Context: an optimization exercise on an open-source flow, tuned for small area and a short achievable clock period. The choices shown serve that exercise and are no tape-out recipe.
At most, simulation tests tie the RTL to the original design; equivalence was not proved.
Some runs may be left out. An edit can pass the tests and still lose a function that they never use.
For run 5, only the layout was checked, not whether the RTL still works.

**flow/run.sh**
```bash
#!/bin/bash
# synth_recipe.tcl (not shown) runs the flow's synth.tcl, then flattens the netlist and writes it again
# the make line also repeats each setting of config.mk as NAME=value (left out here)
make -C /OpenROAD-flow-scripts/flow DESIGN_CONFIG=/design/flow/config.mk WORK_HOME=/design/flow/orfs CLKGATE_MAP_FILE= SYNTH_SCRIPT=/design/flow/synth_recipe.tcl finish
```
**flow/config.mk**
```make
export PLATFORM = sky130hd
export DESIGN_NAME = MIPS
export DESIGN_NICKNAME = MIPS
export VERILOG_FILES = /design/flow/design.v
export SDC_FILE = /design/flow/constraint.sdc
export NUM_CORES = 4
export LEC_CHECK = 0
export CAP_MARGIN = 20
export CORE_MARGIN = 2
export CORE_UTILIZATION = 35
export SETUP_SLACK_MARGIN = 5
export SLEW_MARGIN = 20
export SYNTH_HIERARCHICAL = 1
export SYNTH_MINIMUM_KEEP_SIZE = 0
```
**flow/constraint.sdc**
```tcl
create_clock -name core_clock -period 18.5 [get_ports {CLK}]
set_input_delay 3.7000 -clock core_clock [delete_from_list [all_inputs] [get_ports {CLK}]]
set_output_delay 3.7000 -clock core_clock [all_outputs]
set_load 0.01 [all_outputs]
```
**flow/design.v**
```verilog
module Register_File
(
 input         CLK, RST,
 input         WE3,
 input  [4:0]  A1, A2, A3,
 input  [31:0] WD3,
 input         pv,
 input  [4:0]  pd,
 input  [31:0] Pval,
 output [31:0] RD1, RD2
);
reg  [31:0] valid;
wire [31:0] sel1 = 32'b1 << A1;
wire [31:0] sel2 = 32'b1 << A2;
wire [31:0] selw = 32'b1 << A3;
wire [31:0] selp = pv ? (32'b1 << pd) : 32'b0;
wire [31:0] en   = valid & ~selp;
wire [32:0] s1   = {pv & (A1 == pd), sel1 & en};
wire [32:0] s2   = {pv & (A2 == pd), sel2 & en};
wire [31:0] nwe  = ~(selw & {32{WE3}});
wire [31:0] nwd  = ~WD3;
wire [1023:0] q;
genvar i, j;
generate
  for (i = 0; i < 32; i = i + 1) begin : r
    RegWord w (.CLK(CLK), .nwe(nwe[i]), .nwd(nwd), .q(q[i*32 +: 32]));
    always @(posedge CLK or negedge RST)
      if (!RST)       valid[i] <= 1'b0;
      else if (~nwe[i]) valid[i] <= 1'b1;
  end
  for (j = 0; j < 32; j = j + 1) begin : b
    wire [32:0] d;
    for (i = 0; i < 32; i = i + 1) begin : c
      assign d[i] = q[i*32 + j];
    end
    assign d[32] = Pval[j];
    RdBit r1 (.d(d), .s(s1), .y(RD1[j]));
    RdBit r2 (.d(d), .s(s2), .y(RD2[j]));
  end
endgenerate
endmodule
module RegWord (input CLK, input nwe, input [31:0] nwd, output reg [31:0] q);
wire [31:0] d;
genvar j;
generate
  for (j = 0; j < 32; j = j + 1) begin : b
    HoldBit h (.nwe(nwe), .nwd(nwd[j]), .q(q[j]), .d(d[j]));
  end
endgenerate
always @(posedge CLK) q <= d;
endmodule
module HoldBit (input nwe, input nwd, input q, output d);
assign d = ~((nwd | nwe) & ~(q & nwe));
endmodule
module RdBit (input [32:0] d, input [32:0] s, output y);
wire [10:0] g;
genvar k;
generate
  for (k = 0; k < 11; k = k + 1) begin : a
    AOI3 u (.d(d[3*k +: 3]), .s(s[3*k +: 3]), .y(g[k]));
  end
endgenerate
assign y = ~&g;
endmodule
module AOI3 (input [2:0] d, input [2:0] s, output y);
assign y = ~((d[0] & s[0]) | (d[1] & s[1]) | (d[2] & s[2]));
endmodule
module ALU
(
 input  [31:0] A, B, M,
 input         sub,
 output [31:0] sum,
 output        ltu,
 output [63:0] rows
);
wire cout;
assign {cout, sum} = {1'b0, A} + {1'b0, B ^ {32{sub}}} + {32'b0, sub};
assign ltu = ~cout;
MulTree mul (.a(A), .b(M), .rows(rows));
endmodule
module MulTree (input [31:0] a, b, output [63:0] rows);
wire [31:0] an = ~a;
wire [31:0] bn = ~b;
wire pp0_0;
PPBit upp0_0 (.an(an[0]), .bn(bn[0]), .y(pp0_0));
wire pp0_1;
PPBit upp0_1 (.an(an[1]), .bn(bn[0]), .y(pp0_1));
wire pp0_2;
PPBit upp0_2 (.an(an[2]), .bn(bn[0]), .y(pp0_2));
wire pp0_3;
PPBit upp0_3 (.an(an[3]), .bn(bn[0]), .y(pp0_3));
wire pp0_4;
PPBit upp0_4 (.an(an[4]), .bn(bn[0]), .y(pp0_4));
wire pp0_5;
PPBit upp0_5 (.an(an[5]), .bn(bn[0]), .y(pp0_5));
wire pp0_6;
PPBit upp0_6 (.an(an[6]), .bn(bn[0]), .y(pp0_6));
wire pp0_7;
PPBit upp0_7 (.an(an[7]), .bn(bn[0]), .y(pp0_7));
wire pp0_8;
PPBit upp0_8 (.an(an[8]), .bn(bn[0]), .y(pp0_8));
wire pp0_9;
PPBit upp0_9 (.an(an[9]), .bn(bn[0]), .y(pp0_9));
wire pp0_10;
PPBit upp0_10 (.an(an[10]), .bn(bn[0]), .y(pp0_10));
wire pp0_11;
PPBit upp0_11 (.an(an[11]), .bn(bn[0]), .y(pp0_11));
wire pp0_12;
PPBit upp0_12 (.an(an[12]), .bn(bn[0]), .y(pp0_12));
wire pp0_13;
PPBit upp0_13 (.an(an[13]), .bn(bn[0]), .y(pp0_13));
wire pp0_14;
PPBit upp0_14 (.an(an[14]), .bn(bn[0]), .y(pp0_14));
wire pp0_15;
PPBit upp0_15 (.an(an[15]), .bn(bn[0]), .y(pp0_15));
wire pp0_16;
PPBit upp0_16 (.an(an[16]), .bn(bn[0]), .y(pp0_16));
wire pp0_17;
PPBit upp0_17 (.an(an[17]), .bn(bn[0]), .y(pp0_17));
wire pp0_18;
PPBit upp0_18 (.an(an[18]), .bn(bn[0]), .y(pp0_18));
wire pp0_19;
PPBit upp0_19 (.an(an[19]), .bn(bn[0]), .y(pp0_19));
wire pp0_20;
PPBit upp0_20 (.an(an[20]), .bn(bn[0]), .y(pp0_20));
wire pp0_21;
PPBit upp0_21 (.an(an[21]), .bn(bn[0]), .y(pp0_21));
wire pp0_22;
PPBit upp0_22 (.an(an[22]), .bn(bn[0]), .y(pp0_22));
wire pp0_23;
PPBit upp0_23 (.an(an[23]), .bn(bn[0]), .y(pp0_23));
wire pp0_24;
PPBit upp0_24 (.an(an[24]), .bn(bn[0]), .y(pp0_24));
wire pp0_25;
PPBit upp0_25 (.an(an[25]), .bn(bn[0]), .y(pp0_25));
wire pp0_26;
PPBit upp0_26 (.an(an[26]), .bn(bn[0]), .y(pp0_26));
wire pp0_27;
PPBit upp0_27 (.an(an[27]), .bn(bn[0]), .y(pp0_27));
wire pp0_28;
PPBit upp0_28 (.an(an[28]), .bn(bn[0]), .y(pp0_28));
wire pp0_29;
PPBit upp0_29 (.an(an[29]), .bn(bn[0]), .y(pp0_29));
wire pp0_30;
PPBit upp0_30 (.an(an[30]), .bn(bn[0]), .y(pp0_30));
wire pp0_31;
PPBit upp0_31 (.an(an[31]), .bn(bn[0]), .y(pp0_31));
wire pp1_0;
PPBit upp1_0 (.an(an[0]), .bn(bn[1]), .y(pp1_0));
wire pp1_1;
PPBit upp1_1 (.an(an[1]), .bn(bn[1]), .y(pp1_1));
wire pp1_2;
PPBit upp1_2 (.an(an[2]), .bn(bn[1]), .y(pp1_2));
wire pp1_3;
PPBit upp1_3 (.an(an[3]), .bn(bn[1]), .y(pp1_3));
wire pp1_4;
PPBit upp1_4 (.an(an[4]), .bn(bn[1]), .y(pp1_4));
wire pp1_5;
PPBit upp1_5 (.an(an[5]), .bn(bn[1]), .y(pp1_5));
wire pp1_6;
PPBit upp1_6 (.an(an[6]), .bn(bn[1]), .y(pp1_6));
wire pp1_7;
PPBit upp1_7 (.an(an[7]), .bn(bn[1]), .y(pp1_7));
wire pp1_8;
PPBit upp1_8 (.an(an[8]), .bn(bn[1]), .y(pp1_8));
wire pp1_9;
PPBit upp1_9 (.an(an[9]), .bn(bn[1]), .y(pp1_9));
wire pp1_10;
PPBit upp1_10 (.an(an[10]), .bn(bn[1]), .y(pp1_10));
wire pp1_11;
PPBit upp1_11 (.an(an[11]), .bn(bn[1]), .y(pp1_11));
wire pp1_12;
PPBit upp1_12 (.an(an[12]), .bn(bn[1]), .y(pp1_12));
wire pp1_13;
PPBit upp1_13 (.an(an[13]), .bn(bn[1]), .y(pp1_13));
wire pp1_14;
PPBit upp1_14 (.an(an[14]), .bn(bn[1]), .y(pp1_14));
wire pp1_15;
PPBit upp1_15 (.an(an[15]), .bn(bn[1]), .y(pp1_15));
wire pp1_16;
PPBit upp1_16 (.an(an[16]), .bn(bn[1]), .y(pp1_16));
wire pp1_17;
PPBit upp1_17 (.an(an[17]), .bn(bn[1]), .y(pp1_17));
wire pp1_18;
PPBit upp1_18 (.an(an[18]), .bn(bn[1]), .y(pp1_18));
wire pp1_19;
PPBit upp1_19 (.an(an[19]), .bn(bn[1]), .y(pp1_19));
wire pp1_20;
PPBit upp1_20 (.an(an[20]), .bn(bn[1]), .y(pp1_20));
wire pp1_21;
PPBit upp1_21 (.an(an[21]), .bn(bn[1]), .y(pp1_21));
wire pp1_22;
PPBit upp1_22 (.an(an[22]), .bn(bn[1]), .y(pp1_22));
wire pp1_23;
PPBit upp1_23 (.an(an[23]), .bn(bn[1]), .y(pp1_23));
wire pp1_24;
PPBit upp1_24 (.an(an[24]), .bn(bn[1]), .y(pp1_24));
wire pp1_25;
PPBit upp1_25 (.an(an[25]), .bn(bn[1]), .y(pp1_25));
wire pp1_26;
PPBit upp1_26 (.an(an[26]), .bn(bn[1]), .y(pp1_26));
wire pp1_27;
PPBit upp1_27 (.an(an[27]), .bn(bn[1]), .y(pp1_27));
wire pp1_28;
PPBit upp1_28 (.an(an[28]), .bn(bn[1]), .y(pp1_28));
wire pp1_29;
PPBit upp1_29 (.an(an[29]), .bn(bn[1]), .y(pp1_29));
wire pp1_30;
PPBit upp1_30 (.an(an[30]), .bn(bn[1]), .y(pp1_30));
wire pp2_0;
PPBit upp2_0 (.an(an[0]), .bn(bn[2]), .y(pp2_0));
wire pp2_1;
PPBit upp2_1 (.an(an[1]), .bn(bn[2]), .y(pp2_1));
wire pp2_2;
PPBit upp2_2 (.an(an[2]), .bn(bn[2]), .y(pp2_2));
wire pp2_3;
PPBit upp2_3 (.an(an[3]), .bn(bn[2]), .y(pp2_3));
wire pp2_4;
PPBit upp2_4 (.an(an[4]), .bn(bn[2]), .y(pp2_4));
wire pp2_5;
PPBit upp2_5 (.an(an[5]), .bn(bn[2]), .y(pp2_5));
wire pp2_6;
PPBit upp2_6 (.an(an[6]), .bn(bn[2]), .y(pp2_6));
wire pp2_7;
PPBit upp2_7 (.an(an[7]), .bn(bn[2]), .y(pp2_7));
wire pp2_8;
PPBit upp2_8 (.an(an[8]), .bn(bn[2]), .y(pp2_8));
wire pp2_9;
PPBit upp2_9 (.an(an[9]), .bn(bn[2]), .y(pp2_9));
wire pp2_10;
PPBit upp2_10 (.an(an[10]), .bn(bn[2]), .y(pp2_10));
wire pp2_11;
PPBit upp2_11 (.an(an[11]), .bn(bn[2]), .y(pp2_11));
wire pp2_12;
PPBit upp2_12 (.an(an[12]), .bn(bn[2]), .y(pp2_12));
wire pp2_13;
PPBit upp2_13 (.an(an[13]), .bn(bn[2]), .y(pp2_13));
wire pp2_14;
PPBit upp2_14 (.an(an[14]), .bn(bn[2]), .y(pp2_14));
wire pp2_15;
PPBit upp2_15 (.an(an[15]), .bn(bn[2]), .y(pp2_15));
wire pp2_16;
PPBit upp2_16 (.an(an[16]), .bn(bn[2]), .y(pp2_16));
wire pp2_17;
PPBit upp2_17 (.an(an[17]), .bn(bn[2]), .y(pp2_17));
wire pp2_18;
PPBit upp2_18 (.an(an[18]), .bn(bn[2]), .y(pp2_18));
wire pp2_19;
PPBit upp2_19 (.an(an[19]), .bn(bn[2]), .y(pp2_19));
wire pp2_20;
PPBit upp2_20 (.an(an[20]), .bn(bn[2]), .y(pp2_20));
wire pp2_21;
PPBit upp2_21 (.an(an[21]), .bn(bn[2]), .y(pp2_21));
wire pp2_22;
PPBit upp2_22 (.an(an[22]), .bn(bn[2]), .y(pp2_22));
wire pp2_23;
PPBit upp2_23 (.an(an[23]), .bn(bn[2]), .y(pp2_23));
wire pp2_24;
PPBit upp2_24 (.an(an[24]), .bn(bn[2]), .y(pp2_24));
wire pp2_25;
PPBit upp2_25 (.an(an[25]), .bn(bn[2]), .y(pp2_25));
wire pp2_26;
PPBit upp2_26 (.an(an[26]), .bn(bn[2]), .y(pp2_26));
wire pp2_27;
PPBit upp2_27 (.an(an[27]), .bn(bn[2]), .y(pp2_27));
wire pp2_28;
PPBit upp2_28 (.an(an[28]), .bn(bn[2]), .y(pp2_28));
wire pp2_29;
PPBit upp2_29 (.an(an[29]), .bn(bn[2]), .y(pp2_29));
wire pp3_0;
PPBit upp3_0 (.an(an[0]), .bn(bn[3]), .y(pp3_0));
wire pp3_1;
PPBit upp3_1 (.an(an[1]), .bn(bn[3]), .y(pp3_1));
wire pp3_2;
PPBit upp3_2 (.an(an[2]), .bn(bn[3]), .y(pp3_2));
wire pp3_3;
PPBit upp3_3 (.an(an[3]), .bn(bn[3]), .y(pp3_3));
wire pp3_4;
PPBit upp3_4 (.an(an[4]), .bn(bn[3]), .y(pp3_4));
wire pp3_5;
PPBit upp3_5 (.an(an[5]), .bn(bn[3]), .y(pp3_5));
wire pp3_6;
PPBit upp3_6 (.an(an[6]), .bn(bn[3]), .y(pp3_6));
wire pp3_7;
PPBit upp3_7 (.an(an[7]), .bn(bn[3]), .y(pp3_7));
wire pp3_8;
PPBit upp3_8 (.an(an[8]), .bn(bn[3]), .y(pp3_8));
wire pp3_9;
PPBit upp3_9 (.an(an[9]), .bn(bn[3]), .y(pp3_9));
wire pp3_10;
PPBit upp3_10 (.an(an[10]), .bn(bn[3]), .y(pp3_10));
wire pp3_11;
PPBit upp3_11 (.an(an[11]), .bn(bn[3]), .y(pp3_11));
wire pp3_12;
PPBit upp3_12 (.an(an[12]), .bn(bn[3]), .y(pp3_12));
wire pp3_13;
PPBit upp3_13 (.an(an[13]), .bn(bn[3]), .y(pp3_13));
wire pp3_14;
PPBit upp3_14 (.an(an[14]), .bn(bn[3]), .y(pp3_14));
wire pp3_15;
PPBit upp3_15 (.an(an[15]), .bn(bn[3]), .y(pp3_15));
wire pp3_16;
PPBit upp3_16 (.an(an[16]), .bn(bn[3]), .y(pp3_16));
wire pp3_17;
PPBit upp3_17 (.an(an[17]), .bn(bn[3]), .y(pp3_17));
wire pp3_18;
PPBit upp3_18 (.an(an[18]), .bn(bn[3]), .y(pp3_18));
wire pp3_19;
PPBit upp3_19 (.an(an[19]), .bn(bn[3]), .y(pp3_19));
wire pp3_20;
PPBit upp3_20 (.an(an[20]), .bn(bn[3]), .y(pp3_20));
wire pp3_21;
PPBit upp3_21 (.an(an[21]), .bn(bn[3]), .y(pp3_21));
wire pp3_22;
PPBit upp3_22 (.an(an[22]), .bn(bn[3]), .y(pp3_22));
wire pp3_23;
PPBit upp3_23 (.an(an[23]), .bn(bn[3]), .y(pp3_23));
wire pp3_24;
PPBit upp3_24 (.an(an[24]), .bn(bn[3]), .y(pp3_24));
wire pp3_25;
PPBit upp3_25 (.an(an[25]), .bn(bn[3]), .y(pp3_25));
wire pp3_26;
PPBit upp3_26 (.an(an[26]), .bn(bn[3]), .y(pp3_26));
wire pp3_27;
PPBit upp3_27 (.an(an[27]), .bn(bn[3]), .y(pp3_27));
wire pp3_28;
PPBit upp3_28 (.an(an[28]), .bn(bn[3]), .y(pp3_28));
wire pp4_0;
PPBit upp4_0 (.an(an[0]), .bn(bn[4]), .y(pp4_0));
wire pp4_1;
PPBit upp4_1 (.an(an[1]), .bn(bn[4]), .y(pp4_1));
wire pp4_2;
PPBit upp4_2 (.an(an[2]), .bn(bn[4]), .y(pp4_2));
wire pp4_3;
PPBit upp4_3 (.an(an[3]), .bn(bn[4]), .y(pp4_3));
wire pp4_4;
PPBit upp4_4 (.an(an[4]), .bn(bn[4]), .y(pp4_4));
wire pp4_5;
PPBit upp4_5 (.an(an[5]), .bn(bn[4]), .y(pp4_5));
wire pp4_6;
PPBit upp4_6 (.an(an[6]), .bn(bn[4]), .y(pp4_6));
wire pp4_7;
PPBit upp4_7 (.an(an[7]), .bn(bn[4]), .y(pp4_7));
wire pp4_8;
PPBit upp4_8 (.an(an[8]), .bn(bn[4]), .y(pp4_8));
wire pp4_9;
PPBit upp4_9 (.an(an[9]), .bn(bn[4]), .y(pp4_9));
wire pp4_10;
PPBit upp4_10 (.an(an[10]), .bn(bn[4]), .y(pp4_10));
wire pp4_11;
PPBit upp4_11 (.an(an[11]), .bn(bn[4]), .y(pp4_11));
wire pp4_12;
PPBit upp4_12 (.an(an[12]), .bn(bn[4]), .y(pp4_12));
wire pp4_13;
PPBit upp4_13 (.an(an[13]), .bn(bn[4]), .y(pp4_13));
wire pp4_14;
PPBit upp4_14 (.an(an[14]), .bn(bn[4]), .y(pp4_14));
wire pp4_15;
PPBit upp4_15 (.an(an[15]), .bn(bn[4]), .y(pp4_15));
wire pp4_16;
PPBit upp4_16 (.an(an[16]), .bn(bn[4]), .y(pp4_16));
wire pp4_17;
PPBit upp4_17 (.an(an[17]), .bn(bn[4]), .y(pp4_17));
wire pp4_18;
PPBit upp4_18 (.an(an[18]), .bn(bn[4]), .y(pp4_18));
wire pp4_19;
PPBit upp4_19 (.an(an[19]), .bn(bn[4]), .y(pp4_19));
wire pp4_20;
PPBit upp4_20 (.an(an[20]), .bn(bn[4]), .y(pp4_20));
wire pp4_21;
PPBit upp4_21 (.an(an[21]), .bn(bn[4]), .y(pp4_21));
wire pp4_22;
PPBit upp4_22 (.an(an[22]), .bn(bn[4]), .y(pp4_22));
wire pp4_23;
PPBit upp4_23 (.an(an[23]), .bn(bn[4]), .y(pp4_23));
wire pp4_24;
PPBit upp4_24 (.an(an[24]), .bn(bn[4]), .y(pp4_24));
wire pp4_25;
PPBit upp4_25 (.an(an[25]), .bn(bn[4]), .y(pp4_25));
wire pp4_26;
PPBit upp4_26 (.an(an[26]), .bn(bn[4]), .y(pp4_26));
wire pp4_27;
PPBit upp4_27 (.an(an[27]), .bn(bn[4]), .y(pp4_27));
wire pp5_0;
PPBit upp5_0 (.an(an[0]), .bn(bn[5]), .y(pp5_0));
wire pp5_1;
PPBit upp5_1 (.an(an[1]), .bn(bn[5]), .y(pp5_1));
wire pp5_2;
PPBit upp5_2 (.an(an[2]), .bn(bn[5]), .y(pp5_2));
wire pp5_3;
PPBit upp5_3 (.an(an[3]), .bn(bn[5]), .y(pp5_3));
wire pp5_4;
PPBit upp5_4 (.an(an[4]), .bn(bn[5]), .y(pp5_4));
wire pp5_5;
PPBit upp5_5 (.an(an[5]), .bn(bn[5]), .y(pp5_5));
wire pp5_6;
PPBit upp5_6 (.an(an[6]), .bn(bn[5]), .y(pp5_6));
wire pp5_7;
PPBit upp5_7 (.an(an[7]), .bn(bn[5]), .y(pp5_7));
wire pp5_8;
PPBit upp5_8 (.an(an[8]), .bn(bn[5]), .y(pp5_8));
wire pp5_9;
PPBit upp5_9 (.an(an[9]), .bn(bn[5]), .y(pp5_9));
wire pp5_10;
PPBit upp5_10 (.an(an[10]), .bn(bn[5]), .y(pp5_10));
wire pp5_11;
PPBit upp5_11 (.an(an[11]), .bn(bn[5]), .y(pp5_11));
wire pp5_12;
PPBit upp5_12 (.an(an[12]), .bn(bn[5]), .y(pp5_12));
wire pp5_13;
PPBit upp5_13 (.an(an[13]), .bn(bn[5]), .y(pp5_13));
wire pp5_14;
PPBit upp5_14 (.an(an[14]), .bn(bn[5]), .y(pp5_14));
wire pp5_15;
PPBit upp5_15 (.an(an[15]), .bn(bn[5]), .y(pp5_15));
wire pp5_16;
PPBit upp5_16 (.an(an[16]), .bn(bn[5]), .y(pp5_16));
wire pp5_17;
PPBit upp5_17 (.an(an[17]), .bn(bn[5]), .y(pp5_17));
wire pp5_18;
PPBit upp5_18 (.an(an[18]), .bn(bn[5]), .y(pp5_18));
wire pp5_19;
PPBit upp5_19 (.an(an[19]), .bn(bn[5]), .y(pp5_19));
wire pp5_20;
PPBit upp5_20 (.an(an[20]), .bn(bn[5]), .y(pp5_20));
wire pp5_21;
PPBit upp5_21 (.an(an[21]), .bn(bn[5]), .y(pp5_21));
wire pp5_22;
PPBit upp5_22 (.an(an[22]), .bn(bn[5]), .y(pp5_22));
wire pp5_23;
PPBit upp5_23 (.an(an[23]), .bn(bn[5]), .y(pp5_23));
wire pp5_24;
PPBit upp5_24 (.an(an[24]), .bn(bn[5]), .y(pp5_24));
wire pp5_25;
PPBit upp5_25 (.an(an[25]), .bn(bn[5]), .y(pp5_25));
wire pp5_26;
PPBit upp5_26 (.an(an[26]), .bn(bn[5]), .y(pp5_26));
wire pp6_0;
PPBit upp6_0 (.an(an[0]), .bn(bn[6]), .y(pp6_0));
wire pp6_1;
PPBit upp6_1 (.an(an[1]), .bn(bn[6]), .y(pp6_1));
wire pp6_2;
PPBit upp6_2 (.an(an[2]), .bn(bn[6]), .y(pp6_2));
wire pp6_3;
PPBit upp6_3 (.an(an[3]), .bn(bn[6]), .y(pp6_3));
wire pp6_4;
PPBit upp6_4 (.an(an[4]), .bn(bn[6]), .y(pp6_4));
wire pp6_5;
PPBit upp6_5 (.an(an[5]), .bn(bn[6]), .y(pp6_5));
wire pp6_6;
PPBit upp6_6 (.an(an[6]), .bn(bn[6]), .y(pp6_6));
wire pp6_7;
PPBit upp6_7 (.an(an[7]), .bn(bn[6]), .y(pp6_7));
wire pp6_8;
PPBit upp6_8 (.an(an[8]), .bn(bn[6]), .y(pp6_8));
wire pp6_9;
PPBit upp6_9 (.an(an[9]), .bn(bn[6]), .y(pp6_9));
wire pp6_10;
PPBit upp6_10 (.an(an[10]), .bn(bn[6]), .y(pp6_10));
wire pp6_11;
PPBit upp6_11 (.an(an[11]), .bn(bn[6]), .y(pp6_11));
wire pp6_12;
PPBit upp6_12 (.an(an[12]), .bn(bn[6]), .y(pp6_12));
wire pp6_13;
PPBit upp6_13 (.an(an[13]), .bn(bn[6]), .y(pp6_13));
wire pp6_14;
PPBit upp6_14 (.an(an[14]), .bn(bn[6]), .y(pp6_14));
wire pp6_15;
PPBit upp6_15 (.an(an[15]), .bn(bn[6]), .y(pp6_15));
wire pp6_16;
PPBit upp6_16 (.an(an[16]), .bn(bn[6]), .y(pp6_16));
wire pp6_17;
PPBit upp6_17 (.an(an[17]), .bn(bn[6]), .y(pp6_17));
wire pp6_18;
PPBit upp6_18 (.an(an[18]), .bn(bn[6]), .y(pp6_18));
wire pp6_19;
PPBit upp6_19 (.an(an[19]), .bn(bn[6]), .y(pp6_19));
wire pp6_20;
PPBit upp6_20 (.an(an[20]), .bn(bn[6]), .y(pp6_20));
wire pp6_21;
PPBit upp6_21 (.an(an[21]), .bn(bn[6]), .y(pp6_21));
wire pp6_22;
PPBit upp6_22 (.an(an[22]), .bn(bn[6]), .y(pp6_22));
wire pp6_23;
PPBit upp6_23 (.an(an[23]), .bn(bn[6]), .y(pp6_23));
wire pp6_24;
PPBit upp6_24 (.an(an[24]), .bn(bn[6]), .y(pp6_24));
wire pp6_25;
PPBit upp6_25 (.an(an[25]), .bn(bn[6]), .y(pp6_25));
wire pp7_0;
PPBit upp7_0 (.an(an[0]), .bn(bn[7]), .y(pp7_0));
wire pp7_1;
PPBit upp7_1 (.an(an[1]), .bn(bn[7]), .y(pp7_1));
wire pp7_2;
PPBit upp7_2 (.an(an[2]), .bn(bn[7]), .y(pp7_2));
wire pp7_3;
PPBit upp7_3 (.an(an[3]), .bn(bn[7]), .y(pp7_3));
wire pp7_4;
PPBit upp7_4 (.an(an[4]), .bn(bn[7]), .y(pp7_4));
wire pp7_5;
PPBit upp7_5 (.an(an[5]), .bn(bn[7]), .y(pp7_5));
wire pp7_6;
PPBit upp7_6 (.an(an[6]), .bn(bn[7]), .y(pp7_6));
wire pp7_7;
PPBit upp7_7 (.an(an[7]), .bn(bn[7]), .y(pp7_7));
wire pp7_8;
PPBit upp7_8 (.an(an[8]), .bn(bn[7]), .y(pp7_8));
wire pp7_9;
PPBit upp7_9 (.an(an[9]), .bn(bn[7]), .y(pp7_9));
wire pp7_10;
PPBit upp7_10 (.an(an[10]), .bn(bn[7]), .y(pp7_10));
wire pp7_11;
PPBit upp7_11 (.an(an[11]), .bn(bn[7]), .y(pp7_11));
wire pp7_12;
PPBit upp7_12 (.an(an[12]), .bn(bn[7]), .y(pp7_12));
wire pp7_13;
PPBit upp7_13 (.an(an[13]), .bn(bn[7]), .y(pp7_13));
wire pp7_14;
PPBit upp7_14 (.an(an[14]), .bn(bn[7]), .y(pp7_14));
wire pp7_15;
PPBit upp7_15 (.an(an[15]), .bn(bn[7]), .y(pp7_15));
wire pp7_16;
PPBit upp7_16 (.an(an[16]), .bn(bn[7]), .y(pp7_16));
wire pp7_17;
PPBit upp7_17 (.an(an[17]), .bn(bn[7]), .y(pp7_17));
wire pp7_18;
PPBit upp7_18 (.an(an[18]), .bn(bn[7]), .y(pp7_18));
wire pp7_19;
PPBit upp7_19 (.an(an[19]), .bn(bn[7]), .y(pp7_19));
wire pp7_20;
PPBit upp7_20 (.an(an[20]), .bn(bn[7]), .y(pp7_20));
wire pp7_21;
PPBit upp7_21 (.an(an[21]), .bn(bn[7]), .y(pp7_21));
wire pp7_22;
PPBit upp7_22 (.an(an[22]), .bn(bn[7]), .y(pp7_22));
wire pp7_23;
PPBit upp7_23 (.an(an[23]), .bn(bn[7]), .y(pp7_23));
wire pp7_24;
PPBit upp7_24 (.an(an[24]), .bn(bn[7]), .y(pp7_24));
wire pp8_0;
PPBit upp8_0 (.an(an[0]), .bn(bn[8]), .y(pp8_0));
wire pp8_1;
PPBit upp8_1 (.an(an[1]), .bn(bn[8]), .y(pp8_1));
wire pp8_2;
PPBit upp8_2 (.an(an[2]), .bn(bn[8]), .y(pp8_2));
wire pp8_3;
PPBit upp8_3 (.an(an[3]), .bn(bn[8]), .y(pp8_3));
wire pp8_4;
PPBit upp8_4 (.an(an[4]), .bn(bn[8]), .y(pp8_4));
wire pp8_5;
PPBit upp8_5 (.an(an[5]), .bn(bn[8]), .y(pp8_5));
wire pp8_6;
PPBit upp8_6 (.an(an[6]), .bn(bn[8]), .y(pp8_6));
wire pp8_7;
PPBit upp8_7 (.an(an[7]), .bn(bn[8]), .y(pp8_7));
wire pp8_8;
PPBit upp8_8 (.an(an[8]), .bn(bn[8]), .y(pp8_8));
wire pp8_9;
PPBit upp8_9 (.an(an[9]), .bn(bn[8]), .y(pp8_9));
wire pp8_10;
PPBit upp8_10 (.an(an[10]), .bn(bn[8]), .y(pp8_10));
wire pp8_11;
PPBit upp8_11 (.an(an[11]), .bn(bn[8]), .y(pp8_11));
wire pp8_12;
PPBit upp8_12 (.an(an[12]), .bn(bn[8]), .y(pp8_12));
wire pp8_13;
PPBit upp8_13 (.an(an[13]), .bn(bn[8]), .y(pp8_13));
wire pp8_14;
PPBit upp8_14 (.an(an[14]), .bn(bn[8]), .y(pp8_14));
wire pp8_15;
PPBit upp8_15 (.an(an[15]), .bn(bn[8]), .y(pp8_15));
wire pp8_16;
PPBit upp8_16 (.an(an[16]), .bn(bn[8]), .y(pp8_16));
wire pp8_17;
PPBit upp8_17 (.an(an[17]), .bn(bn[8]), .y(pp8_17));
wire pp8_18;
PPBit upp8_18 (.an(an[18]), .bn(bn[8]), .y(pp8_18));
wire pp8_19;
PPBit upp8_19 (.an(an[19]), .bn(bn[8]), .y(pp8_19));
wire pp8_20;
PPBit upp8_20 (.an(an[20]), .bn(bn[8]), .y(pp8_20));
wire pp8_21;
PPBit upp8_21 (.an(an[21]), .bn(bn[8]), .y(pp8_21));
wire pp8_22;
PPBit upp8_22 (.an(an[22]), .bn(bn[8]), .y(pp8_22));
wire pp8_23;
PPBit upp8_23 (.an(an[23]), .bn(bn[8]), .y(pp8_23));
wire pp9_0;
PPBit upp9_0 (.an(an[0]), .bn(bn[9]), .y(pp9_0));
wire pp9_1;
PPBit upp9_1 (.an(an[1]), .bn(bn[9]), .y(pp9_1));
wire pp9_2;
PPBit upp9_2 (.an(an[2]), .bn(bn[9]), .y(pp9_2));
wire pp9_3;
PPBit upp9_3 (.an(an[3]), .bn(bn[9]), .y(pp9_3));
wire pp9_4;
PPBit upp9_4 (.an(an[4]), .bn(bn[9]), .y(pp9_4));
wire pp9_5;
PPBit upp9_5 (.an(an[5]), .bn(bn[9]), .y(pp9_5));
wire pp9_6;
PPBit upp9_6 (.an(an[6]), .bn(bn[9]), .y(pp9_6));
wire pp9_7;
PPBit upp9_7 (.an(an[7]), .bn(bn[9]), .y(pp9_7));
wire pp9_8;
PPBit upp9_8 (.an(an[8]), .bn(bn[9]), .y(pp9_8));
wire pp9_9;
PPBit upp9_9 (.an(an[9]), .bn(bn[9]), .y(pp9_9));
wire pp9_10;
PPBit upp9_10 (.an(an[10]), .bn(bn[9]), .y(pp9_10));
wire pp9_11;
PPBit upp9_11 (.an(an[11]), .bn(bn[9]), .y(pp9_11));
wire pp9_12;
PPBit upp9_12 (.an(an[12]), .bn(bn[9]), .y(pp9_12));
wire pp9_13;
PPBit upp9_13 (.an(an[13]), .bn(bn[9]), .y(pp9_13));
wire pp9_14;
PPBit upp9_14 (.an(an[14]), .bn(bn[9]), .y(pp9_14));
wire pp9_15;
PPBit upp9_15 (.an(an[15]), .bn(bn[9]), .y(pp9_15));
wire pp9_16;
PPBit upp9_16 (.an(an[16]), .bn(bn[9]), .y(pp9_16));
wire pp9_17;
PPBit upp9_17 (.an(an[17]), .bn(bn[9]), .y(pp9_17));
wire pp9_18;
PPBit upp9_18 (.an(an[18]), .bn(bn[9]), .y(pp9_18));
wire pp9_19;
PPBit upp9_19 (.an(an[19]), .bn(bn[9]), .y(pp9_19));
wire pp9_20;
PPBit upp9_20 (.an(an[20]), .bn(bn[9]), .y(pp9_20));
wire pp9_21;
PPBit upp9_21 (.an(an[21]), .bn(bn[9]), .y(pp9_21));
wire pp9_22;
PPBit upp9_22 (.an(an[22]), .bn(bn[9]), .y(pp9_22));
wire pp10_0;
PPBit upp10_0 (.an(an[0]), .bn(bn[10]), .y(pp10_0));
wire pp10_1;
PPBit upp10_1 (.an(an[1]), .bn(bn[10]), .y(pp10_1));
wire pp10_2;
PPBit upp10_2 (.an(an[2]), .bn(bn[10]), .y(pp10_2));
wire pp10_3;
PPBit upp10_3 (.an(an[3]), .bn(bn[10]), .y(pp10_3));
wire pp10_4;
PPBit upp10_4 (.an(an[4]), .bn(bn[10]), .y(pp10_4));
wire pp10_5;
PPBit upp10_5 (.an(an[5]), .bn(bn[10]), .y(pp10_5));
wire pp10_6;
PPBit upp10_6 (.an(an[6]), .bn(bn[10]), .y(pp10_6));
wire pp10_7;
PPBit upp10_7 (.an(an[7]), .bn(bn[10]), .y(pp10_7));
wire pp10_8;
PPBit upp10_8 (.an(an[8]), .bn(bn[10]), .y(pp10_8));
wire pp10_9;
PPBit upp10_9 (.an(an[9]), .bn(bn[10]), .y(pp10_9));
wire pp10_10;
PPBit upp10_10 (.an(an[10]), .bn(bn[10]), .y(pp10_10));
wire pp10_11;
PPBit upp10_11 (.an(an[11]), .bn(bn[10]), .y(pp10_11));
wire pp10_12;
PPBit upp10_12 (.an(an[12]), .bn(bn[10]), .y(pp10_12));
wire pp10_13;
PPBit upp10_13 (.an(an[13]), .bn(bn[10]), .y(pp10_13));
wire pp10_14;
PPBit upp10_14 (.an(an[14]), .bn(bn[10]), .y(pp10_14));
wire pp10_15;
PPBit upp10_15 (.an(an[15]), .bn(bn[10]), .y(pp10_15));
wire pp10_16;
PPBit upp10_16 (.an(an[16]), .bn(bn[10]), .y(pp10_16));
wire pp10_17;
PPBit upp10_17 (.an(an[17]), .bn(bn[10]), .y(pp10_17));
wire pp10_18;
PPBit upp10_18 (.an(an[18]), .bn(bn[10]), .y(pp10_18));
wire pp10_19;
PPBit upp10_19 (.an(an[19]), .bn(bn[10]), .y(pp10_19));
wire pp10_20;
PPBit upp10_20 (.an(an[20]), .bn(bn[10]), .y(pp10_20));
wire pp10_21;
PPBit upp10_21 (.an(an[21]), .bn(bn[10]), .y(pp10_21));
wire pp11_0;
PPBit upp11_0 (.an(an[0]), .bn(bn[11]), .y(pp11_0));
wire pp11_1;
PPBit upp11_1 (.an(an[1]), .bn(bn[11]), .y(pp11_1));
wire pp11_2;
PPBit upp11_2 (.an(an[2]), .bn(bn[11]), .y(pp11_2));
wire pp11_3;
PPBit upp11_3 (.an(an[3]), .bn(bn[11]), .y(pp11_3));
wire pp11_4;
PPBit upp11_4 (.an(an[4]), .bn(bn[11]), .y(pp11_4));
wire pp11_5;
PPBit upp11_5 (.an(an[5]), .bn(bn[11]), .y(pp11_5));
wire pp11_6;
PPBit upp11_6 (.an(an[6]), .bn(bn[11]), .y(pp11_6));
wire pp11_7;
PPBit upp11_7 (.an(an[7]), .bn(bn[11]), .y(pp11_7));
wire pp11_8;
PPBit upp11_8 (.an(an[8]), .bn(bn[11]), .y(pp11_8));
wire pp11_9;
PPBit upp11_9 (.an(an[9]), .bn(bn[11]), .y(pp11_9));
wire pp11_10;
PPBit upp11_10 (.an(an[10]), .bn(bn[11]), .y(pp11_10));
wire pp11_11;
PPBit upp11_11 (.an(an[11]), .bn(bn[11]), .y(pp11_11));
wire pp11_12;
PPBit upp11_12 (.an(an[12]), .bn(bn[11]), .y(pp11_12));
wire pp11_13;
PPBit upp11_13 (.an(an[13]), .bn(bn[11]), .y(pp11_13));
wire pp11_14;
PPBit upp11_14 (.an(an[14]), .bn(bn[11]), .y(pp11_14));
wire pp11_15;
PPBit upp11_15 (.an(an[15]), .bn(bn[11]), .y(pp11_15));
wire pp11_16;
PPBit upp11_16 (.an(an[16]), .bn(bn[11]), .y(pp11_16));
wire pp11_17;
PPBit upp11_17 (.an(an[17]), .bn(bn[11]), .y(pp11_17));
wire pp11_18;
PPBit upp11_18 (.an(an[18]), .bn(bn[11]), .y(pp11_18));
wire pp11_19;
PPBit upp11_19 (.an(an[19]), .bn(bn[11]), .y(pp11_19));
wire pp11_20;
PPBit upp11_20 (.an(an[20]), .bn(bn[11]), .y(pp11_20));
wire pp12_0;
PPBit upp12_0 (.an(an[0]), .bn(bn[12]), .y(pp12_0));
wire pp12_1;
PPBit upp12_1 (.an(an[1]), .bn(bn[12]), .y(pp12_1));
wire pp12_2;
PPBit upp12_2 (.an(an[2]), .bn(bn[12]), .y(pp12_2));
wire pp12_3;
PPBit upp12_3 (.an(an[3]), .bn(bn[12]), .y(pp12_3));
wire pp12_4;
PPBit upp12_4 (.an(an[4]), .bn(bn[12]), .y(pp12_4));
wire pp12_5;
PPBit upp12_5 (.an(an[5]), .bn(bn[12]), .y(pp12_5));
wire pp12_6;
PPBit upp12_6 (.an(an[6]), .bn(bn[12]), .y(pp12_6));
wire pp12_7;
PPBit upp12_7 (.an(an[7]), .bn(bn[12]), .y(pp12_7));
wire pp12_8;
PPBit upp12_8 (.an(an[8]), .bn(bn[12]), .y(pp12_8));
wire pp12_9;
PPBit upp12_9 (.an(an[9]), .bn(bn[12]), .y(pp12_9));
wire pp12_10;
PPBit upp12_10 (.an(an[10]), .bn(bn[12]), .y(pp12_10));
wire pp12_11;
PPBit upp12_11 (.an(an[11]), .bn(bn[12]), .y(pp12_11));
wire pp12_12;
PPBit upp12_12 (.an(an[12]), .bn(bn[12]), .y(pp12_12));
wire pp12_13;
PPBit upp12_13 (.an(an[13]), .bn(bn[12]), .y(pp12_13));
wire pp12_14;
PPBit upp12_14 (.an(an[14]), .bn(bn[12]), .y(pp12_14));
wire pp12_15;
PPBit upp12_15 (.an(an[15]), .bn(bn[12]), .y(pp12_15));
wire pp12_16;
PPBit upp12_16 (.an(an[16]), .bn(bn[12]), .y(pp12_16));
wire pp12_17;
PPBit upp12_17 (.an(an[17]), .bn(bn[12]), .y(pp12_17));
wire pp12_18;
PPBit upp12_18 (.an(an[18]), .bn(bn[12]), .y(pp12_18));
wire pp12_19;
PPBit upp12_19 (.an(an[19]), .bn(bn[12]), .y(pp12_19));
wire pp13_0;
PPBit upp13_0 (.an(an[0]), .bn(bn[13]), .y(pp13_0));
wire pp13_1;
PPBit upp13_1 (.an(an[1]), .bn(bn[13]), .y(pp13_1));
wire pp13_2;
PPBit upp13_2 (.an(an[2]), .bn(bn[13]), .y(pp13_2));
wire pp13_3;
PPBit upp13_3 (.an(an[3]), .bn(bn[13]), .y(pp13_3));
wire pp13_4;
PPBit upp13_4 (.an(an[4]), .bn(bn[13]), .y(pp13_4));
wire pp13_5;
PPBit upp13_5 (.an(an[5]), .bn(bn[13]), .y(pp13_5));
wire pp13_6;
PPBit upp13_6 (.an(an[6]), .bn(bn[13]), .y(pp13_6));
wire pp13_7;
PPBit upp13_7 (.an(an[7]), .bn(bn[13]), .y(pp13_7));
wire pp13_8;
PPBit upp13_8 (.an(an[8]), .bn(bn[13]), .y(pp13_8));
wire pp13_9;
PPBit upp13_9 (.an(an[9]), .bn(bn[13]), .y(pp13_9));
wire pp13_10;
PPBit upp13_10 (.an(an[10]), .bn(bn[13]), .y(pp13_10));
wire pp13_11;
PPBit upp13_11 (.an(an[11]), .bn(bn[13]), .y(pp13_11));
wire pp13_12;
PPBit upp13_12 (.an(an[12]), .bn(bn[13]), .y(pp13_12));
wire pp13_13;
PPBit upp13_13 (.an(an[13]), .bn(bn[13]), .y(pp13_13));
wire pp13_14;
PPBit upp13_14 (.an(an[14]), .bn(bn[13]), .y(pp13_14));
wire pp13_15;
PPBit upp13_15 (.an(an[15]), .bn(bn[13]), .y(pp13_15));
wire pp13_16;
PPBit upp13_16 (.an(an[16]), .bn(bn[13]), .y(pp13_16));
wire pp13_17;
PPBit upp13_17 (.an(an[17]), .bn(bn[13]), .y(pp13_17));
wire pp13_18;
PPBit upp13_18 (.an(an[18]), .bn(bn[13]), .y(pp13_18));
wire pp14_0;
PPBit upp14_0 (.an(an[0]), .bn(bn[14]), .y(pp14_0));
wire pp14_1;
PPBit upp14_1 (.an(an[1]), .bn(bn[14]), .y(pp14_1));
wire pp14_2;
PPBit upp14_2 (.an(an[2]), .bn(bn[14]), .y(pp14_2));
wire pp14_3;
PPBit upp14_3 (.an(an[3]), .bn(bn[14]), .y(pp14_3));
wire pp14_4;
PPBit upp14_4 (.an(an[4]), .bn(bn[14]), .y(pp14_4));
wire pp14_5;
PPBit upp14_5 (.an(an[5]), .bn(bn[14]), .y(pp14_5));
wire pp14_6;
PPBit upp14_6 (.an(an[6]), .bn(bn[14]), .y(pp14_6));
wire pp14_7;
PPBit upp14_7 (.an(an[7]), .bn(bn[14]), .y(pp14_7));
wire pp14_8;
PPBit upp14_8 (.an(an[8]), .bn(bn[14]), .y(pp14_8));
wire pp14_9;
PPBit upp14_9 (.an(an[9]), .bn(bn[14]), .y(pp14_9));
wire pp14_10;
PPBit upp14_10 (.an(an[10]), .bn(bn[14]), .y(pp14_10));
wire pp14_11;
PPBit upp14_11 (.an(an[11]), .bn(bn[14]), .y(pp14_11));
wire pp14_12;
PPBit upp14_12 (.an(an[12]), .bn(bn[14]), .y(pp14_12));
wire pp14_13;
PPBit upp14_13 (.an(an[13]), .bn(bn[14]), .y(pp14_13));
wire pp14_14;
PPBit upp14_14 (.an(an[14]), .bn(bn[14]), .y(pp14_14));
wire pp14_15;
PPBit upp14_15 (.an(an[15]), .bn(bn[14]), .y(pp14_15));
wire pp14_16;
PPBit upp14_16 (.an(an[16]), .bn(bn[14]), .y(pp14_16));
wire pp14_17;
PPBit upp14_17 (.an(an[17]), .bn(bn[14]), .y(pp14_17));
wire pp15_0;
PPBit upp15_0 (.an(an[0]), .bn(bn[15]), .y(pp15_0));
wire pp15_1;
PPBit upp15_1 (.an(an[1]), .bn(bn[15]), .y(pp15_1));
wire pp15_2;
PPBit upp15_2 (.an(an[2]), .bn(bn[15]), .y(pp15_2));
wire pp15_3;
PPBit upp15_3 (.an(an[3]), .bn(bn[15]), .y(pp15_3));
wire pp15_4;
PPBit upp15_4 (.an(an[4]), .bn(bn[15]), .y(pp15_4));
wire pp15_5;
PPBit upp15_5 (.an(an[5]), .bn(bn[15]), .y(pp15_5));
wire pp15_6;
PPBit upp15_6 (.an(an[6]), .bn(bn[15]), .y(pp15_6));
wire pp15_7;
PPBit upp15_7 (.an(an[7]), .bn(bn[15]), .y(pp15_7));
wire pp15_8;
PPBit upp15_8 (.an(an[8]), .bn(bn[15]), .y(pp15_8));
wire pp15_9;
PPBit upp15_9 (.an(an[9]), .bn(bn[15]), .y(pp15_9));
wire pp15_10;
PPBit upp15_10 (.an(an[10]), .bn(bn[15]), .y(pp15_10));
wire pp15_11;
PPBit upp15_11 (.an(an[11]), .bn(bn[15]), .y(pp15_11));
wire pp15_12;
PPBit upp15_12 (.an(an[12]), .bn(bn[15]), .y(pp15_12));
wire pp15_13;
PPBit upp15_13 (.an(an[13]), .bn(bn[15]), .y(pp15_13));
wire pp15_14;
PPBit upp15_14 (.an(an[14]), .bn(bn[15]), .y(pp15_14));
wire pp15_15;
PPBit upp15_15 (.an(an[15]), .bn(bn[15]), .y(pp15_15));
wire pp15_16;
PPBit upp15_16 (.an(an[16]), .bn(bn[15]), .y(pp15_16));
wire pp16_0;
PPBit upp16_0 (.an(an[0]), .bn(bn[16]), .y(pp16_0));
wire pp16_1;
PPBit upp16_1 (.an(an[1]), .bn(bn[16]), .y(pp16_1));
wire pp16_2;
PPBit upp16_2 (.an(an[2]), .bn(bn[16]), .y(pp16_2));
wire pp16_3;
PPBit upp16_3 (.an(an[3]), .bn(bn[16]), .y(pp16_3));
wire pp16_4;
PPBit upp16_4 (.an(an[4]), .bn(bn[16]), .y(pp16_4));
wire pp16_5;
PPBit upp16_5 (.an(an[5]), .bn(bn[16]), .y(pp16_5));
wire pp16_6;
PPBit upp16_6 (.an(an[6]), .bn(bn[16]), .y(pp16_6));
wire pp16_7;
PPBit upp16_7 (.an(an[7]), .bn(bn[16]), .y(pp16_7));
wire pp16_8;
PPBit upp16_8 (.an(an[8]), .bn(bn[16]), .y(pp16_8));
wire pp16_9;
PPBit upp16_9 (.an(an[9]), .bn(bn[16]), .y(pp16_9));
wire pp16_10;
PPBit upp16_10 (.an(an[10]), .bn(bn[16]), .y(pp16_10));
wire pp16_11;
PPBit upp16_11 (.an(an[11]), .bn(bn[16]), .y(pp16_11));
wire pp16_12;
PPBit upp16_12 (.an(an[12]), .bn(bn[16]), .y(pp16_12));
wire pp16_13;
PPBit upp16_13 (.an(an[13]), .bn(bn[16]), .y(pp16_13));
wire pp16_14;
PPBit upp16_14 (.an(an[14]), .bn(bn[16]), .y(pp16_14));
wire pp16_15;
PPBit upp16_15 (.an(an[15]), .bn(bn[16]), .y(pp16_15));
wire pp17_0;
PPBit upp17_0 (.an(an[0]), .bn(bn[17]), .y(pp17_0));
wire pp17_1;
PPBit upp17_1 (.an(an[1]), .bn(bn[17]), .y(pp17_1));
wire pp17_2;
PPBit upp17_2 (.an(an[2]), .bn(bn[17]), .y(pp17_2));
wire pp17_3;
PPBit upp17_3 (.an(an[3]), .bn(bn[17]), .y(pp17_3));
wire pp17_4;
PPBit upp17_4 (.an(an[4]), .bn(bn[17]), .y(pp17_4));
wire pp17_5;
PPBit upp17_5 (.an(an[5]), .bn(bn[17]), .y(pp17_5));
wire pp17_6;
PPBit upp17_6 (.an(an[6]), .bn(bn[17]), .y(pp17_6));
wire pp17_7;
PPBit upp17_7 (.an(an[7]), .bn(bn[17]), .y(pp17_7));
wire pp17_8;
PPBit upp17_8 (.an(an[8]), .bn(bn[17]), .y(pp17_8));
wire pp17_9;
PPBit upp17_9 (.an(an[9]), .bn(bn[17]), .y(pp17_9));
wire pp17_10;
PPBit upp17_10 (.an(an[10]), .bn(bn[17]), .y(pp17_10));
wire pp17_11;
PPBit upp17_11 (.an(an[11]), .bn(bn[17]), .y(pp17_11));
wire pp17_12;
PPBit upp17_12 (.an(an[12]), .bn(bn[17]), .y(pp17_12));
wire pp17_13;
PPBit upp17_13 (.an(an[13]), .bn(bn[17]), .y(pp17_13));
wire pp17_14;
PPBit upp17_14 (.an(an[14]), .bn(bn[17]), .y(pp17_14));
wire pp18_0;
PPBit upp18_0 (.an(an[0]), .bn(bn[18]), .y(pp18_0));
wire pp18_1;
PPBit upp18_1 (.an(an[1]), .bn(bn[18]), .y(pp18_1));
wire pp18_2;
PPBit upp18_2 (.an(an[2]), .bn(bn[18]), .y(pp18_2));
wire pp18_3;
PPBit upp18_3 (.an(an[3]), .bn(bn[18]), .y(pp18_3));
wire pp18_4;
PPBit upp18_4 (.an(an[4]), .bn(bn[18]), .y(pp18_4));
wire pp18_5;
PPBit upp18_5 (.an(an[5]), .bn(bn[18]), .y(pp18_5));
wire pp18_6;
PPBit upp18_6 (.an(an[6]), .bn(bn[18]), .y(pp18_6));
wire pp18_7;
PPBit upp18_7 (.an(an[7]), .bn(bn[18]), .y(pp18_7));
wire pp18_8;
PPBit upp18_8 (.an(an[8]), .bn(bn[18]), .y(pp18_8));
wire pp18_9;
PPBit upp18_9 (.an(an[9]), .bn(bn[18]), .y(pp18_9));
wire pp18_10;
PPBit upp18_10 (.an(an[10]), .bn(bn[18]), .y(pp18_10));
wire pp18_11;
PPBit upp18_11 (.an(an[11]), .bn(bn[18]), .y(pp18_11));
wire pp18_12;
PPBit upp18_12 (.an(an[12]), .bn(bn[18]), .y(pp18_12));
wire pp18_13;
PPBit upp18_13 (.an(an[13]), .bn(bn[18]), .y(pp18_13));
wire pp19_0;
PPBit upp19_0 (.an(an[0]), .bn(bn[19]), .y(pp19_0));
wire pp19_1;
PPBit upp19_1 (.an(an[1]), .bn(bn[19]), .y(pp19_1));
wire pp19_2;
PPBit upp19_2 (.an(an[2]), .bn(bn[19]), .y(pp19_2));
wire pp19_3;
PPBit upp19_3 (.an(an[3]), .bn(bn[19]), .y(pp19_3));
wire pp19_4;
PPBit upp19_4 (.an(an[4]), .bn(bn[19]), .y(pp19_4));
wire pp19_5;
PPBit upp19_5 (.an(an[5]), .bn(bn[19]), .y(pp19_5));
wire pp19_6;
PPBit upp19_6 (.an(an[6]), .bn(bn[19]), .y(pp19_6));
wire pp19_7;
PPBit upp19_7 (.an(an[7]), .bn(bn[19]), .y(pp19_7));
wire pp19_8;
PPBit upp19_8 (.an(an[8]), .bn(bn[19]), .y(pp19_8));
wire pp19_9;
PPBit upp19_9 (.an(an[9]), .bn(bn[19]), .y(pp19_9));
wire pp19_10;
PPBit upp19_10 (.an(an[10]), .bn(bn[19]), .y(pp19_10));
wire pp19_11;
PPBit upp19_11 (.an(an[11]), .bn(bn[19]), .y(pp19_11));
wire pp19_12;
PPBit upp19_12 (.an(an[12]), .bn(bn[19]), .y(pp19_12));
wire pp20_0;
PPBit upp20_0 (.an(an[0]), .bn(bn[20]), .y(pp20_0));
wire pp20_1;
PPBit upp20_1 (.an(an[1]), .bn(bn[20]), .y(pp20_1));
wire pp20_2;
PPBit upp20_2 (.an(an[2]), .bn(bn[20]), .y(pp20_2));
wire pp20_3;
PPBit upp20_3 (.an(an[3]), .bn(bn[20]), .y(pp20_3));
wire pp20_4;
PPBit upp20_4 (.an(an[4]), .bn(bn[20]), .y(pp20_4));
wire pp20_5;
PPBit upp20_5 (.an(an[5]), .bn(bn[20]), .y(pp20_5));
wire pp20_6;
PPBit upp20_6 (.an(an[6]), .bn(bn[20]), .y(pp20_6));
wire pp20_7;
PPBit upp20_7 (.an(an[7]), .bn(bn[20]), .y(pp20_7));
wire pp20_8;
PPBit upp20_8 (.an(an[8]), .bn(bn[20]), .y(pp20_8));
wire pp20_9;
PPBit upp20_9 (.an(an[9]), .bn(bn[20]), .y(pp20_9));
wire pp20_10;
PPBit upp20_10 (.an(an[10]), .bn(bn[20]), .y(pp20_10));
wire pp20_11;
PPBit upp20_11 (.an(an[11]), .bn(bn[20]), .y(pp20_11));
wire pp21_0;
PPBit upp21_0 (.an(an[0]), .bn(bn[21]), .y(pp21_0));
wire pp21_1;
PPBit upp21_1 (.an(an[1]), .bn(bn[21]), .y(pp21_1));
wire pp21_2;
PPBit upp21_2 (.an(an[2]), .bn(bn[21]), .y(pp21_2));
wire pp21_3;
PPBit upp21_3 (.an(an[3]), .bn(bn[21]), .y(pp21_3));
wire pp21_4;
PPBit upp21_4 (.an(an[4]), .bn(bn[21]), .y(pp21_4));
wire pp21_5;
PPBit upp21_5 (.an(an[5]), .bn(bn[21]), .y(pp21_5));
wire pp21_6;
PPBit upp21_6 (.an(an[6]), .bn(bn[21]), .y(pp21_6));
wire pp21_7;
PPBit upp21_7 (.an(an[7]), .bn(bn[21]), .y(pp21_7));
wire pp21_8;
PPBit upp21_8 (.an(an[8]), .bn(bn[21]), .y(pp21_8));
wire pp21_9;
PPBit upp21_9 (.an(an[9]), .bn(bn[21]), .y(pp21_9));
wire pp21_10;
PPBit upp21_10 (.an(an[10]), .bn(bn[21]), .y(pp21_10));
wire pp22_0;
PPBit upp22_0 (.an(an[0]), .bn(bn[22]), .y(pp22_0));
wire pp22_1;
PPBit upp22_1 (.an(an[1]), .bn(bn[22]), .y(pp22_1));
wire pp22_2;
PPBit upp22_2 (.an(an[2]), .bn(bn[22]), .y(pp22_2));
wire pp22_3;
PPBit upp22_3 (.an(an[3]), .bn(bn[22]), .y(pp22_3));
wire pp22_4;
PPBit upp22_4 (.an(an[4]), .bn(bn[22]), .y(pp22_4));
wire pp22_5;
PPBit upp22_5 (.an(an[5]), .bn(bn[22]), .y(pp22_5));
wire pp22_6;
PPBit upp22_6 (.an(an[6]), .bn(bn[22]), .y(pp22_6));
wire pp22_7;
PPBit upp22_7 (.an(an[7]), .bn(bn[22]), .y(pp22_7));
wire pp22_8;
PPBit upp22_8 (.an(an[8]), .bn(bn[22]), .y(pp22_8));
wire pp22_9;
PPBit upp22_9 (.an(an[9]), .bn(bn[22]), .y(pp22_9));
wire pp23_0;
PPBit upp23_0 (.an(an[0]), .bn(bn[23]), .y(pp23_0));
wire pp23_1;
PPBit upp23_1 (.an(an[1]), .bn(bn[23]), .y(pp23_1));
wire pp23_2;
PPBit upp23_2 (.an(an[2]), .bn(bn[23]), .y(pp23_2));
wire pp23_3;
PPBit upp23_3 (.an(an[3]), .bn(bn[23]), .y(pp23_3));
wire pp23_4;
PPBit upp23_4 (.an(an[4]), .bn(bn[23]), .y(pp23_4));
wire pp23_5;
PPBit upp23_5 (.an(an[5]), .bn(bn[23]), .y(pp23_5));
wire pp23_6;
PPBit upp23_6 (.an(an[6]), .bn(bn[23]), .y(pp23_6));
wire pp23_7;
PPBit upp23_7 (.an(an[7]), .bn(bn[23]), .y(pp23_7));
wire pp23_8;
PPBit upp23_8 (.an(an[8]), .bn(bn[23]), .y(pp23_8));
wire pp24_0;
PPBit upp24_0 (.an(an[0]), .bn(bn[24]), .y(pp24_0));
wire pp24_1;
PPBit upp24_1 (.an(an[1]), .bn(bn[24]), .y(pp24_1));
wire pp24_2;
PPBit upp24_2 (.an(an[2]), .bn(bn[24]), .y(pp24_2));
wire pp24_3;
PPBit upp24_3 (.an(an[3]), .bn(bn[24]), .y(pp24_3));
wire pp24_4;
PPBit upp24_4 (.an(an[4]), .bn(bn[24]), .y(pp24_4));
wire pp24_5;
PPBit upp24_5 (.an(an[5]), .bn(bn[24]), .y(pp24_5));
wire pp24_6;
PPBit upp24_6 (.an(an[6]), .bn(bn[24]), .y(pp24_6));
wire pp24_7;
PPBit upp24_7 (.an(an[7]), .bn(bn[24]), .y(pp24_7));
wire pp25_0;
PPBit upp25_0 (.an(an[0]), .bn(bn[25]), .y(pp25_0));
wire pp25_1;
PPBit upp25_1 (.an(an[1]), .bn(bn[25]), .y(pp25_1));
wire pp25_2;
PPBit upp25_2 (.an(an[2]), .bn(bn[25]), .y(pp25_2));
wire pp25_3;
PPBit upp25_3 (.an(an[3]), .bn(bn[25]), .y(pp25_3));
wire pp25_4;
PPBit upp25_4 (.an(an[4]), .bn(bn[25]), .y(pp25_4));
wire pp25_5;
PPBit upp25_5 (.an(an[5]), .bn(bn[25]), .y(pp25_5));
wire pp25_6;
PPBit upp25_6 (.an(an[6]), .bn(bn[25]), .y(pp25_6));
wire pp26_0;
PPBit upp26_0 (.an(an[0]), .bn(bn[26]), .y(pp26_0));
wire pp26_1;
PPBit upp26_1 (.an(an[1]), .bn(bn[26]), .y(pp26_1));
wire pp26_2;
PPBit upp26_2 (.an(an[2]), .bn(bn[26]), .y(pp26_2));
wire pp26_3;
PPBit upp26_3 (.an(an[3]), .bn(bn[26]), .y(pp26_3));
wire pp26_4;
PPBit upp26_4 (.an(an[4]), .bn(bn[26]), .y(pp26_4));
wire pp26_5;
PPBit upp26_5 (.an(an[5]), .bn(bn[26]), .y(pp26_5));
wire pp27_0;
PPBit upp27_0 (.an(an[0]), .bn(bn[27]), .y(pp27_0));
wire pp27_1;
PPBit upp27_1 (.an(an[1]), .bn(bn[27]), .y(pp27_1));
wire pp27_2;
PPBit upp27_2 (.an(an[2]), .bn(bn[27]), .y(pp27_2));
wire pp27_3;
PPBit upp27_3 (.an(an[3]), .bn(bn[27]), .y(pp27_3));
wire pp27_4;
PPBit upp27_4 (.an(an[4]), .bn(bn[27]), .y(pp27_4));
wire pp28_0;
PPBit upp28_0 (.an(an[0]), .bn(bn[28]), .y(pp28_0));
wire pp28_1;
PPBit upp28_1 (.an(an[1]), .bn(bn[28]), .y(pp28_1));
wire pp28_2;
PPBit upp28_2 (.an(an[2]), .bn(bn[28]), .y(pp28_2));
wire pp28_3;
PPBit upp28_3 (.an(an[3]), .bn(bn[28]), .y(pp28_3));
wire pp29_0;
PPBit upp29_0 (.an(an[0]), .bn(bn[29]), .y(pp29_0));
wire pp29_1;
PPBit upp29_1 (.an(an[1]), .bn(bn[29]), .y(pp29_1));
wire pp29_2;
PPBit upp29_2 (.an(an[2]), .bn(bn[29]), .y(pp29_2));
wire pp30_0;
PPBit upp30_0 (.an(an[0]), .bn(bn[30]), .y(pp30_0));
wire pp30_1;
PPBit upp30_1 (.an(an[1]), .bn(bn[30]), .y(pp30_1));
wire pp31_0;
PPBit upp31_0 (.an(an[0]), .bn(bn[31]), .y(pp31_0));
wire s1, c2;
HA us1 (.a(pp0_28), .b(pp1_27), .s(s1), .co(c2));
wire s3, c4;
FA us3 (.a(pp0_29), .b(pp1_28), .c(pp2_27), .s(s3), .co(c4));
wire s5, c6;
HA us5 (.a(pp3_26), .b(pp4_25), .s(s5), .co(c6));
wire s7, c8;
FA us7 (.a(pp0_30), .b(pp1_29), .c(pp2_28), .s(s7), .co(c8));
wire s9, c10;
FA us9 (.a(pp3_27), .b(pp4_26), .c(pp5_25), .s(s9), .co(c10));
wire s11, c12;
HA us11 (.a(pp6_24), .b(pp7_23), .s(s11), .co(c12));
wire s13, c14;
FA us13 (.a(pp0_31), .b(pp1_30), .c(pp2_29), .s(s13), .co(c14));
wire s15, c16;
FA us15 (.a(pp3_28), .b(pp4_27), .c(pp5_26), .s(s15), .co(c16));
wire s17, c18;
FA us17 (.a(pp6_25), .b(pp7_24), .c(pp8_23), .s(s17), .co(c18));
wire s19 = pp9_22 ^ pp10_21;
wire s20, c21;
HA us20 (.a(pp0_19), .b(pp1_18), .s(s20), .co(c21));
wire s22, c23;
FA us22 (.a(pp0_20), .b(pp1_19), .c(pp2_18), .s(s22), .co(c23));
wire s24, c25;
HA us24 (.a(pp3_17), .b(pp4_16), .s(s24), .co(c25));
wire s26, c27;
FA us26 (.a(pp0_21), .b(pp1_20), .c(pp2_19), .s(s26), .co(c27));
wire s28, c29;
FA us28 (.a(pp3_18), .b(pp4_17), .c(pp5_16), .s(s28), .co(c29));
wire s30, c31;
HA us30 (.a(pp6_15), .b(pp7_14), .s(s30), .co(c31));
wire s32, c33;
FA us32 (.a(pp0_22), .b(pp1_21), .c(pp2_20), .s(s32), .co(c33));
wire s34, c35;
FA us34 (.a(pp3_19), .b(pp4_18), .c(pp5_17), .s(s34), .co(c35));
wire s36, c37;
FA us36 (.a(pp6_16), .b(pp7_15), .c(pp8_14), .s(s36), .co(c37));
wire s38, c39;
HA us38 (.a(pp9_13), .b(pp10_12), .s(s38), .co(c39));
wire s40, c41;
FA us40 (.a(pp0_23), .b(pp1_22), .c(pp2_21), .s(s40), .co(c41));
wire s42, c43;
FA us42 (.a(pp3_20), .b(pp4_19), .c(pp5_18), .s(s42), .co(c43));
wire s44, c45;
FA us44 (.a(pp6_17), .b(pp7_16), .c(pp8_15), .s(s44), .co(c45));
wire s46, c47;
FA us46 (.a(pp9_14), .b(pp10_13), .c(pp11_12), .s(s46), .co(c47));
wire s48, c49;
HA us48 (.a(pp12_11), .b(pp13_10), .s(s48), .co(c49));
wire s50, c51;
FA us50 (.a(pp0_24), .b(pp1_23), .c(pp2_22), .s(s50), .co(c51));
wire s52, c53;
FA us52 (.a(pp3_21), .b(pp4_20), .c(pp5_19), .s(s52), .co(c53));
wire s54, c55;
FA us54 (.a(pp6_18), .b(pp7_17), .c(pp8_16), .s(s54), .co(c55));
wire s56, c57;
FA us56 (.a(pp9_15), .b(pp10_14), .c(pp11_13), .s(s56), .co(c57));
wire s58, c59;
FA us58 (.a(pp12_12), .b(pp13_11), .c(pp14_10), .s(s58), .co(c59));
wire s60, c61;
HA us60 (.a(pp15_9), .b(pp16_8), .s(s60), .co(c61));
wire s62, c63;
FA us62 (.a(pp0_25), .b(pp1_24), .c(pp2_23), .s(s62), .co(c63));
wire s64, c65;
FA us64 (.a(pp3_22), .b(pp4_21), .c(pp5_20), .s(s64), .co(c65));
wire s66, c67;
FA us66 (.a(pp6_19), .b(pp7_18), .c(pp8_17), .s(s66), .co(c67));
wire s68, c69;
FA us68 (.a(pp9_16), .b(pp10_15), .c(pp11_14), .s(s68), .co(c69));
wire s70, c71;
FA us70 (.a(pp12_13), .b(pp13_12), .c(pp14_11), .s(s70), .co(c71));
wire s72, c73;
FA us72 (.a(pp15_10), .b(pp16_9), .c(pp17_8), .s(s72), .co(c73));
wire s74, c75;
HA us74 (.a(pp18_7), .b(pp19_6), .s(s74), .co(c75));
wire s76, c77;
FA us76 (.a(pp0_26), .b(pp1_25), .c(pp2_24), .s(s76), .co(c77));
wire s78, c79;
FA us78 (.a(pp3_23), .b(pp4_22), .c(pp5_21), .s(s78), .co(c79));
wire s80, c81;
FA us80 (.a(pp6_20), .b(pp7_19), .c(pp8_18), .s(s80), .co(c81));
wire s82, c83;
FA us82 (.a(pp9_17), .b(pp10_16), .c(pp11_15), .s(s82), .co(c83));
wire s84, c85;
FA us84 (.a(pp12_14), .b(pp13_13), .c(pp14_12), .s(s84), .co(c85));
wire s86, c87;
FA us86 (.a(pp15_11), .b(pp16_10), .c(pp17_9), .s(s86), .co(c87));
wire s88, c89;
FA us88 (.a(pp18_8), .b(pp19_7), .c(pp20_6), .s(s88), .co(c89));
wire s90, c91;
HA us90 (.a(pp21_5), .b(pp22_4), .s(s90), .co(c91));
wire s92, c93;
FA us92 (.a(pp0_27), .b(pp1_26), .c(pp2_25), .s(s92), .co(c93));
wire s94, c95;
FA us94 (.a(pp3_24), .b(pp4_23), .c(pp5_22), .s(s94), .co(c95));
wire s96, c97;
FA us96 (.a(pp6_21), .b(pp7_20), .c(pp8_19), .s(s96), .co(c97));
wire s98, c99;
FA us98 (.a(pp9_18), .b(pp10_17), .c(pp11_16), .s(s98), .co(c99));
wire s100, c101;
FA us100 (.a(pp12_15), .b(pp13_14), .c(pp14_13), .s(s100), .co(c101));
wire s102, c103;
FA us102 (.a(pp15_12), .b(pp16_11), .c(pp17_10), .s(s102), .co(c103));
wire s104, c105;
FA us104 (.a(pp18_9), .b(pp19_8), .c(pp20_7), .s(s104), .co(c105));
wire s106, c107;
FA us106 (.a(pp21_6), .b(pp22_5), .c(pp23_4), .s(s106), .co(c107));
wire s108, c109;
HA us108 (.a(pp24_3), .b(pp25_2), .s(s108), .co(c109));
wire s110, c111;
FA us110 (.a(pp2_26), .b(pp3_25), .c(pp4_24), .s(s110), .co(c111));
wire s112, c113;
FA us112 (.a(pp5_23), .b(pp6_22), .c(pp7_21), .s(s112), .co(c113));
wire s114, c115;
FA us114 (.a(pp8_20), .b(pp9_19), .c(pp10_18), .s(s114), .co(c115));
wire s116, c117;
FA us116 (.a(pp11_17), .b(pp12_16), .c(pp13_15), .s(s116), .co(c117));
wire s118, c119;
FA us118 (.a(pp14_14), .b(pp15_13), .c(pp16_12), .s(s118), .co(c119));
wire s120, c121;
FA us120 (.a(pp17_11), .b(pp18_10), .c(pp19_9), .s(s120), .co(c121));
wire s122, c123;
FA us122 (.a(pp20_8), .b(pp21_7), .c(pp22_6), .s(s122), .co(c123));
wire s124, c125;
FA us124 (.a(pp23_5), .b(pp24_4), .c(pp25_3), .s(s124), .co(c125));
wire s126, c127;
FA us126 (.a(pp26_2), .b(pp27_1), .c(pp28_0), .s(s126), .co(c127));
wire s128, c129;
FA us128 (.a(pp5_24), .b(pp6_23), .c(pp7_22), .s(s128), .co(c129));
wire s130, c131;
FA us130 (.a(pp8_21), .b(pp9_20), .c(pp10_19), .s(s130), .co(c131));
wire s132, c133;
FA us132 (.a(pp11_18), .b(pp12_17), .c(pp13_16), .s(s132), .co(c133));
wire s134, c135;
FA us134 (.a(pp14_15), .b(pp15_14), .c(pp16_13), .s(s134), .co(c135));
wire s136, c137;
FA us136 (.a(pp17_12), .b(pp18_11), .c(pp19_10), .s(s136), .co(c137));
wire s138, c139;
FA us138 (.a(pp20_9), .b(pp21_8), .c(pp22_7), .s(s138), .co(c139));
wire s140, c141;
FA us140 (.a(pp23_6), .b(pp24_5), .c(pp25_4), .s(s140), .co(c141));
wire s142, c143;
FA us142 (.a(pp26_3), .b(pp27_2), .c(pp28_1), .s(s142), .co(c143));
wire s144, c145;
FA us144 (.a(pp29_0), .b(s3), .c(s5), .s(s144), .co(c145));
wire s146, c147;
FA us146 (.a(pp8_22), .b(pp9_21), .c(pp10_20), .s(s146), .co(c147));
wire s148, c149;
FA us148 (.a(pp11_19), .b(pp12_18), .c(pp13_17), .s(s148), .co(c149));
wire s150, c151;
FA us150 (.a(pp14_16), .b(pp15_15), .c(pp16_14), .s(s150), .co(c151));
wire s152, c153;
FA us152 (.a(pp17_13), .b(pp18_12), .c(pp19_11), .s(s152), .co(c153));
wire s154, c155;
FA us154 (.a(pp20_10), .b(pp21_9), .c(pp22_8), .s(s154), .co(c155));
wire s156, c157;
FA us156 (.a(pp23_7), .b(pp24_6), .c(pp25_5), .s(s156), .co(c157));
wire s158, c159;
FA us158 (.a(pp26_4), .b(pp27_3), .c(pp28_2), .s(s158), .co(c159));
wire s160, c161;
FA us160 (.a(pp29_1), .b(pp30_0), .c(s7), .s(s160), .co(c161));
wire s162, c163;
FA us162 (.a(s9), .b(s11), .c(c4), .s(s162), .co(c163));
wire s164, c165;
FA us164 (.a(pp11_20), .b(pp12_19), .c(pp13_18), .s(s164), .co(c165));
wire s166, c167;
FA us166 (.a(pp14_17), .b(pp15_16), .c(pp16_15), .s(s166), .co(c167));
wire s168, c169;
FA us168 (.a(pp17_14), .b(pp18_13), .c(pp19_12), .s(s168), .co(c169));
wire s170, c171;
FA us170 (.a(pp20_11), .b(pp21_10), .c(pp22_9), .s(s170), .co(c171));
wire s172, c173;
FA us172 (.a(pp23_8), .b(pp24_7), .c(pp25_6), .s(s172), .co(c173));
wire s174, c175;
FA us174 (.a(pp26_5), .b(pp27_4), .c(pp28_3), .s(s174), .co(c175));
wire s176, c177;
FA us176 (.a(pp29_2), .b(pp30_1), .c(pp31_0), .s(s176), .co(c177));
wire s178, c179;
FA us178 (.a(s13), .b(s15), .c(s17), .s(s178), .co(c179));
wire s180, c181;
FA us180 (.a(s19), .b(c8), .c(c10), .s(s180), .co(c181));
wire s182, c183;
HA us182 (.a(pp0_13), .b(pp1_12), .s(s182), .co(c183));
wire s184, c185;
FA us184 (.a(pp0_14), .b(pp1_13), .c(pp2_12), .s(s184), .co(c185));
wire s186, c187;
HA us186 (.a(pp3_11), .b(pp4_10), .s(s186), .co(c187));
wire s188, c189;
FA us188 (.a(pp0_15), .b(pp1_14), .c(pp2_13), .s(s188), .co(c189));
wire s190, c191;
FA us190 (.a(pp3_12), .b(pp4_11), .c(pp5_10), .s(s190), .co(c191));
wire s192, c193;
HA us192 (.a(pp6_9), .b(pp7_8), .s(s192), .co(c193));
wire s194, c195;
FA us194 (.a(pp0_16), .b(pp1_15), .c(pp2_14), .s(s194), .co(c195));
wire s196, c197;
FA us196 (.a(pp3_13), .b(pp4_12), .c(pp5_11), .s(s196), .co(c197));
wire s198, c199;
FA us198 (.a(pp6_10), .b(pp7_9), .c(pp8_8), .s(s198), .co(c199));
wire s200, c201;
HA us200 (.a(pp9_7), .b(pp10_6), .s(s200), .co(c201));
wire s202, c203;
FA us202 (.a(pp0_17), .b(pp1_16), .c(pp2_15), .s(s202), .co(c203));
wire s204, c205;
FA us204 (.a(pp3_14), .b(pp4_13), .c(pp5_12), .s(s204), .co(c205));
wire s206, c207;
FA us206 (.a(pp6_11), .b(pp7_10), .c(pp8_9), .s(s206), .co(c207));
wire s208, c209;
FA us208 (.a(pp9_8), .b(pp10_7), .c(pp11_6), .s(s208), .co(c209));
wire s210, c211;
HA us210 (.a(pp12_5), .b(pp13_4), .s(s210), .co(c211));
wire s212, c213;
FA us212 (.a(pp0_18), .b(pp1_17), .c(pp2_16), .s(s212), .co(c213));
wire s214, c215;
FA us214 (.a(pp3_15), .b(pp4_14), .c(pp5_13), .s(s214), .co(c215));
wire s216, c217;
FA us216 (.a(pp6_12), .b(pp7_11), .c(pp8_10), .s(s216), .co(c217));
wire s218, c219;
FA us218 (.a(pp9_9), .b(pp10_8), .c(pp11_7), .s(s218), .co(c219));
wire s220, c221;
FA us220 (.a(pp12_6), .b(pp13_5), .c(pp14_4), .s(s220), .co(c221));
wire s222, c223;
HA us222 (.a(pp15_3), .b(pp16_2), .s(s222), .co(c223));
wire s224, c225;
FA us224 (.a(pp2_17), .b(pp3_16), .c(pp4_15), .s(s224), .co(c225));
wire s226, c227;
FA us226 (.a(pp5_14), .b(pp6_13), .c(pp7_12), .s(s226), .co(c227));
wire s228, c229;
FA us228 (.a(pp8_11), .b(pp9_10), .c(pp10_9), .s(s228), .co(c229));
wire s230, c231;
FA us230 (.a(pp11_8), .b(pp12_7), .c(pp13_6), .s(s230), .co(c231));
wire s232, c233;
FA us232 (.a(pp14_5), .b(pp15_4), .c(pp16_3), .s(s232), .co(c233));
wire s234, c235;
FA us234 (.a(pp17_2), .b(pp18_1), .c(pp19_0), .s(s234), .co(c235));
wire s236, c237;
FA us236 (.a(pp5_15), .b(pp6_14), .c(pp7_13), .s(s236), .co(c237));
wire s238, c239;
FA us238 (.a(pp8_12), .b(pp9_11), .c(pp10_10), .s(s238), .co(c239));
wire s240, c241;
FA us240 (.a(pp11_9), .b(pp12_8), .c(pp13_7), .s(s240), .co(c241));
wire s242, c243;
FA us242 (.a(pp14_6), .b(pp15_5), .c(pp16_4), .s(s242), .co(c243));
wire s244, c245;
FA us244 (.a(pp17_3), .b(pp18_2), .c(pp19_1), .s(s244), .co(c245));
wire s246, c247;
FA us246 (.a(pp20_0), .b(s22), .c(s24), .s(s246), .co(c247));
wire s248, c249;
FA us248 (.a(pp8_13), .b(pp9_12), .c(pp10_11), .s(s248), .co(c249));
wire s250, c251;
FA us250 (.a(pp11_10), .b(pp12_9), .c(pp13_8), .s(s250), .co(c251));
wire s252, c253;
FA us252 (.a(pp14_7), .b(pp15_6), .c(pp16_5), .s(s252), .co(c253));
wire s254, c255;
FA us254 (.a(pp17_4), .b(pp18_3), .c(pp19_2), .s(s254), .co(c255));
wire s256, c257;
FA us256 (.a(pp20_1), .b(pp21_0), .c(s26), .s(s256), .co(c257));
wire s258, c259;
FA us258 (.a(s28), .b(s30), .c(c23), .s(s258), .co(c259));
wire s260, c261;
FA us260 (.a(pp11_11), .b(pp12_10), .c(pp13_9), .s(s260), .co(c261));
wire s262, c263;
FA us262 (.a(pp14_8), .b(pp15_7), .c(pp16_6), .s(s262), .co(c263));
wire s264, c265;
FA us264 (.a(pp17_5), .b(pp18_4), .c(pp19_3), .s(s264), .co(c265));
wire s266, c267;
FA us266 (.a(pp20_2), .b(pp21_1), .c(pp22_0), .s(s266), .co(c267));
wire s268, c269;
FA us268 (.a(s32), .b(s34), .c(s36), .s(s268), .co(c269));
wire s270, c271;
FA us270 (.a(s38), .b(c27), .c(c29), .s(s270), .co(c271));
wire s272, c273;
FA us272 (.a(pp14_9), .b(pp15_8), .c(pp16_7), .s(s272), .co(c273));
wire s274, c275;
FA us274 (.a(pp17_6), .b(pp18_5), .c(pp19_4), .s(s274), .co(c275));
wire s276, c277;
FA us276 (.a(pp20_3), .b(pp21_2), .c(pp22_1), .s(s276), .co(c277));
wire s278, c279;
FA us278 (.a(pp23_0), .b(s40), .c(s42), .s(s278), .co(c279));
wire s280, c281;
FA us280 (.a(s44), .b(s46), .c(s48), .s(s280), .co(c281));
wire s282, c283;
FA us282 (.a(c33), .b(c35), .c(c37), .s(s282), .co(c283));
wire s284, c285;
FA us284 (.a(pp17_7), .b(pp18_6), .c(pp19_5), .s(s284), .co(c285));
wire s286, c287;
FA us286 (.a(pp20_4), .b(pp21_3), .c(pp22_2), .s(s286), .co(c287));
wire s288, c289;
FA us288 (.a(pp23_1), .b(pp24_0), .c(s50), .s(s288), .co(c289));
wire s290, c291;
FA us290 (.a(s52), .b(s54), .c(s56), .s(s290), .co(c291));
wire s292, c293;
FA us292 (.a(s58), .b(s60), .c(c41), .s(s292), .co(c293));
wire s294, c295;
FA us294 (.a(c43), .b(c45), .c(c47), .s(s294), .co(c295));
wire s296, c297;
FA us296 (.a(pp20_5), .b(pp21_4), .c(pp22_3), .s(s296), .co(c297));
wire s298, c299;
FA us298 (.a(pp23_2), .b(pp24_1), .c(pp25_0), .s(s298), .co(c299));
wire s300, c301;
FA us300 (.a(s62), .b(s64), .c(s66), .s(s300), .co(c301));
wire s302, c303;
FA us302 (.a(s68), .b(s70), .c(s72), .s(s302), .co(c303));
wire s304, c305;
FA us304 (.a(s74), .b(c51), .c(c53), .s(s304), .co(c305));
wire s306, c307;
FA us306 (.a(c55), .b(c57), .c(c59), .s(s306), .co(c307));
wire s308, c309;
FA us308 (.a(pp23_3), .b(pp24_2), .c(pp25_1), .s(s308), .co(c309));
wire s310, c311;
FA us310 (.a(pp26_0), .b(s76), .c(s78), .s(s310), .co(c311));
wire s312, c313;
FA us312 (.a(s80), .b(s82), .c(s84), .s(s312), .co(c313));
wire s314, c315;
FA us314 (.a(s86), .b(s88), .c(s90), .s(s314), .co(c315));
wire s316, c317;
FA us316 (.a(c63), .b(c65), .c(c67), .s(s316), .co(c317));
wire s318, c319;
FA us318 (.a(c69), .b(c71), .c(c73), .s(s318), .co(c319));
wire s320, c321;
FA us320 (.a(pp26_1), .b(pp27_0), .c(s92), .s(s320), .co(c321));
wire s322, c323;
FA us322 (.a(s94), .b(s96), .c(s98), .s(s322), .co(c323));
wire s324, c325;
FA us324 (.a(s100), .b(s102), .c(s104), .s(s324), .co(c325));
wire s326, c327;
FA us326 (.a(s106), .b(s108), .c(c77), .s(s326), .co(c327));
wire s328, c329;
FA us328 (.a(c79), .b(c81), .c(c83), .s(s328), .co(c329));
wire s330, c331;
FA us330 (.a(c85), .b(c87), .c(c89), .s(s330), .co(c331));
wire s332, c333;
FA us332 (.a(s1), .b(s110), .c(s112), .s(s332), .co(c333));
wire s334, c335;
FA us334 (.a(s114), .b(s116), .c(s118), .s(s334), .co(c335));
wire s336, c337;
FA us336 (.a(s120), .b(s122), .c(s124), .s(s336), .co(c337));
wire s338, c339;
FA us338 (.a(s126), .b(c93), .c(c95), .s(s338), .co(c339));
wire s340, c341;
FA us340 (.a(c97), .b(c99), .c(c101), .s(s340), .co(c341));
wire s342, c343;
FA us342 (.a(c103), .b(c105), .c(c107), .s(s342), .co(c343));
wire s344, c345;
FA us344 (.a(c2), .b(s128), .c(s130), .s(s344), .co(c345));
wire s346, c347;
FA us346 (.a(s132), .b(s134), .c(s136), .s(s346), .co(c347));
wire s348, c349;
FA us348 (.a(s138), .b(s140), .c(s142), .s(s348), .co(c349));
wire s350, c351;
FA us350 (.a(s144), .b(c111), .c(c113), .s(s350), .co(c351));
wire s352, c353;
FA us352 (.a(c115), .b(c117), .c(c119), .s(s352), .co(c353));
wire s354, c355;
FA us354 (.a(c121), .b(c123), .c(c125), .s(s354), .co(c355));
wire s356, c357;
FA us356 (.a(c6), .b(s146), .c(s148), .s(s356), .co(c357));
wire s358, c359;
FA us358 (.a(s150), .b(s152), .c(s154), .s(s358), .co(c359));
wire s360, c361;
FA us360 (.a(s156), .b(s158), .c(s160), .s(s360), .co(c361));
wire s362, c363;
FA us362 (.a(s162), .b(c129), .c(c131), .s(s362), .co(c363));
wire s364, c365;
FA us364 (.a(c133), .b(c135), .c(c137), .s(s364), .co(c365));
wire s366, c367;
FA us366 (.a(c139), .b(c141), .c(c143), .s(s366), .co(c367));
wire s368, c369;
FA us368 (.a(c12), .b(s164), .c(s166), .s(s368), .co(c369));
wire s370, c371;
FA us370 (.a(s168), .b(s170), .c(s172), .s(s370), .co(c371));
wire s372, c373;
FA us372 (.a(s174), .b(s176), .c(s178), .s(s372), .co(c373));
wire s374, c375;
FA us374 (.a(s180), .b(c147), .c(c149), .s(s374), .co(c375));
wire s376, c377;
FA us376 (.a(c151), .b(c153), .c(c155), .s(s376), .co(c377));
wire s378, c379;
FA us378 (.a(c157), .b(c159), .c(c161), .s(s378), .co(c379));
wire s380, c381;
HA us380 (.a(pp0_9), .b(pp1_8), .s(s380), .co(c381));
wire s382, c383;
FA us382 (.a(pp0_10), .b(pp1_9), .c(pp2_8), .s(s382), .co(c383));
wire s384, c385;
HA us384 (.a(pp3_7), .b(pp4_6), .s(s384), .co(c385));
wire s386, c387;
FA us386 (.a(pp0_11), .b(pp1_10), .c(pp2_9), .s(s386), .co(c387));
wire s388, c389;
FA us388 (.a(pp3_8), .b(pp4_7), .c(pp5_6), .s(s388), .co(c389));
wire s390, c391;
HA us390 (.a(pp6_5), .b(pp7_4), .s(s390), .co(c391));
wire s392, c393;
FA us392 (.a(pp0_12), .b(pp1_11), .c(pp2_10), .s(s392), .co(c393));
wire s394, c395;
FA us394 (.a(pp3_9), .b(pp4_8), .c(pp5_7), .s(s394), .co(c395));
wire s396, c397;
FA us396 (.a(pp6_6), .b(pp7_5), .c(pp8_4), .s(s396), .co(c397));
wire s398, c399;
HA us398 (.a(pp9_3), .b(pp10_2), .s(s398), .co(c399));
wire s400, c401;
FA us400 (.a(pp2_11), .b(pp3_10), .c(pp4_9), .s(s400), .co(c401));
wire s402, c403;
FA us402 (.a(pp5_8), .b(pp6_7), .c(pp7_6), .s(s402), .co(c403));
wire s404, c405;
FA us404 (.a(pp8_5), .b(pp9_4), .c(pp10_3), .s(s404), .co(c405));
wire s406, c407;
FA us406 (.a(pp11_2), .b(pp12_1), .c(pp13_0), .s(s406), .co(c407));
wire s408, c409;
FA us408 (.a(pp5_9), .b(pp6_8), .c(pp7_7), .s(s408), .co(c409));
wire s410, c411;
FA us410 (.a(pp8_6), .b(pp9_5), .c(pp10_4), .s(s410), .co(c411));
wire s412, c413;
FA us412 (.a(pp11_3), .b(pp12_2), .c(pp13_1), .s(s412), .co(c413));
wire s414, c415;
FA us414 (.a(pp14_0), .b(s184), .c(s186), .s(s414), .co(c415));
wire s416, c417;
FA us416 (.a(pp8_7), .b(pp9_6), .c(pp10_5), .s(s416), .co(c417));
wire s418, c419;
FA us418 (.a(pp11_4), .b(pp12_3), .c(pp13_2), .s(s418), .co(c419));
wire s420, c421;
FA us420 (.a(pp14_1), .b(pp15_0), .c(s188), .s(s420), .co(c421));
wire s422, c423;
FA us422 (.a(s190), .b(s192), .c(c185), .s(s422), .co(c423));
wire s424, c425;
FA us424 (.a(pp11_5), .b(pp12_4), .c(pp13_3), .s(s424), .co(c425));
wire s426, c427;
FA us426 (.a(pp14_2), .b(pp15_1), .c(pp16_0), .s(s426), .co(c427));
wire s428, c429;
FA us428 (.a(s194), .b(s196), .c(s198), .s(s428), .co(c429));
wire s430, c431;
FA us430 (.a(s200), .b(c189), .c(c191), .s(s430), .co(c431));
wire s432, c433;
FA us432 (.a(pp14_3), .b(pp15_2), .c(pp16_1), .s(s432), .co(c433));
wire s434, c435;
FA us434 (.a(pp17_0), .b(s202), .c(s204), .s(s434), .co(c435));
wire s436, c437;
FA us436 (.a(s206), .b(s208), .c(s210), .s(s436), .co(c437));
wire s438, c439;
FA us438 (.a(c195), .b(c197), .c(c199), .s(s438), .co(c439));
wire s440, c441;
FA us440 (.a(pp17_1), .b(pp18_0), .c(s212), .s(s440), .co(c441));
wire s442, c443;
FA us442 (.a(s214), .b(s216), .c(s218), .s(s442), .co(c443));
wire s444, c445;
FA us444 (.a(s220), .b(s222), .c(c203), .s(s444), .co(c445));
wire s446, c447;
FA us446 (.a(c205), .b(c207), .c(c209), .s(s446), .co(c447));
wire s448, c449;
FA us448 (.a(s20), .b(s224), .c(s226), .s(s448), .co(c449));
wire s450, c451;
FA us450 (.a(s228), .b(s230), .c(s232), .s(s450), .co(c451));
wire s452, c453;
FA us452 (.a(s234), .b(c213), .c(c215), .s(s452), .co(c453));
wire s454, c455;
FA us454 (.a(c217), .b(c219), .c(c221), .s(s454), .co(c455));
wire s456, c457;
FA us456 (.a(c21), .b(s236), .c(s238), .s(s456), .co(c457));
wire s458, c459;
FA us458 (.a(s240), .b(s242), .c(s244), .s(s458), .co(c459));
wire s460, c461;
FA us460 (.a(s246), .b(c225), .c(c227), .s(s460), .co(c461));
wire s462, c463;
FA us462 (.a(c229), .b(c231), .c(c233), .s(s462), .co(c463));
wire s464, c465;
FA us464 (.a(c25), .b(s248), .c(s250), .s(s464), .co(c465));
wire s466, c467;
FA us466 (.a(s252), .b(s254), .c(s256), .s(s466), .co(c467));
wire s468, c469;
FA us468 (.a(s258), .b(c237), .c(c239), .s(s468), .co(c469));
wire s470, c471;
FA us470 (.a(c241), .b(c243), .c(c245), .s(s470), .co(c471));
wire s472, c473;
FA us472 (.a(c31), .b(s260), .c(s262), .s(s472), .co(c473));
wire s474, c475;
FA us474 (.a(s264), .b(s266), .c(s268), .s(s474), .co(c475));
wire s476, c477;
FA us476 (.a(s270), .b(c249), .c(c251), .s(s476), .co(c477));
wire s478, c479;
FA us478 (.a(c253), .b(c255), .c(c257), .s(s478), .co(c479));
wire s480, c481;
FA us480 (.a(c39), .b(s272), .c(s274), .s(s480), .co(c481));
wire s482, c483;
FA us482 (.a(s276), .b(s278), .c(s280), .s(s482), .co(c483));
wire s484, c485;
FA us484 (.a(s282), .b(c261), .c(c263), .s(s484), .co(c485));
wire s486, c487;
FA us486 (.a(c265), .b(c267), .c(c269), .s(s486), .co(c487));
wire s488, c489;
FA us488 (.a(c49), .b(s284), .c(s286), .s(s488), .co(c489));
wire s490, c491;
FA us490 (.a(s288), .b(s290), .c(s292), .s(s490), .co(c491));
wire s492, c493;
FA us492 (.a(s294), .b(c273), .c(c275), .s(s492), .co(c493));
wire s494, c495;
FA us494 (.a(c277), .b(c279), .c(c281), .s(s494), .co(c495));
wire s496, c497;
FA us496 (.a(c61), .b(s296), .c(s298), .s(s496), .co(c497));
wire s498, c499;
FA us498 (.a(s300), .b(s302), .c(s304), .s(s498), .co(c499));
wire s500, c501;
FA us500 (.a(s306), .b(c285), .c(c287), .s(s500), .co(c501));
wire s502, c503;
FA us502 (.a(c289), .b(c291), .c(c293), .s(s502), .co(c503));
wire s504, c505;
FA us504 (.a(c75), .b(s308), .c(s310), .s(s504), .co(c505));
wire s506, c507;
FA us506 (.a(s312), .b(s314), .c(s316), .s(s506), .co(c507));
wire s508, c509;
FA us508 (.a(s318), .b(c297), .c(c299), .s(s508), .co(c509));
wire s510, c511;
FA us510 (.a(c301), .b(c303), .c(c305), .s(s510), .co(c511));
wire s512, c513;
FA us512 (.a(c91), .b(s320), .c(s322), .s(s512), .co(c513));
wire s514, c515;
FA us514 (.a(s324), .b(s326), .c(s328), .s(s514), .co(c515));
wire s516, c517;
FA us516 (.a(s330), .b(c309), .c(c311), .s(s516), .co(c517));
wire s518, c519;
FA us518 (.a(c313), .b(c315), .c(c317), .s(s518), .co(c519));
wire s520, c521;
FA us520 (.a(c109), .b(s332), .c(s334), .s(s520), .co(c521));
wire s522, c523;
FA us522 (.a(s336), .b(s338), .c(s340), .s(s522), .co(c523));
wire s524, c525;
FA us524 (.a(s342), .b(c321), .c(c323), .s(s524), .co(c525));
wire s526, c527;
FA us526 (.a(c325), .b(c327), .c(c329), .s(s526), .co(c527));
wire s528, c529;
FA us528 (.a(c127), .b(s344), .c(s346), .s(s528), .co(c529));
wire s530, c531;
FA us530 (.a(s348), .b(s350), .c(s352), .s(s530), .co(c531));
wire s532, c533;
FA us532 (.a(s354), .b(c333), .c(c335), .s(s532), .co(c533));
wire s534, c535;
FA us534 (.a(c337), .b(c339), .c(c341), .s(s534), .co(c535));
wire s536, c537;
FA us536 (.a(c145), .b(s356), .c(s358), .s(s536), .co(c537));
wire s538, c539;
FA us538 (.a(s360), .b(s362), .c(s364), .s(s538), .co(c539));
wire s540, c541;
FA us540 (.a(s366), .b(c345), .c(c347), .s(s540), .co(c541));
wire s542, c543;
FA us542 (.a(c349), .b(c351), .c(c353), .s(s542), .co(c543));
wire s544, c545;
FA us544 (.a(c163), .b(s368), .c(s370), .s(s544), .co(c545));
wire s546, c547;
FA us546 (.a(s372), .b(s374), .c(s376), .s(s546), .co(c547));
wire s548, c549;
FA us548 (.a(s378), .b(c357), .c(c359), .s(s548), .co(c549));
wire s550, c551;
FA us550 (.a(c361), .b(c363), .c(c365), .s(s550), .co(c551));
wire s552, c553;
HA us552 (.a(pp0_6), .b(pp1_5), .s(s552), .co(c553));
wire s554, c555;
FA us554 (.a(pp0_7), .b(pp1_6), .c(pp2_5), .s(s554), .co(c555));
wire s556, c557;
HA us556 (.a(pp3_4), .b(pp4_3), .s(s556), .co(c557));
wire s558, c559;
FA us558 (.a(pp0_8), .b(pp1_7), .c(pp2_6), .s(s558), .co(c559));
wire s560, c561;
FA us560 (.a(pp3_5), .b(pp4_4), .c(pp5_3), .s(s560), .co(c561));
wire s562, c563;
HA us562 (.a(pp6_2), .b(pp7_1), .s(s562), .co(c563));
wire s564, c565;
FA us564 (.a(pp2_7), .b(pp3_6), .c(pp4_5), .s(s564), .co(c565));
wire s566, c567;
FA us566 (.a(pp5_4), .b(pp6_3), .c(pp7_2), .s(s566), .co(c567));
wire s568, c569;
FA us568 (.a(pp8_1), .b(pp9_0), .c(s380), .s(s568), .co(c569));
wire s570, c571;
FA us570 (.a(pp5_5), .b(pp6_4), .c(pp7_3), .s(s570), .co(c571));
wire s572, c573;
FA us572 (.a(pp8_2), .b(pp9_1), .c(pp10_0), .s(s572), .co(c573));
wire s574, c575;
FA us574 (.a(s382), .b(s384), .c(c381), .s(s574), .co(c575));
wire s576, c577;
FA us576 (.a(pp8_3), .b(pp9_2), .c(pp10_1), .s(s576), .co(c577));
wire s578, c579;
FA us578 (.a(pp11_0), .b(s386), .c(s388), .s(s578), .co(c579));
wire s580, c581;
FA us580 (.a(s390), .b(c383), .c(c385), .s(s580), .co(c581));
wire s582, c583;
FA us582 (.a(pp11_1), .b(pp12_0), .c(s392), .s(s582), .co(c583));
wire s584, c585;
FA us584 (.a(s394), .b(s396), .c(s398), .s(s584), .co(c585));
wire s586, c587;
FA us586 (.a(c387), .b(c389), .c(c391), .s(s586), .co(c587));
wire s588, c589;
FA us588 (.a(s182), .b(s400), .c(s402), .s(s588), .co(c589));
wire s590, c591;
FA us590 (.a(s404), .b(s406), .c(c393), .s(s590), .co(c591));
wire s592, c593;
FA us592 (.a(c395), .b(c397), .c(c399), .s(s592), .co(c593));
wire s594, c595;
FA us594 (.a(c183), .b(s408), .c(s410), .s(s594), .co(c595));
wire s596, c597;
FA us596 (.a(s412), .b(s414), .c(c401), .s(s596), .co(c597));
wire s598, c599;
FA us598 (.a(c403), .b(c405), .c(c407), .s(s598), .co(c599));
wire s600, c601;
FA us600 (.a(c187), .b(s416), .c(s418), .s(s600), .co(c601));
wire s602, c603;
FA us602 (.a(s420), .b(s422), .c(c409), .s(s602), .co(c603));
wire s604, c605;
FA us604 (.a(c411), .b(c413), .c(c415), .s(s604), .co(c605));
wire s606, c607;
FA us606 (.a(c193), .b(s424), .c(s426), .s(s606), .co(c607));
wire s608, c609;
FA us608 (.a(s428), .b(s430), .c(c417), .s(s608), .co(c609));
wire s610, c611;
FA us610 (.a(c419), .b(c421), .c(c423), .s(s610), .co(c611));
wire s612, c613;
FA us612 (.a(c201), .b(s432), .c(s434), .s(s612), .co(c613));
wire s614, c615;
FA us614 (.a(s436), .b(s438), .c(c425), .s(s614), .co(c615));
wire s616, c617;
FA us616 (.a(c427), .b(c429), .c(c431), .s(s616), .co(c617));
wire s618, c619;
FA us618 (.a(c211), .b(s440), .c(s442), .s(s618), .co(c619));
wire s620, c621;
FA us620 (.a(s444), .b(s446), .c(c433), .s(s620), .co(c621));
wire s622, c623;
FA us622 (.a(c435), .b(c437), .c(c439), .s(s622), .co(c623));
wire s624, c625;
FA us624 (.a(c223), .b(s448), .c(s450), .s(s624), .co(c625));
wire s626, c627;
FA us626 (.a(s452), .b(s454), .c(c441), .s(s626), .co(c627));
wire s628, c629;
FA us628 (.a(c443), .b(c445), .c(c447), .s(s628), .co(c629));
wire s630, c631;
FA us630 (.a(c235), .b(s456), .c(s458), .s(s630), .co(c631));
wire s632, c633;
FA us632 (.a(s460), .b(s462), .c(c449), .s(s632), .co(c633));
wire s634, c635;
FA us634 (.a(c451), .b(c453), .c(c455), .s(s634), .co(c635));
wire s636, c637;
FA us636 (.a(c247), .b(s464), .c(s466), .s(s636), .co(c637));
wire s638, c639;
FA us638 (.a(s468), .b(s470), .c(c457), .s(s638), .co(c639));
wire s640, c641;
FA us640 (.a(c459), .b(c461), .c(c463), .s(s640), .co(c641));
wire s642, c643;
FA us642 (.a(c259), .b(s472), .c(s474), .s(s642), .co(c643));
wire s644, c645;
FA us644 (.a(s476), .b(s478), .c(c465), .s(s644), .co(c645));
wire s646, c647;
FA us646 (.a(c467), .b(c469), .c(c471), .s(s646), .co(c647));
wire s648, c649;
FA us648 (.a(c271), .b(s480), .c(s482), .s(s648), .co(c649));
wire s650, c651;
FA us650 (.a(s484), .b(s486), .c(c473), .s(s650), .co(c651));
wire s652, c653;
FA us652 (.a(c475), .b(c477), .c(c479), .s(s652), .co(c653));
wire s654, c655;
FA us654 (.a(c283), .b(s488), .c(s490), .s(s654), .co(c655));
wire s656, c657;
FA us656 (.a(s492), .b(s494), .c(c481), .s(s656), .co(c657));
wire s658, c659;
FA us658 (.a(c483), .b(c485), .c(c487), .s(s658), .co(c659));
wire s660, c661;
FA us660 (.a(c295), .b(s496), .c(s498), .s(s660), .co(c661));
wire s662, c663;
FA us662 (.a(s500), .b(s502), .c(c489), .s(s662), .co(c663));
wire s664, c665;
FA us664 (.a(c491), .b(c493), .c(c495), .s(s664), .co(c665));
wire s666, c667;
FA us666 (.a(c307), .b(s504), .c(s506), .s(s666), .co(c667));
wire s668, c669;
FA us668 (.a(s508), .b(s510), .c(c497), .s(s668), .co(c669));
wire s670, c671;
FA us670 (.a(c499), .b(c501), .c(c503), .s(s670), .co(c671));
wire s672, c673;
FA us672 (.a(c319), .b(s512), .c(s514), .s(s672), .co(c673));
wire s674, c675;
FA us674 (.a(s516), .b(s518), .c(c505), .s(s674), .co(c675));
wire s676, c677;
FA us676 (.a(c507), .b(c509), .c(c511), .s(s676), .co(c677));
wire s678, c679;
FA us678 (.a(c331), .b(s520), .c(s522), .s(s678), .co(c679));
wire s680, c681;
FA us680 (.a(s524), .b(s526), .c(c513), .s(s680), .co(c681));
wire s682, c683;
FA us682 (.a(c515), .b(c517), .c(c519), .s(s682), .co(c683));
wire s684, c685;
FA us684 (.a(c343), .b(s528), .c(s530), .s(s684), .co(c685));
wire s686, c687;
FA us686 (.a(s532), .b(s534), .c(c521), .s(s686), .co(c687));
wire s688, c689;
FA us688 (.a(c523), .b(c525), .c(c527), .s(s688), .co(c689));
wire s690, c691;
FA us690 (.a(c355), .b(s536), .c(s538), .s(s690), .co(c691));
wire s692, c693;
FA us692 (.a(s540), .b(s542), .c(c529), .s(s692), .co(c693));
wire s694, c695;
FA us694 (.a(c531), .b(c533), .c(c535), .s(s694), .co(c695));
wire s696, c697;
FA us696 (.a(c367), .b(s544), .c(s546), .s(s696), .co(c697));
wire s698, c699;
FA us698 (.a(s548), .b(s550), .c(c537), .s(s698), .co(c699));
wire s700, c701;
FA us700 (.a(c539), .b(c541), .c(c543), .s(s700), .co(c701));
wire s702, c703;
HA us702 (.a(pp0_4), .b(pp1_3), .s(s702), .co(c703));
wire s704, c705;
FA us704 (.a(pp0_5), .b(pp1_4), .c(pp2_3), .s(s704), .co(c705));
wire s706, c707;
HA us706 (.a(pp3_2), .b(pp4_1), .s(s706), .co(c707));
wire s708, c709;
FA us708 (.a(pp2_4), .b(pp3_3), .c(pp4_2), .s(s708), .co(c709));
wire s710, c711;
FA us710 (.a(pp5_1), .b(pp6_0), .c(s552), .s(s710), .co(c711));
wire s712, c713;
FA us712 (.a(pp5_2), .b(pp6_1), .c(pp7_0), .s(s712), .co(c713));
wire s714, c715;
FA us714 (.a(s554), .b(s556), .c(c553), .s(s714), .co(c715));
wire s716, c717;
FA us716 (.a(pp8_0), .b(s558), .c(s560), .s(s716), .co(c717));
wire s718, c719;
FA us718 (.a(s562), .b(c555), .c(c557), .s(s718), .co(c719));
wire s720, c721;
FA us720 (.a(s564), .b(s566), .c(s568), .s(s720), .co(c721));
wire s722, c723;
FA us722 (.a(c559), .b(c561), .c(c563), .s(s722), .co(c723));
wire s724, c725;
FA us724 (.a(s570), .b(s572), .c(s574), .s(s724), .co(c725));
wire s726, c727;
FA us726 (.a(c565), .b(c567), .c(c569), .s(s726), .co(c727));
wire s728, c729;
FA us728 (.a(s576), .b(s578), .c(s580), .s(s728), .co(c729));
wire s730, c731;
FA us730 (.a(c571), .b(c573), .c(c575), .s(s730), .co(c731));
wire s732, c733;
FA us732 (.a(s582), .b(s584), .c(s586), .s(s732), .co(c733));
wire s734, c735;
FA us734 (.a(c577), .b(c579), .c(c581), .s(s734), .co(c735));
wire s736, c737;
FA us736 (.a(s588), .b(s590), .c(s592), .s(s736), .co(c737));
wire s738, c739;
FA us738 (.a(c583), .b(c585), .c(c587), .s(s738), .co(c739));
wire s740, c741;
FA us740 (.a(s594), .b(s596), .c(s598), .s(s740), .co(c741));
wire s742, c743;
FA us742 (.a(c589), .b(c591), .c(c593), .s(s742), .co(c743));
wire s744, c745;
FA us744 (.a(s600), .b(s602), .c(s604), .s(s744), .co(c745));
wire s746, c747;
FA us746 (.a(c595), .b(c597), .c(c599), .s(s746), .co(c747));
wire s748, c749;
FA us748 (.a(s606), .b(s608), .c(s610), .s(s748), .co(c749));
wire s750, c751;
FA us750 (.a(c601), .b(c603), .c(c605), .s(s750), .co(c751));
wire s752, c753;
FA us752 (.a(s612), .b(s614), .c(s616), .s(s752), .co(c753));
wire s754, c755;
FA us754 (.a(c607), .b(c609), .c(c611), .s(s754), .co(c755));
wire s756, c757;
FA us756 (.a(s618), .b(s620), .c(s622), .s(s756), .co(c757));
wire s758, c759;
FA us758 (.a(c613), .b(c615), .c(c617), .s(s758), .co(c759));
wire s760, c761;
FA us760 (.a(s624), .b(s626), .c(s628), .s(s760), .co(c761));
wire s762, c763;
FA us762 (.a(c619), .b(c621), .c(c623), .s(s762), .co(c763));
wire s764, c765;
FA us764 (.a(s630), .b(s632), .c(s634), .s(s764), .co(c765));
wire s766, c767;
FA us766 (.a(c625), .b(c627), .c(c629), .s(s766), .co(c767));
wire s768, c769;
FA us768 (.a(s636), .b(s638), .c(s640), .s(s768), .co(c769));
wire s770, c771;
FA us770 (.a(c631), .b(c633), .c(c635), .s(s770), .co(c771));
wire s772, c773;
FA us772 (.a(s642), .b(s644), .c(s646), .s(s772), .co(c773));
wire s774, c775;
FA us774 (.a(c637), .b(c639), .c(c641), .s(s774), .co(c775));
wire s776, c777;
FA us776 (.a(s648), .b(s650), .c(s652), .s(s776), .co(c777));
wire s778, c779;
FA us778 (.a(c643), .b(c645), .c(c647), .s(s778), .co(c779));
wire s780, c781;
FA us780 (.a(s654), .b(s656), .c(s658), .s(s780), .co(c781));
wire s782, c783;
FA us782 (.a(c649), .b(c651), .c(c653), .s(s782), .co(c783));
wire s784, c785;
FA us784 (.a(s660), .b(s662), .c(s664), .s(s784), .co(c785));
wire s786, c787;
FA us786 (.a(c655), .b(c657), .c(c659), .s(s786), .co(c787));
wire s788, c789;
FA us788 (.a(s666), .b(s668), .c(s670), .s(s788), .co(c789));
wire s790, c791;
FA us790 (.a(c661), .b(c663), .c(c665), .s(s790), .co(c791));
wire s792, c793;
FA us792 (.a(s672), .b(s674), .c(s676), .s(s792), .co(c793));
wire s794, c795;
FA us794 (.a(c667), .b(c669), .c(c671), .s(s794), .co(c795));
wire s796, c797;
FA us796 (.a(s678), .b(s680), .c(s682), .s(s796), .co(c797));
wire s798, c799;
FA us798 (.a(c673), .b(c675), .c(c677), .s(s798), .co(c799));
wire s800, c801;
FA us800 (.a(s684), .b(s686), .c(s688), .s(s800), .co(c801));
wire s802, c803;
FA us802 (.a(c679), .b(c681), .c(c683), .s(s802), .co(c803));
wire s804, c805;
FA us804 (.a(s690), .b(s692), .c(s694), .s(s804), .co(c805));
wire s806, c807;
FA us806 (.a(c685), .b(c687), .c(c689), .s(s806), .co(c807));
wire s808, c809;
FA us808 (.a(s696), .b(s698), .c(s700), .s(s808), .co(c809));
wire s810, c811;
FA us810 (.a(c691), .b(c693), .c(c695), .s(s810), .co(c811));
wire s812, c813;
HA us812 (.a(pp0_3), .b(pp1_2), .s(s812), .co(c813));
wire s814, c815;
FA us814 (.a(pp2_2), .b(pp3_1), .c(pp4_0), .s(s814), .co(c815));
wire s816, c817;
FA us816 (.a(pp5_0), .b(s704), .c(s706), .s(s816), .co(c817));
wire s818, c819;
FA us818 (.a(s708), .b(s710), .c(c705), .s(s818), .co(c819));
wire s820, c821;
FA us820 (.a(s712), .b(s714), .c(c709), .s(s820), .co(c821));
wire s822, c823;
FA us822 (.a(s716), .b(s718), .c(c713), .s(s822), .co(c823));
wire s824, c825;
FA us824 (.a(s720), .b(s722), .c(c717), .s(s824), .co(c825));
wire s826, c827;
FA us826 (.a(s724), .b(s726), .c(c721), .s(s826), .co(c827));
wire s828, c829;
FA us828 (.a(s728), .b(s730), .c(c725), .s(s828), .co(c829));
wire s830, c831;
FA us830 (.a(s732), .b(s734), .c(c729), .s(s830), .co(c831));
wire s832, c833;
FA us832 (.a(s736), .b(s738), .c(c733), .s(s832), .co(c833));
wire s834, c835;
FA us834 (.a(s740), .b(s742), .c(c737), .s(s834), .co(c835));
wire s836, c837;
FA us836 (.a(s744), .b(s746), .c(c741), .s(s836), .co(c837));
wire s838, c839;
FA us838 (.a(s748), .b(s750), .c(c745), .s(s838), .co(c839));
wire s840, c841;
FA us840 (.a(s752), .b(s754), .c(c749), .s(s840), .co(c841));
wire s842, c843;
FA us842 (.a(s756), .b(s758), .c(c753), .s(s842), .co(c843));
wire s844, c845;
FA us844 (.a(s760), .b(s762), .c(c757), .s(s844), .co(c845));
wire s846, c847;
FA us846 (.a(s764), .b(s766), .c(c761), .s(s846), .co(c847));
wire s848, c849;
FA us848 (.a(s768), .b(s770), .c(c765), .s(s848), .co(c849));
wire s850, c851;
FA us850 (.a(s772), .b(s774), .c(c769), .s(s850), .co(c851));
wire s852, c853;
FA us852 (.a(s776), .b(s778), .c(c773), .s(s852), .co(c853));
wire s854, c855;
FA us854 (.a(s780), .b(s782), .c(c777), .s(s854), .co(c855));
wire s856, c857;
FA us856 (.a(s784), .b(s786), .c(c781), .s(s856), .co(c857));
wire s858, c859;
FA us858 (.a(s788), .b(s790), .c(c785), .s(s858), .co(c859));
wire s860, c861;
FA us860 (.a(s792), .b(s794), .c(c789), .s(s860), .co(c861));
wire s862, c863;
FA us862 (.a(s796), .b(s798), .c(c793), .s(s862), .co(c863));
wire s864, c865;
FA us864 (.a(s800), .b(s802), .c(c797), .s(s864), .co(c865));
wire s866, c867;
FA us866 (.a(s804), .b(s806), .c(c801), .s(s866), .co(c867));
wire s868, c869;
FA us868 (.a(s808), .b(s810), .c(c805), .s(s868), .co(c869));
wire s870, c871;
HA us870 (.a(pp0_2), .b(pp1_1), .s(s870), .co(c871));
wire s872, c873;
FA us872 (.a(pp2_1), .b(pp3_0), .c(s812), .s(s872), .co(c873));
wire s874, c875;
FA us874 (.a(s702), .b(s814), .c(c813), .s(s874), .co(c875));
wire s876, c877;
FA us876 (.a(c703), .b(s816), .c(c815), .s(s876), .co(c877));
wire s878, c879;
FA us878 (.a(c707), .b(s818), .c(c817), .s(s878), .co(c879));
wire s880, c881;
FA us880 (.a(c711), .b(s820), .c(c819), .s(s880), .co(c881));
wire s882, c883;
FA us882 (.a(c715), .b(s822), .c(c821), .s(s882), .co(c883));
wire s884, c885;
FA us884 (.a(c719), .b(s824), .c(c823), .s(s884), .co(c885));
wire s886, c887;
FA us886 (.a(c723), .b(s826), .c(c825), .s(s886), .co(c887));
wire s888, c889;
FA us888 (.a(c727), .b(s828), .c(c827), .s(s888), .co(c889));
wire s890, c891;
FA us890 (.a(c731), .b(s830), .c(c829), .s(s890), .co(c891));
wire s892, c893;
FA us892 (.a(c735), .b(s832), .c(c831), .s(s892), .co(c893));
wire s894, c895;
FA us894 (.a(c739), .b(s834), .c(c833), .s(s894), .co(c895));
wire s896, c897;
FA us896 (.a(c743), .b(s836), .c(c835), .s(s896), .co(c897));
wire s898, c899;
FA us898 (.a(c747), .b(s838), .c(c837), .s(s898), .co(c899));
wire s900, c901;
FA us900 (.a(c751), .b(s840), .c(c839), .s(s900), .co(c901));
wire s902, c903;
FA us902 (.a(c755), .b(s842), .c(c841), .s(s902), .co(c903));
wire s904, c905;
FA us904 (.a(c759), .b(s844), .c(c843), .s(s904), .co(c905));
wire s906, c907;
FA us906 (.a(c763), .b(s846), .c(c845), .s(s906), .co(c907));
wire s908, c909;
FA us908 (.a(c767), .b(s848), .c(c847), .s(s908), .co(c909));
wire s910, c911;
FA us910 (.a(c771), .b(s850), .c(c849), .s(s910), .co(c911));
wire s912, c913;
FA us912 (.a(c775), .b(s852), .c(c851), .s(s912), .co(c913));
wire s914, c915;
FA us914 (.a(c779), .b(s854), .c(c853), .s(s914), .co(c915));
wire s916, c917;
FA us916 (.a(c783), .b(s856), .c(c855), .s(s916), .co(c917));
wire s918, c919;
FA us918 (.a(c787), .b(s858), .c(c857), .s(s918), .co(c919));
wire s920, c921;
FA us920 (.a(c791), .b(s860), .c(c859), .s(s920), .co(c921));
wire s922, c923;
FA us922 (.a(c795), .b(s862), .c(c861), .s(s922), .co(c923));
wire s924, c925;
FA us924 (.a(c799), .b(s864), .c(c863), .s(s924), .co(c925));
wire s926, c927;
FA us926 (.a(c803), .b(s866), .c(c865), .s(s926), .co(c927));
wire s928, c929;
FA us928 (.a(c807), .b(s868), .c(c867), .s(s928), .co(c929));
assign rows[31:0] = {s928, s926, s924, s922, s920, s918, s916, s914, s912, s910, s908, s906, s904, s902, s900, s898, s896, s894, s892, s890, s888, s886, s884, s882, s880, s878, s876, s874, s872, pp2_0, pp0_1, pp0_0};
assign rows[63:32] = {c927, c925, c923, c921, c919, c917, c915, c913, c911, c909, c907, c905, c903, c901, c899, c897, c895, c893, c891, c889, c887, c885, c883, c881, c879, c877, c875, c873, c871, s870, pp1_0, 1'b0};
endmodule
module MulResolve (input [63:0] rows, output [31:0] p);
assign p = rows[31:0] + rows[63:32];
endmodule
module PPBit (input an, bn, output y); assign y = ~(an | bn); endmodule
module FA (input a, b, c, output s, co); assign s = a ^ b ^ c; assign co = (a & b) | (a & c) | (b & c); endmodule
module HA (input a, b, output s, co); assign s = a ^ b; assign co = a & b; endmodule
module MIPS
(
input  wire        CLK ,
input  wire        RST ,
output wire [31:0] imem_addr ,
input  wire [31:0] imem_rdata ,
output wire [31:0] dmem_addr ,
output wire [31:0] dmem_wdata ,
output wire        dmem_we ,
input  wire [31:0] dmem_rdata
);
wire [5:0]  op    = imem_rdata[31:26];
wire [4:0]  rs    = imem_rdata[25:21];
wire [4:0]  rt    = imem_rdata[20:16];
wire [4:0]  rd    = imem_rdata[15:11];
wire [5:0]  funct = imem_rdata[5:0];
wire [15:0] imm16 = imem_rdata[15:0];
wire [31:0] imm   = {{16{imm16[15]}}, imm16};
wire isR    = (op == 6'b000000);
wire isLW   = (op == 6'b100011);
wire isSW   = (op == 6'b101011);
wire isADDI = (op == 6'b001000);
wire isBEQ  = (op == 6'b000100);
wire isJ    = (op == 6'b000010);
wire fSub   = (funct == 6'b100010);
wire fSlt   = (funct == 6'b101010);
wire fMul   = (funct == 6'b011100);
wire        useImm = isLW | isSW | isADDI;
wire        sub    = isR & (fSub | fSlt);
wire        isMul  = isR & fMul;
wire        selSlt = isR & fSlt;
reg  [63:0] P;
reg  [4:0]  pd;
reg         pv;
wire [31:0] Pval;
MulResolve mres (.rows(P), .p(Pval));
wire        normWE = (isR & ~fMul) | isLW | isADDI;
wire [4:0]  normWA = isR ? rd : rt;
wire        regWE  = isMul ? pv : normWE;
wire [4:0]  wAddr  = isMul ? pd : normWA;
wire [31:0] RD1, RD2;
wire [31:0] WD;
Register_File RF (
  .CLK(CLK), .RST(RST), .WE3(regWE),
  .A1(rs), .A2(rt), .A3(wAddr), .WD3(WD),
  .pv(pv), .pd(pd), .Pval(Pval),
  .RD1(RD1), .RD2(RD2)
);
wire [31:0] sum;
wire        ltu;
wire [63:0] rows;
ALU ALU1 (
  .A(RD1), .B(useImm ? imm : RD2), .M(RD2), .sub(sub),
  .sum(sum), .ltu(ltu), .rows(rows)
);
assign WD = isMul  ? Pval :
            isLW   ? dmem_rdata :
            selSlt ? {31'b0, ltu} :
                     sum;
always @(posedge CLK)
  if (isMul) begin
    P  <= rows;
    pd <= rd;
  end
always @(posedge CLK or negedge RST)
  if (!RST)                          pv <= 1'b0;
  else if (isMul)                    pv <= 1'b1;
  else if (normWE && normWA == pd)   pv <= 1'b0;
wire        eq   = (RD1 == RD2);
reg  [29:0] pc;
wire [29:0] pc4  = pc + 30'd1;
wire [29:0] pcbr = pc4 + {{14{imm16[15]}}, imm16};
wire [29:0] pcj  = {pc4[29:26], imem_rdata[25:0]};
wire [29:0] npc  = isJ ? pcj : ((isBEQ & eq) ? pcbr : pc4);
always @(posedge CLK or negedge RST)
  if (!RST) pc <= 30'b0;
  else      pc <= npc;
assign imem_addr  = {pc, 2'b00};
assign dmem_addr  = sum;
assign dmem_wdata = RD2;
assign dmem_we    = isSW;
endmodule
```
Fig. 1: run 1, sequential cells grouped by signal name
Bar = 100 um.
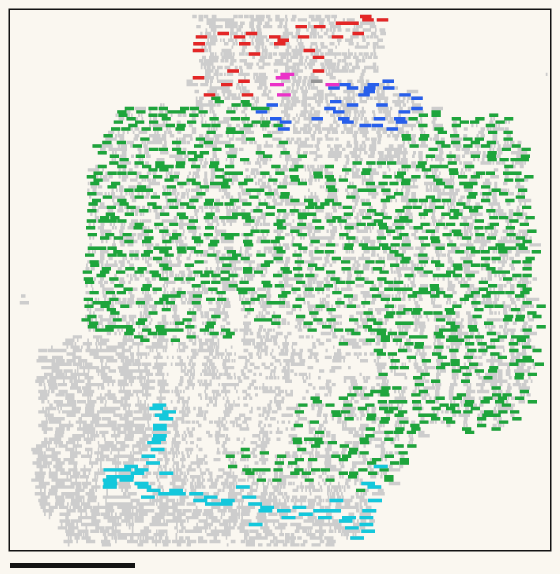
cyan -> `P`  # placed flops 64
green -> `RF.r.w.q`  # placed flops 1024
red -> `pc`  # placed flops 30, where north
magenta -> `pd`  # placed flops 5, where north
blue -> `RF.valid`  # placed flops 32
utilization of the core after routing: 40.83%
sequential share of cell area: 32.68%
register area: 0.02415 mm2

Fig. 2: run 1, placement density heat map
The die is cut into 22 by 22 equal tiles; dark purple is low, yellow is high, 0 to 100% covered.
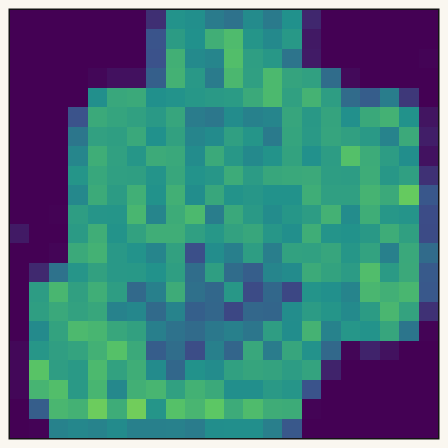
mean over tiles = 38%
nearly empty tiles = 23%
fullest tile = 78%
tiles over 75% full = 0.60%
emptiest ninth of the die = north-west
Core Footprint: 0.1809 mm2
Starting Density: 35.24%

==> impl_summary.log, run 1 <==
INFO  metric max-clock-path-buffers = 3
INFO  metric gr-max-usage-layer = met2
INFO  metric cts_htree_levels = 4
INFO  metric finalNonFillerCells = 9669
INFO  metric cts.clk_slew.worst_paths = 0.06 ns
INFO  metric detail_route.wirelength.met1 = about 110000 um
INFO  metric wirelength = slightly below 300000 um
INFO  metric biggest_fanout_along_the_worst_timing_path = 32
INFO  metric dominant_combinational_cell_family_by_area_after_synthesis = compound AO/OA/AOI/OAI gates
INFO  metric timing.critical_path.required = between 10 and 15 ns
INFO  metric postSynthRegisterBits = roughly 1200
INFO  metric post_route_cells_drive_above_1_share = under 10%
INFO  metric placedInstanceArea = approximately 0.069 mm2
INFO  metric num_vias = roughly 62000
INFO  metric critical_path_cell_count = 18
INFO  metric hold_buffers = 0
INFO  metric finalInstanceArea = ~0.074 mm2
INFO  metric yosys.area_share.xor_xnor = approximately 2.5%
INFO  metric worstSetupStartpoint = imem_rdata[18]
INFO  metric core.rowCount = 156
INFO  metric max_slew.worst_pin.slew = about 1.3 ns
INFO  metric grtUsageTotal = around 31%
INFO  metric drv_slew = 0
INFO  metric compound_gate_portion_of_the_synthesized_area = 23.50%
INFO  metric grtUsageMet3 = a little under a tenth
INFO  metric crit_family = simple AND/OR/NAND/NOR gates
INFO  metric multi_input_comb_area = approximately 0.04 mm2
INFO  metric nClkBuffers = 179
INFO  metric min_delay_worst_endpoint = RF.valid[30]
INFO  metric crit_chain = clkbuf_2 -> nor2_1 -> nand2_1 -> nor3_2 -> buf_4 -> a222oi_1 -> nand4_1 -> or3_1 -> mux2_2 -> xor2_1 -> ha_1 -> a211oi_1 -> nor2_1 -> a211o_1 -> a21o_1 -> or2_4 -> a311oi_2 -> clkdlybuf4s50_1
INFO  metric met1_track_usage_gr = about two fifths
INFO  metric die_h = 430.8 um
INFO  metric antenna-diode-count = 10
INFO  metric signal_buffers = ~350
INFO  metric adder_and_majority_cell_fraction_of_the_synthesized_area = 16.30%
INFO  metric period_minus_slack = 13.33 ns
INFO  metric nNonClkInverters = approximately 120
INFO  metric min_path_type = register to register
INFO  metric die_width = approximately 430 um
INFO  metric dominant_cells = multi-input combinational cells
INFO  metric outcome = timing/DRC/antenna clean
INFO  metric globalplace.congestion = between 1 and 1.5
INFO  metric grt_setup_unrepaired = false
INFO  metric worst_setup_path_endpoint = dmem_addr[25]
INFO  metric critPathSlowestCell = sky130_fd_sc_hd__clkdlybuf4s50_1
INFO  metric cts_inserted_buffers = approximately 130
INFO  metric dp_worst_setup_slack = 4.065 ns
INFO  metric slew_headroom = between 10% and 20%
INFO  metric ctsRootBufferMaster = sky130_fd_sc_hd__clkbuf_16
INFO  metric nonClkBufAreaFrac = 4.046%
INFO  metric smallest_hold_slack = around 0.46 ns
INFO  metric route.antenna.remaining_nets = 0
INFO  metric dr_wl_met3 = 36980 um
INFO  metric endpoint_type_of_the_worst_setup_path = primary output
INFO  metric routed-wl-met2 = about 120000 um
INFO  metric setup-violations-final = 0
INFO  metric critical_path.most_common_cell = sky130_fd_sc_hd__nor2_1
INFO  metric route.detailed.wl_per_inst = just over 30 um
INFO  metric vias_in_the_first_global_route = between 50000 and 60000
INFO  metric synth_cell_types = slightly above 100
INFO  metric synth-edff-count = 69
INFO  metric synth-simple-area-share = ~17%
Fig. 3: run 1, supply voltage drop heat map
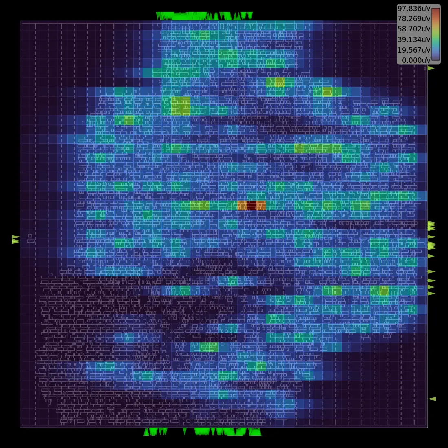

## run 1: registers in the layout, summed over array words and instances (netlist names)
name and flops:
pc 30, P 64, RF.valid 32, RF.r.w.q 1024
pd 5, pv 1
## run 1: Yosys cell counts (102+ instances only)
cell	count	area share, %
sky130_fd_sc_hd__nand2_1	1214	7.1
sky130_fd_sc_hd__o21ai_1	1028	8.1
sky130_fd_sc_hd__dfxtp_1	1024	32
sky130_fd_sc_hd__a222oi_1	705	11
sky130_fd_sc_hd__nor2_1	655	3.9
sky130_fd_sc_hd__fa_1	438	14
sky130_fd_sc_hd__nand4_1	170	1.7
sky130_fd_sc_hd__nand3_1	143	1.1
sky130_fd_sc_hd__ha_1	130	2.6
sky130_fd_sc_hd__inv_1	120	0.71
sky130_fd_sc_hd__a21oi_1	105	0.82
sky130_fd_sc_hd__xnor2_1	102	1.4
## run 1: Yosys stat by module (local to each module, per instance), excerpt
module	area, um2	copies in the design	cells inside
MIPS	7461	1	838
ALU	2347	1	323
MulTree	733.2	1	130
RegWord	640.6	32	32
FA	20.02	435	1
AOI3	10.01	704	1
## run 1: repair_timing
action,4_1_cts,5_1_grt
gates resized for setup,22,25
buffers inserted,3,5
endpoints found under the setup margin,22,18
pin swaps,6,8
==> run 2: changes to the inputs <==
==> flow/flow/run.sh (new file) <==
#!/bin/bash
# The standard layout (standard.sh), with two changes to how it is made:
# the port buffers are buf_2 cells, which timing repair may then resize,
# instead of the default delay buffers; and timing repair aims for 7 ns of
# setup slack instead of the usual margin. The constraints are the standard flow's.
set -euo pipefail
export BUFFER_PORTS_ARGS="-buffer_cell sky130_fd_sc_hd__buf_2"
export SETUP_SLACK_MARGIN=7
bash standard.sh > standard.log 2>&1
==> flow/standard.sh (new file) <==
#!/bin/bash
# synth_recipe.tcl (not shown) runs the flow's synth.tcl, then flattens the netlist and writes it again
# the make line also repeats each setting of config.mk as NAME=value (left out here)
make -C /OpenROAD-flow-scripts/flow DESIGN_CONFIG=/design/flow/config.mk WORK_HOME=/design/flow/orfs CLKGATE_MAP_FILE= SYNTH_SCRIPT=/design/flow/synth_recipe.tcl "${@:-finish}"
--- a/flow/config.mk
+++ b/flow/config.mk
@@ -8,7 +8,6 @@
 export CAP_MARGIN = 20
 export CORE_MARGIN = 2
 export CORE_UTILIZATION = 35
-export SETUP_SLACK_MARGIN = 5
 export SLEW_MARGIN = 20
 export SYNTH_HIERARCHICAL = 1
 export SYNTH_MINIMUM_KEEP_SIZE = 0
removed: flow/run.sh
Fig. 4: run 2, sequential cells grouped by signal name
Bar = 100 um.
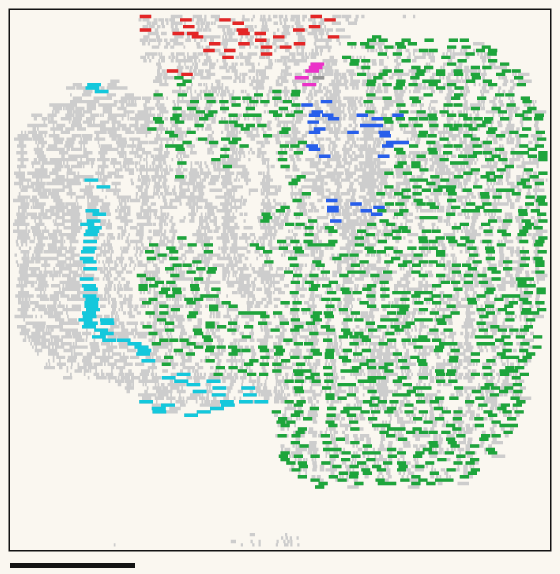
blue -> `RF.valid`  # placed flops 32
red -> `pc`  # placed flops 30, where north
magenta -> `pd`  # placed flops 5, where north
green -> `RF.r.w.q`  # placed flops 1024
cyan -> `P`  # placed flops 64

==> impl_summary.log, run 2 <==
INFO  metric grtUsageTotal = a little under a third
INFO  metric crit_path_buffers_inverters = 5
INFO  metric synth.avg_cell_area = 9.286 um2
INFO  metric clock_latency = a little over 0.8 ns
INFO  metric num_vias = roughly 64000
INFO  metric vias_in_the_first_global_route = between 50000 and 60000
INFO  metric grt_overflow_total = 0
INFO  metric post-route-drc-count = 0
INFO  metric min_from = RF.r[19].w.q[27]
INFO  metric yosysSeqAreaShare = a little under two fifths
INFO  metric cp-start-kind = input port
INFO  metric period_minus_slack = approximately 12 ns
INFO  metric hold_buffers = 0
INFO  metric fraction_of_synthesis_flops_using_an_asynchronous_set_or_reset_pin = under 10%
INFO  metric globalplace.congestion = just over 1
INFO  metric adder_and_majority_cell_fraction_of_the_synthesized_area = between 15 and 20%
INFO  metric timing.critical_path.required = 14.80 ns
INFO  metric post-synth-top-count-cell = sky130_fd_sc_hd__nand2_1
INFO  metric synthMuxAreaShare = less than 1%
INFO  metric synth-warning-count = 9
INFO  metric final_cell_mix = 1176 x sky130_fd_sc_hd__nand2_1, 1033 x sky130_fd_sc_hd__o21ai_1, 1024 x sky130_fd_sc_hd__dfxtp_1
INFO  metric area_growth = 21.10%
INFO  metric finClkSkew = roughly 0.042 ns
INFO  metric crit_chain = buf_12 -> or2_4 -> buf_4 -> nor3_4 -> buf_12 -> a222oi_1 -> nand4_1 -> or3_4 -> nand2_2 -> nand2_2 -> xor2_2 -> ha_4 -> and4_4 -> and4_4 -> or3b_4 -> a211oi_4 -> a211oi_2 -> xnor2_1 -> buf_4 -> buf_6
INFO  metric finalHoldViolCount = 0
INFO  metric post-synth-top-area-fraction = roughly a third
INFO  metric synth_cell_types = between 100 and 150
INFO  metric cts.clk_slew.worst_paths = 0.06 ns
INFO  metric setup-violations-final = 0
INFO  metric initial_core_util = 35.24%
INFO  metric design.final.nets = 7970
INFO  metric worstSetupStartpoint = imem_rdata[20]
INFO  metric outcome = timing/DRC/antenna clean
INFO  metric core = 0.1809 mm2
INFO  metric biggest_fanout_along_the_worst_timing_path = 32
INFO  metric wirelength = slightly above 300000 um
INFO  metric finalInstanceArea = 0.07721 mm2
INFO  metric most_frequent_standard_cell_in_the_layout_excluding_fill_and_tap_cells = sky130_fd_sc_hd__nand2_1
INFO  metric cts_setup_buffers = 85
INFO  metric top_reg_cell_synth = sky130_fd_sc_hd__dfxtp_1
INFO  metric registers.top_by_ff_count = RF.r.w.q
INFO  metric drv_slew = 0
INFO  metric fillCellCount = 17550
INFO  metric antenna_violations_before_repair = 21
INFO  metric place.detailed.instances = roughly 9400
INFO  metric post_route_cells_drive_above_1_share = roughly 15%
INFO  metric finalNonFillerCells = ~9800
INFO  metric post_synth_main_area_contributors = sky130_fd_sc_hd__dfxtp_1 32%, sky130_fd_sc_hd__fa_1 14%, sky130_fd_sc_hd__a222oi_1 11%
INFO  metric multi_input_comb_area = ~0.041 mm2
INFO  metric cts_sinks = around 1200
INFO  metric initialDrtViolationCount = 12350
INFO  metric grt_setup_unrepaired = true
INFO  metric yosys.area_share.xor_xnor = between 2 and 3%
INFO  metric route.detailed.wl_per_inst = 31.62 um
INFO  metric route.antenna.remaining_nets = 0
INFO  metric core.rowCount = 156
INFO  metric die_h = around 430 um
INFO  metric cts_inserted_buffers = ~130
INFO  metric cts_htree_levels = 4
INFO  metric postSynthRegisterBits = ~1200
INFO  metric critPathSlowestCell = sky130_fd_sc_hd__nand4_1
INFO  metric yosys-top-cells-count = 1214 x sky130_fd_sc_hd__nand2_1, 1028 x sky130_fd_sc_hd__o21ai_1, 1024 x sky130_fd_sc_hd__dfxtp_1
INFO  metric min_path_type = register to register
INFO  metric die_width = 430.8 um
INFO  metric grt_start_max_net_pins = between 60 and 70
INFO  metric syn-cell-area = about 0.064 mm2
INFO  metric ios = ~160
INFO  metric timing.setup.tns = 0 ns
INFO  metric arrival = about 8.6 ns
INFO  metric cts-resized-gates = about 280
INFO  metric placedInstanceArea = 0.06881 mm2
INFO  metric compound_gate_portion_of_the_synthesized_area = a little under a quarter
INFO  metric dominant_combinational_cell_family_by_area_after_synthesis = compound AO/OA/AOI/OAI gates
INFO  metric tritoncts = built
INFO  metric max_slew.worst_pin.slew = 1.219 ns
INFO  metric dp.final_hpwl = 200200 um
INFO  metric grt_pass1_wl = between 400000 and 500000 um
INFO  metric ctsRootBufferMaster = sky130_fd_sc_hd__clkbuf_16
INFO  metric synth-simple-area-share = between 10% and 20%
INFO  metric synth_top_area_cell = sky130_fd_sc_hd__dfxtp_1
INFO  metric area.sequential = roughly 0.024 mm2
INFO  metric maxClockFrequency = 81.30 MHz
INFO  metric buffer_ports.inserted = 160
INFO  metric slew_headroom = between 15 and 20%
INFO  metric max_cap_viol_count = 0
INFO  metric reg_top3 = RF.r.w.q: 1024 flops, P: 64 flops, RF.valid: 32 flops
INFO  metric worstSetupPathType = input port to primary output
INFO  metric endpoint_type_of_the_worst_setup_path = primary output
INFO  metric crit_family = simple AND/OR/NAND/NOR gates
INFO  metric largest_register_ff_count = 1024
INFO  metric max-clock-path-buffers = 3
INFO  metric r2r_start = P[0]
INFO  metric synth-edff-count = 69
INFO  metric timing.critical_path.slowest_cell_delay = 0.75 ns
INFO  metric fin_crit_sh = 66.49%
INFO  metric netlist_instances = slightly below 7000
Fig. 5: run 2, nets reached from selected ports
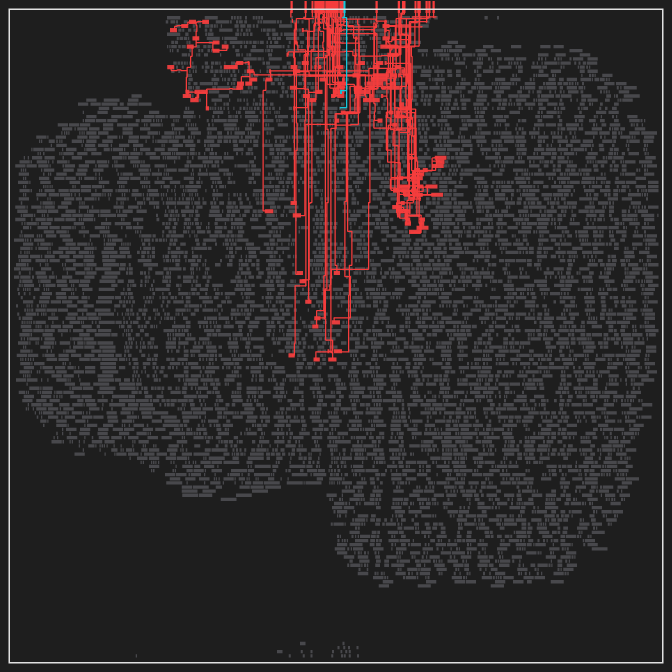
red -> `imem_rdata`  # bits 32, direction input, edge north, end cells 170, buffers 38, wire 7010 um
cyan -> `dmem_we`  # bits 1, direction output, edge north, end cells 1, buffers 1, wire 74.9 um

## run 2: final timing paths
kind                            cells past startpoint  slack [ns]               end
max in group asynchronous                           2       14.74       RF.valid[1]
worst max register to register                     22        9.11             P[31]
worst min register to register                      2        0.46  RF.r[19].w.q[27]
min in group asynchronous                           2        3.11             pc[0]
worst min-delay path                                2        0.46  RF.r[19].w.q[27]
worst max-delay path                               20        6.20     dmem_addr[31]
## run 2: layout make-up
class / instances / share of cell area [%]
Multi-Input combinational cell: 5442 / 52.77
Sequential cell: 1156 / 31.27
Clock buffer: 188 / 4.944
Tap cell: 2370 / 3.840
Timing Repair Buffer: 483 / 5.587
Clock inverter: 53 / 0.9528
Antenna cell: 13 / 0.04213
Inverter: 121 / 0.5898
## run 2: metal layers
layer	GRT usage [%]	routed length (um)	up-vias
met5	0.07806	311	-
met4	21.97	25590	22
met3	10.61	42070	1182
met2	46.31	128800	4632
met1	39.83	113900	30790
li1	-	-	27260
## run 2: stage by stage
step                      util (%)  worst slack, ns  hold WS [ns]
after floorplan                  -            7.040        0.4275
after global placement       38.02            5.296        0.4432
after detailed placement     38.03            5.312        0.4465
after CTS                    41.84            6.449        0.4629
after global routing         42.66            6.258        0.4747
final                        42.67            6.200        0.4628
==> run 3: changes to the inputs <==
--- a/flow/design.v
+++ b/flow/design.v
@@ -7,7 +7,7 @@
  input         pv,
  input  [4:0]  pd,
  input  [31:0] Pval,
- output [31:0] RD1, RD2
+ output [31:0] RD1n, RD2n
 );
 reg  [31:0] valid;
 wire [31:0] sel1 = 32'b1 << A1;
@@ -34,8 +34,8 @@
       assign d[i] = q[i*32 + j];
     end
     assign d[32] = Pval[j];
-    RdBit r1 (.d(d), .s(s1), .y(RD1[j]));
-    RdBit r2 (.d(d), .s(s2), .y(RD2[j]));
+    RdBit r1 (.d(d), .s(s1), .yn(RD1n[j]));
+    RdBit r2 (.d(d), .s(s2), .yn(RD2n[j]));
   end
 endgenerate
 endmodule
@@ -52,7 +52,7 @@
 module HoldBit (input nwe, input nwd, input q, output d);
 assign d = ~((nwd | nwe) & ~(q & nwe));
 endmodule
-module RdBit (input [32:0] d, input [32:0] s, output y);
+module RdBit (input [32:0] d, input [32:0] s, output yn);
 wire [10:0] g;
 genvar k;
 generate
@@ -60,27 +60,272 @@
     AOI3 u (.d(d[3*k +: 3]), .s(s[3*k +: 3]), .y(g[k]));
   end
 endgenerate
-assign y = ~&g;
+assign yn = &g;
 endmodule
 module AOI3 (input [2:0] d, input [2:0] s, output y);
 assign y = ~((d[0] & s[0]) | (d[1] & s[1]) | (d[2] & s[2]));
 endmodule
 module ALU
 (
- input  [31:0] A, B, M,
+ input  [31:0] An, Bx, Mn,
  input         sub,
  output [31:0] sum,
  output        ltu,
  output [63:0] rows
 );
 wire cout;
-assign {cout, sum} = {1'b0, A} + {1'b0, B ^ {32{sub}}} + {32'b0, sub};
+KSAdd32 add (.an(An), .b(Bx), .cin(sub), .s(sum), .cout(cout));
 assign ltu = ~cout;
-MulTree mul (.a(A), .b(M), .rows(rows));
+MulTree mul (.an(An), .bn(Mn), .rows(rows));
 endmodule
-module MulTree (input [31:0] a, b, output [63:0] rows);
-wire [31:0] an = ~a;
-wire [31:0] bn = ~b;
+module KSAdd32 (input [31:0] an, b, input cin, output [31:0] s, output cout);
+wire [31:0] p0, g0r, g0;
+genvar i;
+generate for (i = 0; i < 32; i = i + 1) begin : pg
+  XnorBit x (.an(an[i]), .b(b[i]), .y(p0[i]));
+  AndnBit n (.an(an[i]), .b(b[i]), .y(g0r[i]));
+end endgenerate
+GP0 c0 (.g(g0r[0]), .p(p0[0]), .c(cin), .y(g0[0]));
+assign g0[31:1] = g0r[31:1];
+wire g1_0 = ~g0[0];
+wire p1_0 = ~p0[0];
+wire g1_1, p1_1; BlackAOI c1_1 (.gh(g0[1]), .ph(p0[1]), .gl(g0[0]), .pl(p0[0]), .gn(g1_1), .pn(p1_1));
+wire g1_2, p1_2; BlackAOI c1_2 (.gh(g0[2]), .ph(p0[2]), .gl(g0[1]), .pl(p0[1]), .gn(g1_2), .pn(p1_2));
+wire g1_3, p1_3; BlackAOI c1_3 (.gh(g0[3]), .ph(p0[3]), .gl(g0[2]), .pl(p0[2]), .gn(g1_3), .pn(p1_3));
+wire g1_4, p1_4; BlackAOI c1_4 (.gh(g0[4]), .ph(p0[4]), .gl(g0[3]), .pl(p0[3]), .gn(g1_4), .pn(p1_4));
+wire g1_5, p1_5; BlackAOI c1_5 (.gh(g0[5]), .ph(p0[5]), .gl(g0[4]), .pl(p0[4]), .gn(g1_5), .pn(p1_5));
+wire g1_6, p1_6; BlackAOI c1_6 (.gh(g0[6]), .ph(p0[6]), .gl(g0[5]), .pl(p0[5]), .gn(g1_6), .pn(p1_6));
+wire g1_7, p1_7; BlackAOI c1_7 (.gh(g0[7]), .ph(p0[7]), .gl(g0[6]), .pl(p0[6]), .gn(g1_7), .pn(p1_7));
+wire g1_8, p1_8; BlackAOI c1_8 (.gh(g0[8]), .ph(p0[8]), .gl(g0[7]), .pl(p0[7]), .gn(g1_8), .pn(p1_8));
+wire g1_9, p1_9; BlackAOI c1_9 (.gh(g0[9]), .ph(p0[9]), .gl(g0[8]), .pl(p0[8]), .gn(g1_9), .pn(p1_9));
+wire g1_10, p1_10; BlackAOI c1_10 (.gh(g0[10]), .ph(p0[10]), .gl(g0[9]), .pl(p0[9]), .gn(g1_10), .pn(p1_10));
+wire g1_11, p1_11; BlackAOI c1_11 (.gh(g0[11]), .ph(p0[11]), .gl(g0[10]), .pl(p0[10]), .gn(g1_11), .pn(p1_11));
+wire g1_12, p1_12; BlackAOI c1_12 (.gh(g0[12]), .ph(p0[12]), .gl(g0[11]), .pl(p0[11]), .gn(g1_12), .pn(p1_12));
+wire g1_13, p1_13; BlackAOI c1_13 (.gh(g0[13]), .ph(p0[13]), .gl(g0[12]), .pl(p0[12]), .gn(g1_13), .pn(p1_13));
+wire g1_14, p1_14; BlackAOI c1_14 (.gh(g0[14]), .ph(p0[14]), .gl(g0[13]), .pl(p0[13]), .gn(g1_14), .pn(p1_14));
+wire g1_15, p1_15; BlackAOI c1_15 (.gh(g0[15]), .ph(p0[15]), .gl(g0[14]), .pl(p0[14]), .gn(g1_15), .pn(p1_15));
+wire g1_16, p1_16; BlackAOI c1_16 (.gh(g0[16]), .ph(p0[16]), .gl(g0[15]), .pl(p0[15]), .gn(g1_16), .pn(p1_16));
+wire g1_17, p1_17; BlackAOI c1_17 (.gh(g0[17]), .ph(p0[17]), .gl(g0[16]), .pl(p0[16]), .gn(g1_17), .pn(p1_17));
+wire g1_18, p1_18; BlackAOI c1_18 (.gh(g0[18]), .ph(p0[18]), .gl(g0[17]), .pl(p0[17]), .gn(g1_18), .pn(p1_18));
+wire g1_19, p1_19; BlackAOI c1_19 (.gh(g0[19]), .ph(p0[19]), .gl(g0[18]), .pl(p0[18]), .gn(g1_19), .pn(p1_19));
+wire g1_20, p1_20; BlackAOI c1_20 (.gh(g0[20]), .ph(p0[20]), .gl(g0[19]), .pl(p0[19]), .gn(g1_20), .pn(p1_20));
+wire g1_21, p1_21; BlackAOI c1_21 (.gh(g0[21]), .ph(p0[21]), .gl(g0[20]), .pl(p0[20]), .gn(g1_21), .pn(p1_21));
+wire g1_22, p1_22; BlackAOI c1_22 (.gh(g0[22]), .ph(p0[22]), .gl(g0[21]), .pl(p0[21]), .gn(g1_22), .pn(p1_22));
+wire g1_23, p1_23; BlackAOI c1_23 (.gh(g0[23]), .ph(p0[23]), .gl(g0[22]), .pl(p0[22]), .gn(g1_23), .pn(p1_23));
+wire g1_24, p1_24; BlackAOI c1_24 (.gh(g0[24]), .ph(p0[24]), .gl(g0[23]), .pl(p0[23]), .gn(g1_24), .pn(p1_24));
+wire g1_25, p1_25; BlackAOI c1_25 (.gh(g0[25]), .ph(p0[25]), .gl(g0[24]), .pl(p0[24]), .gn(g1_25), .pn(p1_25));
+wire g1_26, p1_26; BlackAOI c1_26 (.gh(g0[26]), .ph(p0[26]), .gl(g0[25]), .pl(p0[25]), .gn(g1_26), .pn(p1_26));
+wire g1_27, p1_27; BlackAOI c1_27 (.gh(g0[27]), .ph(p0[27]), .gl(g0[26]), .pl(p0[26]), .gn(g1_27), .pn(p1_27));
+wire g1_28, p1_28; BlackAOI c1_28 (.gh(g0[28]), .ph(p0[28]), .gl(g0[27]), .pl(p0[27]), .gn(g1_28), .pn(p1_28));
+wire g1_29, p1_29; BlackAOI c1_29 (.gh(g0[29]), .ph(p0[29]), .gl(g0[28]), .pl(p0[28]), .gn(g1_29), .pn(p1_29));
+wire g1_30, p1_30; BlackAOI c1_30 (.gh(g0[30]), .ph(p0[30]), .gl(g0[29]), .pl(p0[29]), .gn(g1_30), .pn(p1_30));
+wire g1_31, p1_31; BlackAOI c1_31 (.gh(g0[31]), .ph(p0[31]), .gl(g0[30]), .pl(p0[30]), .gn(g1_31), .pn(p1_31));
+wire g2_0 = ~g1_0;
+wire p2_0 = ~p1_0;
+wire g2_1 = ~g1_1;
+wire p2_1 = ~p1_1;
+wire g2_2, p2_2; BlackOAI c2_2 (.ghn(g1_2), .phn(p1_2), .gln(g1_0), .pln(p1_0), .g(g2_2), .p(p2_2));
+wire g2_3, p2_3; BlackOAI c2_3 (.ghn(g1_3), .phn(p1_3), .gln(g1_1), .pln(p1_1), .g(g2_3), .p(p2_3));
+wire g2_4, p2_4; BlackOAI c2_4 (.ghn(g1_4), .phn(p1_4), .gln(g1_2), .pln(p1_2), .g(g2_4), .p(p2_4));
+wire g2_5, p2_5; BlackOAI c2_5 (.ghn(g1_5), .phn(p1_5), .gln(g1_3), .pln(p1_3), .g(g2_5), .p(p2_5));
+wire g2_6, p2_6; BlackOAI c2_6 (.ghn(g1_6), .phn(p1_6), .gln(g1_4), .pln(p1_4), .g(g2_6), .p(p2_6));
+wire g2_7, p2_7; BlackOAI c2_7 (.ghn(g1_7), .phn(p1_7), .gln(g1_5), .pln(p1_5), .g(g2_7), .p(p2_7));
+wire g2_8, p2_8; BlackOAI c2_8 (.ghn(g1_8), .phn(p1_8), .gln(g1_6), .pln(p1_6), .g(g2_8), .p(p2_8));
+wire g2_9, p2_9; BlackOAI c2_9 (.ghn(g1_9), .phn(p1_9), .gln(g1_7), .pln(p1_7), .g(g2_9), .p(p2_9));
+wire g2_10, p2_10; BlackOAI c2_10 (.ghn(g1_10), .phn(p1_10), .gln(g1_8), .pln(p1_8), .g(g2_10), .p(p2_10));
+wire g2_11, p2_11; BlackOAI c2_11 (.ghn(g1_11), .phn(p1_11), .gln(g1_9), .pln(p1_9), .g(g2_11), .p(p2_11));
+wire g2_12, p2_12; BlackOAI c2_12 (.ghn(g1_12), .phn(p1_12), .gln(g1_10), .pln(p1_10), .g(g2_12), .p(p2_12));
+wire g2_13, p2_13; BlackOAI c2_13 (.ghn(g1_13), .phn(p1_13), .gln(g1_11), .pln(p1_11), .g(g2_13), .p(p2_13));
+wire g2_14, p2_14; BlackOAI c2_14 (.ghn(g1_14), .phn(p1_14), .gln(g1_12), .pln(p1_12), .g(g2_14), .p(p2_14));
+wire g2_15, p2_15; BlackOAI c2_15 (.ghn(g1_15), .phn(p1_15), .gln(g1_13), .pln(p1_13), .g(g2_15), .p(p2_15));
+wire g2_16, p2_16; BlackOAI c2_16 (.ghn(g1_16), .phn(p1_16), .gln(g1_14), .pln(p1_14), .g(g2_16), .p(p2_16));
+wire g2_17, p2_17; BlackOAI c2_17 (.ghn(g1_17), .phn(p1_17), .gln(g1_15), .pln(p1_15), .g(g2_17), .p(p2_17));
+wire g2_18, p2_18; BlackOAI c2_18 (.ghn(g1_18), .phn(p1_18), .gln(g1_16), .pln(p1_16), .g(g2_18), .p(p2_18));
+wire g2_19, p2_19; BlackOAI c2_19 (.ghn(g1_19), .phn(p1_19), .gln(g1_17), .pln(p1_17), .g(g2_19), .p(p2_19));
+wire g2_20, p2_20; BlackOAI c2_20 (.ghn(g1_20), .phn(p1_20), .gln(g1_18), .pln(p1_18), .g(g2_20), .p(p2_20));
+wire g2_21, p2_21; BlackOAI c2_21 (.ghn(g1_21), .phn(p1_21), .gln(g1_19), .pln(p1_19), .g(g2_21), .p(p2_21));
+wire g2_22, p2_22; BlackOAI c2_22 (.ghn(g1_22), .phn(p1_22), .gln(g1_20), .pln(p1_20), .g(g2_22), .p(p2_22));
+wire g2_23, p2_23; BlackOAI c2_23 (.ghn(g1_23), .phn(p1_23), .gln(g1_21), .pln(p1_21), .g(g2_23), .p(p2_23));
+wire g2_24, p2_24; BlackOAI c2_24 (.ghn(g1_24), .phn(p1_24), .gln(g1_22), .pln(p1_22), .g(g2_24), .p(p2_24));
+wire g2_25, p2_25; BlackOAI c2_25 (.ghn(g1_25), .phn(p1_25), .gln(g1_23), .pln(p1_23), .g(g2_25), .p(p2_25));
+wire g2_26, p2_26; BlackOAI c2_26 (.ghn(g1_26), .phn(p1_26), .gln(g1_24), .pln(p1_24), .g(g2_26), .p(p2_26));
+wire g2_27, p2_27; BlackOAI c2_27 (.ghn(g1_27), .phn(p1_27), .gln(g1_25), .pln(p1_25), .g(g2_27), .p(p2_27));
+wire g2_28, p2_28; BlackOAI c2_28 (.ghn(g1_28), .phn(p1_28), .gln(g1_26), .pln(p1_26), .g(g2_28), .p(p2_28));
+wire g2_29, p2_29; BlackOAI c2_29 (.ghn(g1_29), .phn(p1_29), .gln(g1_27), .pln(p1_27), .g(g2_29), .p(p2_29));
+wire g2_30, p2_30; BlackOAI c2_30 (.ghn(g1_30), .phn(p1_30), .gln(g1_28), .pln(p1_28), .g(g2_30), .p(p2_30));
+wire g2_31, p2_31; BlackOAI c2_31 (.ghn(g1_31), .phn(p1_31), .gln(g1_29), .pln(p1_29), .g(g2_31), .p(p2_31));
+wire g3_0 = ~g2_0;
+wire p3_0 = ~p2_0;
+wire g3_1 = ~g2_1;
+wire p3_1 = ~p2_1;
+wire g3_2 = ~g2_2;
+wire p3_2 = ~p2_2;
+wire g3_3 = ~g2_3;
+wire p3_3 = ~p2_3;
+wire g3_4, p3_4; BlackAOI c3_4 (.gh(g2_4), .ph(p2_4), .gl(g2_0), .pl(p2_0), .gn(g3_4), .pn(p3_4));
+wire g3_5, p3_5; BlackAOI c3_5 (.gh(g2_5), .ph(p2_5), .gl(g2_1), .pl(p2_1), .gn(g3_5), .pn(p3_5));
+wire g3_6, p3_6; BlackAOI c3_6 (.gh(g2_6), .ph(p2_6), .gl(g2_2), .pl(p2_2), .gn(g3_6), .pn(p3_6));
+wire g3_7, p3_7; BlackAOI c3_7 (.gh(g2_7), .ph(p2_7), .gl(g2_3), .pl(p2_3), .gn(g3_7), .pn(p3_7));
+wire g3_8, p3_8; BlackAOI c3_8 (.gh(g2_8), .ph(p2_8), .gl(g2_4), .pl(p2_4), .gn(g3_8), .pn(p3_8));
+wire g3_9, p3_9; BlackAOI c3_9 (.gh(g2_9), .ph(p2_9), .gl(g2_5), .pl(p2_5), .gn(g3_9), .pn(p3_9));
+wire g3_10, p3_10; BlackAOI c3_10 (.gh(g2_10), .ph(p2_10), .gl(g2_6), .pl(p2_6), .gn(g3_10), .pn(p3_10));
+wire g3_11, p3_11; BlackAOI c3_11 (.gh(g2_11), .ph(p2_11), .gl(g2_7), .pl(p2_7), .gn(g3_11), .pn(p3_11));
+wire g3_12, p3_12; BlackAOI c3_12 (.gh(g2_12), .ph(p2_12), .gl(g2_8), .pl(p2_8), .gn(g3_12), .pn(p3_12));
+wire g3_13, p3_13; BlackAOI c3_13 (.gh(g2_13), .ph(p2_13), .gl(g2_9), .pl(p2_9), .gn(g3_13), .pn(p3_13));
+wire g3_14, p3_14; BlackAOI c3_14 (.gh(g2_14), .ph(p2_14), .gl(g2_10), .pl(p2_10), .gn(g3_14), .pn(p3_14));
+wire g3_15, p3_15; BlackAOI c3_15 (.gh(g2_15), .ph(p2_15), .gl(g2_11), .pl(p2_11), .gn(g3_15), .pn(p3_15));
+wire g3_16, p3_16; BlackAOI c3_16 (.gh(g2_16), .ph(p2_16), .gl(g2_12), .pl(p2_12), .gn(g3_16), .pn(p3_16));
+wire g3_17, p3_17; BlackAOI c3_17 (.gh(g2_17), .ph(p2_17), .gl(g2_13), .pl(p2_13), .gn(g3_17), .pn(p3_17));
+wire g3_18, p3_18; BlackAOI c3_18 (.gh(g2_18), .ph(p2_18), .gl(g2_14), .pl(p2_14), .gn(g3_18), .pn(p3_18));
+wire g3_19, p3_19; BlackAOI c3_19 (.gh(g2_19), .ph(p2_19), .gl(g2_15), .pl(p2_15), .gn(g3_19), .pn(p3_19));
+wire g3_20, p3_20; BlackAOI c3_20 (.gh(g2_20), .ph(p2_20), .gl(g2_16), .pl(p2_16), .gn(g3_20), .pn(p3_20));
+wire g3_21, p3_21; BlackAOI c3_21 (.gh(g2_21), .ph(p2_21), .gl(g2_17), .pl(p2_17), .gn(g3_21), .pn(p3_21));
+wire g3_22, p3_22; BlackAOI c3_22 (.gh(g2_22), .ph(p2_22), .gl(g2_18), .pl(p2_18), .gn(g3_22), .pn(p3_22));
+wire g3_23, p3_23; BlackAOI c3_23 (.gh(g2_23), .ph(p2_23), .gl(g2_19), .pl(p2_19), .gn(g3_23), .pn(p3_23));
+wire g3_24, p3_24; BlackAOI c3_24 (.gh(g2_24), .ph(p2_24), .gl(g2_20), .pl(p2_20), .gn(g3_24), .pn(p3_24));
+wire g3_25, p3_25; BlackAOI c3_25 (.gh(g2_25), .ph(p2_25), .gl(g2_21), .pl(p2_21), .gn(g3_25), .pn(p3_25));
+wire g3_26, p3_26; BlackAOI c3_26 (.gh(g2_26), .ph(p2_26), .gl(g2_22), .pl(p2_22), .gn(g3_26), .pn(p3_26));
+wire g3_27, p3_27; BlackAOI c3_27 (.gh(g2_27), .ph(p2_27), .gl(g2_23), .pl(p2_23), .gn(g3_27), .pn(p3_27));
+wire g3_28, p3_28; BlackAOI c3_28 (.gh(g2_28), .ph(p2_28), .gl(g2_24), .pl(p2_24), .gn(g3_28), .pn(p3_28));
+wire g3_29, p3_29; BlackAOI c3_29 (.gh(g2_29), .ph(p2_29), .gl(g2_25), .pl(p2_25), .gn(g3_29), .pn(p3_29));
+wire g3_30, p3_30; BlackAOI c3_30 (.gh(g2_30), .ph(p2_30), .gl(g2_26), .pl(p2_26), .gn(g3_30), .pn(p3_30));
+wire g3_31, p3_31; BlackAOI c3_31 (.gh(g2_31), .ph(p2_31), .gl(g2_27), .pl(p2_27), .gn(g3_31), .pn(p3_31));
+wire g4_0 = ~g3_0;
+wire p4_0 = ~p3_0;
+wire g4_1 = ~g3_1;
+wire p4_1 = ~p3_1;
+wire g4_2 = ~g3_2;
+wire p4_2 = ~p3_2;
+wire g4_3 = ~g3_3;
+wire p4_3 = ~p3_3;
+wire g4_4 = ~g3_4;
+wire p4_4 = ~p3_4;
+wire g4_5 = ~g3_5;
+wire p4_5 = ~p3_5;
+wire g4_6 = ~g3_6;
+wire p4_6 = ~p3_6;
+wire g4_7 = ~g3_7;
+wire p4_7 = ~p3_7;
+wire g4_8, p4_8; BlackOAI c4_8 (.ghn(g3_8), .phn(p3_8), .gln(g3_0), .pln(p3_0), .g(g4_8), .p(p4_8));
+wire g4_9, p4_9; BlackOAI c4_9 (.ghn(g3_9), .phn(p3_9), .gln(g3_1), .pln(p3_1), .g(g4_9), .p(p4_9));
+wire g4_10, p4_10; BlackOAI c4_10 (.ghn(g3_10), .phn(p3_10), .gln(g3_2), .pln(p3_2), .g(g4_10), .p(p4_10));
+wire g4_11, p4_11; BlackOAI c4_11 (.ghn(g3_11), .phn(p3_11), .gln(g3_3), .pln(p3_3), .g(g4_11), .p(p4_11));
+wire g4_12, p4_12; BlackOAI c4_12 (.ghn(g3_12), .phn(p3_12), .gln(g3_4), .pln(p3_4), .g(g4_12), .p(p4_12));
+wire g4_13, p4_13; BlackOAI c4_13 (.ghn(g3_13), .phn(p3_13), .gln(g3_5), .pln(p3_5), .g(g4_13), .p(p4_13));
+wire g4_14, p4_14; BlackOAI c4_14 (.ghn(g3_14), .phn(p3_14), .gln(g3_6), .pln(p3_6), .g(g4_14), .p(p4_14));
+wire g4_15, p4_15; BlackOAI c4_15 (.ghn(g3_15), .phn(p3_15), .gln(g3_7), .pln(p3_7), .g(g4_15), .p(p4_15));
+wire g4_16, p4_16; BlackOAI c4_16 (.ghn(g3_16), .phn(p3_16), .gln(g3_8), .pln(p3_8), .g(g4_16), .p(p4_16));
+wire g4_17, p4_17; BlackOAI c4_17 (.ghn(g3_17), .phn(p3_17), .gln(g3_9), .pln(p3_9), .g(g4_17), .p(p4_17));
+wire g4_18, p4_18; BlackOAI c4_18 (.ghn(g3_18), .phn(p3_18), .gln(g3_10), .pln(p3_10), .g(g4_18), .p(p4_18));
+wire g4_19, p4_19; BlackOAI c4_19 (.ghn(g3_19), .phn(p3_19), .gln(g3_11), .pln(p3_11), .g(g4_19), .p(p4_19));
+wire g4_20, p4_20; BlackOAI c4_20 (.ghn(g3_20), .phn(p3_20), .gln(g3_12), .pln(p3_12), .g(g4_20), .p(p4_20));
+wire g4_21, p4_21; BlackOAI c4_21 (.ghn(g3_21), .phn(p3_21), .gln(g3_13), .pln(p3_13), .g(g4_21), .p(p4_21));
+wire g4_22, p4_22; BlackOAI c4_22 (.ghn(g3_22), .phn(p3_22), .gln(g3_14), .pln(p3_14), .g(g4_22), .p(p4_22));
+wire g4_23, p4_23; BlackOAI c4_23 (.ghn(g3_23), .phn(p3_23), .gln(g3_15), .pln(p3_15), .g(g4_23), .p(p4_23));
+wire g4_24, p4_24; BlackOAI c4_24 (.ghn(g3_24), .phn(p3_24), .gln(g3_16), .pln(p3_16), .g(g4_24), .p(p4_24));
+wire g4_25, p4_25; BlackOAI c4_25 (.ghn(g3_25), .phn(p3_25), .gln(g3_17), .pln(p3_17), .g(g4_25), .p(p4_25));
+wire g4_26, p4_26; BlackOAI c4_26 (.ghn(g3_26), .phn(p3_26), .gln(g3_18), .pln(p3_18), .g(g4_26), .p(p4_26));
+wire g4_27, p4_27; BlackOAI c4_27 (.ghn(g3_27), .phn(p3_27), .gln(g3_19), .pln(p3_19), .g(g4_27), .p(p4_27));
+wire g4_28, p4_28; BlackOAI c4_28 (.ghn(g3_28), .phn(p3_28), .gln(g3_20), .pln(p3_20), .g(g4_28), .p(p4_28));
+wire g4_29, p4_29; BlackOAI c4_29 (.ghn(g3_29), .phn(p3_29), .gln(g3_21), .pln(p3_21), .g(g4_29), .p(p4_29));
+wire g4_30, p4_30; BlackOAI c4_30 (.ghn(g3_30), .phn(p3_30), .gln(g3_22), .pln(p3_22), .g(g4_30), .p(p4_30));
+wire g4_31, p4_31; BlackOAI c4_31 (.ghn(g3_31), .phn(p3_31), .gln(g3_23), .pln(p3_23), .g(g4_31), .p(p4_31));
+wire g5_0 = ~g4_0;
+wire p5_0 = ~p4_0;
+wire g5_1 = ~g4_1;
+wire p5_1 = ~p4_1;
+wire g5_2 = ~g4_2;
+wire p5_2 = ~p4_2;
+wire g5_3 = ~g4_3;
+wire p5_3 = ~p4_3;
+wire g5_4 = ~g4_4;
+wire p5_4 = ~p4_4;
+wire g5_5 = ~g4_5;
+wire p5_5 = ~p4_5;
+wire g5_6 = ~g4_6;
+wire p5_6 = ~p4_6;
+wire g5_7 = ~g4_7;
+wire p5_7 = ~p4_7;
+wire g5_8 = ~g4_8;
+wire p5_8 = ~p4_8;
+wire g5_9 = ~g4_9;
+wire p5_9 = ~p4_9;
+wire g5_10 = ~g4_10;
+wire p5_10 = ~p4_10;
+wire g5_11 = ~g4_11;
+wire p5_11 = ~p4_11;
+wire g5_12 = ~g4_12;
+wire p5_12 = ~p4_12;
+wire g5_13 = ~g4_13;
+wire p5_13 = ~p4_13;
+wire g5_14 = ~g4_14;
+wire p5_14 = ~p4_14;
+wire g5_15 = ~g4_15;
+wire p5_15 = ~p4_15;
+wire g5_16, p5_16; BlackAOI c5_16 (.gh(g4_16), .ph(p4_16), .gl(g4_0), .pl(p4_0), .gn(g5_16), .pn(p5_16));
+wire g5_17, p5_17; BlackAOI c5_17 (.gh(g4_17), .ph(p4_17), .gl(g4_1), .pl(p4_1), .gn(g5_17), .pn(p5_17));
+wire g5_18, p5_18; BlackAOI c5_18 (.gh(g4_18), .ph(p4_18), .gl(g4_2), .pl(p4_2), .gn(g5_18), .pn(p5_18));
+wire g5_19, p5_19; BlackAOI c5_19 (.gh(g4_19), .ph(p4_19), .gl(g4_3), .pl(p4_3), .gn(g5_19), .pn(p5_19));
+wire g5_20, p5_20; BlackAOI c5_20 (.gh(g4_20), .ph(p4_20), .gl(g4_4), .pl(p4_4), .gn(g5_20), .pn(p5_20));
+wire g5_21, p5_21; BlackAOI c5_21 (.gh(g4_21), .ph(p4_21), .gl(g4_5), .pl(p4_5), .gn(g5_21), .pn(p5_21));
+wire g5_22, p5_22; BlackAOI c5_22 (.gh(g4_22), .ph(p4_22), .gl(g4_6), .pl(p4_6), .gn(g5_22), .pn(p5_22));
+wire g5_23, p5_23; BlackAOI c5_23 (.gh(g4_23), .ph(p4_23), .gl(g4_7), .pl(p4_7), .gn(g5_23), .pn(p5_23));
+wire g5_24, p5_24; BlackAOI c5_24 (.gh(g4_24), .ph(p4_24), .gl(g4_8), .pl(p4_8), .gn(g5_24), .pn(p5_24));
+wire g5_25, p5_25; BlackAOI c5_25 (.gh(g4_25), .ph(p4_25), .gl(g4_9), .pl(p4_9), .gn(g5_25), .pn(p5_25));
+wire g5_26, p5_26; BlackAOI c5_26 (.gh(g4_26), .ph(p4_26), .gl(g4_10), .pl(p4_10), .gn(g5_26), .pn(p5_26));
+wire g5_27, p5_27; BlackAOI c5_27 (.gh(g4_27), .ph(p4_27), .gl(g4_11), .pl(p4_11), .gn(g5_27), .pn(p5_27));
+wire g5_28, p5_28; BlackAOI c5_28 (.gh(g4_28), .ph(p4_28), .gl(g4_12), .pl(p4_12), .gn(g5_28), .pn(p5_28));
+wire g5_29, p5_29; BlackAOI c5_29 (.gh(g4_29), .ph(p4_29), .gl(g4_13), .pl(p4_13), .gn(g5_29), .pn(p5_29));
+wire g5_30, p5_30; BlackAOI c5_30 (.gh(g4_30), .ph(p4_30), .gl(g4_14), .pl(p4_14), .gn(g5_30), .pn(p5_30));
+wire g5_31, p5_31; BlackAOI c5_31 (.gh(g4_31), .ph(p4_31), .gl(g4_15), .pl(p4_15), .gn(g5_31), .pn(p5_31));
+assign s[0] = p0[0] ^ cin;
+assign s[1] = p0[1] ^ ~g5_0;
+assign s[2] = p0[2] ^ ~g5_1;
+assign s[3] = p0[3] ^ ~g5_2;
+assign s[4] = p0[4] ^ ~g5_3;
+assign s[5] = p0[5] ^ ~g5_4;
+assign s[6] = p0[6] ^ ~g5_5;
+assign s[7] = p0[7] ^ ~g5_6;
+assign s[8] = p0[8] ^ ~g5_7;
+assign s[9] = p0[9] ^ ~g5_8;
+assign s[10] = p0[10] ^ ~g5_9;
+assign s[11] = p0[11] ^ ~g5_10;
+assign s[12] = p0[12] ^ ~g5_11;
+assign s[13] = p0[13] ^ ~g5_12;
+assign s[14] = p0[14] ^ ~g5_13;
+assign s[15] = p0[15] ^ ~g5_14;
+assign s[16] = p0[16] ^ ~g5_15;
+assign s[17] = p0[17] ^ ~g5_16;
+assign s[18] = p0[18] ^ ~g5_17;
+assign s[19] = p0[19] ^ ~g5_18;
+assign s[20] = p0[20] ^ ~g5_19;
+assign s[21] = p0[21] ^ ~g5_20;
+assign s[22] = p0[22] ^ ~g5_21;
+assign s[23] = p0[23] ^ ~g5_22;
+assign s[24] = p0[24] ^ ~g5_23;
+assign s[25] = p0[25] ^ ~g5_24;
+assign s[26] = p0[26] ^ ~g5_25;
+assign s[27] = p0[27] ^ ~g5_26;
+assign s[28] = p0[28] ^ ~g5_27;
+assign s[29] = p0[29] ^ ~g5_28;
+assign s[30] = p0[30] ^ ~g5_29;
+assign s[31] = p0[31] ^ ~g5_30;
+assign cout = ~g5_31;
+endmodule
+module XnorBit (input an, b, output y); assign y = ~(an ^ b); endmodule
+module AndnBit (input an, b, output y); assign y = ~an & b; endmodule
+module GP0 (input g, p, c, output y);
+assign y = g | (p & c);
+endmodule
+module BlackAOI (input gh, ph, gl, pl, output gn, pn);
+assign gn = ~(gh | (ph & gl));
+assign pn = ~(ph & pl);
+endmodule
+module BlackOAI (input ghn, phn, gln, pln, output g, p);
+assign g = ~(ghn & (phn | gln));
+assign p = ~(phn | pln);
+endmodule
+module MulTree (input [31:0] an, bn, output [63:0] rows);
 wire pp0_0;
 PPBit upp0_0 (.an(an[0]), .bn(bn[0]), .y(pp0_0));
 wire pp0_1;
@@ -2072,6 +2317,7 @@
 module MulResolve (input [63:0] rows, output [31:0] p);
 assign p = rows[31:0] + rows[63:32];
 endmodule
+module BoothBit (input a, am, one, two, neg, output y); assign y = neg ^ ((a & one) | (am & two)); endmodule
 module PPBit (input an, bn, output y); assign y = ~(an | bn); endmodule
 module FA (input a, b, c, output s, co); assign s = a ^ b ^ c; assign co = (a & b) | (a & c) | (b & c); endmodule
 module HA (input a, b, output s, co); assign s = a ^ b; assign co = a & b; endmodule
@@ -2115,19 +2361,28 @@
 wire [4:0]  normWA = isR ? rd : rt;
 wire        regWE  = isMul ? pv : normWE;
 wire [4:0]  wAddr  = isMul ? pd : normWA;
-wire [31:0] RD1, RD2;
+wire [31:0] RD1n, RD2n;
 wire [31:0] WD;
 Register_File RF (
   .CLK(CLK), .RST(RST), .WE3(regWE),
   .A1(rs), .A2(rt), .A3(wAddr), .WD3(WD),
   .pv(pv), .pd(pd), .Pval(Pval),
-  .RD1(RD1), .RD2(RD2)
+  .RD1n(RD1n), .RD2n(RD2n)
 );
+wire [31:0] x0 = useImm ? imm : {32{sub}};
+wire [31:0] x1 = useImm ? imm : {32{~sub}};
+wire [31:0] Bx;
+genvar gi;
+generate
+  for (gi = 0; gi < 32; gi = gi + 1) begin : bs
+    BSel u (.rdn(RD2n[gi]), .x0(x0[gi]), .x1(x1[gi]), .y(Bx[gi]));
+  end
+endgenerate
 wire [31:0] sum;
 wire        ltu;
 wire [63:0] rows;
 ALU ALU1 (
-  .A(RD1), .B(useImm ? imm : RD2), .M(RD2), .sub(sub),
+  .An(RD1n), .Bx(Bx), .Mn(RD2n), .sub(sub),
   .sum(sum), .ltu(ltu), .rows(rows)
 );
 assign WD = isMul  ? Pval :
@@ -2143,7 +2398,7 @@
   if (!RST)                          pv <= 1'b0;
   else if (isMul)                    pv <= 1'b1;
   else if (normWE && normWA == pd)   pv <= 1'b0;
-wire        eq   = (RD1 == RD2);
+wire        eq   = (RD1n == RD2n);
 reg  [29:0] pc;
 wire [29:0] pc4  = pc + 30'd1;
 wire [29:0] pcbr = pc4 + {{14{imm16[15]}}, imm16};
@@ -2154,6 +2409,9 @@
   else      pc <= npc;
 assign imem_addr  = {pc, 2'b00};
 assign dmem_addr  = sum;
-assign dmem_wdata = RD2;
+assign dmem_wdata = ~RD2n;
 assign dmem_we    = isSW;
 endmodule
+module BSel (input rdn, x0, x1, output y);
+assign y = rdn ? x0 : x1;
+endmodule
==> flow/flow/run.sh (replaced) <==
#!/bin/bash
# The standard layout (standard.sh), with two changes to how it is made:
# the port buffers are buf_2 cells, which timing repair may then resize,
# instead of the default delay buffers; and timing repair aims for 7.5 ns of
# setup slack instead of the usual margin. The constraints are the standard flow's.
set -euo pipefail
export BUFFER_PORTS_ARGS="-buffer_cell sky130_fd_sc_hd__buf_2"
export SETUP_SLACK_MARGIN=7.5
bash standard.sh > standard.log 2>&1
Fig. 6: run 3, metal layers overlaid
Bar = 100 um.
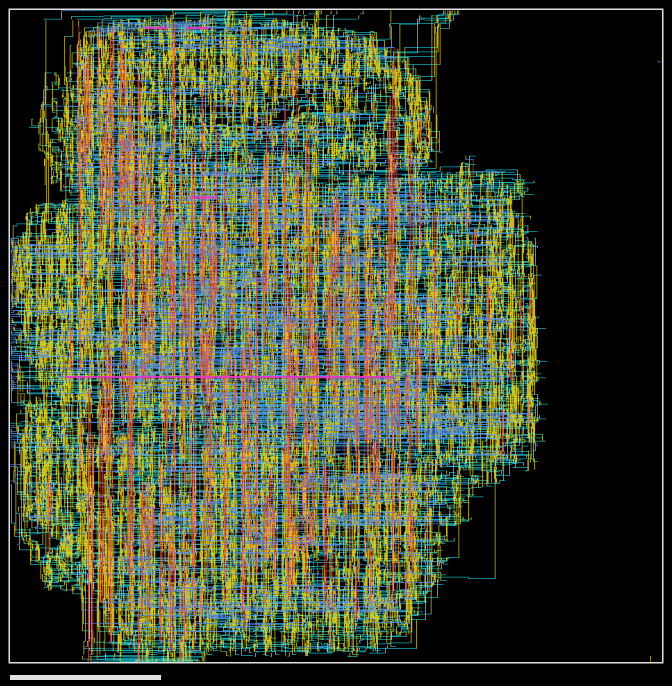
cyan -> met1  # wire length 108 mm
red -> met4  # wire length 24.2 mm
yellow -> met2  # wire length 124 mm
blue -> met3  # wire length 41.4 mm
magenta -> met5  # wire length 259 um
overall routing resource usage: 30.61%
drt wl/cell: 30.12 um
number of vias after detailed routing: 63030

==> impl_summary.log, run 3 <==
INFO  metric outcome = timing/DRC/antenna clean
INFO  metric synth.avg_cell_area = 9.411 um2
INFO  metric worstSetupPathType = input port to primary output
INFO  metric routed-wl-met2 = roughly 120000 um
INFO  metric crit_chain = buf_12 -> nand3b_1 -> buf_6 -> nor3_4 -> buf_12 -> buf_16 -> a222oi_1 -> nand4_1 -> nor3_4 -> buf_12 -> mux2_4 -> xnor2_4 -> buf_12 -> a21oi_4 -> o21ai_4 -> a21oi_4 -> o21ai_2 -> a21oi_2 -> xnor2_1 -> buf_2
INFO  metric wirelength = ~300000 um
INFO  metric seq_area_share = a little under a third
INFO  metric drt-vias-per-instance = 6.382
INFO  metric synth-warning-count = 9
INFO  metric cts_setup_buffers = approximately 150
INFO  metric max_slew.worst_pin.slew = 1.322 ns
INFO  metric slew_headroom = 11.88%
INFO  metric fin_crit_sh = between 60% and 70%
INFO  metric crit_path_buffers_inverters = 7
INFO  metric cts_inserted_buffers = 120
INFO  metric finalInstanceArea = between 0.07 and 0.08 mm2
INFO  metric detail_route.wirelength.met1 = roughly 110000 um
INFO  metric die_width = 431.8 um
INFO  metric most_frequent_standard_cell_in_the_layout_excluding_fill_and_tap_cells = sky130_fd_sc_hd__nand2_1
INFO  metric min_setup_slack_post_route = ~7 ns
INFO  metric min_path_type = register to register
INFO  metric ios = between 150 and 200
INFO  metric maxClockFrequency = 85.88 MHz
INFO  metric timing.critical_path.required = 14.80 ns
INFO  metric final_cell_mix = 1137 x sky130_fd_sc_hd__nand2_1, 1026 x sky130_fd_sc_hd__o21ai_1, 1024 x sky130_fd_sc_hd__dfxtp_1
INFO  metric finClkSkew = about 0.054 ns
INFO  metric biggest_fanout_along_the_worst_timing_path = 5
INFO  metric initialDrtViolationCount = around 12000
INFO  metric antenna_violations_before_repair = 9
INFO  metric critPathSlowestCell = sky130_fd_sc_hd__nand4_1
INFO  metric post-route-drc-count = 0
INFO  metric setup-violations-final = 0
INFO  metric antenna-diode-count = 3
INFO  metric fillCellCount = approximately 17000
INFO  metric grt_pass1_wl = between 400000 and 500000 um
INFO  metric registers.top_by_ff_count = RF.r.w.q
INFO  metric dp_worst_setup_slack = ~5.6 ns
INFO  metric hold_buffers = 0
INFO  metric grt_start_max_net_pins = 66
INFO  metric endpoint_type_of_the_worst_setup_path = primary output
INFO  metric grt_overflow_total = 0
INFO  metric tritoncts = built
INFO  metric top_signal_layer_used = met5
INFO  metric design.die.area = roughly 0.19 mm2
INFO  metric core.rowCount = ~160
INFO  metric max-clock-path-buffers = 3
INFO  metric signal_buffers = 580
INFO  metric timing.setup.tns = 0 ns
INFO  metric vias_in_the_first_global_route = about 61000
INFO  metric dr_wl_met3 = just over 40000 um
INFO  metric netlist_instances = about 6800
INFO  metric floorplan.tapcells = about 2400
INFO  metric route.antenna.remaining_nets = 0
INFO  metric smallest_hold_slack = between 0.4 and 0.5 ns
INFO  metric cts.clk_slew.worst_paths = 0.06 ns
INFO  metric firstDrtPassIters = 13
INFO  metric cts-resized-gates = about 390
INFO  metric nClkBuffers = 168
INFO  metric grt_setup_unrepaired = true
INFO  metric crit_family = simple AND/OR/NAND/NOR gates
INFO  metric finalHoldViolCount = 0
INFO  metric design.final.nets = about 8000
INFO  metric cts_htree_levels = 3
INFO  metric cp-start-kind = input port
INFO  metric buffer_ports.inserted = 160
INFO  metric area.sequential = 0.02415 mm2
INFO  metric finalNonFillerCells = roughly 9900
INFO  metric die_h = 431.8 um
INFO  metric syn-cell-area = about 0.064 mm2
INFO  metric nNonClkInverters = between 90 and 100
INFO  metric post_route_cells_drive_above_1_share = between 10% and 20%
INFO  metric globalplace.congestion = approximately 0.94
INFO  metric nonClkBufAreaFrac = 7.298%
INFO  metric drv_slew = 0
INFO  metric critical_path.most_common_cell = sky130_fd_sc_hd__buf_12
INFO  metric dominant_cells = multi-input combinational cells
INFO  metric placedInstanceArea = around 0.07 mm2
INFO  metric multi_input_comb_area = 0.04162 mm2
INFO  metric layout.clock.cell_area_share = ~5.6%
INFO  metric area_growth = 23.79%
INFO  metric dp.final_hpwl = around 180000 um
INFO  metric ctsRootBufferMaster = sky130_fd_sc_hd__clkbuf_16
INFO  metric largest_register_ff_count = about 1000
INFO  metric arrival = about 7.9 ns
INFO  metric n_sequential_cell = around 1200
INFO  metric nMultiInputCombCells = between 5000 and 6000
INFO  metric place.detailed.instances = 9416
INFO  metric multi_input_combinational_area_share = roughly 52%
INFO  metric clock_latency = between 0.7 and 0.8 ns
INFO  metric timing.critical_path.slowest_cell_delay = 0.79 ns
INFO  metric cts_sinks = 1156
INFO  metric max_cap_viol_count = 0
INFO  metric reg_top3 = RF.r.w.q: 1024 flops, P: 64 flops, RF.valid: 32 flops
INFO  metric period_minus_slack = about 12 ns
Fig. 7: run 3, placement density heat map
The die is cut into 22 by 22 equal tiles; dark purple is low, yellow is high, 0 to 100% covered.
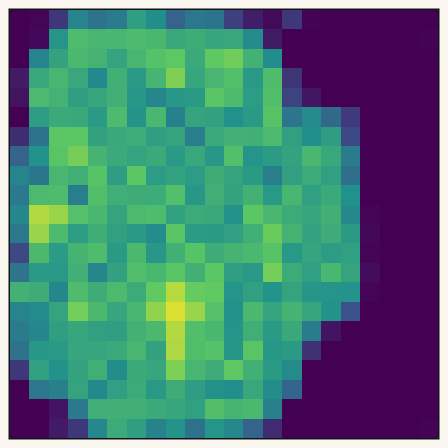
Starting Density: 35.11%
Core Footprint: 0.1825 mm2
utilization of the core after routing: 43.46%

-- run 3: cell count changes in the layout (fill, tap and decap cells not counted), moves of 40 or more --
| cell | previous run | this run |
|---|---|---|
| sky130_fd_sc_hd__buf_12 | 34 | 80 |
| sky130_fd_sc_hd__a21oi_2 | 17 | 57 |
| sky130_fd_sc_hd__a31oi_1 | 50 | 3 |
| sky130_fd_sc_hd__or3_4 | 51 | 2 |
| sky130_fd_sc_hd__nor3_4 | 56 | 107 |
| sky130_fd_sc_hd__nor2_1 | 653 | 694 |
-- run 3: per-layer routing --
metal	global-route usage [%]	up-vias
met3	9.547	989
met1	38.45	30300
li1	-	27160
met4	21.67	8
met2	44.36	4570
met5	0.8067	-
-- run 3: final timing paths --
check / slack (ns) / startpoint / to / cells after the start
max: 6.86 / imem_rdata[17] / dmem_addr[30] / 20
min: 0.46 / RF.r[1].w.q[25] / RF.r[1].w.q[25] / 2
max reg2reg: 9.54 / pv / P[31] / 20
min reg2reg: 0.46 / RF.r[1].w.q[25] / RF.r[1].w.q[25] / 2
max in group asynchronous: 14.69 / RST / RF.valid[7] / 2
min in group asynchronous: 3.15 / RST / pc[15] / 2
==> run 4: changes to the inputs <==
==> flow/flow/run.sh (replaced) <==
#!/bin/bash
# The standard layout (standard.sh), with two changes to how it is made:
# the port buffers are buf_2 cells, which timing repair may then resize,
# instead of the default delay buffers; and timing repair aims for 7 ns of
# setup slack instead of the usual margin. The constraints are the standard flow's.
set -euo pipefail
export BUFFER_PORTS_ARGS="-buffer_cell sky130_fd_sc_hd__buf_2"
export SETUP_SLACK_MARGIN=7
bash standard.sh > standard.log 2>&1
Fig. 8: run 4, nets reached from selected ports
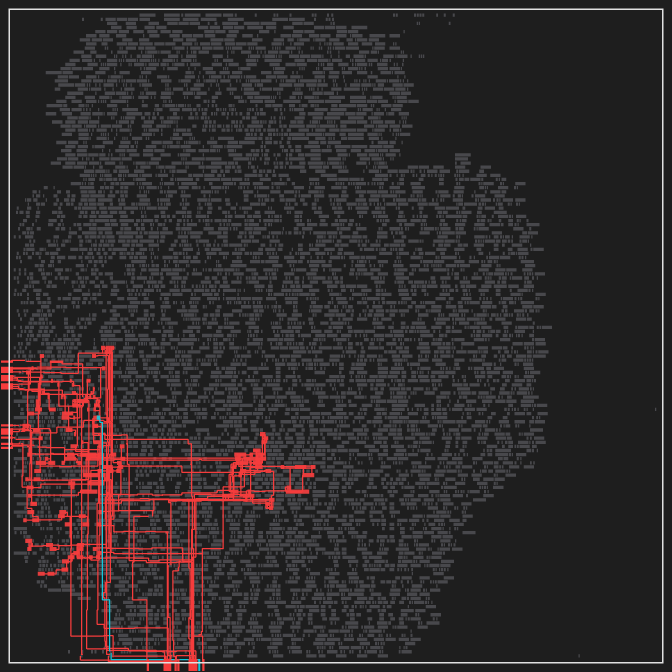
cyan -> `dmem_we`  # bits 1, direction output, edge south, end cells 1, buffers 1, wire 225 um
red -> `imem_rdata`  # bits 32, direction input, edge 17 west, 15 south, end cells 172, buffers 32, wire 7070 um

==> impl_summary.log, run 4 <==
INFO  metric outcome = timing/DRC/antenna clean
INFO  metric min_from = RF.r[10].w.q[22]
INFO  metric cts_sinks = 1156
INFO  metric netlist_instances = ~6800
INFO  metric max_slew.worst_pin.slew = around 1.2 ns
INFO  metric die_width = roughly 430 um
INFO  metric clock_latency = ~0.8 ns
INFO  metric initial_core_util = a little over a third
INFO  metric critical_path.most_common_cell = sky130_fd_sc_hd__buf_4
INFO  metric cts.clk_slew.worst_paths = about 0.06 ns
INFO  metric fin_crit_sh = a little over three fifths
INFO  metric grt_start_max_net_pins = 66
INFO  metric area_growth = 20.14%
INFO  metric r2r_cells = 19
INFO  metric finClkSkew = approximately 0.047 ns
INFO  metric final_cell_mix = 1158 x sky130_fd_sc_hd__nand2_1, 1026 x sky130_fd_sc_hd__o21ai_1, 1024 x sky130_fd_sc_hd__dfxtp_1
INFO  metric dp_worst_setup_slack = 5.709 ns
INFO  metric globalplace.congestion = about 1
INFO  metric timing.critical_path.required = 14.80 ns
INFO  metric worstSetupPathType = input port to primary output
INFO  metric cts_htree_levels = 3
INFO  metric fillCellCount = 17560
INFO  metric wirelength = 289800 um
INFO  metric drv_slew = 0
INFO  metric cp-start-kind = input port
INFO  metric worstSetupStartpoint = imem_rdata[21]
INFO  metric setup-violations-final = 0
INFO  metric firstDrtPassIters = 17
INFO  metric core = approximately 0.18 mm2
INFO  metric ctsRootBufferMaster = sky130_fd_sc_hd__clkbuf_16
INFO  metric reg_top3 = RF.r.w.q: 1024 flops, P: 64 flops, RF.valid: 32 flops
INFO  metric critical_path_cell_count = 16
INFO  metric initialDrtViolationCount = 12070
INFO  metric core.rowCount = roughly 160
INFO  metric route.antenna.remaining_nets = 0
INFO  metric finalNonFillerCells = just under 10000
INFO  metric num_vias = just over 60000
INFO  metric crit_path_buffers_inverters = 4
INFO  metric period_minus_slack = roughly 12 ns
INFO  metric endpoint_type_of_the_worst_setup_path = primary output
INFO  metric rrSetupSlack = around 9.4 ns
INFO  metric antenna_violations_before_repair = 10
INFO  metric drt-vias-per-instance = 6.370
INFO  metric vias_in_the_first_global_route = roughly 60000
INFO  metric critPathSlowestCell = sky130_fd_sc_hd__a222oi_1
INFO  metric timing.critical_path.slowest_cell_delay = ~0.48 ns
INFO  metric biggest_fanout_along_the_worst_timing_path = 32
INFO  metric smallest_hold_slack = approximately 0.46 ns
INFO  metric largest_register_ff_count = roughly 1000
INFO  metric ios = about 160
INFO  metric most_frequent_standard_cell_in_the_layout_excluding_fill_and_tap_cells = sky130_fd_sc_hd__nand2_1
INFO  metric regToRegEndpoint = P[31]
INFO  metric crit_family = simple AND/OR/NAND/NOR gates
INFO  metric cts_inserted_buffers = 118
INFO  metric final_util = 42.18%
INFO  metric max_cap_viol_count = 0
INFO  metric r2r_start = pd[0]
INFO  metric worst_setup_path_endpoint = dmem_addr[25]
INFO  metric route.detailed.wl_per_inst = between 20 and 30 um
INFO  metric min_setup_slack_post_route = a little under 7 ns
INFO  metric post-route-drc-count = 0
INFO  metric grt_setup_unrepaired = true
INFO  metric arrival = between 7 and 8 ns
INFO  metric finalInstanceArea = between 0.07 and 0.08 mm2
INFO  metric slew_headroom = between 15 and 20%
INFO  metric max-clock-path-buffers = 3
INFO  metric dp.final_hpwl = 179900 um
INFO  metric registers.top_by_ff_count = RF.r.w.q
INFO  metric hold_path_depth = 2
INFO  metric synth.avg_cell_area = roughly 9.4 um2
INFO  metric place.detailed.instances = between 9000 and 10000
INFO  metric post_route_cells_drive_above_1_share = 16.24%
INFO  metric finalHoldViolCount = 0
INFO  metric die_h = 431.8 um
INFO  metric buffer_ports.inserted = between 150 and 200
INFO  metric synth-warning-count = 9
INFO  metric grtUsageTotal = between 30% and 40%
INFO  metric grt_overflow_total = 0
INFO  metric grt_pass1_wl = slightly above 400000 um
INFO  metric syn-cell-area = around 0.064 mm2
INFO  metric tritoncts = built
INFO  metric min_delay_worst_endpoint = RF.r[10].w.q[22]
INFO  metric design.die.area = 0.1865 mm2
INFO  metric design.final.nets = about 7900
INFO  metric placedInstanceArea = roughly 0.070 mm2
INFO  metric min_path_type = register to register
INFO  metric maxClockFrequency = between 80 and 90 MHz
INFO  metric crit_chain = buf_4 -> nand2b_2 -> nor3_4 -> buf_4 -> a222oi_1 -> nand4_1 -> nor3_2 -> buf_4 -> xnor2_4 -> nand2_2 -> nor2_2 -> nand2_1 -> nor2_1 -> a21oi_2 -> xnor2_2 -> buf_2
INFO  metric timing.setup.tns = 0 ns
Fig. 9: run 4, placement density heat map
The die is cut into 22 by 22 equal tiles; dark purple is low, yellow is high, 0 to 100% covered.
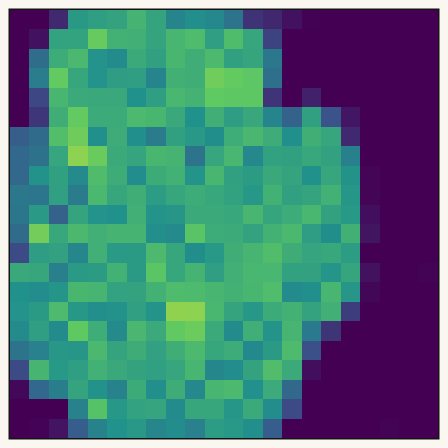
fullest tile = 83%
emptiest ninth of the die = north-east
nearly empty tiles = 27%
tiles over 75% full = 3.1%

-- run 4: changes by cell type in the layout (fill, tap and decap cells not counted), sizes merged, moves of 4 or more --
cell,change
buf,-83
bufinv,-9
clkbuf,-8
diode,+4
clkinv,+13
bufbuf,-6
-- run 4: cell type report --
type | count | area (um2) | area share, %
Multi-Input combinational cell | 5430 | 41030 | 53.31
Sequential cell | 1156 | 24150 | 31.37
Timing Repair Buffer | 496 | 4354 | 5.657
Clock buffer | 155 | 3304 | 4.293
Tap cell | 2385 | 2984 | 3.877
Clock inverter | 66 | 779.5 | 1.013
Inverter | 91 | 349.1 | 0.4535
Antenna cell | 7 | 17.52 | 0.02276
-- run 4: metal layers --
metal,vias up,track usage (%),wire (um)
li1,26990,-,-
met1,29870,37.34,107400
met2,4465,43.63,120400
met3,1004,9.502,37830
met4,8,21.75,24010
met5,-,0.1301,205
-- run 4: repair_timing --
action                     CTS  global route
setup buffers               59            62
cloned                       6             8
hold buffers                 0             0
gates resized for setup    210           124
hold endpoints to repair     0             0
setup endpoints to repair   31            23
pin swaps                   76           108
--- run 5 (changed files replaced; the others as in run 4) ---
removed: flow/flow/run.sh
removed: flow/standard.sh
==> flow/design.v <==
module mux # (parameter WIDTH = 32)
(input [WIDTH-1:0] d0, d1,
input s,
output [WIDTH-1:0] OUT);
assign OUT = s ? d1 : d0;
endmodule
module Adder #(parameter ADDER_WIDTH = 32)
(
input  [ADDER_WIDTH - 1 : 0] IN_1 , IN_2 ,
output [ADDER_WIDTH - 1 : 0] OUT  
);
assign OUT = IN_1 + IN_2 ;
endmodule
module Shifter
(
input   [31 : 0]  in ,
output  [31 : 0]  shifted_in
);
assign shifted_in = in << 2 ;
endmodule
module Sign_Extend #(parameter DATA_IN = 16 , DATA_OUT = 32 )
(
 input   [DATA_IN  - 1 : 0]  IN ,
 output  [DATA_OUT - 1 : 0]  OUT 
);
assign OUT = { {DATA_IN{IN[DATA_IN-1]} } , IN } ;  
endmodule
module PC #(parameter PC_WIDTH = 32)
(
input                          CLK ,RST,
input      [PC_WIDTH - 1 : 0]   PC_reg ,
output reg [PC_WIDTH - 1 : 0]   PC 
);
always @( posedge CLK or negedge RST )
begin
if (!RST)
  PC <= 32'b0 ;
else 
  PC <= PC_reg ;
end
endmodule
module Register_File #(parameter RegAdd_WIDTH = 5 , RegFile_WIDTH = 32 , RegFile_DEPTH = 32)
(
 input                                  CLK ,RST ,
 input                                  WE3 ,
 input      [RegAdd_WIDTH - 1 : 0]      A1 , A2 , A3 ,
 input      [RegFile_WIDTH - 1 : 0]     WD3 ,
 output reg [RegFile_WIDTH - 1 : 0]     RD1 ,RD2
);
reg [RegFile_WIDTH - 1 : 0] RegFile [RegFile_DEPTH - 1 : 0] ;
integer I ;
always @(posedge CLK or negedge RST)
begin
if(!RST)   
    begin
      for (I = 0 ; I < RegFile_DEPTH ; I = I +1)
        begin
          RegFile[I] <= {RegFile_WIDTH{1'b0}}; 
        end
     end
else if (WE3) 
   RegFile[A3] <= WD3 ;
end 
always @*
begin
   RD1 = RegFile[A1] ;
   RD2 = RegFile[A2] ;
end
endmodule
module ALU #(parameter ALUResult_WIDTH = 32 ,
                       ALUIN_WIDTH   = 32 ,
					             ALUControl_WIDTH = 3  
	        )
(
input          [ALUIN_WIDTH - 1 : 0]         SrcA , SrcB , 
input          [ALUControl_WIDTH - 1 : 0]    ALUControl ,
output reg     [ALUResult_WIDTH - 1 : 0]     ALUResult ,
output reg                                   Zero_flag 
) ;
always @*
begin
 ALUResult = 32'b0 ;
 case (ALUControl)
 3'b000 : ALUResult = SrcA & SrcB ;
 3'b001 : ALUResult = SrcA | SrcB ;
 3'b010 : ALUResult = SrcA + SrcB ;
 3'b100 : ALUResult = SrcA - SrcB ;
 3'b101 : ALUResult = SrcA * SrcB ;
 3'b110 : begin 
           if(SrcA < SrcB)
             ALUResult = 32'b1 ; 
		   else
		     ALUResult = 32'b0 ; 
		  end
default : ALUResult = 32'b0 ;
 endcase
end
always @* begin
 Zero_flag = (ALUResult == 32'b0);
end 
endmodule
module Data_Path 
   #(parameter MIPS_SIZE = 32 , 
			   ALUControl_WIDTH = 3 ,
			   RegAdd_WIDTH = 5  
    )
(
 input                                 CLK , RST ,
 input   [MIPS_SIZE - 1 : 0 ]          ReadData ,
 output  [MIPS_SIZE - 1 : 0 ]          WriteData ,
 output  [MIPS_SIZE - 1 : 0]           PC ,
 input   [MIPS_SIZE - 1 : 0]           instr ,
 output  [MIPS_SIZE - 1 : 0]           ALUResult ,
 output                                Zero_flag ,
 input                                 MemtoReg ,
 input                                 PCSrc ,
 input   [ALUControl_WIDTH - 1 : 0]    ALUControl ,
 input                                 ALUSrc ,
 input                                 RegDst ,
 input                                 RegWrite  ,
 input                                 Jump
);
wire  [RegAdd_WIDTH - 1 : 0]   A3_mux ;
wire  [MIPS_SIZE - 1 : 0]      WD3_Result ;
wire  [MIPS_SIZE - 1 : 0]      RD1_SrcA ;
wire  [MIPS_SIZE - 1 : 0]      SrcB_mux ;
wire  [MIPS_SIZE - 1 : 0]      Signlmm ; 
wire  [MIPS_SIZE - 1 : 0]      Signlmm_Shift ; 
wire  [MIPS_SIZE - 1 : 0]      PCPlus4 ;
wire  [MIPS_SIZE - 1 : 0]      PCBranch ;
wire  [MIPS_SIZE - 1 : 0]      Branch_mux ;
wire  [MIPS_SIZE - 1 : 0]      Shift_mux ;
wire  [MIPS_SIZE - 1 : 0]      PC_mux ;
Register_File RegFile (
.CLK(CLK) ,
.RST(RST) ,
.A1(instr[25:21]) ,
.A2(instr[20:16]) ,
.A3(A3_mux) ,
.WE3(RegWrite) ,
.WD3(WD3_Result) ,
.RD1(RD1_SrcA) ,
.RD2(WriteData)
);
mux #(.WIDTH(5)) MUX_A3 (
.d0(instr[20:16]) ,
.d1(instr[15:11]) ,
.s(RegDst) ,
.OUT(A3_mux)
);
mux  MUX_Result (
.d0(ALUResult) ,
.d1(ReadData) ,
.s(MemtoReg) ,
.OUT(WD3_Result)
);
Sign_Extend Sign_Extend (
.IN(instr[15:0]) ,
.OUT(Signlmm) 
);
mux  MUX_SrcB (
.d0(WriteData) ,
.d1(Signlmm) ,
.s(ALUSrc) ,
.OUT(SrcB_mux)
);
ALU ALU1 (
.SrcA(RD1_SrcA) ,
.SrcB(SrcB_mux) ,
.ALUControl(ALUControl) ,
.ALUResult(ALUResult) ,
.Zero_flag(Zero_flag)
);
Shifter SLT_Signlmm (
.in(Signlmm) ,
.shifted_in(Signlmm_Shift)
);
Shifter SLT_PCJump (
.in({6'd0 ,instr[25:0] }) ,
.shifted_in(Shift_mux)
);
Adder Adder_PCBranch(
.IN_1(Signlmm_Shift) ,
.IN_2(PCPlus4) ,
.OUT(PCBranch)
);
Adder Adder_PCPlus4(
.IN_1(PC) ,
.IN_2(32'd4) ,
.OUT(PCPlus4)
);
mux MUX_Branch (
.d0(PCPlus4) ,
.d1(PCBranch) ,
.s(PCSrc) ,
.OUT(Branch_mux)
);
mux MUX_PCJump (
.d0(Branch_mux) ,
.d1({PCPlus4[31:28],Shift_mux[27:0]}) ,
.s(Jump) ,
.OUT(PC_mux)
);
PC PC1 (
.CLK(CLK) ,
.RST(RST) ,
.PC_reg(PC_mux) ,
.PC(PC)
);
endmodule
module MainDecoder 
						(
						input[5:0] OpCode,
						output reg [1:0] ALUOp,
						output reg Jump,
						output reg MemWrite,RegWrite,MemtoReg,RegDest,ALUSrc,Branch
						);
						always @(*)
						begin
						    Jump     = 1'b0 ;
                ALUOp    = 2'b00 ;
                MemWrite = 1'b0 ;
                RegWrite = 1'b0 ;
                RegDest   = 1'b0 ;
                ALUSrc   = 1'b0 ;
                MemtoReg = 1'b0 ;
                Branch   = 1'b0 ;
							case(OpCode)
								6'b100011:                     
								begin
									RegWrite = 1'b1;
									ALUSrc = 1'b1;
									MemtoReg = 1'b1;
								end
								6'b10_1011:                    
								begin
									MemWrite = 1'b1;
									ALUSrc = 1'b1;
									MemtoReg = 1'b1;
								end
								 6'b00_0000 : begin    
                    ALUOp    = 2'b10 ;
                    RegWrite = 1'b1 ;
                     RegDest   = 1'b1 ;
                end
								6'b00_1000:                  
								begin									
								  RegWrite = 1'b1;
									ALUSrc = 1'b1;
								end
								6'b00_0100:                     
								begin
									ALUOp = 2'b01;
									Branch = 1'b1;
								end
								6'b00_0010:                      
								begin
									Jump = 1'b1;
								end
								default:
								begin
									Jump = 1'b0;
									ALUOp = 2'b00;
									MemWrite = 1'b0;
									RegWrite = 1'b0;
									RegDest = 1'b0;
									ALUSrc = 1'b0;
									MemtoReg = 1'b0;
									Branch = 1'b0; 
								end
							endcase
						end
endmodule 
module ALUDecoder
					  (
					  input[1:0] ALUOp,
					  input [5:0] Funct,
					  output reg [2:0] ALUControl
					  );
					  always @(*)
					  begin
						case(ALUOp)
						2'b00: ALUControl = 3'b010;
						2'b01:ALUControl = 3'b100;
						2'b10: 
						begin
							case(Funct)
								6'b100000: ALUControl = 3'b010;    
								6'b100010: ALUControl = 3'b100;    
								6'b101010: ALUControl = 3'b110;    
								6'b011100: ALUControl = 3'b101;    
								default: ALUControl = 3'b010;    
							endcase
						end
						default:ALUControl = 3'b010;
						endcase
					  end
endmodule 
module ControlUnit
						(
						input [5:0] OpCode,
						input [5:0] Funct,
						input zero,
						output Jump,
						output MemtoReg,MemWrite,ALUSrc,RegDest,RegWrite,PCSrc,
					   output [2:0] ALUControl
						);
						wire Branch;
						wire [1:0] ALUOp;
						MainDecoder maindec
						(
						.OpCode(OpCode),
						.Jump(Jump),
						.ALUOp(ALUOp),
						.MemtoReg(MemtoReg),
						.MemWrite(MemWrite),
						.Branch(Branch),
						.ALUSrc(ALUSrc),
						.RegDest(RegDest),
						.RegWrite(RegWrite)
						);
						ALUDecoder aludec
						(
						.ALUOp(ALUOp),
					   .Funct(Funct),
					   .ALUControl(ALUControl)
						);
						and (PCSrc,zero,Branch);
endmodule 
module MIPS
#( parameter    MIPS_SIZE = 32 ,
			    ALUControl_WIDTH = 3
)
(
input  wire                           CLK ,
input  wire                           RST ,
output wire [MIPS_SIZE - 1 : 0]       imem_addr ,
input  wire [MIPS_SIZE - 1 : 0]       imem_rdata ,
output wire [MIPS_SIZE - 1 : 0]       dmem_addr ,
output wire [MIPS_SIZE - 1 : 0]       dmem_wdata ,
output wire                           dmem_we ,
input  wire [MIPS_SIZE - 1 : 0]       dmem_rdata
);
 wire                                 Zero_flag ;
 wire                                 MemtoReg ;
 wire                                 PCSrc ;
 wire   [ALUControl_WIDTH - 1 : 0]    ALUControl ;
 wire                                 ALUSrc ;
 wire                                 RegDst ;
 wire                                 RegWrite  ;
 wire                                 Jump ;
 wire                                 MemWrite ;
 wire   [MIPS_SIZE - 1 : 0 ]          ReadData ;
 wire   [MIPS_SIZE - 1 : 0 ]          WriteData ;
 wire   [MIPS_SIZE - 1 : 0]           PC ;
 wire   [MIPS_SIZE - 1 : 0]           instr ;
 wire   [MIPS_SIZE - 1 : 0]           ALUOut ;
Data_Path DP (
.CLK(CLK) ,
.RST(RST) ,
.ReadData(ReadData) ,
.WriteData(WriteData) ,
.PC(PC) ,
.instr(instr) ,
.ALUResult(ALUOut) ,
.Zero_flag(Zero_flag) ,
.MemtoReg(MemtoReg) ,
.PCSrc(PCSrc) ,
.ALUControl(ALUControl) ,
.ALUSrc(ALUSrc) ,
.RegDst(RegDst) ,
.RegWrite(RegWrite) ,
.Jump(Jump)
);
ControlUnit CU (
.OpCode(instr[31:26]) ,
.Funct(instr[5:0]) ,
.zero(Zero_flag) ,
.MemtoReg(MemtoReg) ,
.MemWrite(MemWrite) ,
.PCSrc(PCSrc) ,
.ALUControl(ALUControl) ,
.ALUSrc(ALUSrc) ,
.RegDest(RegDst) ,
.RegWrite(RegWrite)  ,
.Jump(Jump)
);
assign imem_addr  = PC ;
assign instr      = imem_rdata ;
assign dmem_addr  = ALUOut ;
assign dmem_wdata = WriteData ;
assign dmem_we    = MemWrite ;
assign ReadData   = dmem_rdata ;
endmodule
==> flow/run.sh <==
#!/bin/bash
# synth_recipe.tcl (not shown) runs the flow's synth.tcl, then flattens the netlist and writes it again
# the make line also repeats each setting of config.mk as NAME=value (left out here)
make -C /OpenROAD-flow-scripts/flow DESIGN_CONFIG=/design/flow/config.mk WORK_HOME=/design/flow/orfs CLKGATE_MAP_FILE= SYNTH_SCRIPT=/design/flow/synth_recipe.tcl finish
==> flow/config.mk <==
export PLATFORM = sky130hd
export DESIGN_NAME = MIPS
export DESIGN_NICKNAME = MIPS
export VERILOG_FILES = /design/flow/design.v
export SDC_FILE = /design/flow/constraint.sdc
export NUM_CORES = 4
export LEC_CHECK = 0
export CAP_MARGIN = 20
export CORE_MARGIN = 2
export CORE_UTILIZATION = 30
export SETUP_SLACK_MARGIN = 0.5
export SLEW_MARGIN = 20
Fig. 10: run 5, nets reached from selected ports
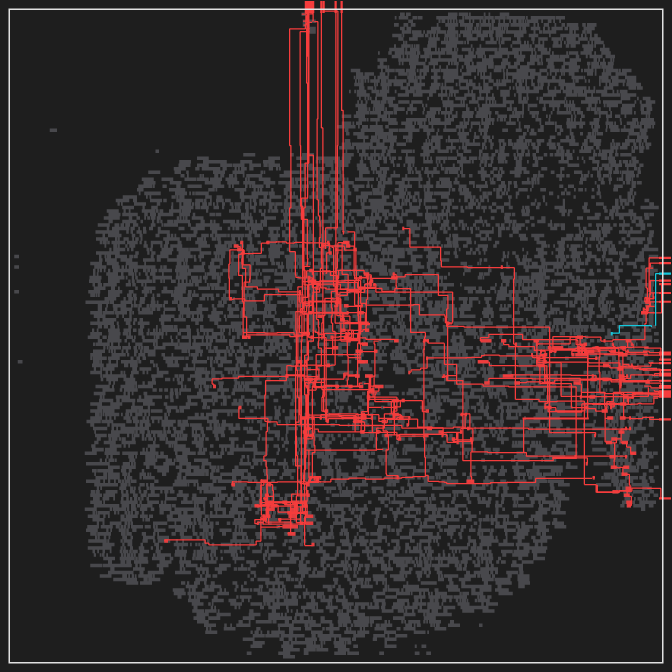
count of input and output buffers: 160
Boundary Pins: 163

==> impl_summary.log, run 5 <==
INFO  metric outcome = timing/DRC/antenna clean
INFO  metric globalplace.congestion = around 1.1
INFO  metric period_minus_slack = around 18 ns
INFO  metric multi_input_comb_area = about 0.045 mm2
INFO  metric yosys-top-cells-count = 1475 x sky130_fd_sc_hd__nand2_1, 1054 x sky130_fd_sc_hd__dfrtp_1, 1041 x sky130_fd_sc_hd__o21ai_0
INFO  metric finalInstanceArea = 0.08947 mm2
INFO  metric critPathSlowestCell = sky130_fd_sc_hd__buf_4
INFO  metric floorplan.tapcells = 3348
INFO  metric syn-cell-area = 0.07536 mm2
INFO  metric hold_buffers = 0
INFO  metric die_width = between 500 and 600 um
INFO  metric postSynthRegisterBits = between 1000 and 1500
INFO  metric cts_htree_levels = 3
INFO  metric place.detailed.instances = 12390
INFO  metric slew_headroom = between 10% and 20%
INFO  metric nonClkBufAreaFrac = 8.541%
INFO  metric cts.clk_slew.worst_paths = around 0.06 ns
INFO  metric core.rowCount = 184
INFO  metric netlist_instances = around 9000
INFO  metric die_h = a little over 500 um
INFO  metric most_frequent_standard_cell_in_the_layout_excluding_fill_and_tap_cells = sky130_fd_sc_hd__nand2_1
INFO  metric biggest_fanout_along_the_worst_timing_path = 31
INFO  metric wirelength = 433500 um
INFO  metric firstDrtPassIters = 14
INFO  metric r2r_cells = 41
INFO  metric synth-edff-count = 0
INFO  metric rrSetupSlack = 6.73 ns
INFO  metric grt_pass1_wl = 598500 um
INFO  metric min_from = DP.RegFile.RegFile[0][19]
INFO  metric grt_start_max_net_pins = ~180
INFO  metric antenna-diode-count = 21
INFO  metric post-synth-top-count-cell = sky130_fd_sc_hd__nand2_1
INFO  metric timing.critical_path.required = about 15 ns
INFO  metric initialDrtViolationCount = between 10000 and 15000
INFO  metric max-clock-path-buffers = 3
INFO  metric post_route_cells_drive_above_1_share = between 10% and 20%
INFO  metric ctsRootBufferMaster = sky130_fd_sc_hd__clkbuf_16
INFO  metric route.antenna.remaining_nets = 0
INFO  metric arrival = approximately 14 ns
INFO  metric finalNonFillerCells = ~13000
INFO  metric min_setup_slack_post_route = 0.7045 ns
INFO  metric maxClockFrequency = approximately 56 MHz
INFO  metric finalHoldViolCount = 0
INFO  metric timing.critical_path.slowest_cell_delay = roughly 0.62 ns
INFO  metric antenna_violations_before_repair = 39
INFO  metric drv_slew = 0
INFO  metric layout.clock.cell_area_share = 4.505%
INFO  metric synth.avg_cell_area = 8.444 um2
INFO  metric setup-violations-final = 0
INFO  metric synth_cell_types = a little over 100
INFO  metric top_reg_cell_synth = sky130_fd_sc_hd__dfrtp_1
INFO  metric fillCellCount = about 26000
INFO  metric grt_setup_unrepaired = false
INFO  metric design.final.nets = 9918
INFO  metric n_sequential_cell = between 1000 and 1500
INFO  metric largest_register_ff_count = a little over 1000
INFO  metric min_delay_worst_endpoint = DP.RegFile.RegFile[0][19]
INFO  metric fraction_of_synthesis_flops_using_an_asynchronous_set_or_reset_pin = 100.0%
INFO  metric max_cap_viol_count = 0
INFO  metric cp-start-kind = input port
INFO  metric grt_overflow_total = 0
INFO  metric fin_crit_sh = 96.19%
INFO  metric cts_sinks = approximately 1100
INFO  metric synth-warning-count = 6
INFO  metric dominant_cells = multi-input combinational cells
INFO  metric yosysSeqAreaShare = 35.00%
INFO  metric final_cell_mix = 1445 x sky130_fd_sc_hd__nand2_1, 1054 x sky130_fd_sc_hd__dfrtp_1, 1035 x sky130_fd_sc_hd__o21ai_0
INFO  metric hold_path_depth = 2
INFO  metric tritoncts = built
INFO  metric critical_path.most_common_cell = sky130_fd_sc_hd__fa_1
INFO  metric nClkBuffers = about 170
INFO  metric grtUsageTotal = 32.95%
INFO  metric synth_top_area_cell = sky130_fd_sc_hd__dfrtp_1
INFO  metric finClkSkew = 0.09600 ns
INFO  metric initial_core_util = roughly 30%
INFO  metric worstSetupStartpoint = imem_rdata[17]
INFO  metric clock_latency = approximately 0.84 ns
INFO  metric cts_setup_buffers = 10
INFO  metric regToRegEndpoint = DP.PC1.PC[19]
INFO  metric placedInstanceArea = roughly 0.084 mm2
INFO  metric post-synth-top-area-fraction = between 30% and 40%
INFO  metric dp.final_hpwl = just over 300000 um
INFO  metric endpoint_type_of_the_worst_setup_path = primary output
INFO  metric route.detailed.wl_per_inst = between 30 and 40 um
INFO  metric area_growth = 18.71%
INFO  metric drt-vias-per-instance = 6.170
INFO  metric nMultiInputCombCells = 6504
INFO  metric signal_buffers = about 860
INFO  metric r2r_start = DP.RegFile.RegFile[18][11]
INFO  metric worst_setup_path_endpoint = dmem_addr[31]
INFO  metric worstSetupPathType = input port to primary output
INFO  metric max_slew.worst_pin.slew = between 1 and 1.5 ns
INFO  metric design.die.area = between 0.2 and 0.3 mm2
INFO  metric smallest_hold_slack = around 0.50 ns
INFO  metric timing.setup.tns = 0 ns
INFO  metric multi_input_combinational_area_share = between 40% and 50%
INFO  metric num_vias = roughly 78000
INFO  metric dp_worst_setup_slack = between 0.1 and 0.15 ns
INFO  metric core = approximately 0.25 mm2
INFO  metric min_path_type = register to register
INFO  metric cts_inserted_buffers = around 120
INFO  metric post-route-drc-count = 0
INFO  metric vias_in_the_first_global_route = around 75000
INFO  metric nNonClkInverters = roughly 660
INFO  metric post_synth_main_area_contributors = sky130_fd_sc_hd__dfrtp_1 35%, sky130_fd_sc_hd__fa_1 11%, sky130_fd_sc_hd__nand2_1 7.3%
INFO  metric cts-resized-gates = 29
Fig. 11: run 5, sequential cells grouped by signal name
Bar = 200 um.
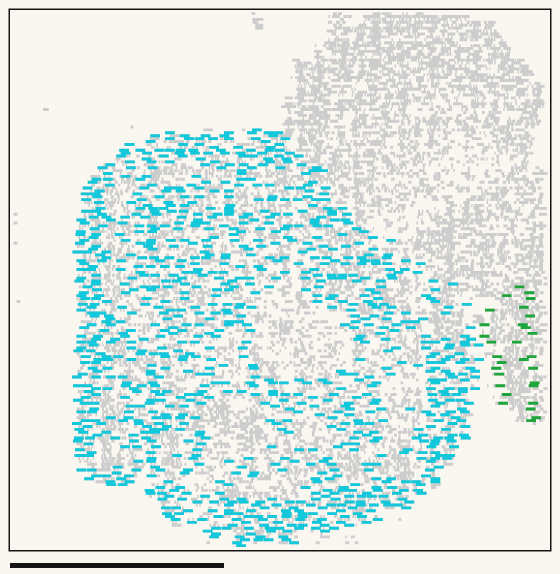
sequential share of cell area: 29.48%
register area: 0.02638 mm2
utilization of the core after routing: 35.72%

-- run 5: worst max-delay path: cells and delay by family --
family,cells,cell delay [ns]
AOI/OAI and AO/OA,2,0.36
xor gates and xnor gates,9,1.85
adders and majority gates,8,3.91
buffers and inverters,11,2.77
muxes,1,0.28
and+or+nand+nor,5,1.07
-- run 5: layer usage --
metal	global-route usage, %	vias up	part of all wire [%]
met1	42.25	38370	38
li1	-	31440	-
met3	12.48	1799	14
met4	22.06	46	8.4
met5	0.09384	-	0.091
met2	45.70	6425	40
-- run 5: logic make-up (layout without fill, tap and decap cells) --
kind of cell               Yosys count  count (layout)  share of synthesized area (%)
DFF                               1054            1054                          35.00
buffers and inverters             1368            1728                          7.371
AOI/OAI and AO/OA                 2220            2220                          18.53
xor gates and xnor gates           140             140                          1.757
other                                1              23                       0.004976
muxes                              144             144                          2.045
and+or+nand+nor                   3336            3336                          20.21
adders and majority gates          662             662                          15.08

==> static timing again, ports no longer ideal <==
The flow's constraints put no driver on any port. The routed layouts listed below were extracted and timed again, unchanged, in two steps.
Step 1 sets driving cells, clkbuf_16 on the clock port and buf_2 on the other inputs (assumed; they add their load-dependent delay and slew).
Step 2, shift: input delay + t, output delay - t, t = (earliest + latest rising clock arrival at the registers) / 2. This alone moves slack from input paths to output paths.
Slacks: ideal ports / drivers / drivers and shift; pairs: ideal ports / drivers.
run | t (ns) | setup WS [ns] | worst setup path at the end
run 1 | 0.855 | 5.166 / 5.140 / 5.140 | input to output
run 2 | 0.887 | 6.200 / 6.089 / 6.089 | input to output
run 3 | 0.843 | 6.856 / 6.618 / 6.618 | input to output
run 4 | 0.877 | 6.949 / 6.876 / 6.876 | input to output
run 5 | 0.891 | 0.704 / 0.472 / 0.472 | input to output
After both steps setup and hold are still met in every run listed. For run 3, which loses most, drivers alone change the setup slack by -0.238 ns; drivers and shift together by -0.238 ns.
